Context: an optimization exercise on an open-source flow, tuned for small area. The choices shown serve that exercise and are no tape-out recipe.
Where RTL was checked, it was by simulation tests only, not by an equivalence proof against the original.
The series may have gaps, and a smaller design here may also do less where the tests do not look.
The RTL of runs 7 and 9 was laid out without a check of its function.

### design/flow/run.sh
#!/bin/bash
# synth_recipe.tcl (not shown) runs the flow's synth.tcl, then flattens the netlist and writes it again
# the make line also repeats each setting of config.mk as NAME=value (left out here)
make -C /OpenROAD-flow-scripts/flow DESIGN_CONFIG=/design/flow/config.mk WORK_HOME=/design/flow/orfs CLKGATE_MAP_FILE= SYNTH_SCRIPT=/design/flow/synth_recipe.tcl finish
### design/flow/config.mk
export PLATFORM = sky130hd
export DESIGN_NAME = MazeRunner
export DESIGN_NICKNAME = MazeRunner
export VERILOG_FILES = /design/flow/design.v
export SDC_FILE = /design/flow/constraint.sdc
export NUM_CORES = 4
export LEC_CHECK = 0
export CAP_MARGIN = 20
export CORE_MARGIN = 2
export CORE_UTILIZATION = 40
export PLACE_DENSITY = 0.6
export SLEW_MARGIN = 20
### design/flow/constraint.sdc
create_clock -name core_clock -period 27.0 [get_ports {clk}]
set_input_delay 5.4000 -clock core_clock [delete_from_list [all_inputs] [get_ports {clk}]]
set_output_delay 5.4000 -clock core_clock [all_outputs]
set_load 0.01 [all_outputs]
### design/flow/design.v
module reset_synch(RST_n,rst_n,clk);
input logic RST_n, clk;
output logic rst_n;
logic ff1;
always_ff @(negedge clk, negedge RST_n) begin
	if(!RST_n) begin
		ff1 <= 0;
		rst_n <= 0;
	end
	else begin
		ff1 <= 1'b1;
		rst_n <= ff1;
	end
end
endmodule
module UART_tx(clk , rst_n ,trmt , tx_data, tx_done, TX);
input clk, trmt, rst_n ;
input [7:0] tx_data;
output TX ;
output reg tx_done;
typedef enum logic {IDLE , TRANSMITTING} state_t;
logic init, shift ,transmitting;
logic [3:0] bit_cnt;
logic [3:0] nxt_bit_cnt;
logic [11:0] baud_cnt;
logic [11:0] nxt_baud_cnt;
logic [8:0] shift_reg;
logic [8:0] nxt_shift_reg;
always_comb begin
casez ({init,shift})
2'b1?: nxt_bit_cnt = '0;
2'b01: nxt_bit_cnt = bit_cnt + 1;
2'b00: nxt_bit_cnt = bit_cnt;
endcase
end
always_ff @(posedge clk) begin
bit_cnt <= nxt_bit_cnt;
end
always_comb begin
casez ({(init || shift),transmitting})
2'b1?: nxt_baud_cnt = '0;
2'b01: nxt_baud_cnt = baud_cnt + 1;
2'b00: nxt_baud_cnt = baud_cnt;
endcase
end
always_ff @(posedge clk) begin
baud_cnt <= nxt_baud_cnt;
end
assign shift = (baud_cnt === 12'hA2C)?1'b1:1'b0;
always_comb begin
casez ({init,shift})
2'b1?: nxt_shift_reg = {tx_data,1'b0};
2'b01: nxt_shift_reg = {1'b1,shift_reg[8:1]};
2'b00: nxt_shift_reg = shift_reg;
endcase
end
always_ff @(posedge clk , negedge rst_n) begin
if(!rst_n)
shift_reg <= '1;
else
shift_reg <= nxt_shift_reg;
end
assign TX = shift_reg[0];
state_t state, nxt_state;
logic setdone;
always_comb begin
nxt_state = state;
init = 0;
transmitting = 0;
setdone = 0;
unique case(state)
IDLE: if(trmt) begin
      init = 1;
	  nxt_state = TRANSMITTING;
	  end
TRANSMITTING: begin
               init = 0;
               transmitting = 1;
               if(bit_cnt === 4'b1010) begin
               setdone = 1;
			   nxt_state = IDLE;
			   end
			   end
endcase
end
always_ff @(posedge clk, negedge rst_n) begin
if(!rst_n)
state <= IDLE;
else
state <= nxt_state;
end     
always_ff @(posedge clk, negedge rst_n) begin
if(!rst_n)
tx_done <= 1'b0;
else begin
	if(init)
	tx_done <= 1'b0;
	else if(setdone)
	tx_done <= 1'b1;
end
end
endmodule
module UART_rcv(clk , rst_n ,clr_rdy , rx_data, rdy, RX);
input clk, RX, rst_n , clr_rdy;
output [7:0] rx_data;
output reg rdy;
typedef enum logic {IDLE , RCVNG} state_t;
logic start, shift ,receiving;
logic [3:0] bit_cnt;
logic [3:0] nxt_bit_cnt;
logic [11:0] baud_cnt;
logic [11:0] nxt_baud_cnt;
logic [8:0] shift_reg;
logic [8:0] nxt_shift_reg;
always_comb begin
casez ({start,shift})
2'b1?: nxt_bit_cnt = '0;
2'b01: nxt_bit_cnt = bit_cnt + 1;
2'b00: nxt_bit_cnt = bit_cnt;
endcase
end
always_ff @(posedge clk) begin
bit_cnt <= nxt_bit_cnt;
end
always_comb begin
casez ({(start || shift),receiving})
2'b1?: begin 
       if(start == 1)
	   nxt_baud_cnt = 12'h516;
	   else
	   nxt_baud_cnt = 12'hA2C;
	   end
2'b01: nxt_baud_cnt = baud_cnt - 1;
2'b00: nxt_baud_cnt = baud_cnt;
endcase
end
always_ff @(posedge clk) begin
baud_cnt <= nxt_baud_cnt;
end
assign shift = (baud_cnt === 12'h000)?1'b1:1'b0;
always_comb begin
casez (shift)
1'b1: nxt_shift_reg = {RX,shift_reg[8:1]};
1'b0: nxt_shift_reg = shift_reg;
endcase
end
always_ff @(posedge clk) begin
shift_reg <= nxt_shift_reg;
end
assign rx_data = shift_reg[7:0];
state_t state, nxt_state;
logic set_rdy ;
always_comb begin
nxt_state = state;
receiving= 0;
set_rdy = 0;
unique case(state)
IDLE: if(start) begin
	  nxt_state = RCVNG;
	  end
RCVNG: begin
               receiving = 1;
               if(bit_cnt === 4'b1010) begin
               set_rdy = 1;
			   nxt_state = IDLE;
			   end
			   end
endcase
end
assign start = (state == IDLE && RX == 0)?1'b1:1'b0;
always_ff @(posedge clk, negedge rst_n) begin
if(!rst_n)
state <= IDLE;
else
state <= nxt_state;
end     
always_ff @(posedge clk, negedge rst_n) begin
if(!rst_n)
rdy <= 1'b0;
else begin
	if(start | clr_rdy)
	rdy <= 1'b0;
	else if(set_rdy)
	rdy <= 1'b1;
end
end
endmodule
module UART(clk,rst_n,RX,TX,rx_rdy,clr_rx_rdy,rx_data,trmt,tx_data,tx_done);
input clk,rst_n;		 
input RX,trmt;		 
input clr_rx_rdy;		 
input [7:0] tx_data;		 
output TX,rx_rdy,tx_done;	 
output [7:0] rx_data;		 
UART_tx iTX(.clk(clk), .rst_n(rst_n), .TX(TX), .trmt(trmt),
        .tx_data(tx_data), .tx_done(tx_done));
UART_rcv iRX(.clk(clk), .rst_n(rst_n), .RX(RX), .rdy(rx_rdy),
            .clr_rdy(clr_rx_rdy), .rx_data(rx_data));
endmodule
module UART_wrapper(clk, rst_n, RX, trmt, resp, tx_done, TX, clr_cmd_rdy, cmd, cmd_rdy);
input logic clk, rst_n, RX, trmt, clr_cmd_rdy;
input logic [7:0] resp;
output logic cmd_rdy, tx_done, TX;
output logic [15:0] cmd;
logic rx_rdy, clr_rdy, byte_sel;
logic [7:0] rx_data;
logic [7:0] ff_in;
logic [7:0]upperbyte;
logic set_cmd_rdy;
UART uart(.clk(clk),.rst_n(rst_n),.RX(RX),.TX(TX),.rx_rdy(rx_rdy),.clr_rx_rdy(clr_rdy),.rx_data(rx_data),.trmt(trmt),.tx_data(resp),.tx_done(tx_done));
typedef enum logic {IDLE , RCVNG} state_t; 
state_t state, nxt_state;
always_ff @(posedge clk) begin
	upperbyte <= (byte_sel)?rx_data:upperbyte;
end
always_ff @(posedge clk, negedge rst_n) begin
	if(!rst_n)
		state <= IDLE;
	else
		state <= nxt_state;
end
always_comb begin
	nxt_state = state ;
	set_cmd_rdy = 0;
	clr_rdy = 0;
	byte_sel = 0;
	case (state)
	IDLE:   begin
					  if(rx_rdy) begin
							byte_sel = 1;
							clr_rdy = 1;
							nxt_state = RCVNG;
						end
				  end
	RCVNG:  begin
					 if(rx_rdy) begin
						set_cmd_rdy = 1;
						clr_rdy = 1;
						nxt_state = IDLE;
					 end
					end
	endcase
end
always_ff @(posedge clk, negedge rst_n) begin
	if(!rst_n)
		cmd_rdy <= 0;
	else if(set_cmd_rdy)
		cmd_rdy <= 1;
	else if(rx_rdy)
		cmd_rdy <= 0;
	else if(clr_cmd_rdy)
		cmd_rdy <= 0;
end
assign cmd = {upperbyte,rx_data};
endmodule
module cmd_proc(cmd, cmd_rdy, clk, rst_n, cal_done, sol_cmplt, mv_cmplt, dsrd_hdng, stp_lft, stp_rght,
								strt_mv,strt_hdng,cmd_md, strt_cal, clr_cmd_rdy, send_resp, in_cal);
	input logic [15:0] cmd;
	input logic cmd_rdy, clk, rst_n, cal_done, sol_cmplt, mv_cmplt;
	output logic [11:0] dsrd_hdng;
	output logic stp_lft, stp_rght, strt_mv, strt_hdng, cmd_md, strt_cal, clr_cmd_rdy, send_resp, in_cal;
	logic [11:0] new_hdng;
	logic new_stp_lft, new_stp_rght;
	logic change_dsrd_hdng, change_stp;
	typedef enum logic [1:0] {IDLE, WAIT_CAL, WAIT_MV, WAIT_SLV} state_t;
	state_t state , nxt_state;
	always_ff @(posedge clk, negedge rst_n) begin
		if(!rst_n)
			dsrd_hdng <= '0;
		else
			dsrd_hdng <= (change_dsrd_hdng)?new_hdng:dsrd_hdng;
	end
	always_ff @(posedge clk, negedge rst_n) begin
		if(!rst_n) begin
			stp_lft <= 0;
			stp_rght <= 0;
		end
		else begin
			stp_lft <= (change_stp)?new_stp_lft:stp_lft;
			stp_rght <= (change_stp)?new_stp_rght:stp_rght;
		end
	end
	always_ff @(posedge clk, negedge rst_n) begin
		if(!rst_n)
			state <= IDLE;
		else
			state <= nxt_state;
	end
	always_comb begin
		nxt_state = state;
		change_dsrd_hdng = 0;
		change_stp = 0;
		new_hdng = '0;
		new_stp_lft = 0;
		new_stp_rght = 0;
		strt_mv = 0;
		strt_hdng = 0;
		cmd_md = 1;
		strt_cal = 0;
		clr_cmd_rdy = 0;
		in_cal = 0;
		send_resp = 0;
		case (state)
			IDLE:	begin
							if(cmd_rdy) begin
								clr_cmd_rdy = 1;
								if(cmd[15:13] === 3'b000) begin
									strt_cal = 1;
									nxt_state = WAIT_CAL;
								end
								else if(cmd[15:13] === 3'b001) begin
									new_hdng = cmd[11:0];
									change_dsrd_hdng = 1;
									strt_hdng = 1;
									nxt_state = WAIT_MV;
								end
								else if(cmd[15:13] === 3'b010) begin
									strt_mv = 1;
									change_stp = 1;
									new_stp_lft = cmd[1];
									new_stp_rght = cmd[0];
									nxt_state = WAIT_MV;
								end
								else if(cmd[15:13] === 3'b011) begin
									cmd_md = 0;
									nxt_state = WAIT_SLV;
								end
								else 
									nxt_state = state;
							end
						end
			WAIT_CAL: begin
									in_cal = 1;
									if(cal_done) begin
										send_resp = 1;
										nxt_state = IDLE;
									end
								end
			WAIT_MV:	begin
									if(mv_cmplt) begin
										send_resp = 1;
										nxt_state = IDLE;
									end
								end
			WAIT_SLV: begin
									cmd_md = 0;
									if(sol_cmplt) begin
										send_resp = 1;
										nxt_state = IDLE;
									end
								end
		endcase
	end
endmodule
module maze_solve(cmd_md, cmd0, lft_opn, rght_opn, mv_cmplt,sol_cmplt, clk, rst_n,
									strt_hdng, dsrd_hdng, strt_mv, stp_lft, stp_rght);
	input logic cmd_md, cmd0, lft_opn, rght_opn, mv_cmplt, sol_cmplt, clk, rst_n;
	output logic strt_hdng, strt_mv, stp_lft, stp_rght;
	output logic [11:0] dsrd_hdng;
	logic change_hdng;
	logic [11:0] new_hdng;
	always_ff @(posedge clk, negedge rst_n) begin
		if(!rst_n)
			dsrd_hdng <= '0;
		else if (change_hdng)
			dsrd_hdng <= new_hdng;
	end
	assign stp_lft = (cmd0)?1'b1:1'b0;
	assign stp_rght = ~stp_lft;
	typedef enum logic [2:0] {IDLE, WAIT_FRWRD, STRT_HDNG, NEW_HDNG, WAIT_HDNG} state_t;
	state_t state, nxt_state;
	always_comb begin
	nxt_state = state;
	change_hdng = 0;
	strt_hdng = 0;
	strt_mv = 0;
	new_hdng = '0;
	case (state)
	IDLE: begin
			if(!cmd_md) begin
				strt_mv = 1;
				nxt_state = WAIT_FRWRD;
			end
			end
	WAIT_FRWRD: begin
					if(mv_cmplt) begin
						nxt_state = NEW_HDNG;
					end
				end
	NEW_HDNG: begin
				if(sol_cmplt)
					nxt_state = IDLE;
				else if(cmd0) begin
					if(lft_opn) begin
						change_hdng = 1;
						new_hdng = (dsrd_hdng === 12'h000)?12'h3FF:
											 (dsrd_hdng === 12'h3ff)?12'h7ff:
											 (dsrd_hdng === 12'h7ff)?12'hC00:12'h000;
						nxt_state = STRT_HDNG;
					end
					else if (rght_opn) begin
						change_hdng = 1;
						new_hdng = (dsrd_hdng === 12'h000)?12'hC00:
											 (dsrd_hdng === 12'hC00)?12'h7ff:
											 (dsrd_hdng === 12'h7ff)?12'h3ff:12'h000;
						nxt_state = STRT_HDNG;
					end
					else begin
						change_hdng = 1;
						new_hdng = 12'h7FF;
						nxt_state = STRT_HDNG;
					end
				end
				else begin
					if(rght_opn) begin
						change_hdng = 1;
						new_hdng = (dsrd_hdng === 12'h000)?12'hC00:
											 (dsrd_hdng === 12'hC00)?12'h7ff:
											 (dsrd_hdng === 12'h7ff)?12'h3ff:12'h000;
						nxt_state = STRT_HDNG;
					end
					else if (lft_opn) begin
						change_hdng = 1;
						new_hdng = (dsrd_hdng === 12'h000)?12'h3FF:
											 (dsrd_hdng === 12'h3ff)?12'h7ff:
											 (dsrd_hdng === 12'h7ff)?12'hC00:12'h000;
						nxt_state = STRT_HDNG;
					end
					else begin
						change_hdng = 1;
						new_hdng = 12'h7FF;
						nxt_state = STRT_HDNG;
					end
				end
				end
	STRT_HDNG: begin
							strt_hdng = 1;
							nxt_state = WAIT_HDNG;
						end
	WAIT_HDNG: begin
							if(mv_cmplt) begin
							 strt_mv = 1;
							 nxt_state = WAIT_FRWRD;
							end
						end
	endcase
	end
	always_ff @(posedge clk, negedge rst_n) begin
		if(!rst_n)
			state <= IDLE;
		else
			state <= nxt_state;
	end
endmodule
module navigate(clk,rst_n,strt_hdng,strt_mv,stp_lft,stp_rght,mv_cmplt,hdng_rdy,moving,
                en_fusion,at_hdng,lft_opn,rght_opn,frwrd_opn,frwrd_spd);
  parameter FAST_SIM = 1;		 
  input clk,rst_n;					 
  input strt_hdng;					 
  input strt_mv;					 
  input stp_lft;					 
  input stp_rght;					 
  input hdng_rdy;					 
  output logic mv_cmplt;			 
  output logic moving;				 
  output en_fusion;					 
  input at_hdng;					 
  input lft_opn,rght_opn,frwrd_opn;	 
  output reg [10:0] frwrd_spd;		 
  logic [5:0] frwrd_inc;
  logic lft_opn_rise , rght_opn_rise;
  logic q1,q2;  
  logic dec_frwrd, dec_frwrd_fast, inc_frwrd, init_frwrd;
  typedef enum logic [2:0] {IDLE ,HEADING, ACCELERATE, STOP, FASTSTOP} state_t;
  localparam MAX_FRWRD = 11'h2A0;		 
  localparam MIN_FRWRD = 11'h0D0;		 
  always_ff @(posedge clk, negedge rst_n)
    if (!rst_n)
	  frwrd_spd <= 11'h000;
	else if (init_frwrd)		 
	  frwrd_spd <= MIN_FRWRD;									 
	else if (hdng_rdy && inc_frwrd && (frwrd_spd<MAX_FRWRD))	 
	  frwrd_spd <= frwrd_spd + {5'h00,frwrd_inc};				 
	else if (hdng_rdy && (frwrd_spd>11'h000) && (dec_frwrd | dec_frwrd_fast))
	  frwrd_spd <= ((dec_frwrd_fast) && (frwrd_spd>{2'h0,frwrd_inc,3'b000})) ? frwrd_spd - {2'h0,frwrd_inc,3'b000} :  
                    (dec_frwrd_fast) ? 11'h000 :	   
	                (frwrd_spd>{4'h0,frwrd_inc,1'b0}) ? frwrd_spd - {4'h0,frwrd_inc,1'b0} :  
					11'h000;
 always_ff @(posedge clk) begin
  q1 <= lft_opn;
  q2 <= rght_opn;
  end
  assign lft_opn_rise = (!q1 & lft_opn);
  assign rght_opn_rise = (!q2 & rght_opn);
  assign en_fusion = (frwrd_spd > (MAX_FRWRD/2));
  generate if(FAST_SIM)begin
  assign frwrd_inc = 6'h18;
  end else begin
  assign frwrd_inc = 6'h02;
  end
  endgenerate
  state_t state, nxt_state;
  always_comb begin 
  mv_cmplt = 0;
  moving = 0;
  dec_frwrd = 0;
  dec_frwrd_fast = 0;
  inc_frwrd = 0;
  init_frwrd = 0;
  nxt_state = state;
  case(state) 
  IDLE:  begin
         if(strt_hdng) begin
         nxt_state = HEADING;
		 end
		 if(strt_mv) begin
		 init_frwrd = 1;
		 nxt_state = ACCELERATE;
		 end
		 end
  HEADING:  begin
            if(at_hdng) begin
            mv_cmplt = 1;
			nxt_state = IDLE;
			end 
			else begin
			moving = 1;
			end
			end
  ACCELERATE: begin
             inc_frwrd = 1;
             moving = 1;
             if(!frwrd_opn) begin
			 nxt_state = FASTSTOP;
			 end
			 else if((lft_opn_rise && stp_lft) || (rght_opn_rise && stp_rght)) begin 
			 nxt_state = STOP;
			 end
			 end
   STOP:   begin 
           if(frwrd_spd == 0)begin
			mv_cmplt = 1;
			nxt_state = IDLE;
			end
			else begin
			dec_frwrd = 1;
			moving = 1;
			end
			end
   FASTSTOP: begin 
            if(frwrd_spd == 0)begin
			mv_cmplt = 1;
			nxt_state = IDLE;
			end
			else begin
			dec_frwrd_fast = 1;
			moving = 1;
			end
			end
   default: nxt_state = FASTSTOP;  
   endcase
   end
   always_ff @(posedge clk,negedge rst_n) begin
   if(!rst_n)
   state <= IDLE;
   else
   state <= nxt_state;
   end
    endmodule
module SPI_mnrch(rst_n, clk,wrt, MISO, wt_data, MOSI, SCLK, SS_n, done, rd_data);
input logic wrt, MISO , clk , rst_n;
input [15:0] wt_data;
output logic MOSI, SCLK, SS_n, done;
output logic [15:0] rd_data;
typedef enum logic [1:0] {IDLE, FRONTPORCH ,TRANSACTION, BACKPORCH} state_t;
state_t state, nxt_state;
logic ld_SCLK;
logic [4:0] SCLK_div;
logic smpl, shft_imm, shft, init , set_done;
logic [3:0]bit_cnt;
logic MISO_smpl;
logic [15:0]shft_reg;
logic done15;
always_ff @(posedge clk) begin
	SCLK_div <= (ld_SCLK)?5'b10111:(SCLK_div+1);
end 
assign rd_data = shft_reg;
assign SCLK = SCLK_div[4];
assign smpl = (SCLK_div === 5'b01111)?1'b1:1'b0;
assign shft_imm = (SCLK_div === 5'b11111)?1'b1:1'b0;
assign done15 = (bit_cnt === 4'b1111);
always_ff @(posedge clk) begin
	if(init)
		bit_cnt <= 4'b0000;
	else if(shft) 
		bit_cnt <=bit_cnt+1;
end
always_ff @(posedge clk) begin
	MISO_smpl <= (smpl)?MISO:MISO_smpl;
end
always_ff @(posedge clk) begin
	shft_reg <= (init)?wt_data:
	            (shft)?{shft_reg[14:0],MISO_smpl}:shft_reg;
end
assign MOSI = shft_reg[15];
always_comb begin
init = 0;
ld_SCLK = 0;
set_done = 0;
shft = 0;
nxt_state = state;
case(state)
IDLE:				begin
              ld_SCLK = 1;
              if(wrt) begin
              init = 1;
              nxt_state = FRONTPORCH;
              end
            end
FRONTPORCH:	begin
              if(shft_imm)
              nxt_state = TRANSACTION;
            end
TRANSACTION: begin
              if(done15) begin
              nxt_state = BACKPORCH;
             end
             else if(shft_imm) begin
              shft = 1;
              end
             end
BACKPORCH:   begin
              if(shft_imm) begin
              ld_SCLK = 1;
              shft = 1;
              set_done = 1;
              nxt_state = IDLE;
              end
            end
endcase
end
always_ff @(posedge clk , negedge rst_n) begin
	if(!rst_n)
		state <= IDLE;
	else 
		state <= nxt_state;
end
always_ff @(posedge clk , negedge rst_n) begin
	if(!rst_n)
		SS_n <= 1;
	else if(init)
		SS_n <= 0;
	else if(set_done)
		SS_n <= 1;
end
always_ff @(posedge clk, negedge rst_n) begin
	if(!rst_n)
		done <= 0;
	else if(init)
		done <= 0;
	else if(set_done)
		done <= 1;
end
endmodule
module inertial_integrator(clk,rst_n,strt_cal,cal_done,vld,rdy,yaw_rt,
                           IR_Dtrm,heading,moving,en_fusion);
  parameter FAST_SIM = 1;		 
  input clk, rst_n;
  input strt_cal;						 
  input vld;							 
  input signed [15:0] yaw_rt;			 
  input [8:0] IR_Dtrm;					 
  input moving;							 
  input en_fusion;						 
  output logic cal_done;				 
  output reg rdy;
  output signed [11:0] heading;
  reg signed [18:0] yaw_comp;			 
  reg signed [18:0] yaw_scaled;			 
  reg vld_ff1,vld_ff2;				 
  logic clr_integrator;
  logic clr_smpl_cntr;
  logic en_smpl_cntr;
  logic compensate_offset;
  typedef enum reg[1:0] {IDLE,CALIBRATING,RUNNING} state_t;
  state_t state,nstate;
  reg signed [26:0] yaw_int;						 
  reg signed [18:0] yaw_off;						 
  reg [11:0] smpl_cntr;								 
  wire signed [24:0] prod_rate;		 
  wire enough_smpls;		 
  wire signed [18:0] yaw_fusion;
  always_ff @(posedge clk, negedge rst_n)
    if (!rst_n)
	   state <= IDLE;
	 else
	   state <= nstate;
  always_comb begin
	 cal_done = 0;
	 clr_integrator = 0;
	 clr_smpl_cntr = 0;
	 en_smpl_cntr = 0;
	 compensate_offset = 0;
	 nstate = IDLE;
	 case (state)
	   IDLE : begin
		  if (strt_cal) begin				 
		    clr_integrator = 1;			 
			clr_smpl_cntr = 1;				 
		    nstate = CALIBRATING;			 
		  end else
		    nstate = IDLE;
		end
		CALIBRATING : begin
		  en_smpl_cntr = vld_ff1;			 
		  if (enough_smpls) begin			 
		    cal_done = 1;
			clr_integrator = 1;
			nstate = RUNNING;
		  end else
			nstate = CALIBRATING;
		end
		default : begin		 
		  compensate_offset = 1;
		  if (strt_cal) begin				 
			 clr_smpl_cntr = 1;
			 clr_integrator = 1;
			 nstate = CALIBRATING;
		  end else
		    nstate = RUNNING;
		end
	 endcase
  end
  always_ff @(posedge clk) begin
    yaw_comp <= (compensate_offset) ? {yaw_rt,3'b000}-yaw_off : {{3{yaw_rt[15]}},yaw_rt};
  end
  always_ff @(posedge clk)
    if (vld_ff1)
      yaw_scaled <= yaw_comp;		 
  always @(posedge clk, negedge rst_n)
    if (!rst_n)
	  smpl_cntr <= 0;
	else if (clr_smpl_cntr)
	  smpl_cntr <= 0;
	else if (en_smpl_cntr)
	  smpl_cntr <= smpl_cntr + 1;
  generate if (FAST_SIM)
    assign enough_smpls = (smpl_cntr==12'h008) ? 1'b1 : 1'b0;
  else
    assign enough_smpls = (smpl_cntr==12'h800) ? 1'b1 : 1'b0;
  endgenerate	
  always_ff @(posedge clk, negedge rst_n)
    if (!rst_n) begin
	  vld_ff1 <= 1'b0;
	  vld_ff2 <= 1'b0;
	  rdy <= 1'b0;
	end else begin
      vld_ff1 <= vld;
      vld_ff2 <= vld_ff1;
	  rdy <= vld_ff2;
	end
	assign yaw_fusion = (en_fusion) ? -{{3{IR_Dtrm[8]}},IR_Dtrm,7'h00} + {{7{IR_Dtrm[8]}},IR_Dtrm,3'h0} :  
                                      19'h00000;
  always @(posedge clk, negedge rst_n)
    if (!rst_n) begin
	  yaw_int <= 0;
	end else if (clr_integrator) begin
	  yaw_int <= 0;
	end else if ((vld_ff2) && ((!compensate_offset) || (moving))) begin
	  if (FAST_SIM)	 
	    yaw_int  <= yaw_int + {{6{yaw_scaled[18]}},yaw_scaled,2'b00} +
	                          {{7{yaw_fusion[18]}},yaw_fusion,1'b0};
      else							
	    yaw_int  <= yaw_int + {{8{yaw_scaled[18]}},yaw_scaled} + 
	                          {{8{yaw_fusion[18]}},yaw_fusion};
	end
  always @(posedge clk, negedge rst_n)
    if (!rst_n) begin
	  yaw_off <= 19'h00000;
	end else if (cal_done) begin
	  if (FAST_SIM) begin
		yaw_off <= yaw_int[21:0];
      end else begin
		yaw_off <= yaw_int[26:8];
	  end
	end
	assign heading = yaw_int[26:15];
endmodule
module inert_intf(clk,rst_n,strt_cal,cal_done,heading,rdy,IR_Dtrm,
                  SS_n,SCLK,MOSI,MISO,INT,moving,en_fusion);
  parameter FAST_SIM = 0;	 
  input logic clk, rst_n;
  input logic MISO;							 
  input logic INT;							 
  input logic strt_cal;						 
  input logic moving;							 
  input logic en_fusion;						 
  input logic [8:0] IR_Dtrm;					 
  output logic cal_done;				 
  output logic signed [11:0] heading;	 
  output logic rdy;					 
  output logic SS_n,SCLK,MOSI;		 
  logic done;
  logic [15:0] inert_data;		 
  logic signed [15:0] yaw_rt;
  logic C_Y_H, C_Y_L, wrt, vld;
  logic  [15:0] wt_data;
  logic [15:0] timer;
  logic [7:0] yawL;
  logic [7:0] yawH;
  logic ff1_INT, ff2_INT;
  always_ff @(posedge clk, negedge rst_n) begin
    if(!rst_n)
      timer <= '0;
    else
      timer <= timer + 1;
  end
  always_ff @(posedge clk) begin
    if(C_Y_L)
      yawL <= inert_data[7:0];
  end
  always_ff @(posedge clk) begin
    if(C_Y_H)
      yawH <= inert_data[7:0];
  end
  always_ff @(posedge clk) begin
		ff1_INT <= INT;
		ff2_INT <= ff1_INT;
  end
	assign yaw_rt = {yawH,yawL};
  typedef enum logic [2:0] {INIT1, INIT2,INIT3, WAIT,READH, READL, DONE} state_t; 
  state_t state, nxt_state;
  SPI_mnrch iSPI(.clk(clk),.rst_n(rst_n),.SS_n(SS_n),.SCLK(SCLK),
                 .MISO(MISO),.MOSI(MOSI),.wrt(wrt),.done(done),
				 .rd_data(inert_data),.wt_data(wt_data));
  inertial_integrator #(FAST_SIM) iINT(.clk(clk), .rst_n(rst_n), .strt_cal(strt_cal),
                        .vld(vld),.rdy(rdy),.cal_done(cal_done), .yaw_rt(yaw_rt),.moving(moving),
						.en_fusion(en_fusion),.IR_Dtrm(IR_Dtrm),.heading(heading));
  always_comb begin
  nxt_state = state;
  C_Y_H = 0;
  C_Y_L = 0;
  wrt = 0;
  vld = 0;
  wt_data = 16'h0000;
  case (state)
  INIT1: begin
          wt_data = 16'h0D02;
          if(&timer) begin
            wrt = 1;
            nxt_state = INIT2;
          end
         end
  INIT2: begin
          wt_data = 16'h1160;
          if(done) begin 
						wrt = 1;
						nxt_state = INIT3;
          end
         end
  INIT3: begin
          wt_data = 16'h1440;
          if(done) begin 
						wrt = 1;
						nxt_state = WAIT;
          end
				 end
  WAIT:  begin
          if(ff2_INT) begin
            wt_data = 16'hA700;
            wrt = 1;
            nxt_state = READH;
          end
				 end
  READH: begin
          if(done) begin
						C_Y_H = 1;
						wt_data = 16'hA600;
						wrt = 1;
						nxt_state = READL;
          end
         end
	READL: begin
          if(done) begin
						C_Y_L = 1;
						nxt_state = DONE;
          end
         end
	DONE:  begin
          vld = 1;
          nxt_state = WAIT;
         end 
	default: nxt_state = INIT1;
  endcase
  end
  always_ff @(posedge clk, negedge rst_n) begin
	if(!rst_n)
		state <= INIT1;
	else
		state <= nxt_state;
  end
endmodule
module IR_math(lft_opn, rght_opn,lft_IR,rght_IR, IR_Dtrm,en_fusion,dsrd_hdng,dsrd_hdng_adj);
parameter NOM_IR = 12'h970;
input signed  lft_opn , rght_opn;
input   [11:0]lft_IR;
input   [11:0]rght_IR;
input signed  [8:0]IR_Dtrm;
input signed  en_fusion;
input signed  [11:0]dsrd_hdng;
output signed  [11:0]dsrd_hdng_adj;
logic signed [12:0] diff_lftright;
logic signed [12:0] diff_lftNOM;
logic signed [12:0] diff_NOMright;
logic signed [11:0]mux0;
logic signed [11:0]mux1;
logic signed [11:0]mux2;
assign diff_lftright = lft_IR - rght_IR;
assign diff_lftNOM = lft_IR - NOM_IR;
assign diff_NOMright = NOM_IR - rght_IR;
assign mux0 = (rght_opn)?diff_lftNOM[11:0]:diff_lftright[12:1];
assign mux1 = (lft_opn)?diff_NOMright[11:0]:mux0;
assign mux2 = (lft_opn&&rght_opn)?12'h000:mux1;
logic signed [12:0]extmux2;
assign extmux2 = {{6{mux2[11]}},mux2[11:5]};
logic signed [12:0]extIR_Dtrm;
assign extIR_Dtrm =  {{4{IR_Dtrm[8]}},IR_Dtrm[6:0],2'b00};
logic [12:0]sum_extmux2_extDterm;
assign sum_extmux2_extDterm = extIR_Dtrm + extmux2;
logic signed [12:0]div2sum_extmux2_extDterm;
assign div2sum_extmux2_extDterm = {sum_extmux2_extDterm[12],sum_extmux2_extDterm[12:1]};
logic signed [12:0]fin; 
assign fin = div2sum_extmux2_extDterm + dsrd_hdng;
assign dsrd_hdng_adj = (en_fusion)?fin[11:0]:dsrd_hdng;
endmodule
module I_term(err_sat,moverflowing,hdng_vld,clk,rst_n,I_term);
	input signed [9:0]err_sat;
	input moverflowing,hdng_vld , clk, rst_n;
	output signed [11:0]I_term;
	logic signed [15:0]integrator;
	logic signed [15:0]nxt_integrator;
	logic signed [15:0]err_ext;
	logic signed [15:0]sum;
	logic overflow;
	logic update;
	assign err_ext = {{6{err_sat[9]}},err_sat[9:0]};
	assign sum = err_ext + integrator;
	assign overflow = (integrator[15] === err_ext[15] && err_ext[15] !== sum[15] )?1'b1:1'b0;
	assign update = (~overflow && hdng_vld)?1'b1:1'b0;
	assign nxt_integrator = (~moverflowing)?16'h0000:
													(update)?sum:integrator;
	assign I_term = integrator[15:4];
	always_ff @(posedge clk, negedge rst_n) begin
	 if (!rst_n)
		integrator <= 16'h0000;
	 else
		integrator <= nxt_integrator;
	end
endmodule
module D_term(err_sat, hdng_vld, rst_n, clk ,D_term);
	input signed [9:0] err_sat;
	input hdng_vld, rst_n, clk;
	output signed [12:0] D_term;
	localparam signed [4:0]D_COEFF = 5'h0E;
	logic signed [9:0] d1;
	logic signed [9:0] d2;
	logic signed [9:0] q1;
	logic signed [9:0] q2;
	logic signed [10:0]diff;
	logic signed [7:0]diff_sat;
	assign d1 = (hdng_vld)?err_sat:q1;
	assign d2 = (hdng_vld)?q1:q2;
	always_ff @(posedge clk, negedge rst_n) begin
		if(!rst_n) begin
			q1 <= 0;
			q2 <= 0;
		end
		else begin
			q1 <= d1;
			q2 <= d2;
		end
	end
	assign diff = err_sat - q2;
	assign diff_sat = (diff[10] === 0 && |diff[9:7])?8'b01111111:
									  (diff[10] === 1 && !(&diff[9:7]))?8'b10000000:diff[7:0];
	assign D_term = diff_sat * D_COEFF;
endmodule
module P_term(error, P_term_out);
	input signed [11:0] error;
	output signed [13:0] P_term_out;
	localparam signed [3:0] P_COEFF = 4'h3;
	logic signed [9:0] err_sat;
	assign err_sat = (error[11] === 0 && |error[10:9])?10'b0111111111:
									 (error[11] === 1 && !(&error[10:9]))?10'b1000000000:
										error[9:0];
	assign P_term_out =  P_COEFF * err_sat;
endmodule
module PID(actl_hdng , dsrd_hdng , lft_spd , rght_spd , clk, rst_n ,moverflowing , hdng_vld, frwrd_spd , at_hdng);
	input signed [11:0] actl_hdng;
	input signed [11:0] dsrd_hdng;
	input signed [10:0] frwrd_spd;
	input clk, rst_n, moverflowing, hdng_vld;
	output signed [11:0] lft_spd;
	output signed [11:0] rght_spd;
	output at_hdng;
	localparam signed [9:0]low_err_pos = 10'b0000011110;
	localparam signed [9:0]low_err_neg = 10'b1111100010;
	logic signed [9:0] err_sat;
	logic signed [11:0] error;
	logic signed [13:0] P_term_out;
	logic signed [11:0] I_term_out;
	logic signed [12:0] D_term_out;
	logic signed [11:0] ext_frwrd_spd;
	logic signed [15:0] sum;
	logic signed [14:0] ext_P_term_out;
	logic signed [14:0] ext_D_term_out;
	logic signed [14:0] ext_I_term_out;
	assign error[11:0] = actl_hdng - dsrd_hdng;
	assign ext_frwrd_spd = {1'b0,frwrd_spd} ;
	assign err_sat = (error[11] === 0 && |error[10:9])?10'b0111111111:
									 (error[11] === 1 && !(&error[10:9]))?10'b1000000000:
										error[9:0];
	P_term P(.error(error) , .P_term_out(P_term_out));
	assign ext_P_term_out = {P_term_out[13],P_term_out} ;
	I_term I(.err_sat(err_sat),.moverflowing(moverflowing),.hdng_vld(hdng_vld),.clk(clk),.rst_n(rst_n),.I_term(I_term_out));
	assign ext_I_term_out = {{3{I_term_out[11]}},I_term_out} ;
	D_term D(.err_sat(err_sat), .hdng_vld(hdng_vld), .rst_n(rst_n), .clk(clk) ,.D_term(D_term_out));
	assign ext_D_term_out = {{2{D_term_out[12]}},D_term_out} ;
	assign sum = ext_D_term_out + ext_I_term_out + ext_P_term_out ;
	assign lft_spd =  (moverflowing)? sum[14:3] +  ext_frwrd_spd : 12'h000;
	assign rght_spd =  (moverflowing)?  ext_frwrd_spd - sum[14:3]: 12'h000;
	assign at_hdng = (err_sat < low_err_pos && err_sat > low_err_neg);
endmodule
module DutyScaleROM(clk,batt_level,scale);
  input clk;
  input [5:0] batt_level;
  output [12:0] scale;
  reg [11:0]scaleMem[0:63];
  reg [11:0] entry;
  assign scale = {1'b0,entry};	 
 always_ff @(posedge clk) begin
   case(batt_level)
     8'h00 : entry <= 12'h91B;
     8'h01 : entry <= 12'h90F;
     8'h02 : entry <= 12'h903;
     8'h03 : entry <= 12'h8F8;
     8'h04 : entry <= 12'h8EC;
     8'h05 : entry <= 12'h8E0;
     8'h06 : entry <= 12'h8D5;
     8'h07 : entry <= 12'h8C9;
     8'h08 : entry <= 12'h8BE;
     8'h09 : entry <= 12'h8B3;
     8'h0A : entry <= 12'h8A8;
     8'h0B : entry <= 12'h89D;
     8'h0C : entry <= 12'h892;
     8'h0D : entry <= 12'h888;
     8'h0E : entry <= 12'h87D;
     8'h0F : entry <= 12'h872;
     8'h10 : entry <= 12'h868;
     8'h11 : entry <= 12'h85E;
     8'h12 : entry <= 12'h854;
     8'h13 : entry <= 12'h849;
     8'h14 : entry <= 12'h83F;
     8'h15 : entry <= 12'h836;
     8'h16 : entry <= 12'h82C;
     8'h17 : entry <= 12'h822;
     8'h18 : entry <= 12'h818;
     8'h19 : entry <= 12'h80F;
     8'h1A : entry <= 12'h805;
     8'h1B : entry <= 12'h7FC;
     8'h1C : entry <= 12'h7F3;
     8'h1D : entry <= 12'h7E9;
     8'h1E : entry <= 12'h7E0;
     8'h1F : entry <= 12'h7D7;
     8'h20 : entry <= 12'h7CE;
     8'h21 : entry <= 12'h7C5;
     8'h22 : entry <= 12'h7BD;
     8'h23 : entry <= 12'h7B4;
     8'h24 : entry <= 12'h7AB;
     8'h25 : entry <= 12'h7A3;
     8'h26 : entry <= 12'h79A;
     8'h27 : entry <= 12'h792;
     8'h28 : entry <= 12'h789;
     8'h29 : entry <= 12'h781;
     8'h2A : entry <= 12'h779;
     8'h2B : entry <= 12'h771;
     8'h2C : entry <= 12'h769;
     8'h2D : entry <= 12'h761;
     8'h2E : entry <= 12'h759;
     8'h2F : entry <= 12'h751;
     8'h30 : entry <= 12'h749;
     8'h31 : entry <= 12'h741;
     8'h32 : entry <= 12'h73A;
     8'h33 : entry <= 12'h732;
     8'h34 : entry <= 12'h72B;
     8'h35 : entry <= 12'h723;
     8'h36 : entry <= 12'h71C;
     8'h37 : entry <= 12'h714;
     8'h38 : entry <= 12'h70D;
     8'h39 : entry <= 12'h706;
     8'h3A : entry <= 12'h6FF;
     8'h3B : entry <= 12'h6F7;
     8'h3C : entry <= 12'h6F0;
     8'h3D : entry <= 12'h6E9;
     8'h3E : entry <= 12'h6E2;
     8'h3F : entry <= 12'h6DB;
   endcase
 end
endmodule
module PWM12(clk,rst_n,duty,PWM1,PWM2);
input clk, rst_n;
input [11:0] duty;
output reg PWM1, PWM2;
reg [11:0] cnt;
localparam NONOVERLAP = 12'h02C;
logic S1,S2,R1,R2;
always_comb begin
S1 = 0;
R1 = 0;
S2 = 0;
R2 = 0;
if(cnt >= NONOVERLAP)
S1 = 1;
if(cnt >= (duty+NONOVERLAP))
S2 = 1;
if(cnt >= duty)
R1 = 1;
if(&cnt)
R2 = 1;
end
always_ff @(posedge clk, negedge rst_n) begin
if(!rst_n)
PWM1 <= 1'b0;
else begin
	if(R1)
	PWM1 <= 1'b0;
	else if(S1)
	PWM1 <= 1'b1;
    else
	PWM1 <= PWM1;
end
end
always_ff @(posedge clk, negedge rst_n) begin
if(!rst_n)
PWM2 <= 1'b0;
else begin
	if(R2)
	PWM2 <= 1'b0;
	else if(S2)
	PWM2 <= 1'b1;
    else
	PWM2 <= PWM2;
end
end
always_ff @(posedge clk , negedge rst_n) begin
if(!rst_n)
cnt <= '0;
else
cnt <= cnt + 1;
end
endmodule
module PWM8(clk,rst_n,duty,PWM_sig);
  input clk,rst_n;		 
  input [7:0] duty;	 
  output reg PWM_sig;
  wire set, reset;
  reg [7:0] cnt;
  always_ff @(posedge clk, negedge rst_n) 
    if (!rst_n)
	  cnt <= 8'h0;
	else
	  cnt <= cnt + 1;
  assign set = ~|cnt;		 
  assign reset = (cnt>=duty) ? 1'b1 : 1'b0;
  always_ff @(posedge clk, negedge rst_n)
    if (!rst_n)
	  PWM_sig <= 1'b0;
	else if (reset)
	  PWM_sig <= 1'b0;
	else if (set)
	  PWM_sig <= 1'b1;
endmodule
module MtrDrv(lft_spd, vbatt, rght_spd, clk, rst_n, lftPWM1, lftPWM2, rghtPWM1, rghtPWM2);
input logic [11:0] vbatt;
input logic signed [11:0] lft_spd, rght_spd;
input logic clk, rst_n;
output logic lftPWM1, lftPWM2, rghtPWM1, rghtPWM2;
logic signed [12:0] scale;
DutyScaleROM ROM(.clk(clk),.batt_level(vbatt[9:4]),.scale(scale));
logic signed [23:0] lft_prod , rght_prod;
logic [11:0] lft_duty , rght_duty;
assign lft_prod = scale * lft_spd;
assign rght_prod = scale * rght_spd;
logic signed [11:0] lft_scaled, rght_scaled;
logic signed [12:0]  lft_div, rght_div;
assign lft_div = lft_prod[23:11];
assign rght_div = rght_prod[23:11];
assign lft_scaled =  (lft_div[12] === 0 && lft_div[11])?12'b011111111111:
									 (lft_div[11] === 1 && (!lft_div[11]))?12'b100000000000:
										lft_div[11:0];
assign rght_scaled =  (rght_div[12] === 0 && rght_div[11])?12'b011111111111:
									 (rght_div[11] === 1 && (!rght_div[11]))?12'b100000000000:
										rght_div[11:0];										
assign lft_duty = lft_scaled + 12'h800;
assign rght_duty = 12'h800 - rght_scaled;
PWM12 lftPWM(.clk(clk),.rst_n(rst_n),.duty(lft_duty),.PWM1(lftPWM1),.PWM2(lftPWM2));
PWM12 rghtPWM(.clk(clk),.rst_n(rst_n),.duty(rght_duty),.PWM1(rghtPWM1),.PWM2(rghtPWM2));
endmodule
module A2D_intf(clk,rst_n,strt_cnv,cnv_cmplt,chnnl,res,SS_n,SCLK,MOSI,MISO);
  input clk,rst_n;			 
  input strt_cnv;			 
  input [2:0] chnnl;		 
  input MISO;				 
  output [11:0] res;		 
  output logic cnv_cmplt;	 
  output SS_n;				 
  output SCLK,MOSI;			 
  typedef enum reg[1:0] {IDLE,CMD,WAIT,RSP} state_t;
  state_t state, nxt_state;
  reg [7:0] wait_cnt;
  wire [15:0] rspns;		 
  wire [15:0] cmd;
  wire done;
  logic wrt,clr_cnt;
  assign cmd = {2'b00,chnnl,11'h000};		 
  always_ff @(posedge clk, negedge rst_n)
    if (!rst_n)
	  state <= IDLE;
	else
	  state <= nxt_state;
  always_ff @(posedge clk)
    if (clr_cnt)
	  wait_cnt <= 8'h00;
	else
	  wait_cnt <= wait_cnt + 1;
  always_comb begin
	wrt = 0;
	cnv_cmplt = 1'b0;
	clr_cnt = 0;
	nxt_state = IDLE;
	case (state)
	  IDLE:
	    if (strt_cnv) begin
		  nxt_state = CMD;
		  wrt = 1;
		end
	  CMD: begin
	    if (done) begin
		  clr_cnt = 1;
		  nxt_state = WAIT;
		end else
		  nxt_state = CMD;
	  end
	  WAIT: begin			 
		wrt = 1;
		nxt_state = RSP;
	  end
	  RSP: begin
	    if (done) begin
		  cnv_cmplt = 1;
		  nxt_state = IDLE;
		end else
		  nxt_state = RSP;
	  end
	endcase
  end
  SPI_mnrch iSPI(.clk(clk),.rst_n(rst_n),.SS_n(SS_n),.SCLK(SCLK),.MISO(MISO),.MOSI(MOSI),.wrt(wrt),
                  .done(done),.rd_data(rspns),.wt_data(cmd));
  assign res = rspns[11:0];		 
endmodule
module sensor_intf(clk,rst_n,IR_lft_en,IR_cntr_en,IR_rght_en,lft_IR,
                   rght_IR,IR_Dtrm,vbatt,lft_opn,rght_opn,strt_cal,
				   frwrd_opn,batt_low,A2D_SS_n,
				   A2D_SCLK,A2D_MOSI,A2D_MISO,LED);
  parameter FAST_SIM = 1'b1;
  parameter NOM_IR = 12'h900;		 
  input clk,rst_n;					 
  input A2D_MISO;
  input strt_cal;					 
  output IR_lft_en;					 
  output IR_cntr_en;
  output IR_rght_en;
  output reg [11:0] lft_IR;				 
  output reg [11:0] rght_IR;			 
  output reg [8:0] IR_Dtrm;					 
  output [11:0] vbatt;					 
  output lft_opn,frwrd_opn,rght_opn;	 
  output batt_low;						 
  output A2D_SS_n;						 
  output A2D_MOSI, A2D_SCLK;			 
  output [6:0] LED;
  typedef enum reg [2:0] {LFT_STTL,LFT_CPTR,CNTR_STTL,CNTR_CPTR,RGHT_STTL,
                          RGHT_CPTR,BATT_STTL,BATT_CPTR} state_t;
  typedef enum reg {IDLE,CAL} cal_state_t;
  state_t state,nxt_state;
  cal_state_t cal_state, nxt_cal_state;
  wire [11:0] res;
  wire cnv_cmplt;
  wire IR_duty;
  wire signed [8:0] lft_IR_Dtrm,rght_IR_Dtrm;
  wire signed [12:0] lft_IR_diff,rght_IR_diff;
  wire signed [9:0] IR_Dtrm_sum;
  wire sttl_ovr;				 
  wire [13:0] vbatt_accum;		 
  wire [11:0] IR_err;			 
  logic strt_cnv;
  logic capture_batt,capture_rght,capture_lft,capture_cntr;
  logic [2:0] chnnl;
  logic [1:0] IR_sel;
  logic clr_avg_accums;
  logic accum_lft,accum_rght;
  logic ld_offs;
  reg [11:0] cntr_IR;
  reg [15:0] tmr;			 
  reg [11:0] lft_IR_prev1,rght_IR_prev1;	 
  reg [11:0] lft_IR_prev2,rght_IR_prev2;	 
  reg [11:0] lft_IR_prev3,rght_IR_prev3;	 
  reg [11:0] vbatt1,vbatt2,vbatt3,vbatt4;	 
  reg [11:0] lft_off_reg,rght_off_reg;		 
  reg [14:0] lft_accum,rght_accum;			 
  reg [3:0] smpl_cnt;
  localparam OPEN_THRES = 12'hD30;
  localparam OPEN_THRES_FRNT = 12'hDC0;
  localparam HUG = 12'h0E0;			 
  generate if (FAST_SIM)
	assign sttl_ovr = &tmr[10:0];
  else
	assign sttl_ovr = &tmr;
  endgenerate
  always_ff @(posedge clk, negedge rst_n)
    if (!rst_n)
	  tmr <= 16'h0000;
	else
	  tmr <= tmr + 1;
  always_ff @(posedge clk, negedge rst_n)
    if (!rst_n) begin
      vbatt1 <= 12'hC00;
	  vbatt2 <= 12'hC00;
	  vbatt3 <= 12'hC00;
	  vbatt4 <= 12'hC00;
    end else if (capture_batt) begin
      vbatt1 <= res;
	  vbatt2 <= vbatt1;
	  vbatt3 <= vbatt2;
	  vbatt4 <= vbatt3;
	end
  assign vbatt_accum = vbatt1 + vbatt2 + vbatt3 + vbatt4;
  assign vbatt = vbatt_accum[13:2];				 
  assign LED = vbatt[11:5];
  assign batt_low = (vbatt[11:4]<8'hD9)? 1'b1 : 1'b0;	 
  always_ff @(posedge clk, negedge rst_n)
    if (!rst_n)
      cntr_IR <= 12'h0000;
    else if (capture_cntr)
      cntr_IR <= res;
  always_ff @(posedge clk, negedge rst_n)
    if (!rst_n) begin
      rght_IR <= 12'h000;
	  rght_IR_prev1 <= 12'h000;
	  rght_IR_prev2 <= 12'h000;
	  rght_IR_prev3 <= 12'h000;
    end else if (capture_rght) begin
      rght_IR <= res - rght_off_reg;
	  rght_IR_prev1 <= rght_IR;
	  rght_IR_prev2 <= rght_IR_prev1;
	  rght_IR_prev3 <= rght_IR_prev2;
    end
  always_ff @(posedge clk, negedge rst_n)
    if (!rst_n) begin
      lft_IR <= 12'h000;
	  lft_IR_prev1 <= 12'h000;
	  lft_IR_prev2 <= 12'h000;
	  lft_IR_prev3 <= 12'h000;
    end else if (capture_lft) begin
      lft_IR <= res - lft_off_reg;
	  lft_IR_prev1 <= lft_IR;
	  lft_IR_prev2 <= lft_IR_prev1;
	  lft_IR_prev3 <= lft_IR_prev2;
	end
  assign lft_IR_diff = {1'b0,lft_IR} - {1'b0,lft_IR_prev3};
  assign rght_IR_diff = {1'b0,rght_IR} - {1'b0,rght_IR_prev3};
  assign lft_IR_Dtrm = (lft_IR_diff[12] & ~&lft_IR_diff[11:8]) ? 9'h100 :
                       (~lft_IR_diff[12] & |lft_IR_diff[11:8]) ? 9'h0FF :
					   lft_IR_diff[8:0];
  assign rght_IR_Dtrm = (rght_IR_diff[12] & ~&rght_IR_diff[11:8]) ? 9'h100 :
                        (~rght_IR_diff[12] & |rght_IR_diff[11:8]) ? 9'h0FF :
						rght_IR_diff[8:0]; 
  assign IR_Dtrm_sum = {lft_IR_Dtrm[8],lft_IR_Dtrm} - {rght_IR_Dtrm[8],rght_IR_Dtrm};
  always_ff @(posedge clk)
    IR_Dtrm <= ((lft_opn) && (rght_opn)) ? 9'h000 :		 
              (lft_opn) ? ~{rght_IR_Dtrm[8],rght_IR_Dtrm[8:1]} :				 
	      (rght_opn) ? {lft_IR_Dtrm[8],lft_IR_Dtrm[8:1]} :				 
	      IR_Dtrm_sum[9:1];
  always_ff @(posedge clk, negedge rst_n)
    if (!rst_n)
      state <= LFT_STTL;
    else
      state <= nxt_state;
  always_comb begin
    strt_cnv = 0;
    capture_batt = 0;
    capture_rght = 0;
    capture_lft = 0;
    capture_cntr = 0;
    chnnl = 3'b000;
    IR_sel = 2'b00;		 
    nxt_state = state;
    case (state)
      LFT_STTL : begin
	    IR_sel = 2'b01;				 
	    if (sttl_ovr) begin
	      chnnl = 3'b101;			 
	      strt_cnv = 1;
	      nxt_state = LFT_CPTR;
		end
	  end
	  LFT_CPTR : begin
	    IR_sel = 2'b01;				 
		if (cnv_cmplt) begin
		  capture_lft = 1;
		  nxt_state = CNTR_STTL;
		end
	  end
      CNTR_STTL : begin
	    IR_sel = 2'b10;				 
	    if (sttl_ovr) begin
	      chnnl = 3'b111;			 
	      strt_cnv = 1;
	      nxt_state = CNTR_CPTR;
		end
	  end	    
	  CNTR_CPTR : begin
	    IR_sel = 2'b10;				 
		if (cnv_cmplt) begin
		  capture_cntr = 1;
		  nxt_state = RGHT_STTL;
		end
	  end
      RGHT_STTL : begin
	    IR_sel = 2'b11;				 
	    if (sttl_ovr) begin
	      chnnl = 3'b010;			 
	      strt_cnv = 1;
	      nxt_state = RGHT_CPTR;
		end
	  end
	  RGHT_CPTR : begin
	    IR_sel = 2'b11;				 
		if (cnv_cmplt) begin
		  capture_rght = 1;
		  nxt_state = BATT_STTL;
		end
	  end
	  BATT_STTL : begin
	    if (sttl_ovr) begin
	      chnnl = 3'b000;			 
	      strt_cnv = 1;
	      nxt_state = BATT_CPTR;
		end
	  end
	  BATT_CPTR : begin
	    if (cnv_cmplt) begin
	      capture_batt = 1;
		  nxt_state = LFT_STTL;
	    end
	  end
    endcase
  end
  assign IR_err = res - NOM_IR - HUG;	 
  always_ff @(posedge clk)
    if (clr_avg_accums)
	  lft_accum <= 15'h0000;
	else if (accum_lft)
	  lft_accum <= lft_accum + {{3{IR_err[11]}},IR_err};
  always_ff @(posedge clk)
    if (clr_avg_accums)
	  rght_accum <= 15'h0000;
	else if (accum_rght)
	  rght_accum <= rght_accum + {{3{IR_err[11]}},IR_err};
  always_ff @(posedge clk)
    if (clr_avg_accums)
	  smpl_cnt <= 4'h0;
	else if (accum_rght)	 
	  smpl_cnt <= smpl_cnt + 1;
  always_ff @(posedge clk, negedge rst_n)
    if (!rst_n) begin
	  lft_off_reg <= 12'h000;
	  rght_off_reg <= 12'h000;
	end else if (clr_avg_accums) begin
	  lft_off_reg <= 12'h000;
	  rght_off_reg <= 12'h000;
	end else if (ld_offs) begin
	  lft_off_reg <= lft_accum[14:3];
	  rght_off_reg <= rght_accum[14:3];
	end
  always_ff @(posedge clk, negedge rst_n)
    if (!rst_n)
      cal_state <= IDLE;
    else
      cal_state <= nxt_cal_state;
  always_comb begin
    clr_avg_accums = 0;
    accum_lft = 0;
	accum_rght = 0;
	ld_offs = 0;
    nxt_cal_state = cal_state;
	case (cal_state)
	  IDLE : begin
	    if (strt_cal) begin
		  clr_avg_accums = 1;
		  nxt_cal_state = CAL;
		end
	  end
	  CAL : begin
	    accum_lft = capture_lft;
		accum_rght = capture_rght;
		if (smpl_cnt == 4'h8) begin
		  ld_offs = 1;
		  nxt_cal_state = IDLE;
		end
	  end
	endcase
  end
  assign lft_opn = (lft_IR>OPEN_THRES) ? 1'b1 : 1'b0;
  assign frwrd_opn = (cntr_IR>OPEN_THRES_FRNT) ? 1'b1 : 1'b0;
  assign rght_opn = (rght_IR>OPEN_THRES) ? 1'b1 : 1'b0;
  A2D_intf iA2D(.clk(clk),.rst_n(rst_n),.strt_cnv(strt_cnv),.cnv_cmplt(cnv_cmplt),
                .chnnl(chnnl),.res(res),.SS_n(A2D_SS_n),.SCLK(A2D_SCLK),.MOSI(A2D_MOSI),
  			    .MISO(A2D_MISO));
  PWM8 iDRV(.clk(clk),.rst_n(rst_n),.duty(8'hC0),.PWM_sig(IR_duty));
  assign IR_lft_en = (IR_sel==2'b01) ? IR_duty : 1'b0;
  assign IR_cntr_en = (IR_sel==2'b10) ? IR_duty : 1'b0;
  assign IR_rght_en = (IR_sel==2'b11) ? IR_duty : 1'b0;
endmodule
module piezo_drv(clk, rst_n, batt_low, fanfare, piezo, piezo_n);
parameter FAST_SIM = 1;
input logic clk, rst_n, batt_low, fanfare;
output logic piezo, piezo_n;
logic [23:0] dur_cnt;
logic [14:0] freq_cnt;
logic rst_dur, rst_freq;
typedef enum logic[3:0] {IDLE, G6, G7,C7,E7, E7_LOWBAT, G6_LOWBAT, C7_LOWBAT, G7_2, E7_2} state_t;
always_ff @(posedge clk) begin
	if(rst_dur)
		dur_cnt <= '0;
	else
		dur_cnt <= (FAST_SIM)? dur_cnt + 16: dur_cnt + 1;
end
always_ff @(posedge clk) begin
	if(rst_freq)
		freq_cnt <= '0;
	else
		freq_cnt <= (FAST_SIM)? freq_cnt + 16: freq_cnt + 1;
end
state_t state, nxt_state;
always_comb begin
piezo = 0;
nxt_state = state;
rst_freq = 0;
rst_dur = 0;
case (state)
IDLE: begin
		  if(batt_low) begin
			nxt_state = G6_LOWBAT;
			rst_freq = 1;
			rst_dur = 1;
		end
		else if (fanfare) begin
			nxt_state = G6;
			rst_freq = 1;
			rst_dur = 1;
		end
	  end
G6_LOWBAT: begin
				if (dur_cnt >= 8388608) begin
					 rst_dur = 1;
					 rst_freq = 1;
					 nxt_state = C7_LOWBAT;
				end
				else if(freq_cnt < 16000)
					 piezo = 1;
				else if(freq_cnt > 31888) begin
					 rst_freq = 1;
				end 
			end	
C7_LOWBAT: begin
				if (dur_cnt >= 8388608) begin
					 rst_dur = 1;
					 rst_freq =1;
					 nxt_state = E7_LOWBAT;
				end
				else if(freq_cnt < 12000)
					 piezo = 1;
				else if(freq_cnt > 23890) begin
					 rst_freq = 1;
				end 
			end
E7_LOWBAT: begin
				if (dur_cnt >= 8388608) begin
					 rst_dur = 1;
					 rst_freq =1;
					 nxt_state = IDLE;
				end
				else if(freq_cnt < 9500)
					 piezo = 1;
				else if(freq_cnt > 18960) begin
					 rst_freq = 1;
				end 
			end
G6:	begin
			if(dur_cnt > 8388608) begin
				rst_dur = 1;
				rst_freq = 1;
				nxt_state = C7;
			end
			else if(freq_cnt < 16000)
					 piezo = 1;
			else if(freq_cnt > 31888) begin
					 rst_freq = 1;
		end 
		end
C7:	begin
		if (dur_cnt >= 8388608) begin
					 rst_dur = 1;
					 rst_freq =1;
					 nxt_state = E7;
				end
				else if(freq_cnt < 12000)
					 piezo = 1;
				else if(freq_cnt > 23890) begin
					 rst_freq = 1;
				end 
		end
E7: begin
				if (dur_cnt >= 8388608) begin
					 rst_dur = 1;
					 rst_freq =1;
					 nxt_state = G7;
				end
				else if(freq_cnt < 9500)
					 piezo = 1;
				else if(freq_cnt > 18960) begin
					 rst_freq = 1;
				end 
			end
G7: begin
			if(dur_cnt > 12582912) begin
				rst_dur = 1;
				rst_freq = 1;
				nxt_state = E7_2;
			end
			else if(freq_cnt < 7971)
					 piezo = 1;
			else if(freq_cnt > 15943) begin
					 rst_freq = 1;
			end 
		end
E7_2:	begin
			if (dur_cnt >= 8388608) begin
					 rst_dur = 1;
					 rst_freq =1;
					 nxt_state = G7_2;
				end
				else if(freq_cnt < 9500)
					 piezo = 1;
				else if(freq_cnt > 18960) begin
					 rst_freq = 1;
				end 
		end
G7_2:begin
			if(dur_cnt > 12582912) begin
				rst_dur = 1;
				rst_freq = 1;
				nxt_state = IDLE;
			end
			else if(freq_cnt < 7971)
					 piezo = 1;
			else if(freq_cnt > 15943) begin
					 rst_freq = 1;
			end 
		end
default: nxt_state = IDLE;
endcase
end
always_ff @(posedge clk, negedge rst_n) begin
	if(!rst_n)
		state <= IDLE;
	else
		state <= nxt_state;
end
assign piezo_n = ~piezo;
endmodule
module MazeRunner(
  input clk, RST_n,						 
  output INRT_SS_n,INRT_SCLK,INRT_MOSI,	 
  input INRT_MISO,						 
  input INRT_INT,						 
  output A2D_SS_n,A2D_SCLK,A2D_MOSI,	 
  input A2D_MISO,						 
  output lftPWM1,lftPWM2,				 
  output rghtPWM1,rghtPWM2,				 
  input RX,								 
  input hall_n,							 
  output TX,							 
  output piezo,piezo_n,					 
  output IR_lft_en,						 
  output IR_cntr_en,					 
  output IR_rght_en,					 
  output [7:0] LED
);
  localparam FAST_SIM = 1;
  localparam NOM_IR = 12'h900;			 
  wire rst_n;							 
  wire strt_cal;						 
  wire cal_done;						 
  wire signed [11:0] lft_spd, rght_spd;	 
  wire signed [11:0] actl_hdng;			 
  wire signed [11:0] dsrd_hdng_cmd;		 
  wire signed [11:0] dsrd_hdng_slv;		 
  wire signed [11:0] dsrd_hdng;			 
  wire signed [11:0] dsrd_hdng_adj;		 
  wire strt_hdng_cmd,strt_hdng_slv;		 
  wire strt_mv_cmd,strt_mv_slv;			 
  wire strt_mv,strt_hdng;				 
  wire stp_lft_cmd,stp_rght_cmd;		 
  wire stp_lft_slv,stp_rght_slv;		 
  wire stp_lft,stp_rght;				 
  wire [11:0] lft_IR,rght_IR;			 
  wire [8:0] IR_Dtrm; 					 
  wire [11:0] vbatt;					 
  wire lft_opn,rght_opn,frwrd_opn;		 
  wire hdng_rdy;						 
  wire moving;							 
  wire en_fusion;						 
  wire at_hdng;							 
  wire send_resp;						 
  wire mv_cmplt;						 
  wire sol_cmplt;						 
  wire resp_sent;
  wire [10:0] frwrd_spd;				 
  wire [15:0] cmd;						 
  wire cmd_rdy;							 
  wire clr_cmd_rdy;						 
  wire batt_low;
  wire cmd_md;							 
  assign sol_cmplt = ~hall_n;			 
  reset_synch iRST(.*);
  UART_wrapper iWRAP(.clk(clk), .rst_n(rst_n), .RX(RX), .TX(TX), .resp(8'hA5), 
               .trmt(send_resp), .tx_done(resp_sent),
			   .cmd_rdy(cmd_rdy), .cmd(cmd), .clr_cmd_rdy(clr_cmd_rdy));
  cmd_proc iCMD(.clk(clk),.rst_n(rst_n),.cmd(cmd),.cmd_rdy(cmd_rdy),
           .clr_cmd_rdy(clr_cmd_rdy),.send_resp(send_resp),.strt_cal(strt_cal),
		   .cal_done(cal_done),.cmd_md(cmd_md),.dsrd_hdng(dsrd_hdng_cmd),
		   .strt_hdng(strt_hdng_cmd),.strt_mv(strt_mv_cmd),.stp_lft(stp_lft_cmd),
		   .stp_rght(stp_rght_cmd),.mv_cmplt(mv_cmplt),.sol_cmplt(sol_cmplt),
		   .in_cal(LED[0]));
  maze_solve iSLV(.clk(clk),.rst_n(rst_n),.cmd0(cmd[0]),.cmd_md(cmd_md),
             .lft_opn(lft_opn),.rght_opn(rght_opn),.dsrd_hdng(dsrd_hdng_slv),
			 .strt_hdng(strt_hdng_slv),.strt_mv(strt_mv_slv),
			 .stp_lft(stp_lft_slv),.stp_rght(stp_rght_slv),.mv_cmplt(mv_cmplt)
			 ,.sol_cmplt(sol_cmplt));
  assign dsrd_hdng = (cmd_md) ? dsrd_hdng_cmd : dsrd_hdng_slv;
  assign strt_hdng = (cmd_md) ? strt_hdng_cmd : strt_hdng_slv;
  assign strt_mv = (cmd_md) ? strt_mv_cmd : strt_mv_slv;
  assign stp_lft = (cmd_md) ? stp_lft_cmd : stp_lft_slv;
  assign stp_rght = (cmd_md) ? stp_rght_cmd : stp_rght_slv;
  navigate #(FAST_SIM) iNAV(.clk(clk),.rst_n(rst_n),.strt_hdng(strt_hdng),.strt_mv(strt_mv),
                .stp_lft(stp_lft),.stp_rght(stp_rght),.mv_cmplt(mv_cmplt),.hdng_rdy(hdng_rdy),
				.moving(moving),.en_fusion(en_fusion),.at_hdng(at_hdng),.lft_opn(lft_opn),
				.rght_opn(rght_opn),.frwrd_opn(frwrd_opn),.frwrd_spd(frwrd_spd));
  assign LED[7:1] = 7'h00;	 
  inert_intf #(FAST_SIM) iNEMO(.clk(clk),.rst_n(rst_n),.strt_cal(strt_cal),
             .cal_done(cal_done),.heading(actl_hdng),.rdy(hdng_rdy),.IR_Dtrm(IR_Dtrm),   
			 .SS_n(INRT_SS_n),.SCLK(INRT_SCLK),.MOSI(INRT_MOSI),.MISO(INRT_MISO),
			 .INT(INRT_INT),.moving(moving),.en_fusion(en_fusion));
  IR_math #(NOM_IR) iIR_adj(.lft_opn(lft_opn),.rght_opn(rght_opn),.lft_IR(lft_IR),.rght_IR(rght_IR),
                            .IR_Dtrm(IR_Dtrm),.en_fusion(en_fusion),.dsrd_hdng(dsrd_hdng),
				            .dsrd_hdng_adj(dsrd_hdng_adj));
  PID iCNTRL(.clk(clk),.rst_n(rst_n),.moverflowing(moving),.dsrd_hdng(dsrd_hdng_adj),.actl_hdng(actl_hdng),
             .hdng_vld(hdng_rdy),.at_hdng(at_hdng),.frwrd_spd(frwrd_spd),.lft_spd(lft_spd),
			 .rght_spd(rght_spd));
  MtrDrv iMTR(.clk(clk),.rst_n(rst_n),.lft_spd(lft_spd),.rght_spd(rght_spd),
              .vbatt(vbatt),.lftPWM1(lftPWM1),.lftPWM2(lftPWM2),
				  .rghtPWM1(rghtPWM1),.rghtPWM2(rghtPWM2));
  sensor_intf #(FAST_SIM,NOM_IR) iIR(.clk(clk),.rst_n(rst_n),
                          .IR_lft_en(IR_lft_en),.strt_cal(strt_cal),
                          .IR_cntr_en(IR_cntr_en),.IR_rght_en(IR_rght_en),
						  .lft_IR(lft_IR),.rght_IR(rght_IR),.IR_Dtrm(IR_Dtrm),
						  .vbatt(vbatt),.lft_opn(lft_opn),.rght_opn(rght_opn),
						  .frwrd_opn(frwrd_opn),.batt_low(batt_low),
						  .A2D_SS_n(A2D_SS_n),.A2D_SCLK(A2D_SCLK),
						  .A2D_MOSI(A2D_MOSI),.A2D_MISO(A2D_MISO),.LED());
  piezo_drv #(FAST_SIM) ICHRG(.clk(clk),.rst_n(rst_n),.batt_low(batt_low),.fanfare(sol_cmplt),
                           .piezo(piezo),.piezo_n(piezo_n));
endmodule
==> impl_metrics.toml, run 1 <==
[status]
status = "timing/DRC/antenna clean"

[die]
ios = 31
num_rows = 131
die_x_um = 362
start_util_pct = 40.3
core_area_um2 = 127000
die-area_um2 = 131000
die_y_um = 362

[critical_path]
endpoint_kind = "register"
crit_top_cell = "ha_1"
max_stage_delay_ns = 0.71
crit_slowest_cell = "xnor2_1"
path_max_fanout = 15
critPathKind = "reg2reg"
startpoint_type = "register"
critPathTopFamily = "compound AO/OA/AOI/OAI gates"
path_buf_inv = 7
cp.required_ns = 27.55
crit_arrival_ns = 25.34

[clocking]
clock_latency_ns = 0.69
numCtsBuffers = 78
postCtsHoldBufs = 0
clkSinkCount = 651
cts_root_buffer = "clkbuf_16"
h-tree-depth = 3
cts_buffer_depth = 3
cts_tree = "yes"
clk_pin_slew_ns = 0.07

[final_layout]
layout_common_cells = "nand2_1 (650), inv_1 (648), ha_1 (554)"
final_nets = 6464
finalNonFillerCells = 7362
utilization_pct = 44.1
fill_cells = 12400
fin_area_um2 = 56100
area_delta_synth_final_pct = 9.37
mostFrequentLayoutCell = "nand2_1"
largest_reg_flops = 25
top_register = "iNEMO.iINT.yaw_int"
antennaDiodeCount = 0
top_regs = "iNEMO.iINT.yaw_int (25), ICHRG.dur_cnt (20)"
drive_gt1_share_pct = 5.95

[place]
dp_slack_ns = 2.24
gp_congestion = 0.861
place_area_um2 = 53300
place_hpwl_um = 84200
post-place-cells = 7216
io_buffers = 23

[sta]
finalHoldViolCount = 0
drv_slew = 0
fin_tns_setup_ns = 0
rsz0062_at_grt = "false"
setup_violations = 0
clock.fmax_mhz = 40.3
tightestPinTransition_ns = 1.06
fin_ws_ns = 2.21
period_needed_ns = 24.79
relSlewSlack_pct = 28.9
final.period_utilization_pct = 91.8

[routing]
drc = 0
routedWlPerCell_um = 15.3
viasPerCell = 5.17
drtPass1Iterations = 6
ant_nets = 0
totalWireLength_um = 113000
vias = 38100

[job]
drv_cap = 0

[synth]
synth_ff_type = "dfrtp_1"
synth_seq_cells = 651
netlist_instances = 5666
ys_types = 108
synthesis.area_um2 = 51300
synthArstFlopShare_pct = 62.7
seq_area_frac_synth_pct = 31.5
yosysWarningCount = 18
synth-edff-count = 104
synth_area_per_cell_um2 = 9.05

[grt]
grt_pass1_vias = 38000
grt_pass1_wl_um = 191000
grt-ovfl-total = 0
grtUsageTotal_pct = 17.5
antenna_found_initial = 0
grt_max_degree = 159

[hold_path]
worstHoldPathType = "reg2reg"
-- run 1: routing by layer --
| metal | global-route usage [%] | vias up | part of all wire [%] |
|---|---|---|---|
| met1 | 23.3 | 18300 | 47 |
| li1 | - | 19000 | - |
| met3 | 2.59 | 165 | 3.9 |
| met2 | 29.2 | 585 | 46 |
| met5 | 0 | - | 0 |
| met4 | 5.43 | 0 | 2.8 |
-- run 1: worst reg2reg max path, delay by kind of cell (launching register included) --
family          cells  cell delay [ns]
compound gates     48            10.35
xor+xnor            9             2.64
fa+ha+maj          21             8.02
buf+inv             7             0.52
flops               1             0.41
simple gates       19             2.72
-- run 1: metrics by stage --
step / hold slack, ns
4_1_cts: 0.299
2_1_floorplan: 0.292
5_1_grt: 0.300
6_report: 0.296
3_3_place_gp: 0.296
3_5_place_dp: 0.299
-- run 1: cell usage after synthesis (38+ instances only) --
master	number	area share [%]
nand2_1	650	4.8
inv_1	648	4.7
ha_1	554	14
dfrtp_1	388	19
nor2_1	387	2.8
o21ai_0	338	3.3
a21oi_1	301	2.9
fa_1	269	10
xnor2_1	237	4.0
clkbuf_1	161	1.2
dfxtp_1	139	5.4
xor2_1	133	2.3
nand3_1	123	1.2
nor3_1	114	1.1
edfxtp_1	104	6.1
a21o_1	103	1.5
and3_1	99	1.2
nor2b_1	77	0.94
mux2_2	71	1.6
nand2b_1	68	0.83
and2_1	53	0.65
o21bai_1	45	0.66
o21a_1	38	0.56
-- run 1: cell families after synthesis --
logic type                 synth area share (%)
xor gates and xnor gates                   6.40
other                                    0.0146
DFF                                        31.5
and+or+nand+nor                            15.8
muxes                                      2.10
buffers and inverters                      6.31
AOI/OAI and AO/OA                          13.9
adders and majority gates                  24.0
-- run 1: repair_timing --
action                     in CTS  in global routing
setup endpoints to repair       0                  2
resized for setup               0                  2
setup buffers                   0                  0
-- run 1: final cells by class --
type / instances / area, um2 / share of cell area (%)
clock buffer: 103 / 2180 / 3.88
sequential: 651 / 16100 / 28.8
timing repair buffer: 73 / 618 / 1.10
clock inverter: 43 / 606 / 1.08
multi-input combinational: 4175 / 32000 / 57.1
inverter: 655 / 2460 / 4.38
tap: 1662 / 2080 / 3.71
-- run 1: path summary, 6_finish.rpt --
check                                           startpoint                                  to  slack, ns  cells after the start
worst max-delay path            iIR.rght_IR[1]$_DFFE_PN0P_       iMTR.rghtPWM.PWM2$_DFFE_PN0P_       2.21                    104
min in group asynchronous             iRST.rst_n$_DFF_NN0_  iNEMO.iINT.yaw_off[12]$_DFFE_PN0P_      13.95                      1
worst min-delay path                    iRST.ff1$_DFF_NN0_                iRST.rst_n$_DFF_NN0_       0.30                      0
worst max register to register  iIR.rght_IR[1]$_DFFE_PN0P_       iMTR.rghtPWM.PWM2$_DFFE_PN0P_       2.21                    104
worst min register to register          iRST.ff1$_DFF_NN0_                iRST.rst_n$_DFF_NN0_       0.30                      0
max in group asynchronous                            RST_n                  iRST.ff1$_DFF_NN0_       8.54                      1
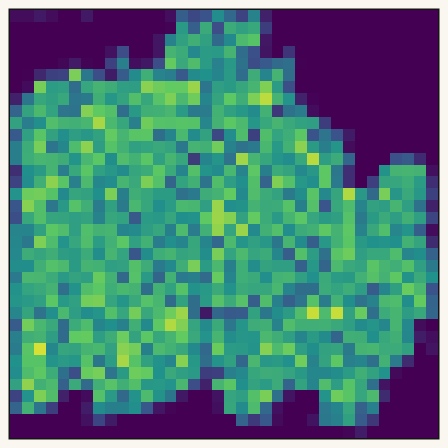
**Above:** run 1 (cell area per tile).
The die is cut into 36 by 36 equal tiles; dark purple is low, yellow is high, 0 to 100% covered.
tiles over 75% full	6.2%
mean over tiles	41%
emptiest ninth of the die	upper right
fullest tile	94%
nearly empty tiles	22%

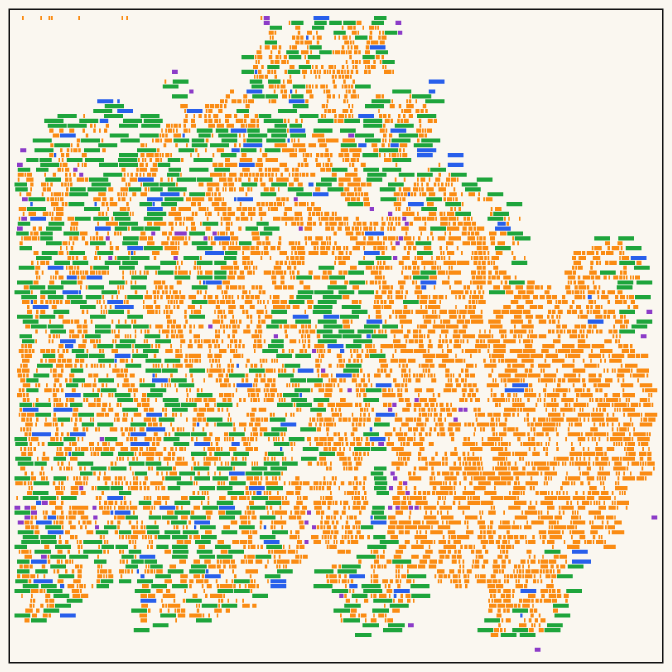
**Above:** run 1 (placed cells, one color a class).
color	class	cells	share of their area
purple	other buffers and delay cells	73	1.1%
green	flip-flops	651	30%
blue	clock drivers and dummy loads	146	5.2%
orange	all other logic	4,830	64%

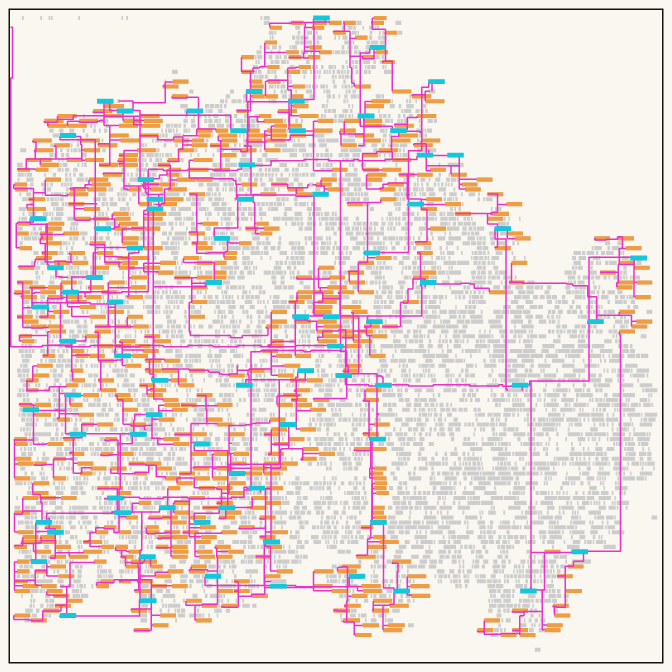
**Above:** run 1 (routed clock nets over the placement).
[orange] flip-flops | count: 651
[magenta] clock wires | length: 10,300 um
[cyan] cells driving clock nets | count: 78
routed clock nets	79
Clock Skew: 0.0528 ns

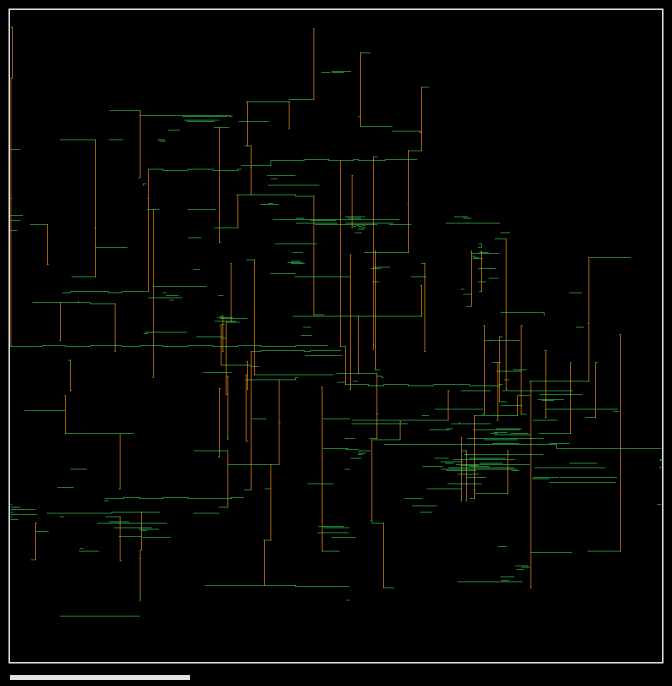
**Above:** run 1 (wiring by layer).
Scale bar: 100 um. Only two layers are drawn.
color	layer	wire length
green	met3	4,350 um
orange	met4	3,190 um

==> inputs of run 2 (changes only) <==
--- a/design/flow/design.v
+++ b/design/flow/design.v
@@ -24,8 +24,6 @@
 logic [3:0] nxt_bit_cnt;
 logic [11:0] baud_cnt;
 logic [11:0] nxt_baud_cnt;
-logic [8:0] shift_reg;
-logic [8:0] nxt_shift_reg;
 always_comb begin
 casez ({init,shift})
 2'b1?: nxt_bit_cnt = '0;
@@ -47,22 +45,11 @@
 baud_cnt <= nxt_baud_cnt;
 end
 assign shift = (baud_cnt === 12'hA2C)?1'b1:1'b0;
-always_comb begin
-casez ({init,shift})
-2'b1?: nxt_shift_reg = {tx_data,1'b0};
-2'b01: nxt_shift_reg = {1'b1,shift_reg[8:1]};
-2'b00: nxt_shift_reg = shift_reg;
-endcase
-end
-always_ff @(posedge clk , negedge rst_n) begin
-if(!rst_n)
-shift_reg <= '1;
-else
-shift_reg <= nxt_shift_reg;
-end
-assign TX = shift_reg[0];
 state_t state, nxt_state;
 logic setdone;
+logic [10:0] frame;
+assign frame = {2'b11,tx_data,1'b0};
+assign TX = (state == TRANSMITTING && bit_cnt <= 4'd10) ? frame[bit_cnt] : 1'b1;
 always_comb begin
 nxt_state = state;
 init = 0;
@@ -357,16 +344,23 @@
 	input logic cmd_md, cmd0, lft_opn, rght_opn, mv_cmplt, sol_cmplt, clk, rst_n;
 	output logic strt_hdng, strt_mv, stp_lft, stp_rght;
 	output logic [11:0] dsrd_hdng;
+	logic [1:0] quad, new_quad;
 	logic change_hdng;
-	logic [11:0] new_hdng;
 	always_ff @(posedge clk, negedge rst_n) begin
 		if(!rst_n)
-			dsrd_hdng <= '0;
+			quad <= 2'b00;
 		else if (change_hdng)
-			dsrd_hdng <= new_hdng;
+			quad <= new_quad;
 	end
-	assign stp_lft = (cmd0)?1'b1:1'b0;
-	assign stp_rght = ~stp_lft;
+	always_comb
+		case (quad)
+			2'b00: dsrd_hdng = 12'h000;
+			2'b01: dsrd_hdng = 12'h3FF;
+			2'b10: dsrd_hdng = 12'h7FF;
+			default: dsrd_hdng = 12'hC00;
+		endcase
+	assign stp_lft = cmd0;
+	assign stp_rght = ~cmd0;
 	typedef enum logic [2:0] {IDLE, WAIT_FRWRD, STRT_HDNG, NEW_HDNG, WAIT_HDNG} state_t;
 	state_t state, nxt_state;
 	always_comb begin
@@ -374,7 +368,7 @@
 	change_hdng = 0;
 	strt_hdng = 0;
 	strt_mv = 0;
-	new_hdng = '0;
+	new_quad = quad;
 	case (state)
 	IDLE: begin
 			if(!cmd_md) begin
@@ -390,47 +384,15 @@
 	NEW_HDNG: begin
 				if(sol_cmplt)
 					nxt_state = IDLE;
-				else if(cmd0) begin
-					if(lft_opn) begin
-						change_hdng = 1;
-						new_hdng = (dsrd_hdng === 12'h000)?12'h3FF:
-											 (dsrd_hdng === 12'h3ff)?12'h7ff:
-											 (dsrd_hdng === 12'h7ff)?12'hC00:12'h000;
-						nxt_state = STRT_HDNG;
-					end
-					else if (rght_opn) begin
-						change_hdng = 1;
-						new_hdng = (dsrd_hdng === 12'h000)?12'hC00:
-											 (dsrd_hdng === 12'hC00)?12'h7ff:
-											 (dsrd_hdng === 12'h7ff)?12'h3ff:12'h000;
-						nxt_state = STRT_HDNG;
-					end
-					else begin
-						change_hdng = 1;
-						new_hdng = 12'h7FF;
-						nxt_state = STRT_HDNG;
-					end
-				end
 				else begin
-					if(rght_opn) begin
-						change_hdng = 1;
-						new_hdng = (dsrd_hdng === 12'h000)?12'hC00:
-											 (dsrd_hdng === 12'hC00)?12'h7ff:
-											 (dsrd_hdng === 12'h7ff)?12'h3ff:12'h000;
-						nxt_state = STRT_HDNG;
-					end
-					else if (lft_opn) begin
-						change_hdng = 1;
-						new_hdng = (dsrd_hdng === 12'h000)?12'h3FF:
-											 (dsrd_hdng === 12'h3ff)?12'h7ff:
-											 (dsrd_hdng === 12'h7ff)?12'hC00:12'h000;
-						nxt_state = STRT_HDNG;
-					end
-					else begin
-						change_hdng = 1;
-						new_hdng = 12'h7FF;
-						nxt_state = STRT_HDNG;
-					end
+					change_hdng = 1;
+					nxt_state = STRT_HDNG;
+					if (cmd0 ? lft_opn : (!rght_opn && lft_opn))
+						new_quad = quad + 2'b01;		 
+					else if (rght_opn)
+						new_quad = quad - 2'b01;		 
+					else
+						new_quad = 2'b10;			 
 				end
 				end
 	STRT_HDNG: begin
@@ -466,39 +428,34 @@
   output en_fusion;					 
   input at_hdng;					 
   input lft_opn,rght_opn,frwrd_opn;	 
-  output reg [10:0] frwrd_spd;		 
-  logic [5:0] frwrd_inc;
+  output [10:0] frwrd_spd;		 
   logic lft_opn_rise , rght_opn_rise;
   logic q1,q2;  
   logic dec_frwrd, dec_frwrd_fast, inc_frwrd, init_frwrd;
   typedef enum logic [2:0] {IDLE ,HEADING, ACCELERATE, STOP, FASTSTOP} state_t;
   localparam MAX_FRWRD = 11'h2A0;		 
   localparam MIN_FRWRD = 11'h0D0;		 
+  logic [6:0] fs;
+  assign frwrd_spd = {1'b0,fs,3'b000};
   always_ff @(posedge clk, negedge rst_n)
     if (!rst_n)
-	  frwrd_spd <= 11'h000;
-	else if (init_frwrd)		 
-	  frwrd_spd <= MIN_FRWRD;									 
-	else if (hdng_rdy && inc_frwrd && (frwrd_spd<MAX_FRWRD))	 
-	  frwrd_spd <= frwrd_spd + {5'h00,frwrd_inc};				 
-	else if (hdng_rdy && (frwrd_spd>11'h000) && (dec_frwrd | dec_frwrd_fast))
-	  frwrd_spd <= ((dec_frwrd_fast) && (frwrd_spd>{2'h0,frwrd_inc,3'b000})) ? frwrd_spd - {2'h0,frwrd_inc,3'b000} :  
-                    (dec_frwrd_fast) ? 11'h000 :	   
-	                (frwrd_spd>{4'h0,frwrd_inc,1'b0}) ? frwrd_spd - {4'h0,frwrd_inc,1'b0} :  
-					11'h000;
+	  fs <= 7'd0;
+	else if (init_frwrd)
+	  fs <= 7'd26;										 
+	else if (hdng_rdy && inc_frwrd && (fs<7'd84))		 
+	  fs <= fs + 7'd3;									 
+	else if (hdng_rdy && (fs>7'd0) && (dec_frwrd | dec_frwrd_fast))
+	  fs <= ((dec_frwrd_fast) && (fs>7'd24)) ? fs - 7'd24 :
+                    (dec_frwrd_fast) ? 7'd0 :
+	                (fs>7'd6) ? fs - 7'd6 :
+					7'd0;
  always_ff @(posedge clk) begin
   q1 <= lft_opn;
   q2 <= rght_opn;
   end
   assign lft_opn_rise = (!q1 & lft_opn);
   assign rght_opn_rise = (!q2 & rght_opn);
-  assign en_fusion = (frwrd_spd > (MAX_FRWRD/2));
-  generate if(FAST_SIM)begin
-  assign frwrd_inc = 6'h18;
-  end else begin
-  assign frwrd_inc = 6'h02;
-  end
-  endgenerate
+  assign en_fusion = (fs > 7'd42);		 
   state_t state, nxt_state;
   always_comb begin 
   mv_cmplt = 0;
@@ -538,7 +495,7 @@
 			 end
 			 end
    STOP:   begin 
-           if(frwrd_spd == 0)begin
+           if(fs == 7'd0)begin
 			mv_cmplt = 1;
 			nxt_state = IDLE;
 			end
@@ -548,7 +505,7 @@
 			end
 			end
    FASTSTOP: begin 
-            if(frwrd_spd == 0)begin
+            if(fs == 7'd0)begin
 			mv_cmplt = 1;
 			nxt_state = IDLE;
 			end
@@ -675,8 +632,7 @@
   output logic cal_done;				 
   output reg rdy;
   output signed [11:0] heading;
-  reg signed [18:0] yaw_comp;			 
-  reg signed [18:0] yaw_scaled;			 
+  reg comp_smpl;						 
   reg vld_ff1,vld_ff2;				 
   logic clr_integrator;
   logic clr_smpl_cntr;
@@ -684,11 +640,11 @@
   logic compensate_offset;
   typedef enum reg[1:0] {IDLE,CALIBRATING,RUNNING} state_t;
   state_t state,nstate;
-  reg signed [26:0] yaw_int;						 
-  reg signed [18:0] yaw_off;						 
-  reg [11:0] smpl_cntr;								 
-  wire signed [24:0] prod_rate;		 
-  wire enough_smpls;		 
+  reg signed [26:1] yaw_int;						 
+  reg signed [18:1] yaw_off;						 
+  reg [3:0] smpl_cntr;								 
+  wire enough_smpls;
+  wire signed [18:0] yaw_comp;
   wire signed [18:0] yaw_fusion;
   always_ff @(posedge clk, negedge rst_n)
     if (!rst_n)
@@ -704,16 +660,16 @@
 	 nstate = IDLE;
 	 case (state)
 	   IDLE : begin
-		  if (strt_cal) begin				 
-		    clr_integrator = 1;			 
-			clr_smpl_cntr = 1;				 
-		    nstate = CALIBRATING;			 
+		  if (strt_cal) begin
+		    clr_integrator = 1;
+			clr_smpl_cntr = 1;
+		    nstate = CALIBRATING;
 		  end else
 		    nstate = IDLE;
 		end
 		CALIBRATING : begin
-		  en_smpl_cntr = vld_ff1;			 
-		  if (enough_smpls) begin			 
+		  en_smpl_cntr = vld_ff1;
+		  if (enough_smpls) begin
 		    cal_done = 1;
 			clr_integrator = 1;
 			nstate = RUNNING;
@@ -722,7 +678,7 @@
 		end
 		default : begin		 
 		  compensate_offset = 1;
-		  if (strt_cal) begin				 
+		  if (strt_cal) begin
 			 clr_smpl_cntr = 1;
 			 clr_integrator = 1;
 			 nstate = CALIBRATING;
@@ -731,12 +687,10 @@
 		end
 	 endcase
   end
-  always_ff @(posedge clk) begin
-    yaw_comp <= (compensate_offset) ? {yaw_rt,3'b000}-yaw_off : {{3{yaw_rt[15]}},yaw_rt};
-  end
   always_ff @(posedge clk)
-    if (vld_ff1)
-      yaw_scaled <= yaw_comp;		 
+    if (vld)
+      comp_smpl <= compensate_offset;
+  assign yaw_comp = (comp_smpl) ? {yaw_rt,3'b000}-{yaw_off,1'b0} : {{3{yaw_rt[15]}},yaw_rt};
   always @(posedge clk, negedge rst_n)
     if (!rst_n)
 	  smpl_cntr <= 0;
@@ -744,11 +698,7 @@
 	  smpl_cntr <= 0;
 	else if (en_smpl_cntr)
 	  smpl_cntr <= smpl_cntr + 1;
-  generate if (FAST_SIM)
-    assign enough_smpls = (smpl_cntr==12'h008) ? 1'b1 : 1'b0;
-  else
-    assign enough_smpls = (smpl_cntr==12'h800) ? 1'b1 : 1'b0;
-  endgenerate	
+  assign enough_smpls = (smpl_cntr==4'h8) ? 1'b1 : 1'b0;
   always_ff @(posedge clk, negedge rst_n)
     if (!rst_n) begin
 	  vld_ff1 <= 1'b0;
@@ -759,7 +709,7 @@
       vld_ff2 <= vld_ff1;
 	  rdy <= vld_ff2;
 	end
-	assign yaw_fusion = (en_fusion) ? -{{3{IR_Dtrm[8]}},IR_Dtrm,7'h00} + {{7{IR_Dtrm[8]}},IR_Dtrm,3'h0} :  
+  assign yaw_fusion = (en_fusion) ? -{{3{IR_Dtrm[8]}},IR_Dtrm,7'h00} + {{7{IR_Dtrm[8]}},IR_Dtrm,3'h0} :
                                       19'h00000;
   always @(posedge clk, negedge rst_n)
     if (!rst_n) begin
@@ -767,27 +717,18 @@
 	end else if (clr_integrator) begin
 	  yaw_int <= 0;
 	end else if ((vld_ff2) && ((!compensate_offset) || (moving))) begin
-	  if (FAST_SIM)	 
-	    yaw_int  <= yaw_int + {{6{yaw_scaled[18]}},yaw_scaled,2'b00} +
-	                          {{7{yaw_fusion[18]}},yaw_fusion,1'b0};
-      else							
-	    yaw_int  <= yaw_int + {{8{yaw_scaled[18]}},yaw_scaled} + 
-	                          {{8{yaw_fusion[18]}},yaw_fusion};
+	  yaw_int  <= yaw_int + {{6{yaw_comp[18]}},yaw_comp,1'b0} + {{7{yaw_fusion[18]}},yaw_fusion};
 	end
   always @(posedge clk, negedge rst_n)
     if (!rst_n) begin
-	  yaw_off <= 19'h00000;
+	  yaw_off <= 18'h00000;
 	end else if (cal_done) begin
-	  if (FAST_SIM) begin
-		yaw_off <= yaw_int[21:0];
-      end else begin
-		yaw_off <= yaw_int[26:8];
-	  end
+	  yaw_off <= yaw_int[18:1];		 
 	end
 	assign heading = yaw_int[26:15];
 endmodule
 module inert_intf(clk,rst_n,strt_cal,cal_done,heading,rdy,IR_Dtrm,
-                  SS_n,SCLK,MOSI,MISO,INT,moving,en_fusion);
+                  SS_n,SCLK,MOSI,MISO,INT,moving,en_fusion,tmr);
   parameter FAST_SIM = 0;	 
   input logic clk, rst_n;
   input logic MISO;							 
@@ -796,6 +737,7 @@
   input logic moving;							 
   input logic en_fusion;						 
   input logic [8:0] IR_Dtrm;					 
+  input logic [15:0] tmr;						 
   output logic cal_done;				 
   output logic signed [11:0] heading;	 
   output logic rdy;					 
@@ -805,16 +747,9 @@
   logic signed [15:0] yaw_rt;
   logic C_Y_H, C_Y_L, wrt, vld;
   logic  [15:0] wt_data;
-  logic [15:0] timer;
   logic [7:0] yawL;
   logic [7:0] yawH;
   logic ff1_INT, ff2_INT;
-  always_ff @(posedge clk, negedge rst_n) begin
-    if(!rst_n)
-      timer <= '0;
-    else
-      timer <= timer + 1;
-  end
   always_ff @(posedge clk) begin
     if(C_Y_L)
       yawL <= inert_data[7:0];
@@ -846,7 +781,7 @@
   case (state)
   INIT1: begin
           wt_data = 16'h0D02;
-          if(&timer) begin
+          if(&tmr) begin
             wrt = 1;
             nxt_state = INIT2;
           end
@@ -1031,180 +966,140 @@
 	assign rght_spd =  (moverflowing)?  ext_frwrd_spd - sum[14:3]: 12'h000;
 	assign at_hdng = (err_sat < low_err_pos && err_sat > low_err_neg);
 endmodule
-module DutyScaleROM(clk,batt_level,scale);
+module DutyScaleROM(clk,batt_level,dscale);
   input clk;
   input [5:0] batt_level;
-  output [12:0] scale;
-  reg [11:0]scaleMem[0:63];
-  reg [11:0] entry;
-  assign scale = {1'b0,entry};	 
- always_ff @(posedge clk) begin
-   case(batt_level)
-     8'h00 : entry <= 12'h91B;
-     8'h01 : entry <= 12'h90F;
-     8'h02 : entry <= 12'h903;
-     8'h03 : entry <= 12'h8F8;
-     8'h04 : entry <= 12'h8EC;
-     8'h05 : entry <= 12'h8E0;
-     8'h06 : entry <= 12'h8D5;
-     8'h07 : entry <= 12'h8C9;
-     8'h08 : entry <= 12'h8BE;
-     8'h09 : entry <= 12'h8B3;
-     8'h0A : entry <= 12'h8A8;
-     8'h0B : entry <= 12'h89D;
-     8'h0C : entry <= 12'h892;
-     8'h0D : entry <= 12'h888;
-     8'h0E : entry <= 12'h87D;
-     8'h0F : entry <= 12'h872;
-     8'h10 : entry <= 12'h868;
-     8'h11 : entry <= 12'h85E;
-     8'h12 : entry <= 12'h854;
-     8'h13 : entry <= 12'h849;
-     8'h14 : entry <= 12'h83F;
-     8'h15 : entry <= 12'h836;
-     8'h16 : entry <= 12'h82C;
-     8'h17 : entry <= 12'h822;
-     8'h18 : entry <= 12'h818;
-     8'h19 : entry <= 12'h80F;
-     8'h1A : entry <= 12'h805;
-     8'h1B : entry <= 12'h7FC;
-     8'h1C : entry <= 12'h7F3;
-     8'h1D : entry <= 12'h7E9;
-     8'h1E : entry <= 12'h7E0;
-     8'h1F : entry <= 12'h7D7;
-     8'h20 : entry <= 12'h7CE;
-     8'h21 : entry <= 12'h7C5;
-     8'h22 : entry <= 12'h7BD;
-     8'h23 : entry <= 12'h7B4;
-     8'h24 : entry <= 12'h7AB;
-     8'h25 : entry <= 12'h7A3;
-     8'h26 : entry <= 12'h79A;
-     8'h27 : entry <= 12'h792;
-     8'h28 : entry <= 12'h789;
-     8'h29 : entry <= 12'h781;
-     8'h2A : entry <= 12'h779;
-     8'h2B : entry <= 12'h771;
-     8'h2C : entry <= 12'h769;
-     8'h2D : entry <= 12'h761;
-     8'h2E : entry <= 12'h759;
-     8'h2F : entry <= 12'h751;
-     8'h30 : entry <= 12'h749;
-     8'h31 : entry <= 12'h741;
-     8'h32 : entry <= 12'h73A;
-     8'h33 : entry <= 12'h732;
-     8'h34 : entry <= 12'h72B;
-     8'h35 : entry <= 12'h723;
-     8'h36 : entry <= 12'h71C;
-     8'h37 : entry <= 12'h714;
-     8'h38 : entry <= 12'h70D;
-     8'h39 : entry <= 12'h706;
-     8'h3A : entry <= 12'h6FF;
-     8'h3B : entry <= 12'h6F7;
-     8'h3C : entry <= 12'h6F0;
-     8'h3D : entry <= 12'h6E9;
-     8'h3E : entry <= 12'h6E2;
-     8'h3F : entry <= 12'h6DB;
-   endcase
- end
+  output logic signed [9:0] dscale;		 
+  reg [5:0] addr;
+  always_ff @(posedge clk)
+    addr <= batt_level;
+  always_comb begin
+    case(addr)
+      6'h00 : dscale = 10'h11B;
+      6'h01 : dscale = 10'h10F;
+      6'h02 : dscale = 10'h103;
+      6'h03 : dscale = 10'h0F8;
+      6'h04 : dscale = 10'h0EC;
+      6'h05 : dscale = 10'h0E0;
+      6'h06 : dscale = 10'h0D5;
+      6'h07 : dscale = 10'h0C9;
+      6'h08 : dscale = 10'h0BE;
+      6'h09 : dscale = 10'h0B3;
+      6'h0A : dscale = 10'h0A8;
+      6'h0B : dscale = 10'h09D;
+      6'h0C : dscale = 10'h092;
+      6'h0D : dscale = 10'h088;
+      6'h0E : dscale = 10'h07D;
+      6'h0F : dscale = 10'h072;
+      6'h10 : dscale = 10'h068;
+      6'h11 : dscale = 10'h05E;
+      6'h12 : dscale = 10'h054;
+      6'h13 : dscale = 10'h049;
+      6'h14 : dscale = 10'h03F;
+      6'h15 : dscale = 10'h036;
+      6'h16 : dscale = 10'h02C;
+      6'h17 : dscale = 10'h022;
+      6'h18 : dscale = 10'h018;
+      6'h19 : dscale = 10'h00F;
+      6'h1A : dscale = 10'h005;
+      6'h1B : dscale = 10'h3FC;
+      6'h1C : dscale = 10'h3F3;
+      6'h1D : dscale = 10'h3E9;
+      6'h1E : dscale = 10'h3E0;
+      6'h1F : dscale = 10'h3D7;
+      6'h20 : dscale = 10'h3CE;
+      6'h21 : dscale = 10'h3C5;
+      6'h22 : dscale = 10'h3BD;
+      6'h23 : dscale = 10'h3B4;
+      6'h24 : dscale = 10'h3AB;
+      6'h25 : dscale = 10'h3A3;
+      6'h26 : dscale = 10'h39A;
+      6'h27 : dscale = 10'h392;
+      6'h28 : dscale = 10'h389;
+      6'h29 : dscale = 10'h381;
+      6'h2A : dscale = 10'h379;
+      6'h2B : dscale = 10'h371;
+      6'h2C : dscale = 10'h369;
+      6'h2D : dscale = 10'h361;
+      6'h2E : dscale = 10'h359;
+      6'h2F : dscale = 10'h351;
+      6'h30 : dscale = 10'h349;
+      6'h31 : dscale = 10'h341;
+      6'h32 : dscale = 10'h33A;
+      6'h33 : dscale = 10'h332;
+      6'h34 : dscale = 10'h32B;
+      6'h35 : dscale = 10'h323;
+      6'h36 : dscale = 10'h31C;
+      6'h37 : dscale = 10'h314;
+      6'h38 : dscale = 10'h30D;
+      6'h39 : dscale = 10'h306;
+      6'h3A : dscale = 10'h2FF;
+      6'h3B : dscale = 10'h2F7;
+      6'h3C : dscale = 10'h2F0;
+      6'h3D : dscale = 10'h2E9;
+      6'h3E : dscale = 10'h2E2;
+      6'h3F : dscale = 10'h2DB;
+    endcase
+  end
 endmodule
-module PWM12(clk,rst_n,duty,PWM1,PWM2);
+module PWM12(clk,rst_n,cnt,duty,PWM1,PWM2);
 input clk, rst_n;
+input [11:0] cnt;			 
 input [11:0] duty;
 output reg PWM1, PWM2;
-reg [11:0] cnt;
 localparam NONOVERLAP = 12'h02C;
 logic S1,S2,R1,R2;
-always_comb begin
-S1 = 0;
-R1 = 0;
-S2 = 0;
-R2 = 0;
-if(cnt >= NONOVERLAP)
-S1 = 1;
-if(cnt >= (duty+NONOVERLAP))
-S2 = 1;
-if(cnt >= duty)
-R1 = 1;
-if(&cnt)
-R2 = 1;
-end
+logic [11:0] duty_no;
+assign duty_no = duty + NONOVERLAP;		 
+assign S1 = (cnt >= NONOVERLAP);
+assign S2 = (cnt >= duty_no);
+assign R1 = (cnt >= duty);
+assign R2 = &cnt;
 always_ff @(posedge clk, negedge rst_n) begin
 if(!rst_n)
 PWM1 <= 1'b0;
-else begin
-	if(R1)
-	PWM1 <= 1'b0;
-	else if(S1)
-	PWM1 <= 1'b1;
-    else
-	PWM1 <= PWM1;
-end
+else if(R1)
+PWM1 <= 1'b0;
+else if(S1)
+PWM1 <= 1'b1;
 end
 always_ff @(posedge clk, negedge rst_n) begin
 if(!rst_n)
 PWM2 <= 1'b0;
-else begin
-	if(R2)
-	PWM2 <= 1'b0;
-	else if(S2)
-	PWM2 <= 1'b1;
-    else
-	PWM2 <= PWM2;
-end
-end
-always_ff @(posedge clk , negedge rst_n) begin
-if(!rst_n)
-cnt <= '0;
-else
-cnt <= cnt + 1;
+else if(R2)
+PWM2 <= 1'b0;
+else if(S2)
+PWM2 <= 1'b1;
 end
 endmodule
-module PWM8(clk,rst_n,duty,PWM_sig);
+module PWM8(clk,rst_n,cnt,PWM_sig);
   input clk,rst_n;		 
-  input [7:0] duty;	 
-  output reg PWM_sig;
-  wire set, reset;
-  reg [7:0] cnt;
-  always_ff @(posedge clk, negedge rst_n) 
-    if (!rst_n)
-	  cnt <= 8'h0;
-	else
-	  cnt <= cnt + 1;
-  assign set = ~|cnt;		 
-  assign reset = (cnt>=duty) ? 1'b1 : 1'b0;
-  always_ff @(posedge clk, negedge rst_n)
-    if (!rst_n)
-	  PWM_sig <= 1'b0;
-	else if (reset)
-	  PWM_sig <= 1'b0;
-	else if (set)
-	  PWM_sig <= 1'b1;
+  input [7:0] cnt;		 
+  output PWM_sig;
+  assign PWM_sig = (|cnt) && (cnt <= 8'hC0);
 endmodule
-module MtrDrv(lft_spd, vbatt, rght_spd, clk, rst_n, lftPWM1, lftPWM2, rghtPWM1, rghtPWM2);
+module MtrDrv(lft_spd, vbatt, rght_spd, clk, rst_n, cnt, lftPWM1, lftPWM2, rghtPWM1, rghtPWM2);
 input logic [11:0] vbatt;
 input logic signed [11:0] lft_spd, rght_spd;
 input logic clk, rst_n;
+input logic [11:0] cnt;				 
 output logic lftPWM1, lftPWM2, rghtPWM1, rghtPWM2;
-logic signed [12:0] scale;
-DutyScaleROM ROM(.clk(clk),.batt_level(vbatt[9:4]),.scale(scale));
-logic signed [23:0] lft_prod , rght_prod;
-logic [11:0] lft_duty , rght_duty;
-assign lft_prod = scale * lft_spd;
-assign rght_prod = scale * rght_spd;
-logic signed [11:0] lft_scaled, rght_scaled;
+logic signed [9:0] dscale;			 
+DutyScaleROM ROM(.clk(clk),.batt_level(vbatt[9:4]),.dscale(dscale));
+logic signed [21:0] lft_pd, rght_pd;
+assign lft_pd = lft_spd * dscale;
+assign rght_pd = rght_spd * dscale;
 logic signed [12:0]  lft_div, rght_div;
-assign lft_div = lft_prod[23:11];
-assign rght_div = rght_prod[23:11];
-assign lft_scaled =  (lft_div[12] === 0 && lft_div[11])?12'b011111111111:
-									 (lft_div[11] === 1 && (!lft_div[11]))?12'b100000000000:
-										lft_div[11:0];
-assign rght_scaled =  (rght_div[12] === 0 && rght_div[11])?12'b011111111111:
-									 (rght_div[11] === 1 && (!rght_div[11]))?12'b100000000000:
-										rght_div[11:0];										
+assign lft_div = {lft_spd[11],lft_spd} + {{2{lft_pd[21]}},lft_pd[21:11]};
+assign rght_div = {rght_spd[11],rght_spd} + {{2{rght_pd[21]}},rght_pd[21:11]};
+logic [11:0] lft_scaled, rght_scaled;
+logic [11:0] lft_duty , rght_duty;
+assign lft_scaled = (!lft_div[12] && lft_div[11]) ? 12'h7FF : lft_div[11:0];
+assign rght_scaled = (!rght_div[12] && rght_div[11]) ? 12'h7FF : rght_div[11:0];
 assign lft_duty = lft_scaled + 12'h800;
 assign rght_duty = 12'h800 - rght_scaled;
-PWM12 lftPWM(.clk(clk),.rst_n(rst_n),.duty(lft_duty),.PWM1(lftPWM1),.PWM2(lftPWM2));
-PWM12 rghtPWM(.clk(clk),.rst_n(rst_n),.duty(rght_duty),.PWM1(rghtPWM1),.PWM2(rghtPWM2));
+PWM12 lftPWM(.clk(clk),.rst_n(rst_n),.cnt(cnt),.duty(lft_duty),.PWM1(lftPWM1),.PWM2(lftPWM2));
+PWM12 rghtPWM(.clk(clk),.rst_n(rst_n),.cnt(cnt),.duty(rght_duty),.PWM1(rghtPWM1),.PWM2(rghtPWM2));
 endmodule
 module A2D_intf(clk,rst_n,strt_cnv,cnv_cmplt,chnnl,res,SS_n,SCLK,MOSI,MISO);
   input clk,rst_n;			 
@@ -1271,7 +1166,7 @@
 module sensor_intf(clk,rst_n,IR_lft_en,IR_cntr_en,IR_rght_en,lft_IR,
                    rght_IR,IR_Dtrm,vbatt,lft_opn,rght_opn,strt_cal,
 				   frwrd_opn,batt_low,A2D_SS_n,
-				   A2D_SCLK,A2D_MOSI,A2D_MISO,LED);
+				   A2D_SCLK,A2D_MOSI,A2D_MISO,tmr);
   parameter FAST_SIM = 1'b1;
   parameter NOM_IR = 12'h900;		 
   input clk,rst_n;					 
@@ -1288,7 +1183,7 @@
   output batt_low;						 
   output A2D_SS_n;						 
   output A2D_MOSI, A2D_SCLK;			 
-  output [6:0] LED;
+  input [10:0] tmr;						 
   typedef enum reg [2:0] {LFT_STTL,LFT_CPTR,CNTR_STTL,CNTR_CPTR,RGHT_STTL,
                           RGHT_CPTR,BATT_STTL,BATT_CPTR} state_t;
   typedef enum reg {IDLE,CAL} cal_state_t;
@@ -1310,28 +1205,18 @@
   logic clr_avg_accums;
   logic accum_lft,accum_rght;
   logic ld_offs;
-  reg [11:0] cntr_IR;
-  reg [15:0] tmr;			 
+  reg frwrd_opn_r;		 
   reg [11:0] lft_IR_prev1,rght_IR_prev1;	 
   reg [11:0] lft_IR_prev2,rght_IR_prev2;	 
   reg [11:0] lft_IR_prev3,rght_IR_prev3;	 
   reg [11:0] vbatt1,vbatt2,vbatt3,vbatt4;	 
-  reg [11:0] lft_off_reg,rght_off_reg;		 
   reg [14:0] lft_accum,rght_accum;			 
+  wire [11:0] lft_off_reg,rght_off_reg;		 
   reg [3:0] smpl_cnt;
   localparam OPEN_THRES = 12'hD30;
   localparam OPEN_THRES_FRNT = 12'hDC0;
   localparam HUG = 12'h0E0;			 
-  generate if (FAST_SIM)
-	assign sttl_ovr = &tmr[10:0];
-  else
-	assign sttl_ovr = &tmr;
-  endgenerate
-  always_ff @(posedge clk, negedge rst_n)
-    if (!rst_n)
-	  tmr <= 16'h0000;
-	else
-	  tmr <= tmr + 1;
+  assign sttl_ovr = &tmr[10:0];
   always_ff @(posedge clk, negedge rst_n)
     if (!rst_n) begin
       vbatt1 <= 12'hC00;
@@ -1346,13 +1231,12 @@
 	end
   assign vbatt_accum = vbatt1 + vbatt2 + vbatt3 + vbatt4;
   assign vbatt = vbatt_accum[13:2];				 
-  assign LED = vbatt[11:5];
   assign batt_low = (vbatt[11:4]<8'hD9)? 1'b1 : 1'b0;	 
   always_ff @(posedge clk, negedge rst_n)
     if (!rst_n)
-      cntr_IR <= 12'h0000;
+      frwrd_opn_r <= 1'b0;
     else if (capture_cntr)
-      cntr_IR <= res;
+      frwrd_opn_r <= (res>OPEN_THRES_FRNT) ? 1'b1 : 1'b0;
   always_ff @(posedge clk, negedge rst_n)
     if (!rst_n) begin
       rght_IR <= 12'h000;
@@ -1467,32 +1351,27 @@
     endcase
   end
   assign IR_err = res - NOM_IR - HUG;	 
-  always_ff @(posedge clk)
-    if (clr_avg_accums)
+  always_ff @(posedge clk, negedge rst_n)
+    if (!rst_n)
+	  lft_accum <= 15'h0000;
+    else if (clr_avg_accums)
 	  lft_accum <= 15'h0000;
-	else if (accum_lft)
+	else if (accum_lft && !ld_offs)
 	  lft_accum <= lft_accum + {{3{IR_err[11]}},IR_err};
-  always_ff @(posedge clk)
-    if (clr_avg_accums)
+  always_ff @(posedge clk, negedge rst_n)
+    if (!rst_n)
+	  rght_accum <= 15'h0000;
+    else if (clr_avg_accums)
 	  rght_accum <= 15'h0000;
-	else if (accum_rght)
+	else if (accum_rght && !ld_offs)
 	  rght_accum <= rght_accum + {{3{IR_err[11]}},IR_err};
   always_ff @(posedge clk)
     if (clr_avg_accums)
 	  smpl_cnt <= 4'h0;
 	else if (accum_rght)	 
 	  smpl_cnt <= smpl_cnt + 1;
-  always_ff @(posedge clk, negedge rst_n)
-    if (!rst_n) begin
-	  lft_off_reg <= 12'h000;
-	  rght_off_reg <= 12'h000;
-	end else if (clr_avg_accums) begin
-	  lft_off_reg <= 12'h000;
-	  rght_off_reg <= 12'h000;
-	end else if (ld_offs) begin
-	  lft_off_reg <= lft_accum[14:3];
-	  rght_off_reg <= rght_accum[14:3];
-	end
+  assign lft_off_reg = (cal_state==CAL) ? 12'h000 : lft_accum[14:3];
+  assign rght_off_reg = (cal_state==CAL) ? 12'h000 : rght_accum[14:3];
   always_ff @(posedge clk, negedge rst_n)
     if (!rst_n)
       cal_state <= IDLE;
@@ -1522,12 +1401,12 @@
 	endcase
   end
   assign lft_opn = (lft_IR>OPEN_THRES) ? 1'b1 : 1'b0;
-  assign frwrd_opn = (cntr_IR>OPEN_THRES_FRNT) ? 1'b1 : 1'b0;
+  assign frwrd_opn = frwrd_opn_r;
   assign rght_opn = (rght_IR>OPEN_THRES) ? 1'b1 : 1'b0;
   A2D_intf iA2D(.clk(clk),.rst_n(rst_n),.strt_cnv(strt_cnv),.cnv_cmplt(cnv_cmplt),
                 .chnnl(chnnl),.res(res),.SS_n(A2D_SS_n),.SCLK(A2D_SCLK),.MOSI(A2D_MOSI),
   			    .MISO(A2D_MISO));
-  PWM8 iDRV(.clk(clk),.rst_n(rst_n),.duty(8'hC0),.PWM_sig(IR_duty));
+  PWM8 iDRV(.clk(clk),.rst_n(rst_n),.cnt(tmr[7:0]),.PWM_sig(IR_duty));
   assign IR_lft_en = (IR_sel==2'b01) ? IR_duty : 1'b0;
   assign IR_cntr_en = (IR_sel==2'b10) ? IR_duty : 1'b0;
   assign IR_rght_en = (IR_sel==2'b11) ? IR_duty : 1'b0;
@@ -1536,21 +1415,25 @@
 parameter FAST_SIM = 1;
 input logic clk, rst_n, batt_low, fanfare;
 output logic piezo, piezo_n;
+logic [19:0] dur_hi;
+logic [10:0] freq_hi;
 logic [23:0] dur_cnt;
 logic [14:0] freq_cnt;
+assign dur_cnt = {dur_hi,4'b0000};
+assign freq_cnt = {freq_hi,4'b0000};
 logic rst_dur, rst_freq;
 typedef enum logic[3:0] {IDLE, G6, G7,C7,E7, E7_LOWBAT, G6_LOWBAT, C7_LOWBAT, G7_2, E7_2} state_t;
 always_ff @(posedge clk) begin
 	if(rst_dur)
-		dur_cnt <= '0;
+		dur_hi <= '0;
 	else
-		dur_cnt <= (FAST_SIM)? dur_cnt + 16: dur_cnt + 1;
+		dur_hi <= dur_hi + 1;
 end
 always_ff @(posedge clk) begin
 	if(rst_freq)
-		freq_cnt <= '0;
+		freq_hi <= '0;
 	else
-		freq_cnt <= (FAST_SIM)? freq_cnt + 16: freq_cnt + 1;
+		freq_hi <= freq_hi + 1;
 end
 state_t state, nxt_state;
 always_comb begin
@@ -1745,6 +1628,12 @@
   wire cmd_md;							 
   assign sol_cmplt = ~hall_n;			 
   reset_synch iRST(.*);
+  logic [15:0] tmr;
+  always_ff @(posedge clk, negedge rst_n)
+    if (!rst_n)
+      tmr <= 16'h0000;
+    else
+      tmr <= tmr + 16'h0001;
   UART_wrapper iWRAP(.clk(clk), .rst_n(rst_n), .RX(RX), .TX(TX), .resp(8'hA5), 
                .trmt(send_resp), .tx_done(resp_sent),
 			   .cmd_rdy(cmd_rdy), .cmd(cmd), .clr_cmd_rdy(clr_cmd_rdy));
@@ -1772,7 +1661,7 @@
   inert_intf #(FAST_SIM) iNEMO(.clk(clk),.rst_n(rst_n),.strt_cal(strt_cal),
              .cal_done(cal_done),.heading(actl_hdng),.rdy(hdng_rdy),.IR_Dtrm(IR_Dtrm),   
 			 .SS_n(INRT_SS_n),.SCLK(INRT_SCLK),.MOSI(INRT_MOSI),.MISO(INRT_MISO),
-			 .INT(INRT_INT),.moving(moving),.en_fusion(en_fusion));
+			 .INT(INRT_INT),.moving(moving),.en_fusion(en_fusion),.tmr(tmr));
   IR_math #(NOM_IR) iIR_adj(.lft_opn(lft_opn),.rght_opn(rght_opn),.lft_IR(lft_IR),.rght_IR(rght_IR),
                             .IR_Dtrm(IR_Dtrm),.en_fusion(en_fusion),.dsrd_hdng(dsrd_hdng),
 				            .dsrd_hdng_adj(dsrd_hdng_adj));
@@ -1780,7 +1669,7 @@
              .hdng_vld(hdng_rdy),.at_hdng(at_hdng),.frwrd_spd(frwrd_spd),.lft_spd(lft_spd),
 			 .rght_spd(rght_spd));
   MtrDrv iMTR(.clk(clk),.rst_n(rst_n),.lft_spd(lft_spd),.rght_spd(rght_spd),
-              .vbatt(vbatt),.lftPWM1(lftPWM1),.lftPWM2(lftPWM2),
+              .vbatt(vbatt),.cnt(tmr[11:0]),.lftPWM1(lftPWM1),.lftPWM2(lftPWM2),
 				  .rghtPWM1(rghtPWM1),.rghtPWM2(rghtPWM2));
   sensor_intf #(FAST_SIM,NOM_IR) iIR(.clk(clk),.rst_n(rst_n),
                           .IR_lft_en(IR_lft_en),.strt_cal(strt_cal),
@@ -1789,7 +1678,7 @@
 						  .vbatt(vbatt),.lft_opn(lft_opn),.rght_opn(rght_opn),
 						  .frwrd_opn(frwrd_opn),.batt_low(batt_low),
 						  .A2D_SS_n(A2D_SS_n),.A2D_SCLK(A2D_SCLK),
-						  .A2D_MOSI(A2D_MOSI),.A2D_MISO(A2D_MISO),.LED());
+						  .A2D_MOSI(A2D_MOSI),.A2D_MISO(A2D_MISO),.tmr(tmr[10:0]));
   piezo_drv #(FAST_SIM) ICHRG(.clk(clk),.rst_n(rst_n),.batt_low(batt_low),.fanfare(sol_cmplt),
                            .piezo(piezo),.piezo_n(piezo_n));
 endmodule
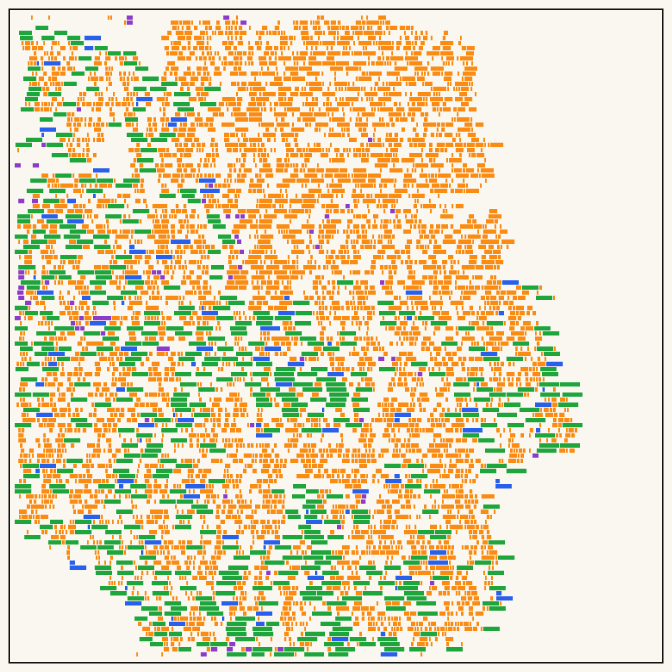
**Above:** run 2 (placed cells, one color a class).
color	class	cells	share of their area
purple	other buffers and delay cells	66	1.2%
orange	all other logic	4,710	69%
blue	clock drivers and dummy loads	110	4.0%
green	flip-flops	516	26%
core footprint: 118,000 um2
Final Util: 43.6%
Cell Rows: 126

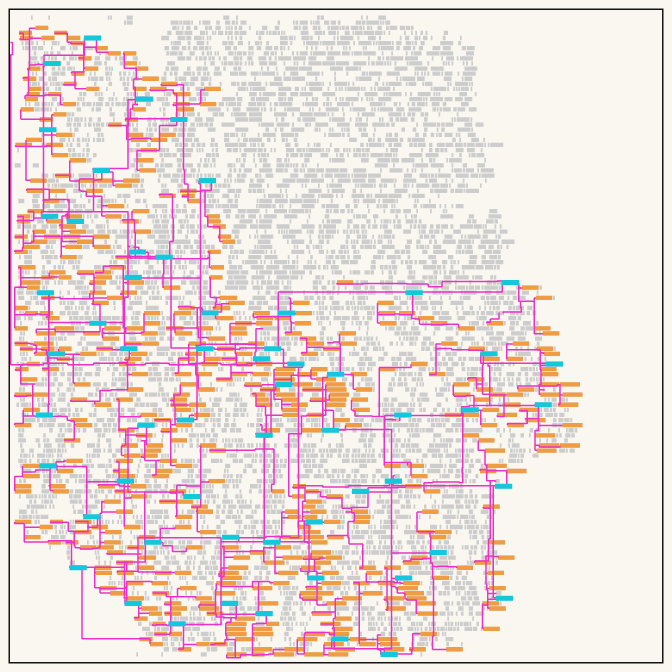
**Above:** run 2 (routed clock nets over the placement).
[magenta] clock wires | length: 8,230 um
[cyan] cells driving clock nets | count: 58
[orange] flip-flops | count: 516
flops lie	spread over the die
clock latency (worst-skew pair): 0.66 ns
Clock Skew: 0.0538 ns

==> run 2 against run 1 <==
Register-to-register slack barely moved. Count of clock-buffer cells in the layout shrank 28. Via count is 6.0% lower. Worst setup slack got worse by 0.0075 ns. Synthesized area down 7.6%. Critical path depth grew 9. Critical endpoint unchanged. Fmax about the same. Non-clock buffer count shrank 7. Final cell count decreased by 5.8%.
==> impl_metrics.toml, run 2 <==
[critical_path]
critPathKind = "reg2reg"
max_stage_delay_ns = 0.55
path_max_fanout = 12
startpoint_type = "register"
critPathTopFamily = "compound AO/OA/AOI/OAI gates"
crit_slowest_cell = "fa_1"
path_buf_inv = 10
crit_top_cell = "o21ai_0"
endpoint_kind = "register"
cp.required_ns = 27.53

[final_layout]
layout_common_cells = "inv_1 (675), nand2_1 (633), ha_1 (539)"
largest_reg_flops = 25
drive_gt1_share_pct = 5.13
multi_input_area_um2 = 31400
final_nets = 6182
area_delta_synth_final_pct = 8.31
mostFrequentLayoutCell = "inv_1"
finalNonFillerCells = 6938
top_register = "iNEMO.iINT.yaw_int"

[sta]
fin_tns_setup_ns = 0
whs_ns = 0.297
relSlewSlack_pct = 28.3
rsz0062_at_grt = "false"
tightestPinTransition_ns = 1.07
period_needed_ns = 24.80
drv_slew = 0
finalHoldViolCount = 0
clock.fmax_mhz = 40.3
final.period_utilization_pct = 91.8
setup_violations = 0

[job]
drv_cap = 0

[die]
die-area_um2 = 121000
die_x_um = 348
start_util_pct = 40.2
die_y_um = 348
ios = 31

[grt]
antenna_found_initial = 1
grt_max_degree = 142
grt_pass1_wl_um = 183000
grt-ovfl-total = 0
grtUsageTotal_pct = 18.0

[clocking]
cts_buffer_depth = 3
cts_tree = "yes"
h-tree-depth = 2
postCtsHoldBufs = 0
clkSinkCount = 516
clk_pin_slew_ns = 0.06

[routing]
totalWireLength_um = 108000
vias = 35800
routedWlPerCell_um = 15.6
drtPass1Iterations = 5

[place]
io_buffers = 23
place_hpwl_um = 81600
gp_congestion = 0.856
post-place-cells = 6826

[status]
status = "timing/DRC/antenna clean"

[synth]
synth-edff-count = 86
synth_most_common_cell = "inv_1"
post-synth-top-area-cell = "dfrtp_1"
netlist_instances = 5394
seq_area_frac_synth_pct = 27.2
synth_top_area_share_pct = 17.4
yosysWarningCount = 18
synth_ff_type = "dfrtp_1"
synthArstFlopShare_pct = 66.1

[hold_path]
worstHoldPathType = "reg2reg"
run 2: changes by cell type after synthesis, sizes merged, moves of 20 or more:
cell and delta:
dfrtp -59, dfxtp -50, nor3 -48, and3 -46, nor2 -33, and2 +29
nand2b +25, inv +24, nand3 -21, mux2 -20
run 2: logic make-up after synthesis:
kind of cell | synth area share [%]
fa+ha+maj | 26.2
simple gates | 15.8
xor+xnor | 6.72
flops | 27.2
mux | 2.03
compound gates | 15.1
buf+inv | 6.83
other cells | 0.0159
run 2: final timing paths:
kind / end / start / depth (start not counted)
setup / recovery: iMTR.rghtPWM.PWM2$_DFFE_PN0P_ / iIR.rght_IR[1]$_DFFE_PN0P_ / 113
hold / removal: iRST.rst_n$_DFF_NN0_ / iRST.ff1$_DFF_NN0_ / 0
setup reg to reg: iMTR.rghtPWM.PWM2$_DFFE_PN0P_ / iIR.rght_IR[1]$_DFFE_PN0P_ / 113
hold reg to reg: iRST.rst_n$_DFF_NN0_ / iRST.ff1$_DFF_NN0_ / 0
max in group asynchronous: iRST.rst_n$_DFF_NN0_ / RST_n / 1
min in group asynchronous: ICHRG.state[1]$_DFFE_PN0P_ / iRST.rst_n$_DFF_NN0_ / 1
run 2: what timing repair did:
| action | CTS | global route |
|---|---|---|
| endpoints found under the setup margin | 0 | 4 |
| setup buffers | 0 | 1 |
| resized for setup | 0 | 11 |
run 2: routing by layer:
layer / vias up / routed length, um / GRT usage, % / share of wire [%]
met3: 126 / 3730 / 1.87 / 3.4
met4: 0 / 2790 / 4.86 / 2.6
li1: 18000 / - / - / -
met5: - / 0 / 0 / 0
met2: 493 / 49700 / 30.0 / 46
met1: 17200 / 51900 / 24.9 / 48
run 2: area by class of cell:
type	instances	share of cell area [%]
clock buffer	75	3.11
clock inverter	35	0.724
inverter	677	4.96
multi-input combinational	4033	61.2
sequential	516	25.2
tap	1536	3.75
timing repair buffer	66	1.14
run 2: metrics by stage:
| step | worst slack [ns] | cell area [um2] | utilization [%] |
|---|---|---|---|
| after global placement | 1.91 | 49200 | 41.8 |
| after CTS | 1.14 | 51200 | 43.5 |
| after floorplan | 3.22 | 47400 | - |
| after global routing | 0.00113 | 51300 | 43.6 |
| after detailed placement | 1.25 | 49300 | 41.8 |
| final | 2.20 | 51300 | 43.6 |
run 2: worst register-to-register path: cells and delay by family, from the launching register on:
kind,cells,cell delay (ns)
AOI/OAI and AO/OA,43,8.50
xor gates and xnor gates,9,1.94
DFF,1,0.42
adders and majority gates,22,8.17
and+or+nand+nor,29,4.87
buffers and inverters,10,0.77
**Run 2: wiring by layer**

Scale bar: 100 um. Only two layers are drawn.
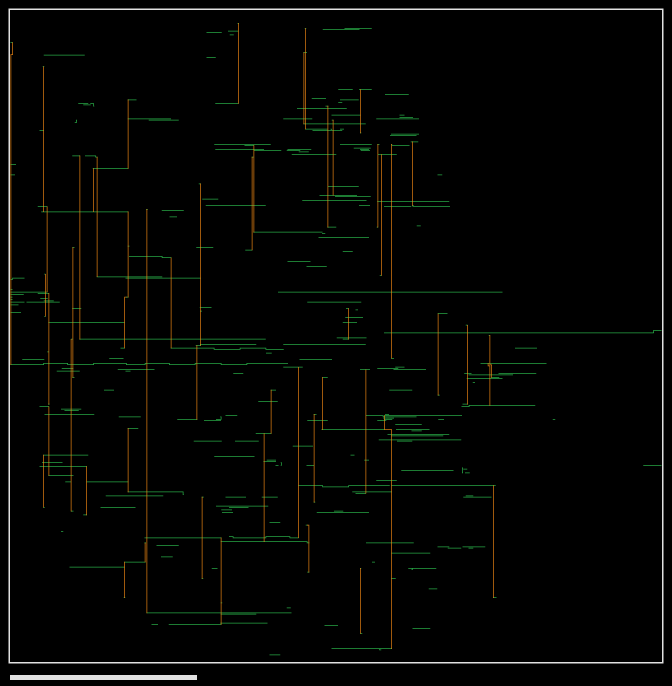

==> inputs of run 3 (changes only) <==
--- a/design/flow/design.v
+++ b/design/flow/design.v
@@ -24,10 +24,14 @@
 logic [3:0] nxt_bit_cnt;
 logic [11:0] baud_cnt;
 logic [11:0] nxt_baud_cnt;
+logic [3:0] bit_cnt_inc;
+logic [11:0] baud_cnt_inc;
+rc_inc #(4) iBITINC(.a(bit_cnt), .s(bit_cnt_inc));
+rc_inc #(12) iBAUDINC(.a(baud_cnt), .s(baud_cnt_inc));
 always_comb begin
 casez ({init,shift})
 2'b1?: nxt_bit_cnt = '0;
-2'b01: nxt_bit_cnt = bit_cnt + 1;
+2'b01: nxt_bit_cnt = bit_cnt_inc;
 2'b00: nxt_bit_cnt = bit_cnt;
 endcase
 end
@@ -37,7 +41,7 @@
 always_comb begin
 casez ({(init || shift),transmitting})
 2'b1?: nxt_baud_cnt = '0;
-2'b01: nxt_baud_cnt = baud_cnt + 1;
+2'b01: nxt_baud_cnt = baud_cnt_inc;
 2'b00: nxt_baud_cnt = baud_cnt;
 endcase
 end
@@ -93,16 +97,18 @@
 output reg rdy;
 typedef enum logic {IDLE , RCVNG} state_t;
 logic start, shift ,receiving;
-logic [3:0] bit_cnt;
+logic [3:0] bit_cnt, bit_cnt_inc;
 logic [3:0] nxt_bit_cnt;
-logic [11:0] baud_cnt;
+logic [11:0] baud_cnt, baud_cnt_dec;
 logic [11:0] nxt_baud_cnt;
 logic [8:0] shift_reg;
 logic [8:0] nxt_shift_reg;
+rc_inc #(4) iBITINC(.a(bit_cnt), .s(bit_cnt_inc));
+rc_add #(12) iBAUDDEC(.a(baud_cnt), .b(12'hFFF), .ci(1'b0), .s(baud_cnt_dec), .co());
 always_comb begin
 casez ({start,shift})
 2'b1?: nxt_bit_cnt = '0;
-2'b01: nxt_bit_cnt = bit_cnt + 1;
+2'b01: nxt_bit_cnt = bit_cnt_inc;
 2'b00: nxt_bit_cnt = bit_cnt;
 endcase
 end
@@ -111,13 +117,13 @@
 end
 always_comb begin
 casez ({(start || shift),receiving})
-2'b1?: begin 
+2'b1?: begin
        if(start == 1)
 	   nxt_baud_cnt = 12'h516;
 	   else
 	   nxt_baud_cnt = 12'hA2C;
 	   end
-2'b01: nxt_baud_cnt = baud_cnt - 1;
+2'b01: nxt_baud_cnt = baud_cnt_dec;
 2'b00: nxt_baud_cnt = baud_cnt;
 endcase
 end
@@ -160,7 +166,7 @@
 state <= IDLE;
 else
 state <= nxt_state;
-end     
+end
 always_ff @(posedge clk, negedge rst_n) begin
 if(!rst_n)
 rdy <= 1'b0;
@@ -538,8 +544,12 @@
 logic MISO_smpl;
 logic [15:0]shft_reg;
 logic done15;
+logic [4:0] SCLK_div_inc;
+logic [3:0] bit_cnt_inc;
+rc_inc #(5) iDIVINC(.a(SCLK_div), .s(SCLK_div_inc));
+rc_inc #(4) iBITINC(.a(bit_cnt), .s(bit_cnt_inc));
 always_ff @(posedge clk) begin
-	SCLK_div <= (ld_SCLK)?5'b10111:(SCLK_div+1);
+	SCLK_div <= (ld_SCLK)?5'b10111:SCLK_div_inc;
 end 
 assign rd_data = shft_reg;
 assign SCLK = SCLK_div[4];
@@ -550,7 +560,7 @@
 	if(init)
 		bit_cnt <= 4'b0000;
 	else if(shft) 
-		bit_cnt <=bit_cnt+1;
+		bit_cnt <= bit_cnt_inc;
 end
 always_ff @(posedge clk) begin
 	MISO_smpl <= (smpl)?MISO:MISO_smpl;
@@ -644,6 +654,8 @@
   reg signed [18:1] yaw_off;						 
   reg [3:0] smpl_cntr;								 
   wire enough_smpls;
+  wire [3:0] smpl_cntr_inc;
+  rc_inc #(4) iSMPLINC(.a(smpl_cntr), .s(smpl_cntr_inc));
   wire signed [18:0] yaw_comp;
   wire signed [18:0] yaw_fusion;
   always_ff @(posedge clk, negedge rst_n)
@@ -690,14 +702,16 @@
   always_ff @(posedge clk)
     if (vld)
       comp_smpl <= compensate_offset;
-  assign yaw_comp = (comp_smpl) ? {yaw_rt,3'b000}-{yaw_off,1'b0} : {{3{yaw_rt[15]}},yaw_rt};
+  wire [18:1] yaw_diff;
+  rc_add #(18) iCOMP(.a({yaw_rt,2'b00}), .b(~yaw_off), .ci(1'b1), .s(yaw_diff), .co());
+  assign yaw_comp = (comp_smpl) ? {yaw_diff,1'b0} : {{3{yaw_rt[15]}},yaw_rt};
   always @(posedge clk, negedge rst_n)
     if (!rst_n)
 	  smpl_cntr <= 0;
 	else if (clr_smpl_cntr)
 	  smpl_cntr <= 0;
 	else if (en_smpl_cntr)
-	  smpl_cntr <= smpl_cntr + 1;
+	  smpl_cntr <= smpl_cntr_inc;
   assign enough_smpls = (smpl_cntr==4'h8) ? 1'b1 : 1'b0;
   always_ff @(posedge clk, negedge rst_n)
     if (!rst_n) begin
@@ -709,15 +723,21 @@
       vld_ff2 <= vld_ff1;
 	  rdy <= vld_ff2;
 	end
-  assign yaw_fusion = (en_fusion) ? -{{3{IR_Dtrm[8]}},IR_Dtrm,7'h00} + {{7{IR_Dtrm[8]}},IR_Dtrm,3'h0} :
-                                      19'h00000;
+  wire [15:3] fus_raw;
+  rc_add #(13) iFUS(.a({{4{IR_Dtrm[8]}},IR_Dtrm}), .b(~{IR_Dtrm,4'h0}), .ci(1'b1), .s(fus_raw), .co());
+  assign yaw_fusion = (en_fusion) ? {{3{fus_raw[15]}},fus_raw,3'b000} : 19'h00000;
+  wire [20:0] yaw_inc;
+  rc_add #(18) iINC(.a({yaw_comp[18],yaw_comp[18:2]}), .b({{2{yaw_fusion[18]}},yaw_fusion[18:3]}), .ci(1'b0), .s(yaw_inc[20:3]), .co());
+  assign yaw_inc[2:0] = {yaw_comp[1:0],1'b0};
+  wire [26:1] yaw_int_nxt;
+  rc_add #(26) iINT(.a(yaw_int), .b({{5{yaw_inc[20]}},yaw_inc}), .ci(1'b0), .s(yaw_int_nxt), .co());
   always @(posedge clk, negedge rst_n)
     if (!rst_n) begin
 	  yaw_int <= 0;
 	end else if (clr_integrator) begin
 	  yaw_int <= 0;
 	end else if ((vld_ff2) && ((!compensate_offset) || (moving))) begin
-	  yaw_int  <= yaw_int + {{6{yaw_comp[18]}},yaw_comp,1'b0} + {{7{yaw_fusion[18]}},yaw_fusion};
+	  yaw_int  <= yaw_int_nxt;
 	end
   always @(posedge clk, negedge rst_n)
     if (!rst_n) begin
@@ -879,7 +899,7 @@
 	logic overflow;
 	logic update;
 	assign err_ext = {{6{err_sat[9]}},err_sat[9:0]};
-	assign sum = err_ext + integrator;
+	rc_add #(16) iISUM(.a(integrator), .b(err_ext), .ci(1'b0), .s(sum), .co());
 	assign overflow = (integrator[15] === err_ext[15] && err_ext[15] !== sum[15] )?1'b1:1'b0;
 	assign update = (~overflow && hdng_vld)?1'b1:1'b0;
 	assign nxt_integrator = (~moverflowing)?16'h0000:
@@ -1213,6 +1233,8 @@
   reg [14:0] lft_accum,rght_accum;			 
   wire [11:0] lft_off_reg,rght_off_reg;		 
   reg [3:0] smpl_cnt;
+  wire [3:0] smpl_cnt_inc;
+  rc_inc #(4) iSMPLINC(.a(smpl_cnt), .s(smpl_cnt_inc));
   localparam OPEN_THRES = 12'hD30;
   localparam OPEN_THRES_FRNT = 12'hDC0;
   localparam HUG = 12'h0E0;			 
@@ -1229,7 +1251,10 @@
 	  vbatt3 <= vbatt2;
 	  vbatt4 <= vbatt3;
 	end
-  assign vbatt_accum = vbatt1 + vbatt2 + vbatt3 + vbatt4;
+  wire [12:0] vb12, vb34;
+  rc_add #(13) iVB12(.a({1'b0,vbatt1}), .b({1'b0,vbatt2}), .ci(1'b0), .s(vb12), .co());
+  rc_add #(13) iVB34(.a({1'b0,vbatt3}), .b({1'b0,vbatt4}), .ci(1'b0), .s(vb34), .co());
+  rc_add #(14) iVBSUM(.a({1'b0,vb12}), .b({1'b0,vb34}), .ci(1'b0), .s(vbatt_accum), .co());
   assign vbatt = vbatt_accum[13:2];				 
   assign batt_low = (vbatt[11:4]<8'hD9)? 1'b1 : 1'b0;	 
   always_ff @(posedge clk, negedge rst_n)
@@ -1237,6 +1262,10 @@
       frwrd_opn_r <= 1'b0;
     else if (capture_cntr)
       frwrd_opn_r <= (res>OPEN_THRES_FRNT) ? 1'b1 : 1'b0;
+  wire [11:0] IR_new;
+  wire [11:0] off_sel;
+  assign off_sel = (state==LFT_CPTR) ? lft_off_reg : rght_off_reg;
+  rc_add #(12) iIRSUB(.a(res), .b(~off_sel), .ci(1'b1), .s(IR_new), .co());
   always_ff @(posedge clk, negedge rst_n)
     if (!rst_n) begin
       rght_IR <= 12'h000;
@@ -1244,7 +1273,7 @@
 	  rght_IR_prev2 <= 12'h000;
 	  rght_IR_prev3 <= 12'h000;
     end else if (capture_rght) begin
-      rght_IR <= res - rght_off_reg;
+      rght_IR <= IR_new;
 	  rght_IR_prev1 <= rght_IR;
 	  rght_IR_prev2 <= rght_IR_prev1;
 	  rght_IR_prev3 <= rght_IR_prev2;
@@ -1256,20 +1285,20 @@
 	  lft_IR_prev2 <= 12'h000;
 	  lft_IR_prev3 <= 12'h000;
     end else if (capture_lft) begin
-      lft_IR <= res - lft_off_reg;
+      lft_IR <= IR_new;
 	  lft_IR_prev1 <= lft_IR;
 	  lft_IR_prev2 <= lft_IR_prev1;
 	  lft_IR_prev3 <= lft_IR_prev2;
 	end
-  assign lft_IR_diff = {1'b0,lft_IR} - {1'b0,lft_IR_prev3};
-  assign rght_IR_diff = {1'b0,rght_IR} - {1'b0,rght_IR_prev3};
+  rc_add #(13) iLDIFF(.a({1'b0,lft_IR}), .b({1'b1,~lft_IR_prev3}), .ci(1'b1), .s(lft_IR_diff), .co());
+  rc_add #(13) iRDIFF(.a({1'b0,rght_IR}), .b({1'b1,~rght_IR_prev3}), .ci(1'b1), .s(rght_IR_diff), .co());
   assign lft_IR_Dtrm = (lft_IR_diff[12] & ~&lft_IR_diff[11:8]) ? 9'h100 :
                        (~lft_IR_diff[12] & |lft_IR_diff[11:8]) ? 9'h0FF :
 					   lft_IR_diff[8:0];
   assign rght_IR_Dtrm = (rght_IR_diff[12] & ~&rght_IR_diff[11:8]) ? 9'h100 :
                         (~rght_IR_diff[12] & |rght_IR_diff[11:8]) ? 9'h0FF :
 						rght_IR_diff[8:0]; 
-  assign IR_Dtrm_sum = {lft_IR_Dtrm[8],lft_IR_Dtrm} - {rght_IR_Dtrm[8],rght_IR_Dtrm};
+  rc_add #(10) iDSUM(.a({lft_IR_Dtrm[8],lft_IR_Dtrm}), .b(~{rght_IR_Dtrm[8],rght_IR_Dtrm}), .ci(1'b1), .s(IR_Dtrm_sum), .co());
   always_ff @(posedge clk)
     IR_Dtrm <= ((lft_opn) && (rght_opn)) ? 9'h000 :		 
               (lft_opn) ? ~{rght_IR_Dtrm[8],rght_IR_Dtrm[8:1]} :				 
@@ -1350,26 +1379,28 @@
 	  end
     endcase
   end
-  assign IR_err = res - NOM_IR - HUG;	 
+  rc_add #(12) iIRERR(.a(res), .b(12'h000 - NOM_IR - HUG), .ci(1'b0), .s(IR_err), .co());
+  wire [14:0] accum_new;
+  rc_add #(15) iACC(.a((state==LFT_CPTR) ? lft_accum : rght_accum), .b({{3{IR_err[11]}},IR_err}), .ci(1'b0), .s(accum_new), .co());
   always_ff @(posedge clk, negedge rst_n)
     if (!rst_n)
 	  lft_accum <= 15'h0000;
     else if (clr_avg_accums)
 	  lft_accum <= 15'h0000;
 	else if (accum_lft && !ld_offs)
-	  lft_accum <= lft_accum + {{3{IR_err[11]}},IR_err};
+	  lft_accum <= accum_new;
   always_ff @(posedge clk, negedge rst_n)
     if (!rst_n)
 	  rght_accum <= 15'h0000;
     else if (clr_avg_accums)
 	  rght_accum <= 15'h0000;
 	else if (accum_rght && !ld_offs)
-	  rght_accum <= rght_accum + {{3{IR_err[11]}},IR_err};
+	  rght_accum <= accum_new;
   always_ff @(posedge clk)
     if (clr_avg_accums)
 	  smpl_cnt <= 4'h0;
 	else if (accum_rght)	 
-	  smpl_cnt <= smpl_cnt + 1;
+	  smpl_cnt <= smpl_cnt_inc;
   assign lft_off_reg = (cal_state==CAL) ? 12'h000 : lft_accum[14:3];
   assign rght_off_reg = (cal_state==CAL) ? 12'h000 : rght_accum[14:3];
   always_ff @(posedge clk, negedge rst_n)
@@ -1421,19 +1452,23 @@
 logic [14:0] freq_cnt;
 assign dur_cnt = {dur_hi,4'b0000};
 assign freq_cnt = {freq_hi,4'b0000};
+logic [19:0] dur_hi_inc;
+logic [10:0] freq_hi_inc;
+rc_inc #(20) iDURINC(.a(dur_hi), .s(dur_hi_inc));
+rc_inc #(11) iFRQINC(.a(freq_hi), .s(freq_hi_inc));
 logic rst_dur, rst_freq;
 typedef enum logic[3:0] {IDLE, G6, G7,C7,E7, E7_LOWBAT, G6_LOWBAT, C7_LOWBAT, G7_2, E7_2} state_t;
 always_ff @(posedge clk) begin
 	if(rst_dur)
 		dur_hi <= '0;
 	else
-		dur_hi <= dur_hi + 1;
+		dur_hi <= dur_hi_inc;
 end
 always_ff @(posedge clk) begin
 	if(rst_freq)
 		freq_hi <= '0;
 	else
-		freq_hi <= freq_hi + 1;
+		freq_hi <= freq_hi_inc;
 end
 state_t state, nxt_state;
 always_comb begin
@@ -1628,12 +1663,13 @@
   wire cmd_md;							 
   assign sol_cmplt = ~hall_n;			 
   reset_synch iRST(.*);
-  logic [15:0] tmr;
+  logic [15:0] tmr, tmr_inc;
+  rc_inc #(16) iTMRINC(.a(tmr), .s(tmr_inc));
   always_ff @(posedge clk, negedge rst_n)
     if (!rst_n)
       tmr <= 16'h0000;
     else
-      tmr <= tmr + 16'h0001;
+      tmr <= tmr_inc;
   UART_wrapper iWRAP(.clk(clk), .rst_n(rst_n), .RX(RX), .TX(TX), .resp(8'hA5), 
                .trmt(send_resp), .tx_done(resp_sent),
 			   .cmd_rdy(cmd_rdy), .cmd(cmd), .clr_cmd_rdy(clr_cmd_rdy));
@@ -1682,3 +1718,42 @@
   piezo_drv #(FAST_SIM) ICHRG(.clk(clk),.rst_n(rst_n),.batt_low(batt_low),.fanfare(sol_cmplt),
                            .piezo(piezo),.piezo_n(piezo_n));
 endmodule
+module rc_add #(parameter W = 8) (
+  input  [W-1:0] a, b,
+  input          ci,
+  output [W-1:0] s,
+  output         co
+);
+  wire [W:0] c;
+  assign c[0] = ci;
+  genvar i;
+  generate for (i = 0; i < W; i = i + 1) begin : g_bit
+    assign s[i] = a[i] ^ b[i] ^ c[i];
+    assign c[i+1] = (a[i] & b[i]) | (c[i] & (a[i] ^ b[i]));
+  end endgenerate
+  assign co = c[W];
+endmodule
+module rc_inc #(parameter W = 8) (
+  input  [W-1:0] a,
+  output [W-1:0] s
+);
+  wire [W:0] c;
+  assign c[0] = 1'b1;
+  genvar i;
+  generate for (i = 0; i < W; i = i + 1) begin : g_bit
+    assign s[i] = a[i] ^ c[i];
+    assign c[i+1] = a[i] & c[i];
+  end endgenerate
+endmodule
+module rc_ge #(parameter W = 8) (
+  input  [W-1:0] a, b,
+  output         ge
+);
+  wire [W:0] c;
+  assign c[0] = 1'b1;
+  genvar i;
+  generate for (i = 0; i < W; i = i + 1) begin : g_bit
+    assign c[i+1] = (a[i] & ~b[i]) | (c[i] & (a[i] | ~b[i]));
+  end endgenerate
+  assign ge = c[W];
+endmodule
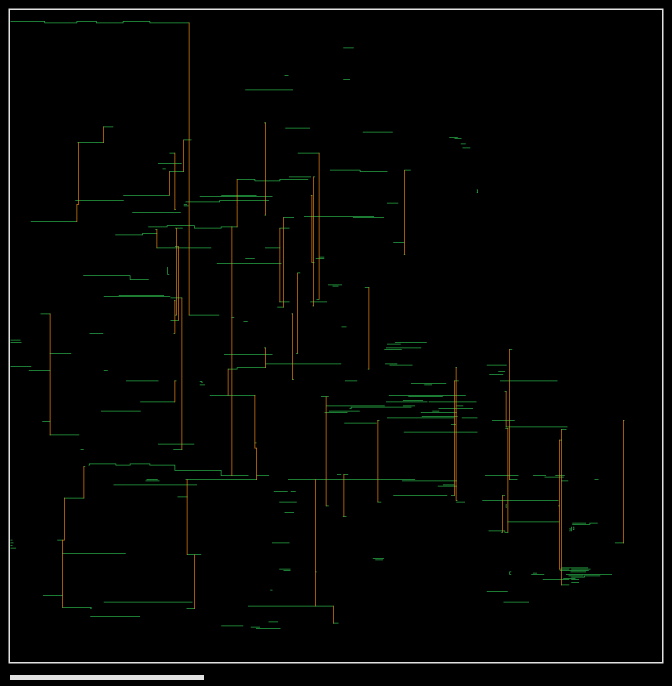
**Above:** run 3 (wiring by layer).
Scale bar: 100 um. Only two layers are drawn.
color	layer	wire length
orange	met4	2,040 um
green	met3	2,690 um

==> run 3 against run 2 <==
Count of clock-buffer cells in the layout down 15. Fmax down 0.49%. Die area fell by 6.4%. Utilization hardly changed. First-iteration DRC count decreased by 9.0%. Largest cell class unchanged.
==> impl_metrics.toml, run 3 <==
[synth]
netlist_instances = 4611
yosysWarningCount = 18
yosys.area_share.xor_xnor_pct = 3.62
synthAdderAreaFrac_pct = 30.6
synthArstFlopShare_pct = 66.1
synth_ff_type = "dfrtp_1"
seq_area_frac_synth_pct = 29.2
synthesis.area_um2 = 44300
post-synth-top-area-cell = "dfrtp_1"
synth_top_family_by_area = "adder cells"
synth_seq_cells = 516
ys_types = 103
synth-edff-count = 86
synth_compound_area_share_pct = 11.7
yosys-top-cells-area = "dfrtp_1 (19%), fa_1 (18%), ha_1 (13%), edfxtp_1 (5.8%), inv_1 (5.0%)"

[sta]
tightestPinTransition_ns = 1.07
whs_ns = 0.295
setup_violations = 0
period_needed_ns = 24.92
rsz0062_at_grt = "false"
clock.fmax_mhz = 40.1
finalHoldViolCount = 0
fin_ws_ns = 2.08

[critical_path]
startpoint_type = "register"
crit_top_cell = "ha_1"
path_max_fanout = 13
cp.required_ns = 27.52
max_stage_delay_ns = 0.53
worstReg2RegEnd = "iMTR.rghtPWM.PWM2$_DFFE_PN0P_"
worstReg2RegStart = "iIR.rght_IR[1]$_DFFE_PN0P_"
critPathKind = "reg2reg"

[die]
start_util_pct = 40.2
num_rows = 122
die_x_um = 337
ios = 31
die_y_um = 337

[routing]
routedWlPerCell_um = 15.9
vias = 31100
drtPass1Iterations = 7
totalWireLength_um = 97500
drc = 0
ant_nets = 0

[final_layout]
mostFrequentLayoutCell = "inv_1"
layout_common_cells = "inv_1 (594), nand2_1 (497), ha_1 (448)"
antennaDiodeCount = 0
top_register = "iNEMO.iINT.yaw_int"
drive_gt1_share_pct = 7.67
top_regs = "iNEMO.iINT.yaw_int (25), ICHRG.dur_hi (20), iNEMO.iINT.yaw_off (17)"
final_nets = 5433

[grt]
antenna_found_initial = 0
grt-ovfl-total = 0
grt_pass1_vias = 31100
grt_pass1_wl_um = 162000

[clocking]
postCtsSetupBuffers = 0
postCtsHoldBufs = 0
numCtsBuffers = 53
clock_latency_ns = 0.64
cts_tree = "yes"
cts_buffer_depth = 3
clkSinkCount = 516
h-tree-depth = 2
clk_pin_slew_ns = 0.07

[status]
status = "timing/DRC/antenna clean"

[hold_path]
min_path_cells = 0

[job]
drv_cap = 0

[place]
place_hpwl_um = 74500
dp_slack_ns = 0.982
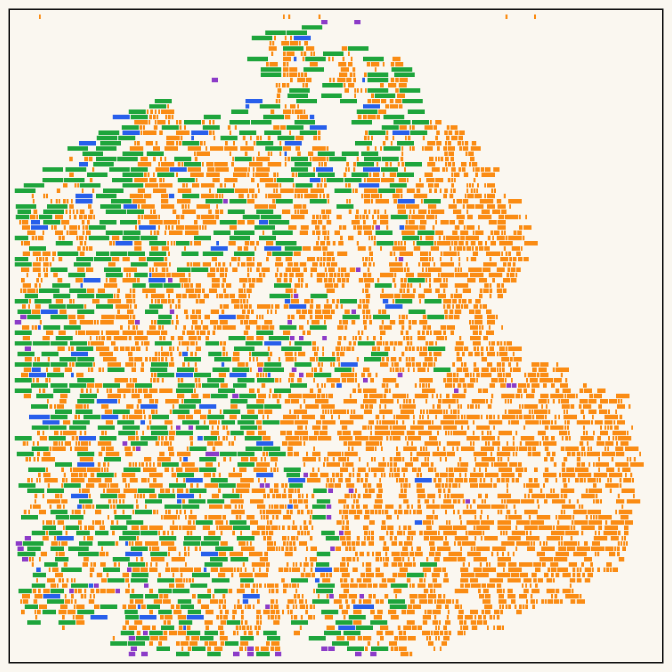
**Above:** run 3 (placed cells, one color a class).
color	class	cells	share of their area
purple	other buffers and delay cells	68	1.3%
green	flip-flops	516	28%
blue	clock drivers and dummy loads	100	4.0%
orange	all other logic	3,942	67%
fin area: 48,000 um2
core footprint: 110,000 um2

run 3: changes by cell type in the layout (fill, tap and decap cells not counted), moves of 64 or more:
cell | previous run | this run
nor2_1 | 352 | 288
fa_1 | 284 | 396
mux2_2 | 51 | 130
xnor2_1 | 218 | 127
ha_1 | 539 | 448
nand2_1 | 633 | 497
o21ai_0 | 352 | 249
inv_1 | 675 | 594
a21oi_1 | 300 | 234
xor2_1 | 141 | 53
run 3: metrics by stage:
step                utilization (%)  area (um2)  std cells
global placement               41.9       46100       6014
finish                         43.6       48000       6114
floorplan                         -       44300       4617
CTS                            43.5       48000       6114
detailed placement             41.9       46100       6014
global route                   43.6       48000       6114
run 3: worst max path at each step:
stage | end | slack, ns | cells past startpoint
floorplan | iMTR.rghtPWM.PWM2$_DFFE_PN0P_ | 3.16 | 110
global placement | iMTR.rghtPWM.PWM2$_DFFE_PN0P_ | 1.53 | 108
detailed placement | iMTR.rghtPWM.PWM2$_DFFE_PN0P_ | 0.98 | 104
CTS | iMTR.rghtPWM.PWM2$_DFFE_PN0P_ | 0.86 | 104
global route | iMTR.rghtPWM.PWM2$_DFFE_PN0P_ | 0.06 | 115
finish | iMTR.rghtPWM.PWM2$_DFFE_PN0P_ | 2.08 | 104
run 3: per-layer routing:
| layer | up-vias | global-route usage (%) | share of wire, % |
|---|---|---|---|
| met5 | - | 0 | 0 |
| met4 | 0 | 4.14 | 2.1 |
| met3 | 111 | 1.46 | 2.8 |
| met2 | 414 | 29.5 | 48 |
| met1 | 15200 | 24.4 | 48 |
| li1 | 15300 | - | - |
run 3: final cells by class:
type                    instances  area, um2
flip-flops and latches        516      12900
clock inverters                40        383
inverters                     596       2240
well taps                    1488       1860
clock buffers                  60       1460
repair buffers                 68        581
fillers                     10800      62200
multi-input cells            3346      28600
run 3: timing repair:
action                                  CTS  global route
endpoints found under the setup margin    0             2
endpoints found under the hold margin     0             0
resized for setup                         0            13
run 3: logic make-up after synthesis:
| family | after synthesis |
|---|---|
| fa+ha+maj | 845 |
| buf+inv | 755 |
| xor+xnor | 182 |
| compound gates | 829 |
| flops | 516 |
| other cells | 2 |
| simple gates | 1296 |
| mux | 186 |
run 3: worst max-delay path: cells and delay by family (launching register included):
| family | cells | cell delay, ns |
|---|---|---|
| compound gates | 39 | 8.72 |
| fa+ha+maj | 21 | 7.47 |
| simple gates | 22 | 5.53 |
| xor+xnor | 9 | 1.55 |
| buf+inv | 13 | 1.17 |
| flops | 1 | 0.40 |
**Run 3: cell area per tile**

The die is cut into 34 by 34 equal tiles; dark purple is low, yellow is high, 0 to 100% covered.
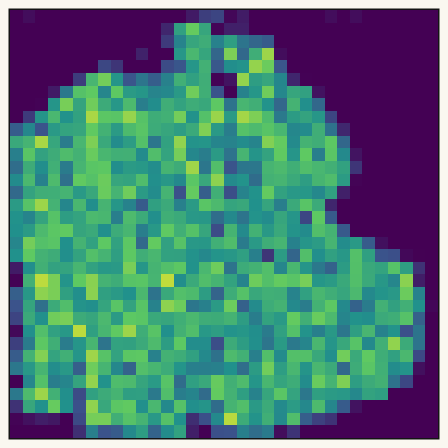

==> inputs of run 4 (changes only) <==
--- a/design/flow/design.v
+++ b/design/flow/design.v
@@ -1062,18 +1062,14 @@
     endcase
   end
 endmodule
-module PWM12(clk,rst_n,cnt,duty,PWM1,PWM2);
+module PWM12(clk,rst_n,cnt,S1,R1,S2,PWM1,PWM2);
 input clk, rst_n;
 input [11:0] cnt;			 
-input [11:0] duty;
+input S1;					 
+input R1;					 
+input S2;					 
 output reg PWM1, PWM2;
-localparam NONOVERLAP = 12'h02C;
-logic S1,S2,R1,R2;
-logic [11:0] duty_no;
-assign duty_no = duty + NONOVERLAP;		 
-assign S1 = (cnt >= NONOVERLAP);
-assign S2 = (cnt >= duty_no);
-assign R1 = (cnt >= duty);
+logic R2;
 assign R2 = &cnt;
 always_ff @(posedge clk, negedge rst_n) begin
 if(!rst_n)
@@ -1106,20 +1102,189 @@
 output logic lftPWM1, lftPWM2, rghtPWM1, rghtPWM2;
 logic signed [9:0] dscale;			 
 DutyScaleROM ROM(.clk(clk),.batt_level(vbatt[9:4]),.dscale(dscale));
-logic signed [21:0] lft_pd, rght_pd;
-assign lft_pd = lft_spd * dscale;
-assign rght_pd = rght_spd * dscale;
-logic signed [12:0]  lft_div, rght_div;
-assign lft_div = {lft_spd[11],lft_spd} + {{2{lft_pd[21]}},lft_pd[21:11]};
-assign rght_div = {rght_spd[11],rght_spd} + {{2{rght_pd[21]}},rght_pd[21:11]};
-logic [11:0] lft_scaled, rght_scaled;
-logic [11:0] lft_duty , rght_duty;
-assign lft_scaled = (!lft_div[12] && lft_div[11]) ? 12'h7FF : lft_div[11:0];
-assign rght_scaled = (!rght_div[12] && rght_div[11]) ? 12'h7FF : rght_div[11:0];
-assign lft_duty = lft_scaled + 12'h800;
-assign rght_duty = 12'h800 - rght_scaled;
-PWM12 lftPWM(.clk(clk),.rst_n(rst_n),.cnt(cnt),.duty(lft_duty),.PWM1(lftPWM1),.PWM2(lftPWM2));
-PWM12 rghtPWM(.clk(clk),.rst_n(rst_n),.cnt(cnt),.duty(rght_duty),.PWM1(rghtPWM1),.PWM2(rghtPWM2));
+logic [12:0]  lft_div, rght_div;
+spd_scale iLMUL(.spd(lft_spd), .d(dscale), .div(lft_div));
+spd_scale iRMUL(.spd(rght_spd), .d(dscale), .div(rght_div));
+logic [11:0] lft_x, rght_x;
+assign lft_x = (!lft_div[12] && lft_div[11]) ? 12'hFFF : {~lft_div[11],lft_div[10:0]};
+assign rght_x = (!rght_div[12] && rght_div[11]) ? 12'hFFF : {~rght_div[11],rght_div[10:0]};
+logic [11:0] cm;
+rc_add #(12) iCM(.a(cnt), .b(12'hFD4), .ci(1'b0), .s(cm), .co());
+logic S1;
+assign S1 = (cnt >= 12'h02C);
+logic lR1, lG, lW, lS2;
+rc_ge #(12) iLR1(.a(cnt), .b(lft_x), .ge(lR1));
+rc_ge #(12) iLG(.a(cm), .b(lft_x), .ge(lG));
+assign lW = (lft_x >= 12'hFD4);
+assign lS2 = lW ? (S1 | lG) : (S1 & lG);
+logic rz, rR1c, rGc, rR1, rG, rW, rS2;
+assign rz = ~|rght_x;
+rc_add #(12) iRR1(.a(cnt), .b(rght_x), .ci(1'b0), .s(), .co(rR1c));
+rc_add #(12) iRG(.a(cm), .b(rght_x), .ci(1'b0), .s(), .co(rGc));
+assign rR1 = rz | rR1c;
+assign rG = rz | rGc;
+assign rW = ~rz & (rght_x <= 12'd44);
+assign rS2 = rW ? (S1 | rG) : (S1 & rG);
+PWM12 lftPWM(.clk(clk),.rst_n(rst_n),.cnt(cnt),.S1(S1),.R1(lR1),.S2(lS2),.PWM1(lftPWM1),.PWM2(lftPWM2));
+PWM12 rghtPWM(.clk(clk),.rst_n(rst_n),.cnt(cnt),.S1(S1),.R1(rR1),.S2(rS2),.PWM1(rghtPWM1),.PWM2(rghtPWM2));
+endmodule
+module spd_scale(input [11:0] spd, input [9:0] d, output [12:0] div);
+  wire [10:0] dd = {d, 1'b0};
+  wire one0 = dd[1] ^ dd[0];
+  wire two0 = (dd[2] & ~dd[1] & ~dd[0]) | (~dd[2] & dd[1] & dd[0]);
+  wire neg0 = dd[2];
+  wire [12:0] m0 = one0 ? {spd[11],spd} : two0 ? {spd,1'b0} : 13'd0;
+  wire [12:0] pp0 = m0 ^ {13{neg0}};
+  wire one1 = dd[3] ^ dd[2];
+  wire two1 = (dd[4] & ~dd[3] & ~dd[2]) | (~dd[4] & dd[3] & dd[2]);
+  wire neg1 = dd[4];
+  wire [12:0] m1 = one1 ? {spd[11],spd} : two1 ? {spd,1'b0} : 13'd0;
+  wire [12:0] pp1 = m1 ^ {13{neg1}};
+  wire one2 = dd[5] ^ dd[4];
+  wire two2 = (dd[6] & ~dd[5] & ~dd[4]) | (~dd[6] & dd[5] & dd[4]);
+  wire neg2 = dd[6];
+  wire [12:0] m2 = one2 ? {spd[11],spd} : two2 ? {spd,1'b0} : 13'd0;
+  wire [12:0] pp2 = m2 ^ {13{neg2}};
+  wire one3 = dd[7] ^ dd[6];
+  wire two3 = (dd[8] & ~dd[7] & ~dd[6]) | (~dd[8] & dd[7] & dd[6]);
+  wire neg3 = dd[8];
+  wire [12:0] m3 = one3 ? {spd[11],spd} : two3 ? {spd,1'b0} : 13'd0;
+  wire [12:0] pp3 = m3 ^ {13{neg3}};
+  wire one4 = dd[9] ^ dd[8];
+  wire two4 = (dd[10] & ~dd[9] & ~dd[8]) | (~dd[10] & dd[9] & dd[8]);
+  wire neg4 = dd[10];
+  wire [12:0] m4 = one4 ? {spd[11],spd} : two4 ? {spd,1'b0} : 13'd0;
+  wire [12:0] pp4 = m4 ^ {13{neg4}};
+  wire hs0 = ~pp0[12] ^ pp1[10];
+  wire hc0 = ~pp0[12] & pp1[10];
+  wire hs1 = pp1[11] ^ pp2[9];
+  wire hc1 = pp1[11] & pp2[9];
+  wire hs2 = pp0[6] ^ pp1[4];
+  wire hc2 = pp0[6] & pp1[4];
+  wire hs3 = pp0[7] ^ pp1[5];
+  wire hc3 = pp0[7] & pp1[5];
+  wire fs4 = pp0[8] ^ pp1[6] ^ pp2[4];
+  wire fc4 = (pp0[8] & pp1[6]) | (pp0[8] & pp2[4]) | (pp1[6] & pp2[4]);
+  wire hs5 = pp3[2] ^ pp4[0];
+  wire hc5 = pp3[2] & pp4[0];
+  wire fs6 = pp0[9] ^ pp1[7] ^ pp2[5];
+  wire fc6 = (pp0[9] & pp1[7]) | (pp0[9] & pp2[5]) | (pp1[7] & pp2[5]);
+  wire hs7 = pp3[3] ^ pp4[1];
+  wire hc7 = pp3[3] & pp4[1];
+  wire fs8 = pp0[10] ^ pp1[8] ^ pp2[6];
+  wire fc8 = (pp0[10] & pp1[8]) | (pp0[10] & pp2[6]) | (pp1[8] & pp2[6]);
+  wire hs9 = pp3[4] ^ pp4[2];
+  wire hc9 = pp3[4] & pp4[2];
+  wire fs10 = pp0[11] ^ pp1[9] ^ pp2[7];
+  wire fc10 = (pp0[11] & pp1[9]) | (pp0[11] & pp2[7]) | (pp1[9] & pp2[7]);
+  wire fs11 = pp3[5] ^ pp4[3] ^ spd[0];
+  wire fc11 = (pp3[5] & pp4[3]) | (pp3[5] & spd[0]) | (pp4[3] & spd[0]);
+  wire fs12 = pp2[8] ^ pp3[6] ^ pp4[4];
+  wire fc12 = (pp2[8] & pp3[6]) | (pp2[8] & pp4[4]) | (pp3[6] & pp4[4]);
+  wire fs13 = spd[1] ^ 1'b1 ^ hs0;
+  wire fc13 = (spd[1] & 1'b1) | (spd[1] & hs0) | (1'b1 & hs0);
+  wire fs14 = pp3[7] ^ pp4[5] ^ spd[2];
+  wire fc14 = (pp3[7] & pp4[5]) | (pp3[7] & spd[2]) | (pp4[5] & spd[2]);
+  wire fs15 = 1'b1 ^ hs1 ^ hc0;
+  wire fc15 = (1'b1 & hs1) | (1'b1 & hc0) | (hs1 & hc0);
+  wire fs16 = ~pp1[12] ^ pp2[10] ^ pp3[8];
+  wire fc16 = (~pp1[12] & pp2[10]) | (~pp1[12] & pp3[8]) | (pp2[10] & pp3[8]);
+  wire fs17 = pp4[6] ^ spd[3] ^ hc1;
+  wire fc17 = (pp4[6] & spd[3]) | (pp4[6] & hc1) | (spd[3] & hc1);
+  wire fs18 = pp2[11] ^ pp3[9] ^ pp4[7];
+  wire fc18 = (pp2[11] & pp3[9]) | (pp2[11] & pp4[7]) | (pp3[9] & pp4[7]);
+  wire hs19 = spd[4] ^ 1'b1;
+  wire hc19 = spd[4] & 1'b1;
+  wire fs20 = ~pp2[12] ^ pp3[10] ^ pp4[8];
+  wire fc20 = (~pp2[12] & pp3[10]) | (~pp2[12] & pp4[8]) | (pp3[10] & pp4[8]);
+  wire hs21 = pp3[11] ^ pp4[9];
+  wire hc21 = pp3[11] & pp4[9];
+  wire hs22 = pp0[4] ^ pp1[2];
+  wire hc22 = pp0[4] & pp1[2];
+  wire hs23 = pp0[5] ^ pp1[3];
+  wire hc23 = pp0[5] & pp1[3];
+  wire fs24 = pp2[2] ^ pp3[0] ^ neg3;
+  wire fc24 = (pp2[2] & pp3[0]) | (pp2[2] & neg3) | (pp3[0] & neg3);
+  wire fs25 = pp2[3] ^ pp3[1] ^ hs3;
+  wire fc25 = (pp2[3] & pp3[1]) | (pp2[3] & hs3) | (pp3[1] & hs3);
+  wire fs26 = neg4 ^ fs4 ^ hs5;
+  wire fc26 = (neg4 & fs4) | (neg4 & hs5) | (fs4 & hs5);
+  wire fs27 = fs6 ^ hs7 ^ fc4;
+  wire fc27 = (fs6 & hs7) | (fs6 & fc4) | (hs7 & fc4);
+  wire fs28 = fs8 ^ hs9 ^ fc6;
+  wire fc28 = (fs8 & hs9) | (fs8 & fc6) | (hs9 & fc6);
+  wire fs29 = fs10 ^ fs11 ^ fc8;
+  wire fc29 = (fs10 & fs11) | (fs10 & fc8) | (fs11 & fc8);
+  wire fs30 = fs12 ^ fs13 ^ fc10;
+  wire fc30 = (fs12 & fs13) | (fs12 & fc10) | (fs13 & fc10);
+  wire fs31 = fs14 ^ fs15 ^ fc12;
+  wire fc31 = (fs14 & fs15) | (fs14 & fc12) | (fs15 & fc12);
+  wire fs32 = fs16 ^ fs17 ^ fc14;
+  wire fc32 = (fs16 & fs17) | (fs16 & fc14) | (fs17 & fc14);
+  wire fs33 = fs18 ^ hs19 ^ fc16;
+  wire fc33 = (fs18 & hs19) | (fs18 & fc16) | (hs19 & fc16);
+  wire fs34 = spd[5] ^ fs20 ^ fc18;
+  wire fc34 = (spd[5] & fs20) | (spd[5] & fc18) | (fs20 & fc18);
+  wire fs35 = spd[6] ^ 1'b1 ^ hs21;
+  wire fc35 = (spd[6] & 1'b1) | (spd[6] & hs21) | (1'b1 & hs21);
+  wire fs36 = ~pp3[12] ^ pp4[10] ^ spd[7];
+  wire fc36 = (~pp3[12] & pp4[10]) | (~pp3[12] & spd[7]) | (pp4[10] & spd[7]);
+  wire hs37 = pp4[11] ^ spd[8];
+  wire hc37 = pp4[11] & spd[8];
+  wire hs38 = pp0[2] ^ pp1[0];
+  wire hc38 = pp0[2] & pp1[0];
+  wire hs39 = pp0[3] ^ pp1[1];
+  wire hc39 = pp0[3] & pp1[1];
+  wire fs40 = pp2[0] ^ neg2 ^ hs22;
+  wire fc40 = (pp2[0] & neg2) | (pp2[0] & hs22) | (neg2 & hs22);
+  wire fs41 = pp2[1] ^ hs23 ^ hc22;
+  wire fc41 = (pp2[1] & hs23) | (pp2[1] & hc22) | (hs23 & hc22);
+  wire fs42 = hs2 ^ fs24 ^ hc23;
+  wire fc42 = (hs2 & fs24) | (hs2 & hc23) | (fs24 & hc23);
+  wire fs43 = hc2 ^ fs25 ^ fc24;
+  wire fc43 = (hc2 & fs25) | (hc2 & fc24) | (fs25 & fc24);
+  wire fs44 = hc3 ^ fs26 ^ fc25;
+  wire fc44 = (hc3 & fs26) | (hc3 & fc25) | (fs26 & fc25);
+  wire fs45 = hc5 ^ fs27 ^ fc26;
+  wire fc45 = (hc5 & fs27) | (hc5 & fc26) | (fs27 & fc26);
+  wire fs46 = hc7 ^ fs28 ^ fc27;
+  wire fc46 = (hc7 & fs28) | (hc7 & fc27) | (fs28 & fc27);
+  wire fs47 = hc9 ^ fs29 ^ fc28;
+  wire fc47 = (hc9 & fs29) | (hc9 & fc28) | (fs29 & fc28);
+  wire fs48 = fc11 ^ fs30 ^ fc29;
+  wire fc48 = (fc11 & fs30) | (fc11 & fc29) | (fs30 & fc29);
+  wire fs49 = fc13 ^ fs31 ^ fc30;
+  wire fc49 = (fc13 & fs31) | (fc13 & fc30) | (fs31 & fc30);
+  wire fs50 = fc15 ^ fs32 ^ fc31;
+  wire fc50 = (fc15 & fs32) | (fc15 & fc31) | (fs32 & fc31);
+  wire fs51 = fc17 ^ fs33 ^ fc32;
+  wire fc51 = (fc17 & fs33) | (fc17 & fc32) | (fs33 & fc32);
+  wire fs52 = hc19 ^ fs34 ^ fc33;
+  wire fc52 = (hc19 & fs34) | (hc19 & fc33) | (fs34 & fc33);
+  wire fs53 = fc20 ^ fs35 ^ fc34;
+  wire fc53 = (fc20 & fs35) | (fc20 & fc34) | (fs35 & fc34);
+  wire fs54 = hc21 ^ fs36 ^ fc35;
+  wire fc54 = (hc21 & fs36) | (hc21 & fc35) | (fs36 & fc35);
+  wire fs55 = 1'b1 ^ hs37 ^ fc36;
+  wire fc55 = (1'b1 & hs37) | (1'b1 & fc36) | (hs37 & fc36);
+  wire fs56 = ~pp4[12] ^ spd[9] ^ hc37;
+  wire fc56 = (~pp4[12] & spd[9]) | (~pp4[12] & hc37) | (spd[9] & hc37);
+  wire hs57 = spd[10] ^ 1'b1;
+  wire hc57 = spd[10] & 1'b1;
+  wire [11:0] lc;
+  assign lc[0] = 1'b0;
+  assign lc[1] = (pp0[0] & neg0) | (lc[0] & (pp0[0] | neg0));
+  assign lc[2] = (pp0[1] & 1'b0) | (lc[1] & (pp0[1] | 1'b0));
+  assign lc[3] = (neg1 & hs38) | (lc[2] & (neg1 | hs38));
+  assign lc[4] = (hs39 & hc38) | (lc[3] & (hs39 | hc38));
+  assign lc[5] = (fs40 & hc39) | (lc[4] & (fs40 | hc39));
+  assign lc[6] = (fs41 & fc40) | (lc[5] & (fs41 | fc40));
+  assign lc[7] = (fs42 & fc41) | (lc[6] & (fs42 | fc41));
+  assign lc[8] = (fs43 & fc42) | (lc[7] & (fs43 | fc42));
+  assign lc[9] = (fs44 & fc43) | (lc[8] & (fs44 | fc43));
+  assign lc[10] = (fs45 & fc44) | (lc[9] & (fs45 | fc44));
+  assign lc[11] = (fs46 & fc45) | (lc[10] & (fs46 | fc45));
+  assign div = {1'b1, ~spd[11], hs57, fs56, fs55, fs54, fs53, fs52, fs51, fs50, fs49, fs48, fs47} + {1'b0, hc57, fc56, fc55, fc54, fc53, fc52, fc51, fc50, fc49, fc48, fc47, fc46} + {12'd0, lc[11]};
 endmodule
 module A2D_intf(clk,rst_n,strt_cnv,cnv_cmplt,chnnl,res,SS_n,SCLK,MOSI,MISO);
   input clk,rst_n;			 
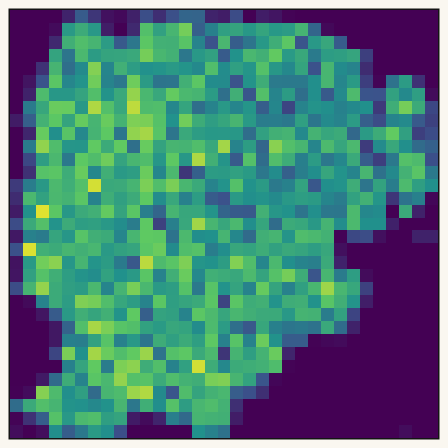
**Above:** run 4 (cell area per tile).
The die is cut into 33 by 33 equal tiles; dark purple is low, yellow is high, 0 to 100% covered.
Final Util: 43.9%
initial core utilization: 40.5%
core footprint: 104,000 um2

==> run 4 against run 3 <==
Still clean. Synthesized area fell by 5.0%. Count of clock-buffer cells in the layout is 28 higher. Global-route usage grew 1.8 points. Hold slack better by 0.0097 ns. Sequential share of layout area is 1.4 points higher. Fmax increased by 3.2%. Utilization grew 0.31 points. Design area fell by 5.0%. First-iteration DRC count up 42%. Largest cell class unchanged. Highest routed layer unchanged.
==> impl_metrics.toml, run 4 <==
[status]
status = "timing/DRC/antenna clean"

[synth]
yosysWarningCount = 18
netlist_instances = 4566
synthArstFlopShare_pct = 66.1
synthSimpleGateAreaFrac_pct = 13.2
synth_compound_area_share_pct = 17.9
synthesis.area_um2 = 42100

[die]
ios = 31
die_y_um = 328

[clocking]
ctsResizeCount = 0
clk_pin_slew_ns = 0.06
h-tree-depth = 2
cts_buffer_depth = 3
postCtsHoldBufs = 0
cts_root_buffer = "clkbuf_16"

[final_layout]
mostFrequentLayoutCell = "inv_1"
top_regs = "iNEMO.iINT.yaw_int (25), ICHRG.dur_hi (20), iNEMO.iINT.yaw_off (17)"
drive_gt1_share_pct = 8.66
area_delta_synth_final_pct = 8.43
layout_common_cells = "inv_1 (497), nand2_1 (398), ha_1 (359)"
finalNonFillerCells = 5896
final_nets = 5095
top_register = "iNEMO.iINT.yaw_int"

[sta]
rsz0062_at_grt = "false"
period_needed_ns = 24.15
setup_violations = 0
relSlewSlack_pct = 32.7
whs_ns = 0.305
fin_ws_ns = 2.85

[critical_path]
cp.required_ns = 27.59
worstReg2RegEnd = "iMTR.lftPWM.PWM1$_DFFE_PN0P_"
max_stage_delay_ns = 0.69
endpoint_kind = "register"
r2r_setup_slack_ns = 2.85
reg2reg_depth = 95
path_max_fanout = 28
crit_slowest_cell = "a2111oi_0"

[place]
place_hpwl_um = 74600
gp_congestion = 0.904
io_buffers = 23
dp_slack_ns = 3.11

[grt]
grt_pass1_wl_um = 170000
grt_max_degree = 154
grt-ovfl-total = 0
antenna_found_initial = 0

[routing]
routedWlPerCell_um = 17.5
ant_nets = 0

[hold_path]
holdPathEnd = "iRST.rst_n$_DFF_NN0_"
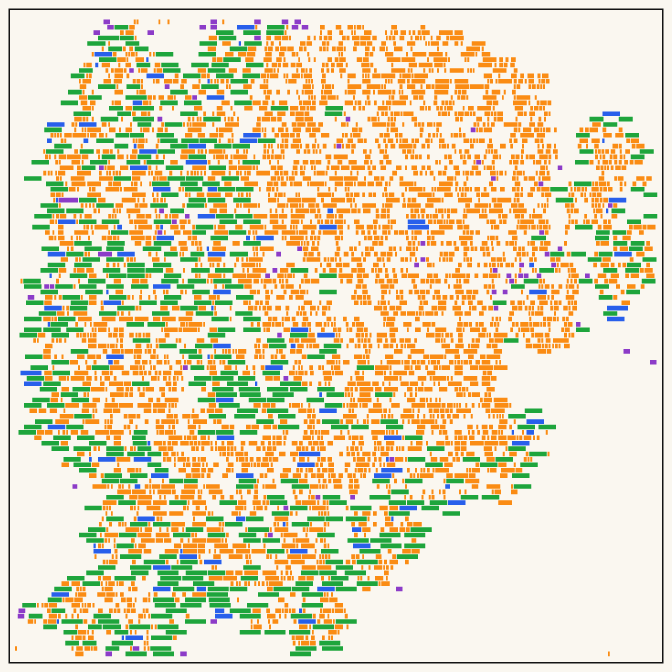
**Above:** run 4 (placed cells, one color a class).
fin area: 45,600 um2
Cell Rows: 118
fraction of area in registers: 28.3%

[run 4: changes by cell type after synthesis, sizes merged, moves of 63 or more]
cell / change
a21oi: +65
fa: -132
inv: -93
nand2: -98
clkbuf: +63
ha: -89
[run 4: metal layers]
layer	share of wire, %	track usage [%]	wire length (um)	up-vias
met3	5.3	2.72	5510	218
met1	46	27.1	47800	15500
met4	2.9	5.60	2970	0
met5	0	0	0	-
met2	45	30.8	46800	836
li1	-	-	-	15600
[run 4: cell type report]
class | instances | area, um2
sequential | 516 | 12900
fill | 10200 | 58300
clock buffer | 88 | 1750
tap | 1380 | 1730
clock inverter | 27 | 317
multi-input combinational | 3298 | 26300
inverter | 511 | 1920
timing repair buffer | 76 | 661
[run 4: cell families after synthesis]
| logic type | count (synthesis) |
|---|---|
| other | 2 |
| adder cells (fa/ha/maj) | 643 |
| multiplexers | 191 |
| AO/OA/AOI/OAI | 1159 |
| XOR/XNOR | 118 |
| buffers and inverters | 758 |
| AND/OR/NAND/NOR | 1179 |
| flip-flops | 516 |
[run 4: how the worst max path moves through the flow]
stage	start	to	slack, ns	cells past startpoint
after floorplan	iRST.rst_n$_DFF_NN0_	ICHRG.state[0]$_DFFE_PN0P_	3.22	0
after global routing	iIR.lft_IR[9]$_DFFE_PN0P_	iMTR.lftPWM.PWM1$_DFFE_PN0P_	0.57	95
after global placement	iIR.lft_IR[9]$_DFFE_PN0P_	iMTR.lftPWM.PWM1$_DFFE_PN0P_	3.68	95
after CTS	iIR.lft_IR[9]$_DFFE_PN0P_	iMTR.lftPWM.PWM1$_DFFE_PN0P_	3.02	95
final	iIR.lft_IR[9]$_DFFE_PN0P_	iMTR.lftPWM.PWM1$_DFFE_PN0P_	2.85	95
after detailed placement	iIR.lft_IR[9]$_DFFE_PN0P_	iMTR.lftPWM.PWM1$_DFFE_PN0P_	3.11	95
[run 4: critical path: cells and delay by family (launching register included)]
family | cells | cell delay (ns)
AO/OA/AOI/OAI | 32 | 8.09
XOR/XNOR | 5 | 1.38
adder cells (fa/ha/maj) | 21 | 7.70
buffers and inverters | 8 | 1.18
flip-flops | 1 | 0.47
multiplexers | 1 | 0.26
AND/OR/NAND/NOR | 28 | 4.97
**Run 4: routed clock nets over the placement**

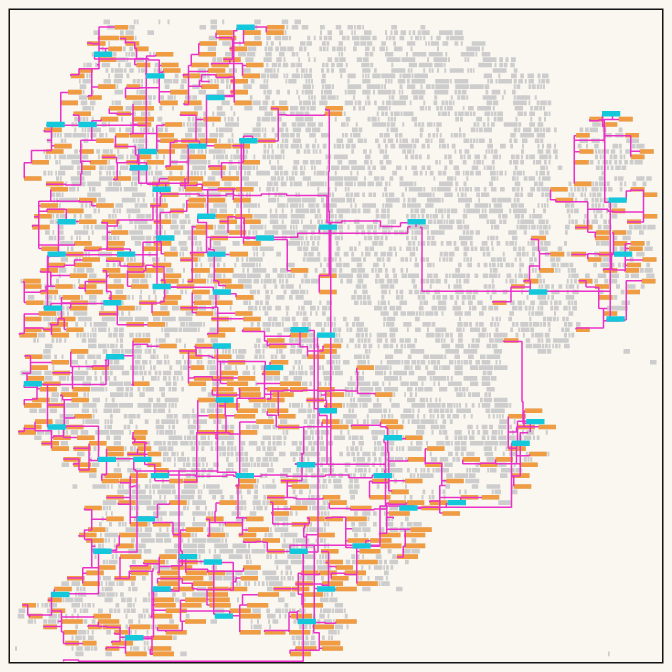

==> inputs of run 5 (changes only) <==
--- a/design/flow/design.v
+++ b/design/flow/design.v
@@ -91,9 +91,10 @@
 end
 end
 endmodule
-module UART_rcv(clk , rst_n ,clr_rdy , rx_data, rdy, RX);
+module UART_rcv(clk , rst_n ,clr_rdy , rx_data, rx_data_n, rdy, RX);
 input clk, RX, rst_n , clr_rdy;
 output [7:0] rx_data;
+output [7:0] rx_data_n;		 
 output reg rdy;
 typedef enum logic {IDLE , RCVNG} state_t;
 logic start, shift ,receiving;
@@ -141,6 +142,7 @@
 shift_reg <= nxt_shift_reg;
 end
 assign rx_data = shift_reg[7:0];
+assign rx_data_n = nxt_shift_reg[7:0];
 state_t state, nxt_state;
 logic set_rdy ;
 always_comb begin
@@ -178,33 +180,38 @@
 end
 end
 endmodule
-module UART(clk,rst_n,RX,TX,rx_rdy,clr_rx_rdy,rx_data,trmt,tx_data,tx_done);
+module UART(clk,rst_n,RX,TX,rx_rdy,clr_rx_rdy,rx_data,rx_data_n,trmt,tx_data,tx_done);
 input clk,rst_n;		 
 input RX,trmt;		 
 input clr_rx_rdy;		 
 input [7:0] tx_data;		 
 output TX,rx_rdy,tx_done;	 
-output [7:0] rx_data;		 
+output [7:0] rx_data;
+output [7:0] rx_data_n;		 
 UART_tx iTX(.clk(clk), .rst_n(rst_n), .TX(TX), .trmt(trmt),
         .tx_data(tx_data), .tx_done(tx_done));
 UART_rcv iRX(.clk(clk), .rst_n(rst_n), .RX(RX), .rdy(rx_rdy),
-            .clr_rdy(clr_rx_rdy), .rx_data(rx_data));
+            .clr_rdy(clr_rx_rdy), .rx_data(rx_data), .rx_data_n(rx_data_n));
 endmodule
-module UART_wrapper(clk, rst_n, RX, trmt, resp, tx_done, TX, clr_cmd_rdy, cmd, cmd_rdy);
+module UART_wrapper(clk, rst_n, RX, trmt, resp, tx_done, TX, clr_cmd_rdy, cmd, cmd_rdy, cmd_n, cmd_rdy_n);
 input logic clk, rst_n, RX, trmt, clr_cmd_rdy;
 input logic [7:0] resp;
 output logic cmd_rdy, tx_done, TX;
 output logic [15:0] cmd;
+output logic [15:0] cmd_n;		 
+output logic cmd_rdy_n;
 logic rx_rdy, clr_rdy, byte_sel;
-logic [7:0] rx_data;
+logic [7:0] rx_data, rx_data_n;
+logic [7:0] upperbyte_n;
 logic [7:0] ff_in;
 logic [7:0]upperbyte;
 logic set_cmd_rdy;
-UART uart(.clk(clk),.rst_n(rst_n),.RX(RX),.TX(TX),.rx_rdy(rx_rdy),.clr_rx_rdy(clr_rdy),.rx_data(rx_data),.trmt(trmt),.tx_data(resp),.tx_done(tx_done));
+UART uart(.clk(clk),.rst_n(rst_n),.RX(RX),.TX(TX),.rx_rdy(rx_rdy),.clr_rx_rdy(clr_rdy),.rx_data(rx_data),.rx_data_n(rx_data_n),.trmt(trmt),.tx_data(resp),.tx_done(tx_done));
 typedef enum logic {IDLE , RCVNG} state_t; 
 state_t state, nxt_state;
+assign upperbyte_n = (byte_sel)?rx_data:upperbyte;
 always_ff @(posedge clk) begin
-	upperbyte <= (byte_sel)?rx_data:upperbyte;
+	upperbyte <= upperbyte_n;
 end
 always_ff @(posedge clk, negedge rst_n) begin
 	if(!rst_n)
@@ -234,21 +241,24 @@
 					end
 	endcase
 end
+assign cmd_rdy_n = set_cmd_rdy | (cmd_rdy & ~rx_rdy & ~clr_cmd_rdy);
 always_ff @(posedge clk, negedge rst_n) begin
 	if(!rst_n)
 		cmd_rdy <= 0;
-	else if(set_cmd_rdy)
-		cmd_rdy <= 1;
-	else if(rx_rdy)
-		cmd_rdy <= 0;
-	else if(clr_cmd_rdy)
-		cmd_rdy <= 0;
+	else
+		cmd_rdy <= cmd_rdy_n;
 end
 assign cmd = {upperbyte,rx_data};
+assign cmd_n = {upperbyte_n,rx_data_n};
 endmodule
 module cmd_proc(cmd, cmd_rdy, clk, rst_n, cal_done, sol_cmplt, mv_cmplt, dsrd_hdng, stp_lft, stp_rght,
-								strt_mv,strt_hdng,cmd_md, strt_cal, clr_cmd_rdy, send_resp, in_cal);
+								strt_mv,strt_hdng,cmd_md, strt_cal, clr_cmd_rdy, send_resp, in_cal,
+								cmd_n, cmd_rdy_n, cmd_md_n, dsrd_hdng_n);
 	input logic [15:0] cmd;
+	input logic [15:0] cmd_n;			 
+	input logic cmd_rdy_n;
+	output logic cmd_md_n;				 
+	output logic [11:0] dsrd_hdng_n;
 	input logic cmd_rdy, clk, rst_n, cal_done, sol_cmplt, mv_cmplt;
 	output logic [11:0] dsrd_hdng;
 	output logic stp_lft, stp_rght, strt_mv, strt_hdng, cmd_md, strt_cal, clr_cmd_rdy, send_resp, in_cal;
@@ -257,12 +267,15 @@
 	logic change_dsrd_hdng, change_stp;
 	typedef enum logic [1:0] {IDLE, WAIT_CAL, WAIT_MV, WAIT_SLV} state_t;
 	state_t state , nxt_state;
+	assign dsrd_hdng_n = (change_dsrd_hdng)?new_hdng:dsrd_hdng;
 	always_ff @(posedge clk, negedge rst_n) begin
 		if(!rst_n)
 			dsrd_hdng <= '0;
 		else
-			dsrd_hdng <= (change_dsrd_hdng)?new_hdng:dsrd_hdng;
+			dsrd_hdng <= dsrd_hdng_n;
 	end
+	assign cmd_md_n = !((nxt_state == WAIT_SLV) ||
+	                    ((nxt_state == IDLE) && cmd_rdy_n && (cmd_n[15:13] == 3'b011)));
 	always_ff @(posedge clk, negedge rst_n) begin
 		if(!rst_n) begin
 			stp_lft <= 0;
@@ -346,25 +359,31 @@
 	end
 endmodule
 module maze_solve(cmd_md, cmd0, lft_opn, rght_opn, mv_cmplt,sol_cmplt, clk, rst_n,
-									strt_hdng, dsrd_hdng, strt_mv, stp_lft, stp_rght);
+									strt_hdng, dsrd_hdng, strt_mv, stp_lft, stp_rght, dsrd_hdng_n);
 	input logic cmd_md, cmd0, lft_opn, rght_opn, mv_cmplt, sol_cmplt, clk, rst_n;
 	output logic strt_hdng, strt_mv, stp_lft, stp_rght;
 	output logic [11:0] dsrd_hdng;
+	output logic [11:0] dsrd_hdng_n;		 
 	logic [1:0] quad, new_quad;
 	logic change_hdng;
+	logic [1:0] quad_n;
+	assign quad_n = (change_hdng) ? new_quad : quad;
 	always_ff @(posedge clk, negedge rst_n) begin
 		if(!rst_n)
 			quad <= 2'b00;
-		else if (change_hdng)
-			quad <= new_quad;
+		else
+			quad <= quad_n;
 	end
-	always_comb
-		case (quad)
-			2'b00: dsrd_hdng = 12'h000;
-			2'b01: dsrd_hdng = 12'h3FF;
-			2'b10: dsrd_hdng = 12'h7FF;
-			default: dsrd_hdng = 12'hC00;
+	function automatic [11:0] quad_hdng(input [1:0] q);
+		case (q)
+			2'b00: quad_hdng = 12'h000;
+			2'b01: quad_hdng = 12'h3FF;
+			2'b10: quad_hdng = 12'h7FF;
+			default: quad_hdng = 12'hC00;
 		endcase
+	endfunction
+	assign dsrd_hdng = quad_hdng(quad);
+	assign dsrd_hdng_n = quad_hdng(quad_n);
 	assign stp_lft = cmd0;
 	assign stp_rght = ~cmd0;
 	typedef enum logic [2:0] {IDLE, WAIT_FRWRD, STRT_HDNG, NEW_HDNG, WAIT_HDNG} state_t;
@@ -421,7 +440,7 @@
 	end
 endmodule
 module navigate(clk,rst_n,strt_hdng,strt_mv,stp_lft,stp_rght,mv_cmplt,hdng_rdy,moving,
-                en_fusion,at_hdng,lft_opn,rght_opn,frwrd_opn,frwrd_spd);
+                en_fusion,at_hdng,lft_opn,rght_opn,frwrd_opn,frwrd_spd,en_fusion_n);
   parameter FAST_SIM = 1;		 
   input clk,rst_n;					 
   input strt_hdng;					 
@@ -431,7 +450,8 @@
   input hdng_rdy;					 
   output logic mv_cmplt;			 
   output logic moving;				 
-  output en_fusion;					 
+  output en_fusion;
+  output en_fusion_n;				 
   input at_hdng;					 
   input lft_opn,rght_opn,frwrd_opn;	 
   output [10:0] frwrd_spd;		 
@@ -443,18 +463,25 @@
   localparam MIN_FRWRD = 11'h0D0;		 
   logic [6:0] fs;
   assign frwrd_spd = {1'b0,fs,3'b000};
-  always_ff @(posedge clk, negedge rst_n)
-    if (!rst_n)
-	  fs <= 7'd0;
-	else if (init_frwrd)
-	  fs <= 7'd26;										 
+  logic [6:0] fs_n;
+  always_comb
+	if (init_frwrd)
+	  fs_n = 7'd26;										 
 	else if (hdng_rdy && inc_frwrd && (fs<7'd84))		 
-	  fs <= fs + 7'd3;									 
+	  fs_n = fs + 7'd3;									 
 	else if (hdng_rdy && (fs>7'd0) && (dec_frwrd | dec_frwrd_fast))
-	  fs <= ((dec_frwrd_fast) && (fs>7'd24)) ? fs - 7'd24 :
+	  fs_n = ((dec_frwrd_fast) && (fs>7'd24)) ? fs - 7'd24 :
                     (dec_frwrd_fast) ? 7'd0 :
 	                (fs>7'd6) ? fs - 7'd6 :
 					7'd0;
+	else
+	  fs_n = fs;
+  always_ff @(posedge clk, negedge rst_n)
+    if (!rst_n)
+	  fs <= 7'd0;
+	else
+	  fs <= fs_n;
+  assign en_fusion_n = (fs_n > 7'd42);
  always_ff @(posedge clk) begin
   q1 <= lft_opn;
   q2 <= rght_opn;
@@ -630,7 +657,7 @@
 end
 endmodule
 module inertial_integrator(clk,rst_n,strt_cal,cal_done,vld,rdy,yaw_rt,
-                           IR_Dtrm,heading,moving,en_fusion);
+                           IR_Dtrm,heading,moving,en_fusion,heading_n);
   parameter FAST_SIM = 1;		 
   input clk, rst_n;
   input strt_cal;						 
@@ -642,6 +669,7 @@
   output logic cal_done;				 
   output reg rdy;
   output signed [11:0] heading;
+  output [11:0] heading_n;				 
   reg comp_smpl;						 
   reg vld_ff1,vld_ff2;				 
   logic clr_integrator;
@@ -734,11 +762,13 @@
   always @(posedge clk, negedge rst_n)
     if (!rst_n) begin
 	  yaw_int <= 0;
-	end else if (clr_integrator) begin
-	  yaw_int <= 0;
-	end else if ((vld_ff2) && ((!compensate_offset) || (moving))) begin
-	  yaw_int  <= yaw_int_nxt;
+	end else begin
+	  yaw_int <= yaw_int_n;
 	end
+  wire [26:1] yaw_int_n;
+  assign yaw_int_n = (clr_integrator) ? 26'h0 :
+                     ((vld_ff2) && ((!compensate_offset) || (moving))) ? yaw_int_nxt : yaw_int;
+  assign heading_n = yaw_int_n[26:15];
   always @(posedge clk, negedge rst_n)
     if (!rst_n) begin
 	  yaw_off <= 18'h00000;
@@ -748,7 +778,7 @@
 	assign heading = yaw_int[26:15];
 endmodule
 module inert_intf(clk,rst_n,strt_cal,cal_done,heading,rdy,IR_Dtrm,
-                  SS_n,SCLK,MOSI,MISO,INT,moving,en_fusion,tmr);
+                  SS_n,SCLK,MOSI,MISO,INT,moving,en_fusion,tmr,heading_n);
   parameter FAST_SIM = 0;	 
   input logic clk, rst_n;
   input logic MISO;							 
@@ -759,6 +789,7 @@
   input logic [8:0] IR_Dtrm;					 
   input logic [15:0] tmr;						 
   output logic cal_done;				 
+  output logic [11:0] heading_n;		 
   output logic signed [11:0] heading;	 
   output logic rdy;					 
   output logic SS_n,SCLK,MOSI;		 
@@ -790,7 +821,7 @@
 				 .rd_data(inert_data),.wt_data(wt_data));
   inertial_integrator #(FAST_SIM) iINT(.clk(clk), .rst_n(rst_n), .strt_cal(strt_cal),
                         .vld(vld),.rdy(rdy),.cal_done(cal_done), .yaw_rt(yaw_rt),.moving(moving),
-						.en_fusion(en_fusion),.IR_Dtrm(IR_Dtrm),.heading(heading));
+						.en_fusion(en_fusion),.IR_Dtrm(IR_Dtrm),.heading(heading),.heading_n(heading_n));
   always_comb begin
   nxt_state = state;
   C_Y_H = 0;
@@ -855,38 +886,36 @@
 		state <= nxt_state;
   end
 endmodule
-module IR_math(lft_opn, rght_opn,lft_IR,rght_IR, IR_Dtrm,en_fusion,dsrd_hdng,dsrd_hdng_adj);
+module IR_math(en_fusion,dsrd_hdng,IR_corr,dsrd_hdng_adj);
+input en_fusion;
+input [11:0] dsrd_hdng;
+input [11:0] IR_corr;			 
+output [11:0] dsrd_hdng_adj;
+wire [11:0] sum;
+rc_add #(12) iADJ(.a(dsrd_hdng), .b(IR_corr), .ci(1'b0), .s(sum), .co());
+assign dsrd_hdng_adj = (en_fusion) ? sum : dsrd_hdng;
+endmodule
+module IR_corr(lft_IR,rght_IR,IR_Dtrm,corr);
 parameter NOM_IR = 12'h970;
-input signed  lft_opn , rght_opn;
 input   [11:0]lft_IR;
 input   [11:0]rght_IR;
-input signed  [8:0]IR_Dtrm;
-input signed  en_fusion;
-input signed  [11:0]dsrd_hdng;
-output signed  [11:0]dsrd_hdng_adj;
-logic signed [12:0] diff_lftright;
-logic signed [12:0] diff_lftNOM;
-logic signed [12:0] diff_NOMright;
-logic signed [11:0]mux0;
-logic signed [11:0]mux1;
-logic signed [11:0]mux2;
-assign diff_lftright = lft_IR - rght_IR;
-assign diff_lftNOM = lft_IR - NOM_IR;
-assign diff_NOMright = NOM_IR - rght_IR;
-assign mux0 = (rght_opn)?diff_lftNOM[11:0]:diff_lftright[12:1];
-assign mux1 = (lft_opn)?diff_NOMright[11:0]:mux0;
-assign mux2 = (lft_opn&&rght_opn)?12'h000:mux1;
-logic signed [12:0]extmux2;
-assign extmux2 = {{6{mux2[11]}},mux2[11:5]};
-logic signed [12:0]extIR_Dtrm;
-assign extIR_Dtrm =  {{4{IR_Dtrm[8]}},IR_Dtrm[6:0],2'b00};
-logic [12:0]sum_extmux2_extDterm;
-assign sum_extmux2_extDterm = extIR_Dtrm + extmux2;
-logic signed [12:0]div2sum_extmux2_extDterm;
-assign div2sum_extmux2_extDterm = {sum_extmux2_extDterm[12],sum_extmux2_extDterm[12:1]};
-logic signed [12:0]fin; 
-assign fin = div2sum_extmux2_extDterm + dsrd_hdng;
-assign dsrd_hdng_adj = (en_fusion)?fin[11:0]:dsrd_hdng;
+input   [8:0]IR_Dtrm;
+output  [11:0]corr;
+localparam OPEN_THRES = 12'hD30;
+wire lft_opn, rght_opn;
+assign lft_opn = (lft_IR>OPEN_THRES);
+assign rght_opn = (rght_IR>OPEN_THRES);
+wire [11:0] x, y;
+wire [12:0] diff;
+assign x = lft_opn ? NOM_IR : lft_IR;
+assign y = (rght_opn && !lft_opn) ? NOM_IR : rght_IR;
+rc_add #(13) iDIFF(.a({1'b0,x}), .b(~{1'b0,y}), .ci(1'b1), .s(diff), .co());
+wire [11:5] mux2;
+assign mux2 = (lft_opn&&rght_opn) ? 7'h00 :
+              (lft_opn||rght_opn) ? diff[11:5] : diff[12:6];
+wire [12:1] sum;
+rc_add #(12) iSUM(.a({{4{IR_Dtrm[8]}},IR_Dtrm[6:0],1'b0}), .b({{6{mux2[11]}},mux2[11:6]}), .ci(1'b0), .s(sum), .co());
+assign corr = sum[12:1];
 endmodule
 module I_term(err_sat,moverflowing,hdng_vld,clk,rst_n,I_term);
 	input signed [9:0]err_sat;
@@ -935,24 +964,24 @@
 			q2 <= d2;
 		end
 	end
-	assign diff = err_sat - q2;
+	rc_add #(11) iDIFF(.a({err_sat[9],err_sat}), .b(~{q2[9],q2}), .ci(1'b1), .s(diff), .co());
 	assign diff_sat = (diff[10] === 0 && |diff[9:7])?8'b01111111:
 									  (diff[10] === 1 && !(&diff[9:7]))?8'b10000000:diff[7:0];
-	assign D_term = diff_sat * D_COEFF;
+	wire [11:0] d14;
+	rc_add #(12) iD14(.a({diff_sat,4'h0}), .b(~{{3{diff_sat[7]}},diff_sat,1'b0}), .ci(1'b1), .s(d14), .co());
+	assign D_term = {d14[11],d14};
 endmodule
-module P_term(error, P_term_out);
-	input signed [11:0] error;
+module P_term(err_sat, P_term_out);
+	input signed [9:0] err_sat;
 	output signed [13:0] P_term_out;
 	localparam signed [3:0] P_COEFF = 4'h3;
-	logic signed [9:0] err_sat;
-	assign err_sat = (error[11] === 0 && |error[10:9])?10'b0111111111:
-									 (error[11] === 1 && !(&error[10:9]))?10'b1000000000:
-										error[9:0];
-	assign P_term_out =  P_COEFF * err_sat;
-endmodule
-module PID(actl_hdng , dsrd_hdng , lft_spd , rght_spd , clk, rst_n ,moverflowing , hdng_vld, frwrd_spd , at_hdng);
-	input signed [11:0] actl_hdng;
-	input signed [11:0] dsrd_hdng;
+	wire [11:0] p3;
+	rc_add #(12) iP3(.a({{2{err_sat[9]}},err_sat}), .b({err_sat[9],err_sat,1'b0}), .ci(1'b0), .s(p3), .co());
+	assign P_term_out = {{2{p3[11]}},p3};
+endmodule
+module PID(actl_hdng_n , dsrd_hdng_n , lft_spd , rght_spd , clk, rst_n ,moverflowing , hdng_vld, frwrd_spd , at_hdng);
+	input signed [11:0] actl_hdng_n;
+	input signed [11:0] dsrd_hdng_n;
 	input signed [10:0] frwrd_spd;
 	input clk, rst_n, moverflowing, hdng_vld;
 	output signed [11:0] lft_spd;
@@ -960,8 +989,8 @@
 	output at_hdng;
 	localparam signed [9:0]low_err_pos = 10'b0000011110;
 	localparam signed [9:0]low_err_neg = 10'b1111100010;
-	logic signed [9:0] err_sat;
-	logic signed [11:0] error;
+	logic signed [9:0] err_sat, err_sat_n;
+	logic signed [11:0] error_n;
 	logic signed [13:0] P_term_out;
 	logic signed [11:0] I_term_out;
 	logic signed [12:0] D_term_out;
@@ -970,20 +999,31 @@
 	logic signed [14:0] ext_P_term_out;
 	logic signed [14:0] ext_D_term_out;
 	logic signed [14:0] ext_I_term_out;
-	assign error[11:0] = actl_hdng - dsrd_hdng;
+	rc_add #(12) iERR(.a(actl_hdng_n), .b(~dsrd_hdng_n), .ci(1'b1), .s(error_n), .co());
+	assign err_sat_n = (error_n[11] === 0 && |error_n[10:9])?10'b0111111111:
+									 (error_n[11] === 1 && !(&error_n[10:9]))?10'b1000000000:
+										error_n[9:0];
+	always_ff @(posedge clk, negedge rst_n)
+		if (!rst_n)
+			err_sat <= 10'h000;
+		else
+			err_sat <= err_sat_n;
 	assign ext_frwrd_spd = {1'b0,frwrd_spd} ;
-	assign err_sat = (error[11] === 0 && |error[10:9])?10'b0111111111:
-									 (error[11] === 1 && !(&error[10:9]))?10'b1000000000:
-										error[9:0];
-	P_term P(.error(error) , .P_term_out(P_term_out));
+	P_term P(.err_sat(err_sat) , .P_term_out(P_term_out));
 	assign ext_P_term_out = {P_term_out[13],P_term_out} ;
 	I_term I(.err_sat(err_sat),.moverflowing(moverflowing),.hdng_vld(hdng_vld),.clk(clk),.rst_n(rst_n),.I_term(I_term_out));
 	assign ext_I_term_out = {{3{I_term_out[11]}},I_term_out} ;
 	D_term D(.err_sat(err_sat), .hdng_vld(hdng_vld), .rst_n(rst_n), .clk(clk) ,.D_term(D_term_out));
 	assign ext_D_term_out = {{2{D_term_out[12]}},D_term_out} ;
-	assign sum = ext_D_term_out + ext_I_term_out + ext_P_term_out ;
-	assign lft_spd =  (moverflowing)? sum[14:3] +  ext_frwrd_spd : 12'h000;
-	assign rght_spd =  (moverflowing)?  ext_frwrd_spd - sum[14:3]: 12'h000;
+	wire [13:0] sum_di, sum_dip;
+	rc_add #(14) iS1(.a({{2{D_term_out[11]}},D_term_out[11:0]}), .b({{2{I_term_out[11]}},I_term_out}), .ci(1'b0), .s(sum_di), .co());
+	rc_add #(14) iS2(.a(sum_di), .b({{2{P_term_out[11]}},P_term_out[11:0]}), .ci(1'b0), .s(sum_dip), .co());
+	assign sum = {{2{sum_dip[13]}},sum_dip};
+	wire [11:0] lft_sum, rght_dif;
+	rc_add #(12) iLFT(.a(sum[14:3]), .b(ext_frwrd_spd), .ci(1'b0), .s(lft_sum), .co());
+	rc_add #(12) iRGHT(.a(ext_frwrd_spd), .b(~sum[14:3]), .ci(1'b1), .s(rght_dif), .co());
+	assign lft_spd =  (moverflowing)? lft_sum : 12'h000;
+	assign rght_spd =  (moverflowing)? rght_dif : 12'h000;
 	assign at_hdng = (err_sat < low_err_pos && err_sat > low_err_neg);
 endmodule
 module DutyScaleROM(clk,batt_level,dscale);
@@ -1284,7 +1324,7 @@
   assign lc[9] = (fs44 & fc43) | (lc[8] & (fs44 | fc43));
   assign lc[10] = (fs45 & fc44) | (lc[9] & (fs45 | fc44));
   assign lc[11] = (fs46 & fc45) | (lc[10] & (fs46 | fc45));
-  assign div = {1'b1, ~spd[11], hs57, fs56, fs55, fs54, fs53, fs52, fs51, fs50, fs49, fs48, fs47} + {1'b0, hc57, fc56, fc55, fc54, fc53, fc52, fc51, fc50, fc49, fc48, fc47, fc46} + {12'd0, lc[11]};
+  rc_add #(13) iHI(.a({1'b1, ~spd[11], hs57, fs56, fs55, fs54, fs53, fs52, fs51, fs50, fs49, fs48, fs47}), .b({1'b0, hc57, fc56, fc55, fc54, fc53, fc52, fc51, fc50, fc49, fc48, fc47, fc46}), .ci(lc[11]), .s(div), .co());
 endmodule
 module A2D_intf(clk,rst_n,strt_cnv,cnv_cmplt,chnnl,res,SS_n,SCLK,MOSI,MISO);
   input clk,rst_n;			 
@@ -1351,7 +1391,7 @@
 module sensor_intf(clk,rst_n,IR_lft_en,IR_cntr_en,IR_rght_en,lft_IR,
                    rght_IR,IR_Dtrm,vbatt,lft_opn,rght_opn,strt_cal,
 				   frwrd_opn,batt_low,A2D_SS_n,
-				   A2D_SCLK,A2D_MOSI,A2D_MISO,tmr);
+				   A2D_SCLK,A2D_MOSI,A2D_MISO,tmr,IR_corr_n);
   parameter FAST_SIM = 1'b1;
   parameter NOM_IR = 12'h900;		 
   input clk,rst_n;					 
@@ -1369,6 +1409,7 @@
   output A2D_SS_n;						 
   output A2D_MOSI, A2D_SCLK;			 
   input [10:0] tmr;						 
+  output [11:0] IR_corr_n;				 
   typedef enum reg [2:0] {LFT_STTL,LFT_CPTR,CNTR_STTL,CNTR_CPTR,RGHT_STTL,
                           RGHT_CPTR,BATT_STTL,BATT_CPTR} state_t;
   typedef enum reg {IDLE,CAL} cal_state_t;
@@ -1464,11 +1505,17 @@
                         (~rght_IR_diff[12] & |rght_IR_diff[11:8]) ? 9'h0FF :
 						rght_IR_diff[8:0]; 
   rc_add #(10) iDSUM(.a({lft_IR_Dtrm[8],lft_IR_Dtrm}), .b(~{rght_IR_Dtrm[8],rght_IR_Dtrm}), .ci(1'b1), .s(IR_Dtrm_sum), .co());
-  always_ff @(posedge clk)
-    IR_Dtrm <= ((lft_opn) && (rght_opn)) ? 9'h000 :		 
+  wire [8:0] IR_Dtrm_n;
+  assign IR_Dtrm_n = ((lft_opn) && (rght_opn)) ? 9'h000 :		 
               (lft_opn) ? ~{rght_IR_Dtrm[8],rght_IR_Dtrm[8:1]} :				 
 	      (rght_opn) ? {lft_IR_Dtrm[8],lft_IR_Dtrm[8:1]} :				 
 	      IR_Dtrm_sum[9:1];
+  always_ff @(posedge clk)
+    IR_Dtrm <= IR_Dtrm_n;
+  wire [11:0] lft_IR_n, rght_IR_n;
+  assign lft_IR_n = capture_lft ? IR_new : lft_IR;
+  assign rght_IR_n = capture_rght ? IR_new : rght_IR;
+  IR_corr #(NOM_IR) iCORR(.lft_IR(lft_IR_n), .rght_IR(rght_IR_n), .IR_Dtrm(IR_Dtrm_n), .corr(IR_corr_n));
   always_ff @(posedge clk, negedge rst_n)
     if (!rst_n)
       state <= LFT_STTL;
@@ -1809,6 +1856,10 @@
   wire stp_lft_slv,stp_rght_slv;		 
   wire stp_lft,stp_rght;				 
   wire [11:0] lft_IR,rght_IR;			 
+  wire [11:0] IR_corr_n;				 
+  wire [15:0] cmd_n;					 
+  wire cmd_rdy_n, cmd_md_n, en_fusion_n;
+  wire [11:0] dsrd_hdng_cmd_n, dsrd_hdng_slv_n, dsrd_hdng_n, dsrd_hdng_adj_n, actl_hdng_n;
   wire [8:0] IR_Dtrm; 					 
   wire [11:0] vbatt;					 
   wire lft_opn,rght_opn,frwrd_opn;		 
@@ -1837,19 +1888,21 @@
       tmr <= tmr_inc;
   UART_wrapper iWRAP(.clk(clk), .rst_n(rst_n), .RX(RX), .TX(TX), .resp(8'hA5), 
                .trmt(send_resp), .tx_done(resp_sent),
-			   .cmd_rdy(cmd_rdy), .cmd(cmd), .clr_cmd_rdy(clr_cmd_rdy));
+			   .cmd_rdy(cmd_rdy), .cmd(cmd), .clr_cmd_rdy(clr_cmd_rdy),
+			   .cmd_n(cmd_n), .cmd_rdy_n(cmd_rdy_n));
   cmd_proc iCMD(.clk(clk),.rst_n(rst_n),.cmd(cmd),.cmd_rdy(cmd_rdy),
            .clr_cmd_rdy(clr_cmd_rdy),.send_resp(send_resp),.strt_cal(strt_cal),
 		   .cal_done(cal_done),.cmd_md(cmd_md),.dsrd_hdng(dsrd_hdng_cmd),
 		   .strt_hdng(strt_hdng_cmd),.strt_mv(strt_mv_cmd),.stp_lft(stp_lft_cmd),
 		   .stp_rght(stp_rght_cmd),.mv_cmplt(mv_cmplt),.sol_cmplt(sol_cmplt),
-		   .in_cal(LED[0]));
+		   .in_cal(LED[0]),.cmd_n(cmd_n),.cmd_rdy_n(cmd_rdy_n),.cmd_md_n(cmd_md_n),.dsrd_hdng_n(dsrd_hdng_cmd_n));
   maze_solve iSLV(.clk(clk),.rst_n(rst_n),.cmd0(cmd[0]),.cmd_md(cmd_md),
              .lft_opn(lft_opn),.rght_opn(rght_opn),.dsrd_hdng(dsrd_hdng_slv),
 			 .strt_hdng(strt_hdng_slv),.strt_mv(strt_mv_slv),
 			 .stp_lft(stp_lft_slv),.stp_rght(stp_rght_slv),.mv_cmplt(mv_cmplt)
-			 ,.sol_cmplt(sol_cmplt));
+			 ,.sol_cmplt(sol_cmplt),.dsrd_hdng_n(dsrd_hdng_slv_n));
   assign dsrd_hdng = (cmd_md) ? dsrd_hdng_cmd : dsrd_hdng_slv;
+  assign dsrd_hdng_n = (cmd_md_n) ? dsrd_hdng_cmd_n : dsrd_hdng_slv_n;
   assign strt_hdng = (cmd_md) ? strt_hdng_cmd : strt_hdng_slv;
   assign strt_mv = (cmd_md) ? strt_mv_cmd : strt_mv_slv;
   assign stp_lft = (cmd_md) ? stp_lft_cmd : stp_lft_slv;
@@ -1857,16 +1910,15 @@
   navigate #(FAST_SIM) iNAV(.clk(clk),.rst_n(rst_n),.strt_hdng(strt_hdng),.strt_mv(strt_mv),
                 .stp_lft(stp_lft),.stp_rght(stp_rght),.mv_cmplt(mv_cmplt),.hdng_rdy(hdng_rdy),
 				.moving(moving),.en_fusion(en_fusion),.at_hdng(at_hdng),.lft_opn(lft_opn),
-				.rght_opn(rght_opn),.frwrd_opn(frwrd_opn),.frwrd_spd(frwrd_spd));
+				.rght_opn(rght_opn),.frwrd_opn(frwrd_opn),.frwrd_spd(frwrd_spd),.en_fusion_n(en_fusion_n));
   assign LED[7:1] = 7'h00;	 
   inert_intf #(FAST_SIM) iNEMO(.clk(clk),.rst_n(rst_n),.strt_cal(strt_cal),
              .cal_done(cal_done),.heading(actl_hdng),.rdy(hdng_rdy),.IR_Dtrm(IR_Dtrm),   
 			 .SS_n(INRT_SS_n),.SCLK(INRT_SCLK),.MOSI(INRT_MOSI),.MISO(INRT_MISO),
-			 .INT(INRT_INT),.moving(moving),.en_fusion(en_fusion),.tmr(tmr));
-  IR_math #(NOM_IR) iIR_adj(.lft_opn(lft_opn),.rght_opn(rght_opn),.lft_IR(lft_IR),.rght_IR(rght_IR),
-                            .IR_Dtrm(IR_Dtrm),.en_fusion(en_fusion),.dsrd_hdng(dsrd_hdng),
-				            .dsrd_hdng_adj(dsrd_hdng_adj));
-  PID iCNTRL(.clk(clk),.rst_n(rst_n),.moverflowing(moving),.dsrd_hdng(dsrd_hdng_adj),.actl_hdng(actl_hdng),
+			 .INT(INRT_INT),.moving(moving),.en_fusion(en_fusion),.tmr(tmr),.heading_n(actl_hdng_n));
+  IR_math iIR_adj(.en_fusion(en_fusion_n),.dsrd_hdng(dsrd_hdng_n),.IR_corr(IR_corr_n),
+				            .dsrd_hdng_adj(dsrd_hdng_adj_n));
+  PID iCNTRL(.clk(clk),.rst_n(rst_n),.moverflowing(moving),.dsrd_hdng_n(dsrd_hdng_adj_n),.actl_hdng_n(actl_hdng_n),
              .hdng_vld(hdng_rdy),.at_hdng(at_hdng),.frwrd_spd(frwrd_spd),.lft_spd(lft_spd),
 			 .rght_spd(rght_spd));
   MtrDrv iMTR(.clk(clk),.rst_n(rst_n),.lft_spd(lft_spd),.rght_spd(rght_spd),
@@ -1879,7 +1931,7 @@
 						  .vbatt(vbatt),.lft_opn(lft_opn),.rght_opn(rght_opn),
 						  .frwrd_opn(frwrd_opn),.batt_low(batt_low),
 						  .A2D_SS_n(A2D_SS_n),.A2D_SCLK(A2D_SCLK),
-						  .A2D_MOSI(A2D_MOSI),.A2D_MISO(A2D_MISO),.tmr(tmr[10:0]));
+						  .A2D_MOSI(A2D_MOSI),.A2D_MISO(A2D_MISO),.tmr(tmr[10:0]),.IR_corr_n(IR_corr_n));
   piezo_drv #(FAST_SIM) ICHRG(.clk(clk),.rst_n(rst_n),.batt_low(batt_low),.fanfare(sol_cmplt),
                            .piezo(piezo),.piezo_n(piezo_n));
 endmodule
--- a/design/flow/config.mk
+++ b/design/flow/config.mk
@@ -8,5 +8,6 @@
 export CAP_MARGIN = 20
 export CORE_MARGIN = 2
 export CORE_UTILIZATION = 40
+export CTS_BUF_LIST = sky130_fd_sc_hd__clkbuf_4 sky130_fd_sc_hd__clkbuf_8
 export PLACE_DENSITY = 0.6
 export SLEW_MARGIN = 20
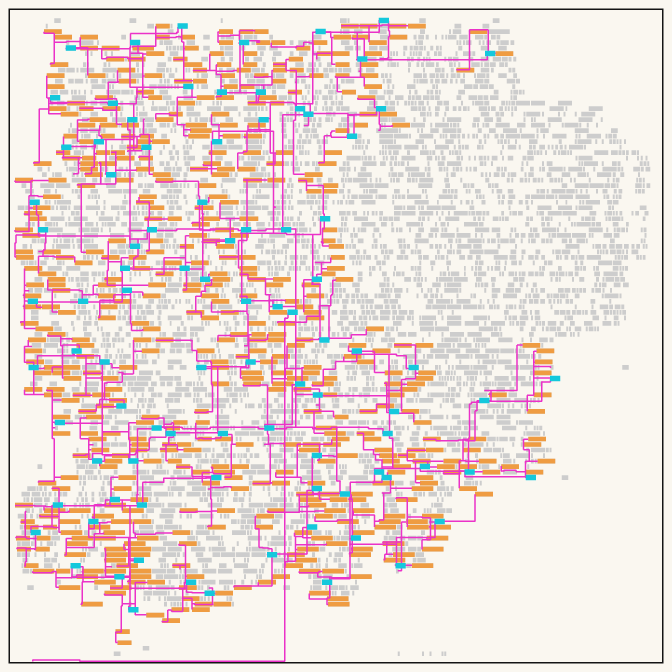
**Above:** run 5 (routed clock nets over the placement).
[cyan] cells driving clock nets | count: 91
[magenta] clock wires | length: 8,220 um
[orange] flip-flops | count: 526
routed clock nets	92

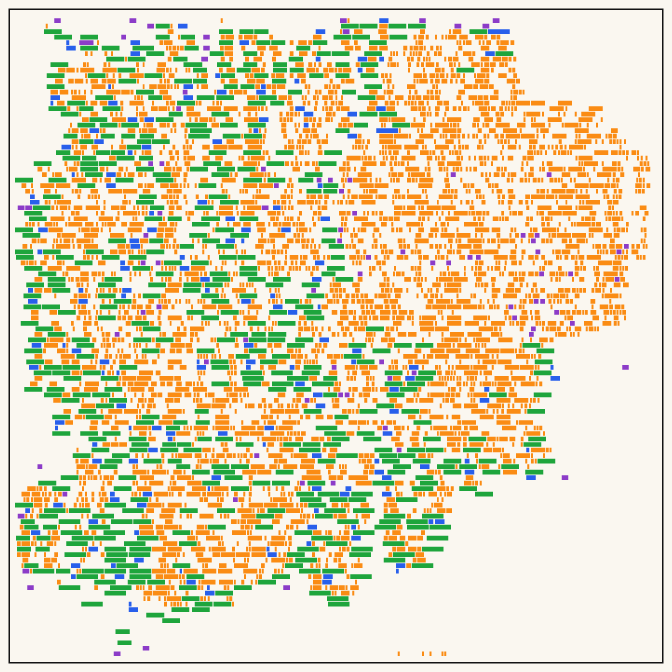
**Above:** run 5 (placed cells, one color a class).
color	class	cells	share of their area
orange	all other logic	3,587	62%
purple	other buffers and delay cells	89	1.7%
blue	clock drivers and dummy loads	172	4.7%
green	flip-flops	526	31%

==> run 5 against run 4 <==
Still clean. Hold slack got worse by 0.0074 ns. Final cell count fell by 3.8%. Largest cell class unchanged. Flip-flop and latch count rose by 10. Critical path type unchanged. Wire length fell by 9.9%.
==> impl_metrics.toml, run 5 <==
[clocking]
h-tree-depth = 3
cts_buffer_depth = 3
postCtsSetupBuffers = 0
clkSinkCount = 526
cts_root_buffer = "clkbuf_8"
ctsResizeCount = 0
postCtsHoldBufs = 0

[critical_path]
crit_top_cell = "fa_1"
endpoint_kind = "register"
path_max_fanout = 22
reg2reg_depth = 77
r2r_setup_slack_ns = 6.42
critPathKind = "reg2reg"
startpoint_type = "register"
crit_arrival_ns = 21.15
max_stage_delay_ns = 0.55
crit_slowest_cell = "fa_1"
cp.required_ns = 27.57

[die]
ios = 31
start_util_pct = 40.4
die-area_um2 = 104000
die_x_um = 322

[hold_path]
min_path_cells = 0
holdPathEnd = "iRST.rst_n$_DFF_NN0_"

[sta]
clock.fmax_mhz = 48.6
relSlewSlack_pct = 29.1
setup_violations = 0
period_needed_ns = 20.58
whs_ns = 0.298
skew_ns = 0.104
fin_tns_setup_ns = 0
final.period_utilization_pct = 76.2
fin_ws_ns = 6.42

[grt]
grt_pass1_wl_um = 157000
grt_pass1_vias = 29600
grt_max_degree = 143
grt-ovfl-total = 0

[synth]
synth_ff_type = "dfrtp_1"
synth_top_area_share_pct = 21.0
yosysWarningCount = 19
ys_top_cells_by_count = "inv_1 (512), nand2_1 (497), nor2_1 (395)"
synth_most_common_cell = "inv_1"
ys_types = 98
synthArstFlopShare_pct = 66.7
netlist_instances = 4366
synth_seq_cells = 526
yosys-top-cells-area = "dfrtp_1 (21%), fa_1 (17%), ha_1 (7.7%), edfxtp_1 (6.2%), inv_1 (4.7%)"
synth_area_per_cell_um2 = 9.27

[routing]
vias = 30100
ant_nets = 0
viasPerCell = 5.31
totalWireLength_um = 92900
drc = 0

[final_layout]
top_regs = "iNEMO.iINT.yaw_int (25), ICHRG.dur_hi (20), iNEMO.iINT.yaw_off (17)"
top_register = "iNEMO.iINT.yaw_int"
mostFrequentLayoutCell = "inv_1"
utilization_pct = 43.8
layout_common_cells = "inv_1 (512), nand2_1 (497), nor2_1 (394)"
largest_reg_flops = 25

[place]
dp_slack_ns = 6.39
post-place-cells = 5500
gp_congestion = 0.880
place_area_um2 = 41900
place_hpwl_um = 67300
io_buffers = 23

[status]
status = "timing/DRC/antenna clean"
==> run 5: cell types whose count changed in the layout (fill, tap and decap cells not counted), moves of 30 or more <==
cell,change
xnor2_1,-66
ha_1,-109
o21ai_0,-30
nor2_1,+78
clkbuf_8,+104
o22ai_1,+31
a21o_1,-30
a21oi_1,-42
fa_1,+86
clkbuf_16,-64
clkbuf_4,+34
nand2_1,+99
==> run 5: area by class of cell <==
class | count | area [um2]
antenna | 1 | 2.50
timing repair buffer | 89 | 738
multi-input combinational | 3071 | 24400
tap | 1298 | 1620
sequential | 526 | 13100
inverter | 516 | 1940
fill | 9745 | 56300
clock buffer | 144 | 1770
clock inverter | 28 | 205
==> run 5: per-layer routing <==
layer / wire length [um] / global-route usage (%) / share of wire [%] / vias to the layer above
met3: 4550 / 2.50 / 4.9 / 120
met1: 44400 / 26.7 / 48 / 14700
met2: 42300 / 29.1 / 46 / 664
met4: 1640 / 4.40 / 1.8 / 2
met5: 13 / 0 / 0.014 / -
li1: - / - / - / 14600
==> run 5: critical path, delay by kind of cell, from the launching register on <==
family	cells	cell delay, ns
adders and majority gates	41	15.20
AOI/OAI and AO/OA	10	1.95
and+or+nand+nor	9	1.52
buffers and inverters	17	1.33
DFF	1	0.43
==> run 5: logic make-up after synthesis <==
family | after synthesis | synth area share, %
AO/OA/AOI/OAI | 981 | 15.2
XOR/XNOR | 39 | 0.937
adder cells (fa/ha/maj) | 625 | 25.7
buffers and inverters | 775 | 7.29
flip-flops | 526 | 32.4
multiplexers | 168 | 4.57
other | 2 | 0.0186
AND/OR/NAND/NOR | 1250 | 13.8
==> run 5: how the worst max path moves through the flow <==
| stage | start | slack [ns] | endpoint | depth (start not counted) |
|---|---|---|---|---|
| after floorplan | iRST.rst_n$_DFF_NN0_ | 2.92 | ICHRG.state[0]$_DFFE_PN0P_ | 0 |
| after global placement | iCNTRL.err_sat[0]$_DFF_PN0_ | 6.71 | iMTR.rghtPWM.PWM2$_DFFE_PN0P_ | 79 |
| after detailed placement | iCNTRL.err_sat[0]$_DFF_PN0_ | 6.39 | iMTR.rghtPWM.PWM2$_DFFE_PN0P_ | 79 |
| after CTS | iCNTRL.err_sat[0]$_DFF_PN0_ | 6.37 | iMTR.lftPWM.PWM2$_DFFE_PN0P_ | 77 |
| after global routing | iCNTRL.err_sat[0]$_DFF_PN0_ | 5.05 | iMTR.lftPWM.PWM2$_DFFE_PN0P_ | 77 |
| final | iCNTRL.err_sat[0]$_DFF_PN0_ | 6.42 | iMTR.lftPWM.PWM2$_DFFE_PN0P_ | 77 |
**Run 5: cell area per tile**

The die is cut into 32 by 32 equal tiles; dark purple is low, yellow is high, 0 to 100% covered.
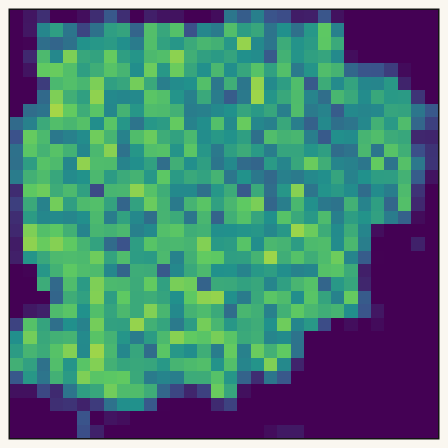

==> inputs of run 6 (changes only) <==
--- a/design/flow/config.mk
+++ b/design/flow/config.mk
@@ -8,6 +8,5 @@
 export CAP_MARGIN = 20
 export CORE_MARGIN = 2
 export CORE_UTILIZATION = 40
-export CTS_BUF_LIST = sky130_fd_sc_hd__clkbuf_4 sky130_fd_sc_hd__clkbuf_8
 export PLACE_DENSITY = 0.6
 export SLEW_MARGIN = 20
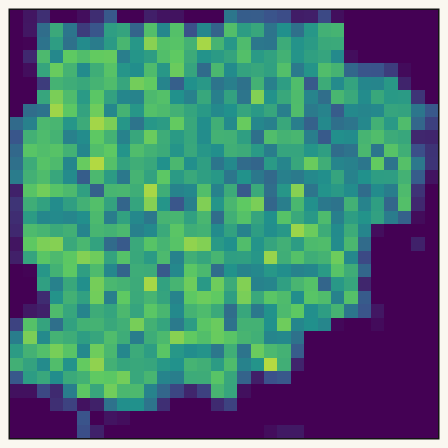
**Above:** run 6 (cell area per tile).
The die is cut into 32 by 32 equal tiles; dark purple is low, yellow is high, 0 to 100% covered.
nearly empty tiles	23%
tiles over 75% full	6.1%
emptiest ninth of the die	lower right
mean over tiles	41%
core footprint: 100,000 um2
initial core utilization: 40.4%

==> run 6 against run 5 <==
Synthesized area did not move. Worst setup slack lost 0.055 ns. Sequential share of layout area is essentially flat. Design area about the same. First-iteration DRC count rose by 0.64%. Synthesized cell count stayed put. Register-to-register slack worse by 0.05 ns. Count of clock-buffer cells in the layout down 62. Largest cell class unchanged.
==> impl_metrics.toml, run 6 <==
[routing]
routedWlPerCell_um = 16.5
viasPerCell = 5.33
ant_nets = 0
drtPass1Iterations = 6
drc = 0
vias = 29900
drt_iter0_markers = 2367
totalWireLength_um = 92500

[critical_path]
startpoint_type = "register"
path_max_fanout = 22
cp.required_ns = 27.51
crit_top_cell = "fa_1"
max_stage_delay_ns = 0.55
crit_arrival_ns = 21.15
endpoint_kind = "register"
crit_slowest_cell = "fa_1"
critPathKind = "reg2reg"

[place]
io_buffers = 23
gp_congestion = 0.880
place_hpwl_um = 67300

[hold_path]
worstHoldPathType = "reg2reg"

[clocking]
cts_buffer_depth = 3
ctsResizeCount = 0
postCtsHoldBufs = 0
postCtsSetupBuffers = 0
h-tree-depth = 2
clock_latency_ns = 0.64
clkSinkCount = 526
cts_root_buffer = "clkbuf_16"
numCtsBuffers = 58
cts_tree = "yes"
clk_pin_slew_ns = 0.06

[grt]
grt-ovfl-total = 0
grtUsageTotal_pct = 18.2
grt_max_degree = 143
grt_pass1_vias = 29300
antenna_found_initial = 1
grt_pass1_wl_um = 156000

[synth]
synthesis.area_um2 = 40500
ys_top_cells_by_count = "inv_1 (512), nand2_1 (497), nor2_1 (395)"
yosysWarningCount = 19
synth-edff-count = 83
synthArstFlopShare_pct = 66.7
netlist_instances = 4366
synth_seq_cells = 526
synth_area_per_cell_um2 = 9.27
synth_top_area_share_pct = 21.0
seq_area_frac_synth_pct = 32.4
post-synth-top-area-cell = "dfrtp_1"
synth_ff_type = "dfrtp_1"
synth_most_common_cell = "inv_1"
ys_types = 98
yosys-top-cells-area = "dfrtp_1 (21%), fa_1 (17%), ha_1 (7.7%), edfxtp_1 (6.2%), inv_1 (4.7%)"

[die]
die-area_um2 = 104000
die_y_um = 322
ios = 31
die_x_um = 322
num_rows = 116

[final_layout]
mostFrequentLayoutCell = "inv_1"
area_delta_synth_final_pct = 8.33
drive_gt1_share_pct = 7.86
final_nets = 4870
largest_reg_flops = 25
top_register = "iNEMO.iINT.yaw_int"
top_regs = "iNEMO.iINT.yaw_int (25), ICHRG.dur_hi (20), iNEMO.iINT.yaw_off (17)"
layout_common_cells = "inv_1 (512), nand2_1 (497), nor2_1 (394)"
antennaDiodeCount = 0
fill_cells = 9714

[sta]
finalHoldViolCount = 0
period_needed_ns = 20.63
relSlewSlack_pct = 30.6
setup_violations = 0
clock.fmax_mhz = 48.5
final.period_utilization_pct = 76.4
whs_ns = 0.298
skew_ns = 0.0436
drv_slew = 0
rsz0062_at_grt = "false"
tightestPinTransition_ns = 1.03
fin_tns_setup_ns = 0

[job]
drv_cap = 0

[status]
status = "timing/DRC/antenna clean"
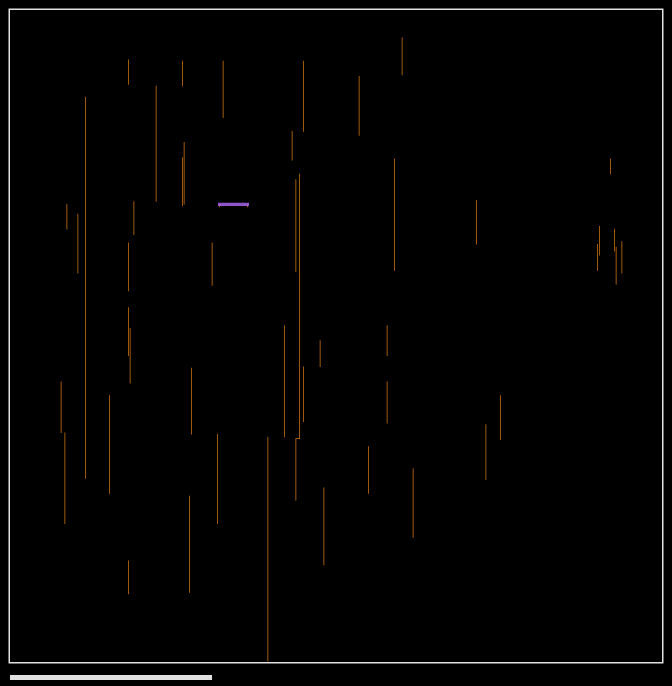
**Above:** run 6 (wiring by layer).
Scale bar: 100 um. Only two layers are drawn.
color	layer	wire length
orange	met4	1,610 um
purple	met5	13.8 um

## run 6: through the flow
stage	cells	cell area, um2	util, %	setup WS (ns)
6_report	5609	43800	43.8	6.37
5_1_grt	5609	43800	43.8	5.08
4_1_cts	5609	43800	43.8	6.39
3_5_place_dp	5500	41900	41.8	6.39
3_3_place_gp	5500	41900	41.8	6.71
2_1_floorplan	4372	40500	-	2.92
## run 6: worst max-delay path, delay by kind of cell, from the launching register on
family	cells	cell delay [ns]
AND/OR/NAND/NOR	9	1.56
adder cells (fa/ha/maj)	41	15.20
AO/OA/AOI/OAI	10	1.98
buffers and inverters	17	1.35
flip-flops	1	0.43
## run 6: cell type report
type / count / area [um2] / area share, %
clock buffers: 82 / 1640 / 3.75
clock inverters: 27 / 315 / 0.719
inverters: 516 / 1940 / 4.42
repair buffers: 89 / 738 / 1.68
multi-input cells: 3071 / 24400 / 55.8
flip-flops and latches: 526 / 13100 / 30.0
well taps: 1298 / 1620 / 3.70
## run 6: final timing paths
kind | start | end | slack, ns | depth (start not counted)
setup / recovery | iCNTRL.err_sat[0]$_DFF_PN0_ | iMTR.lftPWM.PWM2$_DFFE_PN0P_ | 6.37 | 77
hold / removal | iRST.ff1$_DFF_NN0_ | iRST.rst_n$_DFF_NN0_ | 0.30 | 0
setup reg to reg | iCNTRL.err_sat[0]$_DFF_PN0_ | iMTR.lftPWM.PWM2$_DFFE_PN0P_ | 6.37 | 77
hold reg to reg | iRST.ff1$_DFF_NN0_ | iRST.rst_n$_DFF_NN0_ | 0.30 | 0
max in group asynchronous | RST_n | iRST.rst_n$_DFF_NN0_ | 8.51 | 1
min in group asynchronous | iRST.rst_n$_DFF_NN0_ | iIR.vbatt1[3]$_DFFE_PN0P_ | 13.81 | 0
## run 6: cells by family after synthesis
| family | synth area share [%] |
|---|---|
| AOI/OAI and AO/OA | 15.2 |
| other | 0.0186 |
| DFF | 32.4 |
| and+or+nand+nor | 13.8 |
| adders and majority gates | 25.7 |
| muxes | 4.57 |
| xor gates and xnor gates | 0.937 |
| buffers and inverters | 7.29 |
## run 6: per-layer routing
metal	vias up	track usage [%]	wire length, um
met5	-	0	13
met4	2	3.97	1610
met3	108	1.97	4350
met2	669	29.1	42200
met1	14600	26.7	44300
li1	14500	-	-
**Run 6: placed cells, one color a class**

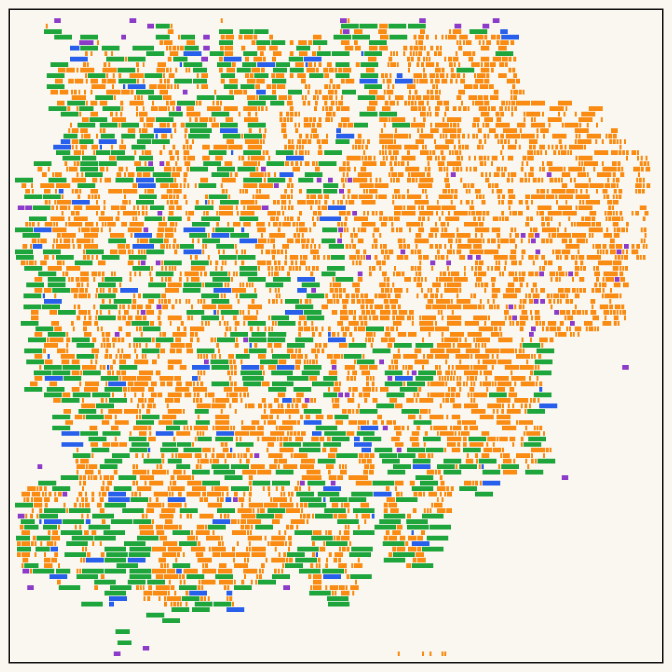

## Run 7: large edit since run 6, in outline
design/flow/design.v: 1976 -> 2022 lines; modules unchanged: 27
  spd_scale: edited, 158 -> 214 lines
  sensor_intf: edited, 266 -> 256 lines
==> module sensor_intf as of run 7 <==
module sensor_intf(clk,rst_n,IR_lft_en,IR_cntr_en,IR_rght_en,lft_IR,
                   rght_IR,IR_Dtrm,vbatt,lft_opn,rght_opn,strt_cal,
				   frwrd_opn,batt_low,A2D_SS_n,
				   A2D_SCLK,A2D_MOSI,A2D_MISO,tmr,IR_corr_n);
  parameter FAST_SIM = 1'b1;
  parameter NOM_IR = 12'h900;		 
  input clk,rst_n;					 
  input A2D_MISO;
  input strt_cal;					 
  output IR_lft_en;					 
  output IR_cntr_en;
  output IR_rght_en;
  output reg [11:0] lft_IR;				 
  output reg [11:0] rght_IR;			 
  output reg [8:0] IR_Dtrm;					 
  output [11:0] vbatt;					 
  output lft_opn,frwrd_opn,rght_opn;	 
  output batt_low;						 
  output A2D_SS_n;						 
  output A2D_MOSI, A2D_SCLK;			 
  input [10:0] tmr;						 
  output [11:0] IR_corr_n;				 
  typedef enum reg [2:0] {LFT_STTL,LFT_CPTR,CNTR_STTL,CNTR_CPTR,RGHT_STTL,
                          RGHT_CPTR,BATT_STTL,BATT_CPTR} state_t;
  typedef enum reg {IDLE,CAL} cal_state_t;
  state_t state,nxt_state;
  cal_state_t cal_state, nxt_cal_state;
  wire [11:0] res;
  wire cnv_cmplt;
  wire IR_duty;
  wire signed [8:0] lft_IR_Dtrm,rght_IR_Dtrm;
  wire signed [12:0] lft_IR_diff,rght_IR_diff;
  wire signed [9:0] IR_Dtrm_sum;
  wire sttl_ovr;				 
  wire [13:0] vbatt_accum;		 
  wire [11:0] IR_err;			 
  logic strt_cnv;
  logic capture_batt,capture_rght,capture_lft,capture_cntr;
  logic [2:0] chnnl;
  logic [1:0] IR_sel;
  logic clr_avg_accums;
  logic accum_lft,accum_rght;
  logic ld_offs;
  reg frwrd_opn_r;		 
  reg [11:0] lft_IR_prev1,rght_IR_prev1;	 
  reg [11:0] lft_IR_prev2,rght_IR_prev2;	 
  reg [11:0] lft_IR_prev3,rght_IR_prev3;	 
  reg [11:0] vbatt1,vbatt2,vbatt3,vbatt4;	 
  reg [14:0] lft_accum,rght_accum;			 
  wire [11:0] lft_off_reg,rght_off_reg;		 
  reg [3:0] smpl_cnt;
  wire [3:0] smpl_cnt_inc;
  rc_inc #(4) iSMPLINC(.a(smpl_cnt), .s(smpl_cnt_inc));
  localparam OPEN_THRES = 12'hD30;
  localparam OPEN_THRES_FRNT = 12'hDC0;
  localparam HUG = 12'h0E0;			 
  assign sttl_ovr = &tmr[10:0];
  always_ff @(posedge clk, negedge rst_n)
    if (!rst_n) begin
      vbatt1 <= 12'hC00;
	  vbatt2 <= 12'hC00;
	  vbatt3 <= 12'hC00;
	  vbatt4 <= 12'hC00;
    end else if (capture_batt) begin
      vbatt1 <= res;
	  vbatt2 <= vbatt1;
	  vbatt3 <= vbatt2;
	  vbatt4 <= vbatt3;
	end
  wire [12:0] vb12, vb34;
  rc_add #(13) iVB12(.a({1'b0,vbatt1}), .b({1'b0,vbatt2}), .ci(1'b0), .s(vb12), .co());
  rc_add #(13) iVB34(.a({1'b0,vbatt3}), .b({1'b0,vbatt4}), .ci(1'b0), .s(vb34), .co());
  rc_add #(14) iVBSUM(.a({1'b0,vb12}), .b({1'b0,vb34}), .ci(1'b0), .s(vbatt_accum), .co());
  assign vbatt = vbatt_accum[13:2];				 
  assign batt_low = (vbatt[11:4]<8'hD9)? 1'b1 : 1'b0;	 
  always_ff @(posedge clk, negedge rst_n)
    if (!rst_n)
      frwrd_opn_r <= 1'b0;
    else if (capture_cntr)
      frwrd_opn_r <= (res>OPEN_THRES_FRNT) ? 1'b1 : 1'b0;
  wire [11:0] IR_new;
  wire [11:0] off_sel;
  assign off_sel = (state==LFT_CPTR) ? lft_off_reg : rght_off_reg;
  rc_add #(12) iIRSUB(.a(res), .b(~off_sel), .ci(1'b1), .s(IR_new), .co());
  always_ff @(posedge clk)
    if (capture_rght) begin
      rght_IR <= IR_new;
	  rght_IR_prev1 <= rght_IR;
	  rght_IR_prev2 <= rght_IR_prev1;
	  rght_IR_prev3 <= rght_IR_prev2;
    end
  always_ff @(posedge clk)
    if (capture_lft) begin
      lft_IR <= IR_new;
	  lft_IR_prev1 <= lft_IR;
	  lft_IR_prev2 <= lft_IR_prev1;
	  lft_IR_prev3 <= lft_IR_prev2;
	end
  rc_add #(13) iLDIFF(.a({1'b0,lft_IR}), .b({1'b1,~lft_IR_prev3}), .ci(1'b1), .s(lft_IR_diff), .co());
  rc_add #(13) iRDIFF(.a({1'b0,rght_IR}), .b({1'b1,~rght_IR_prev3}), .ci(1'b1), .s(rght_IR_diff), .co());
  assign lft_IR_Dtrm = (lft_IR_diff[12] & ~&lft_IR_diff[11:8]) ? 9'h100 :
                       (~lft_IR_diff[12] & |lft_IR_diff[11:8]) ? 9'h0FF :
					   lft_IR_diff[8:0];
  assign rght_IR_Dtrm = (rght_IR_diff[12] & ~&rght_IR_diff[11:8]) ? 9'h100 :
                        (~rght_IR_diff[12] & |rght_IR_diff[11:8]) ? 9'h0FF :
						rght_IR_diff[8:0]; 
  rc_add #(10) iDSUM(.a({lft_IR_Dtrm[8],lft_IR_Dtrm}), .b(~{rght_IR_Dtrm[8],rght_IR_Dtrm}), .ci(1'b1), .s(IR_Dtrm_sum), .co());
  wire [8:0] IR_Dtrm_n;
  assign IR_Dtrm_n = ((lft_opn) && (rght_opn)) ? 9'h000 :		 
              (lft_opn) ? ~{rght_IR_Dtrm[8],rght_IR_Dtrm[8:1]} :				 
	      (rght_opn) ? {lft_IR_Dtrm[8],lft_IR_Dtrm[8:1]} :				 
	      IR_Dtrm_sum[9:1];
  always_ff @(posedge clk)
    IR_Dtrm <= IR_Dtrm_n;
  wire [11:0] lft_IR_n, rght_IR_n;
  assign lft_IR_n = capture_lft ? IR_new : lft_IR;
  assign rght_IR_n = capture_rght ? IR_new : rght_IR;
  IR_corr #(NOM_IR) iCORR(.lft_IR(lft_IR_n), .rght_IR(rght_IR_n), .IR_Dtrm(IR_Dtrm_n), .corr(IR_corr_n));
  always_ff @(posedge clk, negedge rst_n)
    if (!rst_n)
      state <= LFT_STTL;
    else
      state <= nxt_state;
  always_comb begin
    strt_cnv = 0;
    capture_batt = 0;
    capture_rght = 0;
    capture_lft = 0;
    capture_cntr = 0;
    chnnl = 3'b000;
    IR_sel = 2'b00;		 
    nxt_state = state;
    case (state)
      LFT_STTL : begin
	    IR_sel = 2'b01;				 
	    if (sttl_ovr) begin
	      chnnl = 3'b101;			 
	      strt_cnv = 1;
	      nxt_state = LFT_CPTR;
		end
	  end
	  LFT_CPTR : begin
	    IR_sel = 2'b01;				 
		if (cnv_cmplt) begin
		  capture_lft = 1;
		  nxt_state = CNTR_STTL;
		end
	  end
      CNTR_STTL : begin
	    IR_sel = 2'b10;				 
	    if (sttl_ovr) begin
	      chnnl = 3'b111;			 
	      strt_cnv = 1;
	      nxt_state = CNTR_CPTR;
		end
	  end	    
	  CNTR_CPTR : begin
	    IR_sel = 2'b10;				 
		if (cnv_cmplt) begin
		  capture_cntr = 1;
		  nxt_state = RGHT_STTL;
		end
	  end
      RGHT_STTL : begin
	    IR_sel = 2'b11;				 
	    if (sttl_ovr) begin
	      chnnl = 3'b010;			 
	      strt_cnv = 1;
	      nxt_state = RGHT_CPTR;
		end
	  end
	  RGHT_CPTR : begin
	    IR_sel = 2'b11;				 
		if (cnv_cmplt) begin
		  capture_rght = 1;
		  nxt_state = BATT_STTL;
		end
	  end
	  BATT_STTL : begin
	    if (sttl_ovr) begin
	      chnnl = 3'b000;			 
	      strt_cnv = 1;
	      nxt_state = BATT_CPTR;
		end
	  end
	  BATT_CPTR : begin
	    if (cnv_cmplt) begin
	      capture_batt = 1;
		  nxt_state = LFT_STTL;
	    end
	  end
    endcase
  end
  rc_add #(12) iIRERR(.a(res), .b(12'h000 - NOM_IR - HUG), .ci(1'b0), .s(IR_err), .co());
  wire [14:0] accum_new;
  rc_add #(15) iACC(.a((state==LFT_CPTR) ? lft_accum : rght_accum), .b({{3{IR_err[11]}},IR_err}), .ci(1'b0), .s(accum_new), .co());
  always_ff @(posedge clk, negedge rst_n)
    if (!rst_n)
	  lft_accum <= 15'h0000;
    else if (clr_avg_accums)
	  lft_accum <= 15'h0000;
	else if (accum_lft && !ld_offs)
	  lft_accum <= accum_new;
  always_ff @(posedge clk, negedge rst_n)
    if (!rst_n)
	  rght_accum <= 15'h0000;
    else if (clr_avg_accums)
	  rght_accum <= 15'h0000;
	else if (accum_rght && !ld_offs)
	  rght_accum <= accum_new;
  always_ff @(posedge clk)
    if (clr_avg_accums)
	  smpl_cnt <= 4'h0;
	else if (accum_rght)	 
	  smpl_cnt <= smpl_cnt_inc;
  assign lft_off_reg = (cal_state==CAL) ? 12'h000 : lft_accum[14:3];
  assign rght_off_reg = (cal_state==CAL) ? 12'h000 : rght_accum[14:3];
  always_ff @(posedge clk, negedge rst_n)
    if (!rst_n)
      cal_state <= IDLE;
    else
      cal_state <= nxt_cal_state;
  always_comb begin
    clr_avg_accums = 0;
    accum_lft = 0;
	accum_rght = 0;
	ld_offs = 0;
    nxt_cal_state = cal_state;
	case (cal_state)
	  IDLE : begin
	    if (strt_cal) begin
		  clr_avg_accums = 1;
		  nxt_cal_state = CAL;
		end
	  end
	  CAL : begin
	    accum_lft = capture_lft;
		accum_rght = capture_rght;
		if (smpl_cnt == 4'h8) begin
		  ld_offs = 1;
		  nxt_cal_state = IDLE;
		end
	  end
	endcase
  end
  assign lft_opn = (lft_IR>OPEN_THRES) ? 1'b1 : 1'b0;
  assign frwrd_opn = frwrd_opn_r;
  assign rght_opn = (rght_IR>OPEN_THRES) ? 1'b1 : 1'b0;
  A2D_intf iA2D(.clk(clk),.rst_n(rst_n),.strt_cnv(strt_cnv),.cnv_cmplt(cnv_cmplt),
                .chnnl(chnnl),.res(res),.SS_n(A2D_SS_n),.SCLK(A2D_SCLK),.MOSI(A2D_MOSI),
  			    .MISO(A2D_MISO));
  PWM8 iDRV(.clk(clk),.rst_n(rst_n),.cnt(tmr[7:0]),.PWM_sig(IR_duty));
  assign IR_lft_en = (IR_sel==2'b01) ? IR_duty : 1'b0;
  assign IR_cntr_en = (IR_sel==2'b10) ? IR_duty : 1'b0;
  assign IR_rght_en = (IR_sel==2'b11) ? IR_duty : 1'b0;
endmodule
--- a/design/flow/config.mk
+++ b/design/flow/config.mk
@@ -6,4 +6,5 @@
 export NUM_CORES = 4
 export LEC_CHECK = 0
+export ABC_AREA = 1
 export CAP_MARGIN = 20
 export CORE_MARGIN = 2
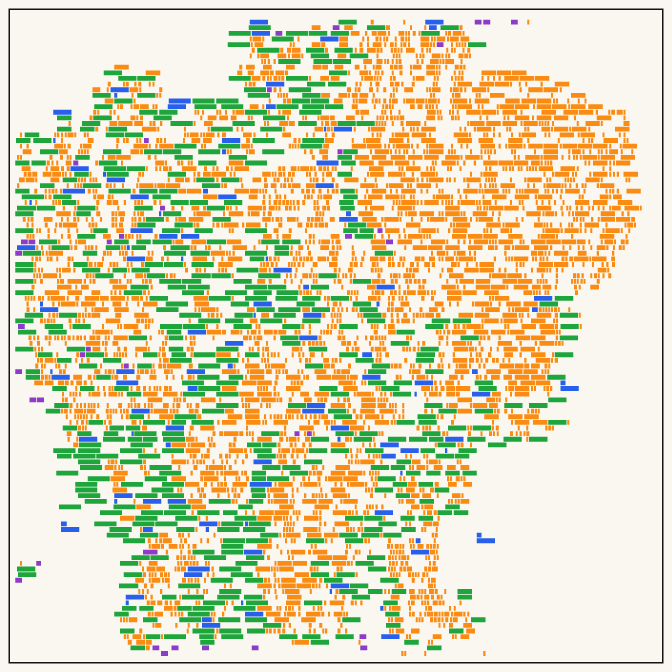
**Above:** run 7 (placed cells, one color a class).
color	class	cells	share of their area
orange	all other logic	3,607	61%
blue	clock drivers and dummy loads	112	5.0%
green	flip-flops	526	33%
purple	other buffers and delay cells	38	0.88%

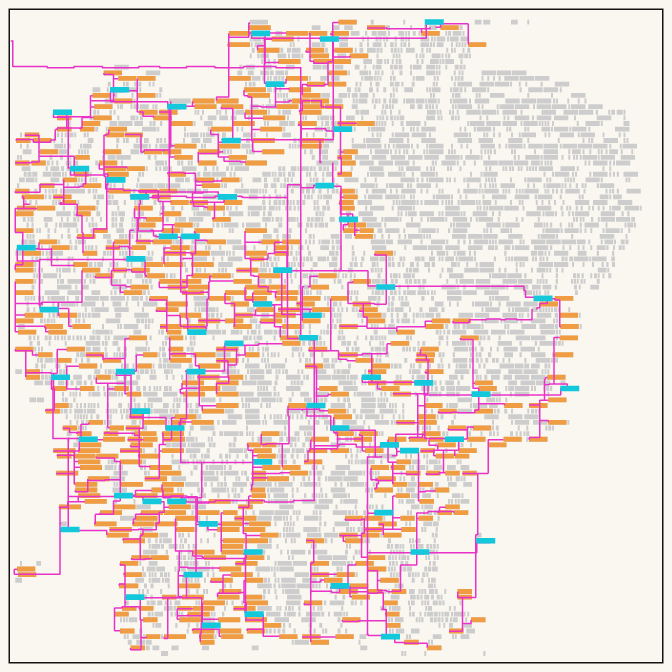
**Above:** run 7 (routed clock nets over the placement).
[magenta] clock wires | length: 7,490 um
[orange] flip-flops | count: 526
[cyan] cells driving clock nets | count: 59
routed clock nets	60
Clock Skew: 0.0415 ns

==> run 7 against run 6 <==
Worst setup slack worse by 0.93 ns. Count of clock-buffer cells in the layout decreased by 6. Via count decreased by 11%. Sequential share of layout area grew 1.8 points. Synthesized cell count shrank 3.2%. Wire length is 12% lower.
==> impl_metrics.toml, run 7 <==
[die]
start_util_pct = 40.5
num_rows = 113
die-area_um2 = 98900
die_x_um = 315
core_area_um2 = 95300
ios = 31

[critical_path]
max_stage_delay_ns = 0.54
reg2reg_depth = 86
startpoint_type = "register"
crit_top_cell = "fa_1"
r2r_setup_slack_ns = 5.44
path_max_fanout = 11
critPathTopFamily = "adder cells"
crit_slowest_cell = "fa_1"
critPathKind = "reg2reg"
endpoint_kind = "register"
worstReg2RegEnd = "iMTR.rghtPWM.PWM1$_DFFE_PN0P_"
crit_arrival_ns = 22.14

[synth]
seq_area_frac_synth_pct = 34.7
synth-edff-count = 155
synthesis.area_um2 = 38600
synth_ff_type = "dfrtp_1"
netlist_instances = 4227
ys_top_cells_by_count = "inv_1 (875), nand2_1 (757), nor2_1 (455)"
synth_top_area_share_pct = 23.5
synth_area_per_cell_um2 = 9.13
synth_seq_cells = 526
synth_most_common_cell = "inv_1"
synthArstFlopShare_pct = 48.5
ys_types = 75

[hold_path]
worstHoldPathType = "reg2reg"
min_path_cells = 0
hp-start = "iRST.ff1$_DFF_NN0_"

[final_layout]
final_nets = 4926
top_regs = "iNEMO.iINT.yaw_int (25), ICHRG.dur_hi (20), iNEMO.iINT.yaw_off (17)"
fill_cells = 9249
multi_input_area_um2 = 21400
register_area_um2 = 13400
antennaDiodeCount = 0
drive_gt1_share_pct = 5.21
top_register = "iNEMO.iINT.yaw_int"
area_delta_synth_final_pct = 9.23
layout_common_cells = "inv_1 (875), nand2_1 (756), nor2_1 (455)"

[grt]
grt_pass1_vias = 27000
antenna_found_initial = 0
grtUsageTotal_pct = 17.1
grt-ovfl-total = 0

[clocking]
cts_buffer_depth = 3
postCtsHoldBufs = 0
cts_tree = "yes"
clk_pin_slew_ns = 0.06
h-tree-depth = 2
clkSinkCount = 526
clock_latency_ns = 0.66

[routing]
drc = 0
totalWireLength_um = 81700
drtPass1Iterations = 5
viasPerCell = 4.80
routedWlPerCell_um = 14.7
drt_iter0_markers = 1519

[sta]
period_needed_ns = 21.56
relSlewSlack_pct = 28.9
drv_slew = 0
tightestPinTransition_ns = 1.06
finalHoldViolCount = 0
setup_violations = 0
final.period_utilization_pct = 79.9
rsz0062_at_grt = "false"

[place]
io_buffers = 23
gp_congestion = 0.880

[status]
status = "timing/DRC/antenna clean"

[job]
drv_cap = 0
run 7: area by class of cell:
| type | count | share of cell area (%) |
|---|---|---|
| Timing Repair Buffer | 38 | 0.843 |
| Tap cell | 1265 | 3.76 |
| Clock buffer | 76 | 3.82 |
| Sequential cell | 526 | 31.7 |
| Clock inverter | 36 | 1.02 |
| Multi-Input combinational cell | 2704 | 50.8 |
| Inverter | 903 | 8.05 |
run 7: worst max path at each step:
stage | depth (start not counted) | endpoint | slack (ns) | start
CTS | 86 | iMTR.rghtPWM.PWM1$_DFFE_PN0P_ | 5.28 | iCNTRL.err_sat[0]$_DFF_PN0_
detailed placement | 86 | iMTR.rghtPWM.PWM1$_DFFE_PN0P_ | 5.23 | iCNTRL.err_sat[0]$_DFF_PN0_
global placement | 86 | iMTR.rghtPWM.PWM1$_DFFE_PN0P_ | 5.72 | iCNTRL.err_sat[0]$_DFF_PN0_
global route | 93 | iMTR.rghtPWM.PWM2$_DFFE_PN0P_ | 3.88 | iCNTRL.err_sat[0]$_DFF_PN0_
finish | 86 | iMTR.rghtPWM.PWM1$_DFFE_PN0P_ | 5.44 | iCNTRL.err_sat[0]$_DFF_PN0_
floorplan | 0 | ICHRG.state[0]$_DFFE_PN0P_ | 5.80 | iRST.rst_n$_DFF_NN0_
run 7: cell families (layout without fill, tap and decap cells):
logic type | count (synthesis) | in the layout | synth area share, %
buf+inv | 1003 | 1053 | 9.97
xor+xnor | 33 | 33 | 0.769
compound gates | 532 | 532 | 7.77
flops | 526 | 526 | 34.7
simple gates | 1420 | 1420 | 15.0
fa+ha+maj | 687 | 687 | 31.1
mux | 24 | 24 | 0.701
other cells | 2 | 8 | 0.0195
run 7: per-layer routing:
layer | wire [um] | vias up | GRT usage (%)
li1 | - | 13100 | -
met1 | 38200 | 13000 | 23.6
met2 | 38800 | 450 | 29.0
met3 | 3420 | 106 | 2.44
met4 | 1400 | 0 | 3.44
met5 | 0 | - | 0
run 7: metrics by stage:
step	worst slack [ns]	hold WS [ns]	instance area [um2]	util [%]
4_1_cts	5.28	0.307	42100	44.2
3_5_place_dp	5.23	0.307	40100	42.1
6_report	5.44	0.306	42100	44.2
3_3_place_gp	5.72	0.302	40100	42.1
2_1_floorplan	5.80	0.292	38600	-
5_1_grt	3.88	0.313	42100	44.2
**Run 7: cell area per tile**

The die is cut into 31 by 31 equal tiles; dark purple is low, yellow is high, 0 to 100% covered.
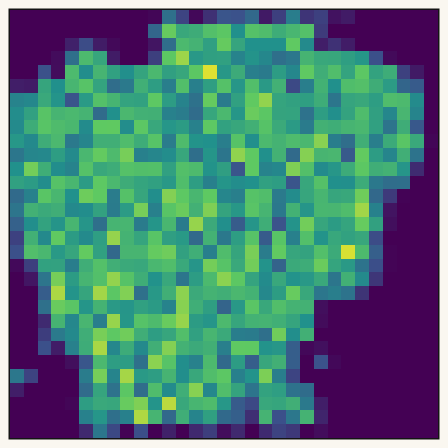

==> inputs of run 8 (changes only) <==
--- a/design/flow/design.v
+++ b/design/flow/design.v
@@ -1475,7 +1475,6 @@
   wire cnv_cmplt;
   wire IR_duty;
   wire signed [8:0] lft_IR_Dtrm,rght_IR_Dtrm;
-  wire signed [12:0] lft_IR_diff,rght_IR_diff;
   wire signed [9:0] IR_Dtrm_sum;
   wire sttl_ovr;				 
   wire [13:0] vbatt_accum;		 
@@ -1490,8 +1489,7 @@
   reg frwrd_opn_r;		 
   reg [11:0] lft_IR_prev1,rght_IR_prev1;	 
   reg [11:0] lft_IR_prev2,rght_IR_prev2;	 
-  reg [11:0] lft_IR_prev3,rght_IR_prev3;	 
-  reg [11:0] vbatt1,vbatt2,vbatt3,vbatt4;	 
+  reg [11:0] vbatt1,vbatt2,vbatt3;	 
   reg [14:0] lft_accum,rght_accum;			 
   wire [11:0] lft_off_reg,rght_off_reg;		 
   reg [3:0] smpl_cnt;
@@ -1506,18 +1504,19 @@
       vbatt1 <= 12'hC00;
 	  vbatt2 <= 12'hC00;
 	  vbatt3 <= 12'hC00;
-	  vbatt4 <= 12'hC00;
+	  vbatt_hi <= 8'hC0;		 
     end else if (capture_batt) begin
       vbatt1 <= res;
 	  vbatt2 <= vbatt1;
 	  vbatt3 <= vbatt2;
-	  vbatt4 <= vbatt3;
+	  vbatt_hi <= vbatt_accum[13:6];
 	end
   wire [12:0] vb12, vb34;
+  reg [7:0] vbatt_hi;
   rc_add #(13) iVB12(.a({1'b0,vbatt1}), .b({1'b0,vbatt2}), .ci(1'b0), .s(vb12), .co());
-  rc_add #(13) iVB34(.a({1'b0,vbatt3}), .b({1'b0,vbatt4}), .ci(1'b0), .s(vb34), .co());
+  rc_add #(13) iVB34(.a({1'b0,vbatt3}), .b({1'b0,res}), .ci(1'b0), .s(vb34), .co());
   rc_add #(14) iVBSUM(.a({1'b0,vb12}), .b({1'b0,vb34}), .ci(1'b0), .s(vbatt_accum), .co());
-  assign vbatt = vbatt_accum[13:2];				 
+  assign vbatt = {vbatt_hi,4'h0};				 
   assign batt_low = (vbatt[11:4]<8'hD9)? 1'b1 : 1'b0;	 
   always_ff @(posedge clk, negedge rst_n)
     if (!rst_n)
@@ -1533,23 +1532,24 @@
       rght_IR <= IR_new;
 	  rght_IR_prev1 <= rght_IR;
 	  rght_IR_prev2 <= rght_IR_prev1;
-	  rght_IR_prev3 <= rght_IR_prev2;
+	  rght_IR_D <= cap_IR_Dtrm;
     end
   always_ff @(posedge clk)
     if (capture_lft) begin
       lft_IR <= IR_new;
 	  lft_IR_prev1 <= lft_IR;
 	  lft_IR_prev2 <= lft_IR_prev1;
-	  lft_IR_prev3 <= lft_IR_prev2;
+	  lft_IR_D <= cap_IR_Dtrm;
 	end
-  rc_add #(13) iLDIFF(.a({1'b0,lft_IR}), .b({1'b1,~lft_IR_prev3}), .ci(1'b1), .s(lft_IR_diff), .co());
-  rc_add #(13) iRDIFF(.a({1'b0,rght_IR}), .b({1'b1,~rght_IR_prev3}), .ci(1'b1), .s(rght_IR_diff), .co());
-  assign lft_IR_Dtrm = (lft_IR_diff[12] & ~&lft_IR_diff[11:8]) ? 9'h100 :
-                       (~lft_IR_diff[12] & |lft_IR_diff[11:8]) ? 9'h0FF :
-					   lft_IR_diff[8:0];
-  assign rght_IR_Dtrm = (rght_IR_diff[12] & ~&rght_IR_diff[11:8]) ? 9'h100 :
-                        (~rght_IR_diff[12] & |rght_IR_diff[11:8]) ? 9'h0FF :
-						rght_IR_diff[8:0]; 
+  wire [12:0] cap_IR_diff;
+  wire [8:0] cap_IR_Dtrm;
+  reg [8:0] lft_IR_D, rght_IR_D;
+  rc_add #(13) iCDIFF(.a({1'b0,IR_new}), .b({1'b1,~((state==LFT_CPTR) ? lft_IR_prev2 : rght_IR_prev2)}), .ci(1'b1), .s(cap_IR_diff), .co());
+  assign cap_IR_Dtrm = (cap_IR_diff[12] & ~&cap_IR_diff[11:8]) ? 9'h100 :
+                       (~cap_IR_diff[12] & |cap_IR_diff[11:8]) ? 9'h0FF :
+					   cap_IR_diff[8:0];
+  assign lft_IR_Dtrm = lft_IR_D;
+  assign rght_IR_Dtrm = rght_IR_D;
   rc_add #(10) iDSUM(.a({lft_IR_Dtrm[8],lft_IR_Dtrm}), .b(~{rght_IR_Dtrm[8],rght_IR_Dtrm}), .ci(1'b1), .s(IR_Dtrm_sum), .co());
   wire [8:0] IR_Dtrm_n;
   assign IR_Dtrm_n = ((lft_opn) && (rght_opn)) ? 9'h000 :		 
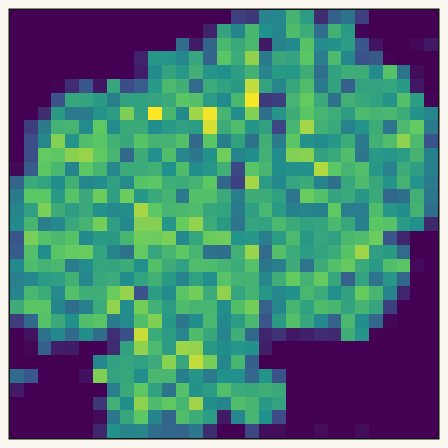
**Above:** run 8 (cell area per tile).
The die is cut into 31 by 31 equal tiles; dark purple is low, yellow is high, 0 to 100% covered.
tiles over 75% full	7.0%
emptiest ninth of the die	lower right
fullest tile	100%

==> run 8 against run 7 <==
Still clean on timing, DRC and antenna. Synthesized area is 1.5% lower. Die area is 1.5% lower. Register-to-register slack worse by 0.30 ns. Flip-flop and latch count is 10 lower. Hold slack worse by 0.0065 ns. Critical path depth is 1 lower. Synthesized cell count is 0.90% lower. Sequential share of layout area is 0.24 points lower. Non-clock buffer count stayed put. Final cell count is 0.70% lower. Critical endpoint unchanged.
==> impl_metrics.toml, run 8 <==
[status]
status = "timing/DRC/antenna clean"

[critical_path]
crit_slowest_cell = "nor2_1"
path_max_fanout = 10
r2r_setup_slack_ns = 5.14
critPathKind = "reg2reg"
startpoint_type = "register"
worstReg2RegEnd = "iMTR.rghtPWM.PWM1$_DFFE_PN0P_"
endpoint_kind = "register"
crit_arrival_ns = 22.45
cp.required_ns = 27.58
endpoint = "iMTR.rghtPWM.PWM1$_DFFE_PN0P_"
max_stage_delay_ns = 0.57
worstReg2RegStart = "iCNTRL.err_sat[0]$_DFF_PN0_"
cp-startpoint = "iCNTRL.err_sat[0]$_DFF_PN0_"
crit_top_cell = "fa_1"

[sta]
drv_slew = 0
finalHoldViolCount = 0
tightestPinTransition_ns = 1.05
fin_tns_setup_ns = 0
rsz0062_at_grt = "false"
skew_ns = 0.0461
setup_violations = 0
final.period_utilization_pct = 81.0
whs_ns = 0.299

[final_layout]
mostFrequentLayoutCell = "inv_1"
utilization_pct = 43.9
final_nets = 4873
area_delta_synth_final_pct = 9.40
layout_common_cells = "inv_1 (854), nand2_1 (789), fa_1 (442)"
fill_cells = 9194
register_area_um2 = 13100
drive_gt1_share_pct = 5.11
top_regs = "iNEMO.iINT.yaw_int (25), ICHRG.dur_hi (20), iNEMO.iINT.yaw_off (17)"
multi_input_area_um2 = 21100

[place]
gp_congestion = 0.880
place_hpwl_um = 63600

[clocking]
clkSinkCount = 516
cts_root_buffer = "clkbuf_16"
numCtsBuffers = 60
clock_latency_ns = 0.66
cts_tree = "yes"
postCtsSetupBuffers = 0
ctsResizeCount = 0
cts_buffer_depth = 3

[die]
ios = 31
start_util_pct = 40.2
die_x_um = 312
core_area_um2 = 94600

[synth]
ys_top_cells_by_count = "inv_1 (854), nand2_1 (790), fa_1 (442)"
synth_ff_type = "dfrtp_1"
synth_area_per_cell_um2 = 9.07
yosys-top-cells-area = "fa_1 (23%), dfrtp_1 (16%), edfxtp_1 (12%), inv_1 (8.4%), nand2_1 (7.8%)"
synth_most_common_cell = "inv_1"
synth_seq_cells = 516
post-synth-top-area-cell = "fa_1"
synthArstFlopShare_pct = 48.6
seq_area_frac_synth_pct = 34.5

[job]
drv_cap = 0

[grt]
grt-ovfl-total = 0
grt_pass1_wl_um = 141000
grt_pass1_vias = 27100

[hold_path]
worstHoldPathType = "reg2reg"

[routing]
viasPerCell = 4.78
drt_iter0_markers = 1447
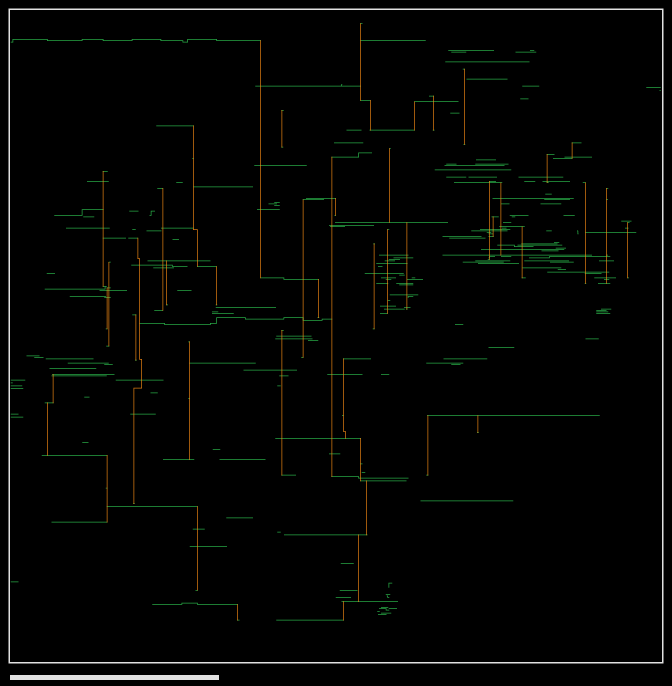
**Above:** run 8 (wiring by layer).
Scale bar: 100 um. Only two layers are drawn.
color	layer	wire length
green	met3	3,090 um
orange	met4	1,750 um
total track usage: 17.8%
WL per Instance: 15.2 um
routed vias: 26,300

[run 8: cell types whose count changed after synthesis, sizes merged, moves of 5 or more]
cell / previous run / this run
inv: 893 / 874
a21oi: 116 / 95
o22ai: 15 / 21
a211oi: 3 / 8
edfxtp: 155 / 149
mux2: 24 / 12
fa: 453 / 442
nand2: 772 / 814
o31ai: 8 / 16
o311ai: 6 / 0
mux2i: 0 / 5
nor2: 465 / 442
[run 8: worst min path at each step]
stage / endpoint / start / depth (start not counted)
after detailed placement: iRST.rst_n$_DFF_NN0_ / iRST.ff1$_DFF_NN0_ / 0
after global routing: iRST.rst_n$_DFF_NN0_ / iRST.ff1$_DFF_NN0_ / 0
after floorplan: iRST.rst_n$_DFF_NN0_ / iRST.ff1$_DFF_NN0_ / 0
after global placement: iRST.rst_n$_DFF_NN0_ / iRST.ff1$_DFF_NN0_ / 0
final: iRST.rst_n$_DFF_NN0_ / iRST.ff1$_DFF_NN0_ / 0
after CTS: iRST.rst_n$_DFF_NN0_ / iRST.ff1$_DFF_NN0_ / 0
[run 8: through the flow]
step	worst slack [ns]	instance area [um2]
floorplan	5.92	38000
global placement	5.47	39500
detailed placement	5.06	39500
CTS	5.00	41600
global route	3.48	41600
finish	5.14	41600
[run 8: logic make-up after synthesis]
family	synth area share, %
DFF	34.5
and+or+nand+nor	15.5
muxes	0.487
adders and majority gates	30.9
AOI/OAI and AO/OA	7.89
xor gates and xnor gates	0.692
other	0.0198
buffers and inverters	9.99
[run 8: critical path, delay by kind of cell, from the launching register on]
| family | cells | cell delay [ns] |
|---|---|---|
| fa+ha+maj | 42 | 16.20 |
| simple gates | 18 | 1.87 |
| compound gates | 9 | 1.72 |
| buf+inv | 16 | 1.55 |
| flops | 1 | 0.42 |
[run 8: area by class of cell]
cell class / count / area share, %
inverters: 888 / 8.02
multi-input cells: 2688 / 50.9
clock inverters: 33 / 1.01
clock buffers: 81 / 3.93
flip-flops and latches: 516 / 31.5
well taps: 1265 / 3.81
repair buffers: 38 / 0.855
[run 8: per-layer routing]
| layer | vias to the layer above | GRT usage (%) | share of wire [%] |
|---|---|---|---|
| met1 | 12800 | 24.3 | 46 |
| met2 | 471 | 30.1 | 48 |
| met4 | 0 | 4.52 | 2.1 |
| li1 | 12900 | - | - |
| met5 | - | 0 | 0 |
| met3 | 113 | 2.12 | 3.7 |
**Run 8: routed clock nets over the placement**

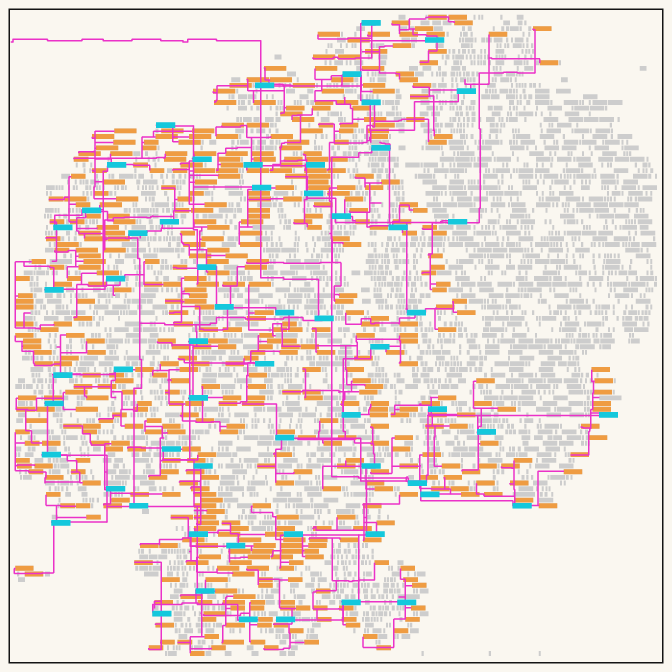

==> inputs of run 9 (changes only) <==
--- a/design/flow/design.v
+++ b/design/flow/design.v
@@ -464,16 +464,16 @@
   logic [6:0] fs;
   assign frwrd_spd = {1'b0,fs,3'b000};
   logic [6:0] fs_n;
+  logic [7:0] fs_k, fs_sum;
+  assign fs_k = inc_frwrd ? 8'd3 : dec_frwrd_fast ? 8'hE8 : 8'hFA;
+  rc_add #(8) iFS(.a({1'b0,fs}), .b(fs_k), .ci(1'b0), .s(fs_sum), .co());
   always_comb
 	if (init_frwrd)
 	  fs_n = 7'd26;										 
 	else if (hdng_rdy && inc_frwrd && (fs<7'd84))		 
-	  fs_n = fs + 7'd3;									 
+	  fs_n = fs_sum[6:0];								 
 	else if (hdng_rdy && (fs>7'd0) && (dec_frwrd | dec_frwrd_fast))
-	  fs_n = ((dec_frwrd_fast) && (fs>7'd24)) ? fs - 7'd24 :
-                    (dec_frwrd_fast) ? 7'd0 :
-	                (fs>7'd6) ? fs - 7'd6 :
-					7'd0;
+	  fs_n = (!fs_sum[7] && |fs_sum[6:0]) ? fs_sum[6:0] : 7'd0;
 	else
 	  fs_n = fs;
   always_ff @(posedge clk, negedge rst_n)
@@ -656,6 +656,225 @@
 		done <= 1;
 end
 endmodule
+module SPI_a2d(rst_n, clk,wrt, MISO, wt_data, MOSI, SCLK, SS_n, done, rd_data);
+input logic wrt, MISO , clk , rst_n;
+input [15:0] wt_data;
+output logic MOSI, SCLK, SS_n, done;
+output logic [15:0] rd_data;
+typedef enum logic [1:0] {IDLE, FRONTPORCH ,TRANSACTION, BACKPORCH} state_t;
+state_t state, nxt_state;
+logic ld_SCLK;
+logic [4:0] SCLK_div;
+logic smpl, shft_imm, shft, init , set_done;
+logic [3:0]bit_cnt;
+logic MISO_smpl;
+logic [11:0]shft_reg;
+logic [2:0]chnl;
+logic done15;
+logic [4:0] SCLK_div_inc;
+logic [3:0] bit_cnt_inc;
+rc_inc #(5) iDIVINC(.a(SCLK_div), .s(SCLK_div_inc));
+rc_inc #(4) iBITINC(.a(bit_cnt), .s(bit_cnt_inc));
+always_ff @(posedge clk) begin
+	SCLK_div <= (ld_SCLK)?5'b10111:SCLK_div_inc;
+end 
+assign rd_data = {4'h0,shft_reg};
+assign SCLK = SCLK_div[4];
+assign smpl = (SCLK_div === 5'b01111)?1'b1:1'b0;
+assign shft_imm = (SCLK_div === 5'b11111)?1'b1:1'b0;
+assign done15 = (bit_cnt === 4'b1111);
+always_ff @(posedge clk) begin
+	if(init)
+		bit_cnt <= 4'b0000;
+	else if(shft) 
+		bit_cnt <= bit_cnt_inc;
+end
+always_ff @(posedge clk) begin
+	MISO_smpl <= (smpl)?MISO:MISO_smpl;
+end
+always_ff @(posedge clk) begin
+	if (shft)
+		shft_reg <= {shft_reg[10:0],MISO_smpl};
+end
+always_ff @(posedge clk) begin
+	if (init)
+		chnl <= wt_data[13:11];
+end
+assign MOSI = (bit_cnt == 4'd2) ? chnl[2] :
+              (bit_cnt == 4'd3) ? chnl[1] :
+              (bit_cnt == 4'd4) ? chnl[0] : 1'b0;
+always_comb begin
+init = 0;
+ld_SCLK = 0;
+set_done = 0;
+shft = 0;
+nxt_state = state;
+case(state)
+IDLE:				begin
+              ld_SCLK = 1;
+              if(wrt) begin
+              init = 1;
+              nxt_state = FRONTPORCH;
+              end
+            end
+FRONTPORCH:	begin
+              if(shft_imm)
+              nxt_state = TRANSACTION;
+            end
+TRANSACTION: begin
+              if(done15) begin
+              nxt_state = BACKPORCH;
+             end
+             else if(shft_imm) begin
+              shft = 1;
+              end
+             end
+BACKPORCH:   begin
+              if(shft_imm) begin
+              ld_SCLK = 1;
+              shft = 1;
+              set_done = 1;
+              nxt_state = IDLE;
+              end
+            end
+endcase
+end
+always_ff @(posedge clk , negedge rst_n) begin
+	if(!rst_n)
+		state <= IDLE;
+	else 
+		state <= nxt_state;
+end
+always_ff @(posedge clk , negedge rst_n) begin
+	if(!rst_n)
+		SS_n <= 1;
+	else if(init)
+		SS_n <= 0;
+	else if(set_done)
+		SS_n <= 1;
+end
+always_ff @(posedge clk, negedge rst_n) begin
+	if(!rst_n)
+		done <= 0;
+	else if(init)
+		done <= 0;
+	else if(set_done)
+		done <= 1;
+end
+endmodule
+module SPI_inrt(rst_n, clk,wrt, MISO, wt_data, MOSI, SCLK, SS_n, done, rd_data);
+input logic wrt, MISO , clk , rst_n;
+input [15:0] wt_data;
+output logic MOSI, SCLK, SS_n, done;
+output logic [15:0] rd_data;
+typedef enum logic [1:0] {IDLE, FRONTPORCH ,TRANSACTION, BACKPORCH} state_t;
+state_t state, nxt_state;
+logic ld_SCLK;
+logic [4:0] SCLK_div;
+logic smpl, shft_imm, shft, init , set_done;
+logic [3:0]bit_cnt;
+logic MISO_smpl;
+logic [7:0]shft_reg;
+logic [2:0]cid;
+logic [15:0]wt_cmd;
+logic done15;
+logic [4:0] SCLK_div_inc;
+logic [3:0] bit_cnt_inc;
+rc_inc #(5) iDIVINC(.a(SCLK_div), .s(SCLK_div_inc));
+rc_inc #(4) iBITINC(.a(bit_cnt), .s(bit_cnt_inc));
+always_ff @(posedge clk) begin
+	SCLK_div <= (ld_SCLK)?5'b10111:SCLK_div_inc;
+end 
+assign rd_data = {8'h00,shft_reg};
+assign SCLK = SCLK_div[4];
+assign smpl = (SCLK_div === 5'b01111)?1'b1:1'b0;
+assign shft_imm = (SCLK_div === 5'b11111)?1'b1:1'b0;
+assign done15 = (bit_cnt === 4'b1111);
+always_ff @(posedge clk) begin
+	if(init)
+		bit_cnt <= 4'b0000;
+	else if(shft) 
+		bit_cnt <= bit_cnt_inc;
+end
+always_ff @(posedge clk) begin
+	MISO_smpl <= (smpl)?MISO:MISO_smpl;
+end
+always_ff @(posedge clk) begin
+	if (shft)
+		shft_reg <= {shft_reg[6:0],MISO_smpl};
+end
+always_ff @(posedge clk) begin
+	if (init)
+		cid <= {wt_data[15],wt_data[10],wt_data[8]};
+end
+always_comb
+	case (cid)
+		3'b011: wt_cmd = 16'h0D02;
+		3'b001: wt_cmd = 16'h1160;
+		3'b010: wt_cmd = 16'h1440;
+		3'b111: wt_cmd = 16'hA700;
+		default: wt_cmd = 16'hA600;
+	endcase
+assign MOSI = wt_cmd[~bit_cnt];
+always_comb begin
+init = 0;
+ld_SCLK = 0;
+set_done = 0;
+shft = 0;
+nxt_state = state;
+case(state)
+IDLE:				begin
+              ld_SCLK = 1;
+              if(wrt) begin
+              init = 1;
+              nxt_state = FRONTPORCH;
+              end
+            end
+FRONTPORCH:	begin
+              if(shft_imm)
+              nxt_state = TRANSACTION;
+            end
+TRANSACTION: begin
+              if(done15) begin
+              nxt_state = BACKPORCH;
+             end
+             else if(shft_imm) begin
+              shft = 1;
+              end
+             end
+BACKPORCH:   begin
+              if(shft_imm) begin
+              ld_SCLK = 1;
+              shft = 1;
+              set_done = 1;
+              nxt_state = IDLE;
+              end
+            end
+endcase
+end
+always_ff @(posedge clk , negedge rst_n) begin
+	if(!rst_n)
+		state <= IDLE;
+	else 
+		state <= nxt_state;
+end
+always_ff @(posedge clk , negedge rst_n) begin
+	if(!rst_n)
+		SS_n <= 1;
+	else if(init)
+		SS_n <= 0;
+	else if(set_done)
+		SS_n <= 1;
+end
+always_ff @(posedge clk, negedge rst_n) begin
+	if(!rst_n)
+		done <= 0;
+	else if(init)
+		done <= 0;
+	else if(set_done)
+		done <= 1;
+end
+endmodule
 module inertial_integrator(clk,rst_n,strt_cal,cal_done,vld,rdy,yaw_rt,
                            IR_Dtrm,heading,moving,en_fusion,heading_n);
   parameter FAST_SIM = 1;		 
@@ -816,7 +1035,7 @@
 	assign yaw_rt = {yawH,yawL};
   typedef enum logic [2:0] {INIT1, INIT2,INIT3, WAIT,READH, READL, DONE} state_t; 
   state_t state, nxt_state;
-  SPI_mnrch iSPI(.clk(clk),.rst_n(rst_n),.SS_n(SS_n),.SCLK(SCLK),
+  SPI_inrt iSPI(.clk(clk),.rst_n(rst_n),.SS_n(SS_n),.SCLK(SCLK),
                  .MISO(MISO),.MOSI(MOSI),.wrt(wrt),.done(done),
 				 .rd_data(inert_data),.wt_data(wt_data));
   inertial_integrator #(FAST_SIM) iINT(.clk(clk), .rst_n(rst_n), .strt_cal(strt_cal),
@@ -1440,7 +1659,7 @@
 	  end
 	endcase
   end
-  SPI_mnrch iSPI(.clk(clk),.rst_n(rst_n),.SS_n(SS_n),.SCLK(SCLK),.MISO(MISO),.MOSI(MOSI),.wrt(wrt),
+  SPI_a2d iSPI(.clk(clk),.rst_n(rst_n),.SS_n(SS_n),.SCLK(SCLK),.MISO(MISO),.MOSI(MOSI),.wrt(wrt),
                   .done(done),.rd_data(rspns),.wt_data(cmd));
   assign res = rspns[11:0];		 
 endmodule
--- a/design/flow/config.mk
+++ b/design/flow/config.mk
@@ -8,6 +8,8 @@
 export ABC_AREA = 1
 export CAP_MARGIN = 20
 export CORE_MARGIN = 2
-export CORE_UTILIZATION = 40
-export PLACE_DENSITY = 0.6
+export CORE_UTILIZATION = 55
+export CTS_CLUSTER_DIAMETER = 120
+export CTS_CLUSTER_SIZE = 25
+export PLACE_DENSITY = 0.7
 export SLEW_MARGIN = 20
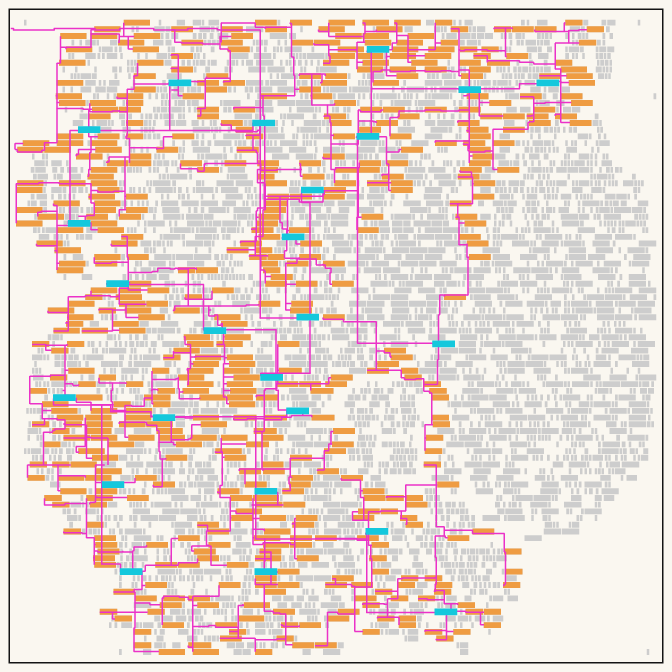
**Above:** run 9 (routed clock nets over the placement).
[orange] flip-flops | count: 509
[cyan] cells driving clock nets | count: 24
[magenta] clock wires | length: 5,770 um
routed clock nets	25

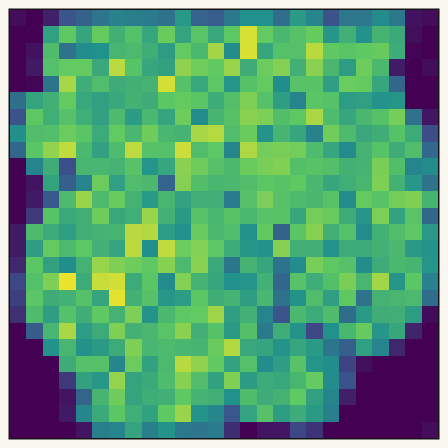
**Above:** run 9 (cell area per tile).
The die is cut into 26 by 26 equal tiles; dark purple is low, yellow is high, 0 to 100% covered.
initial core utilization: 55.6%
Final Util: 58.3%
core footprint: 67,300 um2

==> run 9 against run 8 <==
Still clean on timing, DRC and antenna. Critical path depth is 1 lower. First-iteration DRC count is 36% higher. Final cell count is 10% lower. Die area is 28% lower. Sequential share of layout area is 1.7 points higher. Synthesized cell count is 3.0% lower. Utilization is 14 points higher. Largest cell class unchanged.
==> impl_metrics.toml, run 9 <==
[grt]
grt_pass1_vias = 25900
grt_pass1_wl_um = 130000
grt_max_degree = 140
grt-ovfl-total = 0
grtUsageTotal_pct = 22.6
antenna_found_initial = 1

[clocking]
cts_tree = "yes"
h-tree-depth = 1
clk_pin_slew_ns = 0.10
clkSinkCount = 509
postCtsSetupBuffers = 0
cts_buffer_depth = 3
ctsResizeCount = 0
clock_latency_ns = 0.58
numCtsBuffers = 24

[sta]
final.period_utilization_pct = 81.3
relSlewSlack_pct = 29.2
setup_violations = 0
fin_tns_setup_ns = 0
whs_ns = 0.296
tightestPinTransition_ns = 1.06

[synth]
synthSimpleGateAreaFrac_pct = 14.8
ys_types = 75
netlist_instances = 4065
synth_seq_cells = 509
synthArstFlopShare_pct = 49.3
synth_top_area_share_pct = 23.9
synth-edff-count = 155
synth_most_common_cell = "inv_1"
post-synth-top-area-cell = "fa_1"
yosys-top-cells-area = "fa_1 (24%), dfrtp_1 (16%), edfxtp_1 (12%), inv_1 (8.6%), ha_1 (7.5%)"
synth_area_per_cell_um2 = 9.21
yosys.area_share.xor_xnor_pct = 0.515
ys_top_cells_by_count = "inv_1 (854), nand2_1 (719), fa_1 (447)"
synth_ff_type = "dfrtp_1"
muxShareOfSynthArea_pct = 0.562
seq_area_frac_synth_pct = 34.8
yosysWarningCount = 20
synth_compound_area_share_pct = 8.06
synthAdderAreaFrac_pct = 31.4

[critical_path]
path_buf_inv = 16
cp.required_ns = 27.51
path_max_fanout = 9
endpoint_kind = "register"
max_stage_delay_ns = 0.55
critPathKind = "reg2reg"
crit_slowest_cell = "fa_1"
crit_arrival_ns = 22.47
startpoint_type = "register"

[job]
drv_cap = 0

[routing]
drt_iter0_markers = 1964
drc = 0
drtPass1Iterations = 6
viasPerCell = 5.17
vias = 25500
totalWireLength_um = 76400
ant_nets = 0
routedWlPerCell_um = 15.5

[die]
die_x_um = 265
die-area_um2 = 70200
die_y_um = 265
ios = 31

[status]
status = "timing/DRC/antenna clean"

[final_layout]
largest_reg_flops = 25
fill_cells = 5859
layout_common_cells = "inv_1 (854), nand2_1 (718), fa_1 (447)"
multi_input_area_um2 = 20800
area_delta_synth_final_pct = 4.84
drive_gt1_share_pct = 3.27
top_regs = "iNEMO.iINT.yaw_int (25), ICHRG.dur_hi (20), iNEMO.iINT.yaw_off (17)"
antennaDiodeCount = 0
top_register = "iNEMO.iINT.yaw_int"
final_nets = 4726

[place]
gp_congestion = 0.935
place_hpwl_um = 59400
io_buffers = 23

[hold_path]
worstHoldPathType = "reg2reg"
## run 9: cell count changes after synthesis, sizes merged, moves of 6 or more
cell,change
o21ai,-26
nand2,-85
inv,-9
dfxtp,-13
ha,-7
nor3,+8
clkbuf,-10
edfxtp,+6
a21oi,+23
xor2,-9
## run 9: logic make-up (layout without fill, tap and decap cells)
kind of cell	after synthesis	in the layout
compound gates	522	522
xor+xnor	22	22
fa+ha+maj	672	672
buf+inv	970	964
flops	509	509
mux	19	19
other cells	2	8
simple gates	1349	1349
## run 9: final timing paths
kind                                              from                       endpoint  slack, ns  cells after the start
setup / recovery           iCNTRL.err_sat[0]$_DFF_PN0_  iMTR.rghtPWM.PWM1$_DFFE_PN0P_       5.04                     84
hold / removal                      iRST.ff1$_DFF_NN0_           iRST.rst_n$_DFF_NN0_       0.30                      0
setup reg to reg           iCNTRL.err_sat[0]$_DFF_PN0_  iMTR.rghtPWM.PWM1$_DFFE_PN0P_       5.04                     84
hold reg to reg                     iRST.ff1$_DFF_NN0_           iRST.rst_n$_DFF_NN0_       0.30                      0
max in group asynchronous                        RST_n           iRST.rst_n$_DFF_NN0_       8.48                      1
min in group asynchronous         iRST.rst_n$_DFF_NN0_      iIR.vbatt2[1]$_DFFE_PN0P_      13.84                      1
## run 9: layout make-up
cell class	instances	area share [%]
sequential	509	33.2
multi-input combinational	2592	52.9
tap	873	2.78
clock buffer	43	1.77
inverter	880	8.42
clock inverter	1	0.0415
timing repair buffer	40	0.944
## run 9: worst register-to-register path: cells and delay by family, from the launching register on
| family | cells | cell delay (ns) |
|---|---|---|
| buffers and inverters | 16 | 1.55 |
| DFF | 1 | 0.44 |
| and+or+nand+nor | 17 | 1.76 |
| AOI/OAI and AO/OA | 9 | 1.84 |
| adders and majority gates | 42 | 16.33 |
## run 9: routing by layer
metal | vias to the layer above | wire length (um) | global-route usage [%]
met3 | 94 | 3290 | 2.21
li1 | 12500 | - | -
met4 | 0 | 1700 | 5.16
met1 | 12500 | 34900 | 31.8
met2 | 490 | 36600 | 38.4
met5 | - | 0 | 0
## run 9: through the flow
stage	cell area, um2	utilization (%)	setup slack, ns	instances
6_report	39200	58.3	5.04	4938
5_1_grt	39200	58.3	3.59	4938
4_1_cts	39200	58.3	5.04	4938
3_5_place_dp	38500	57.3	5.07	4894
3_3_place_gp	38500	57.3	5.42	4894
2_1_floorplan	37500	-	5.92	4071
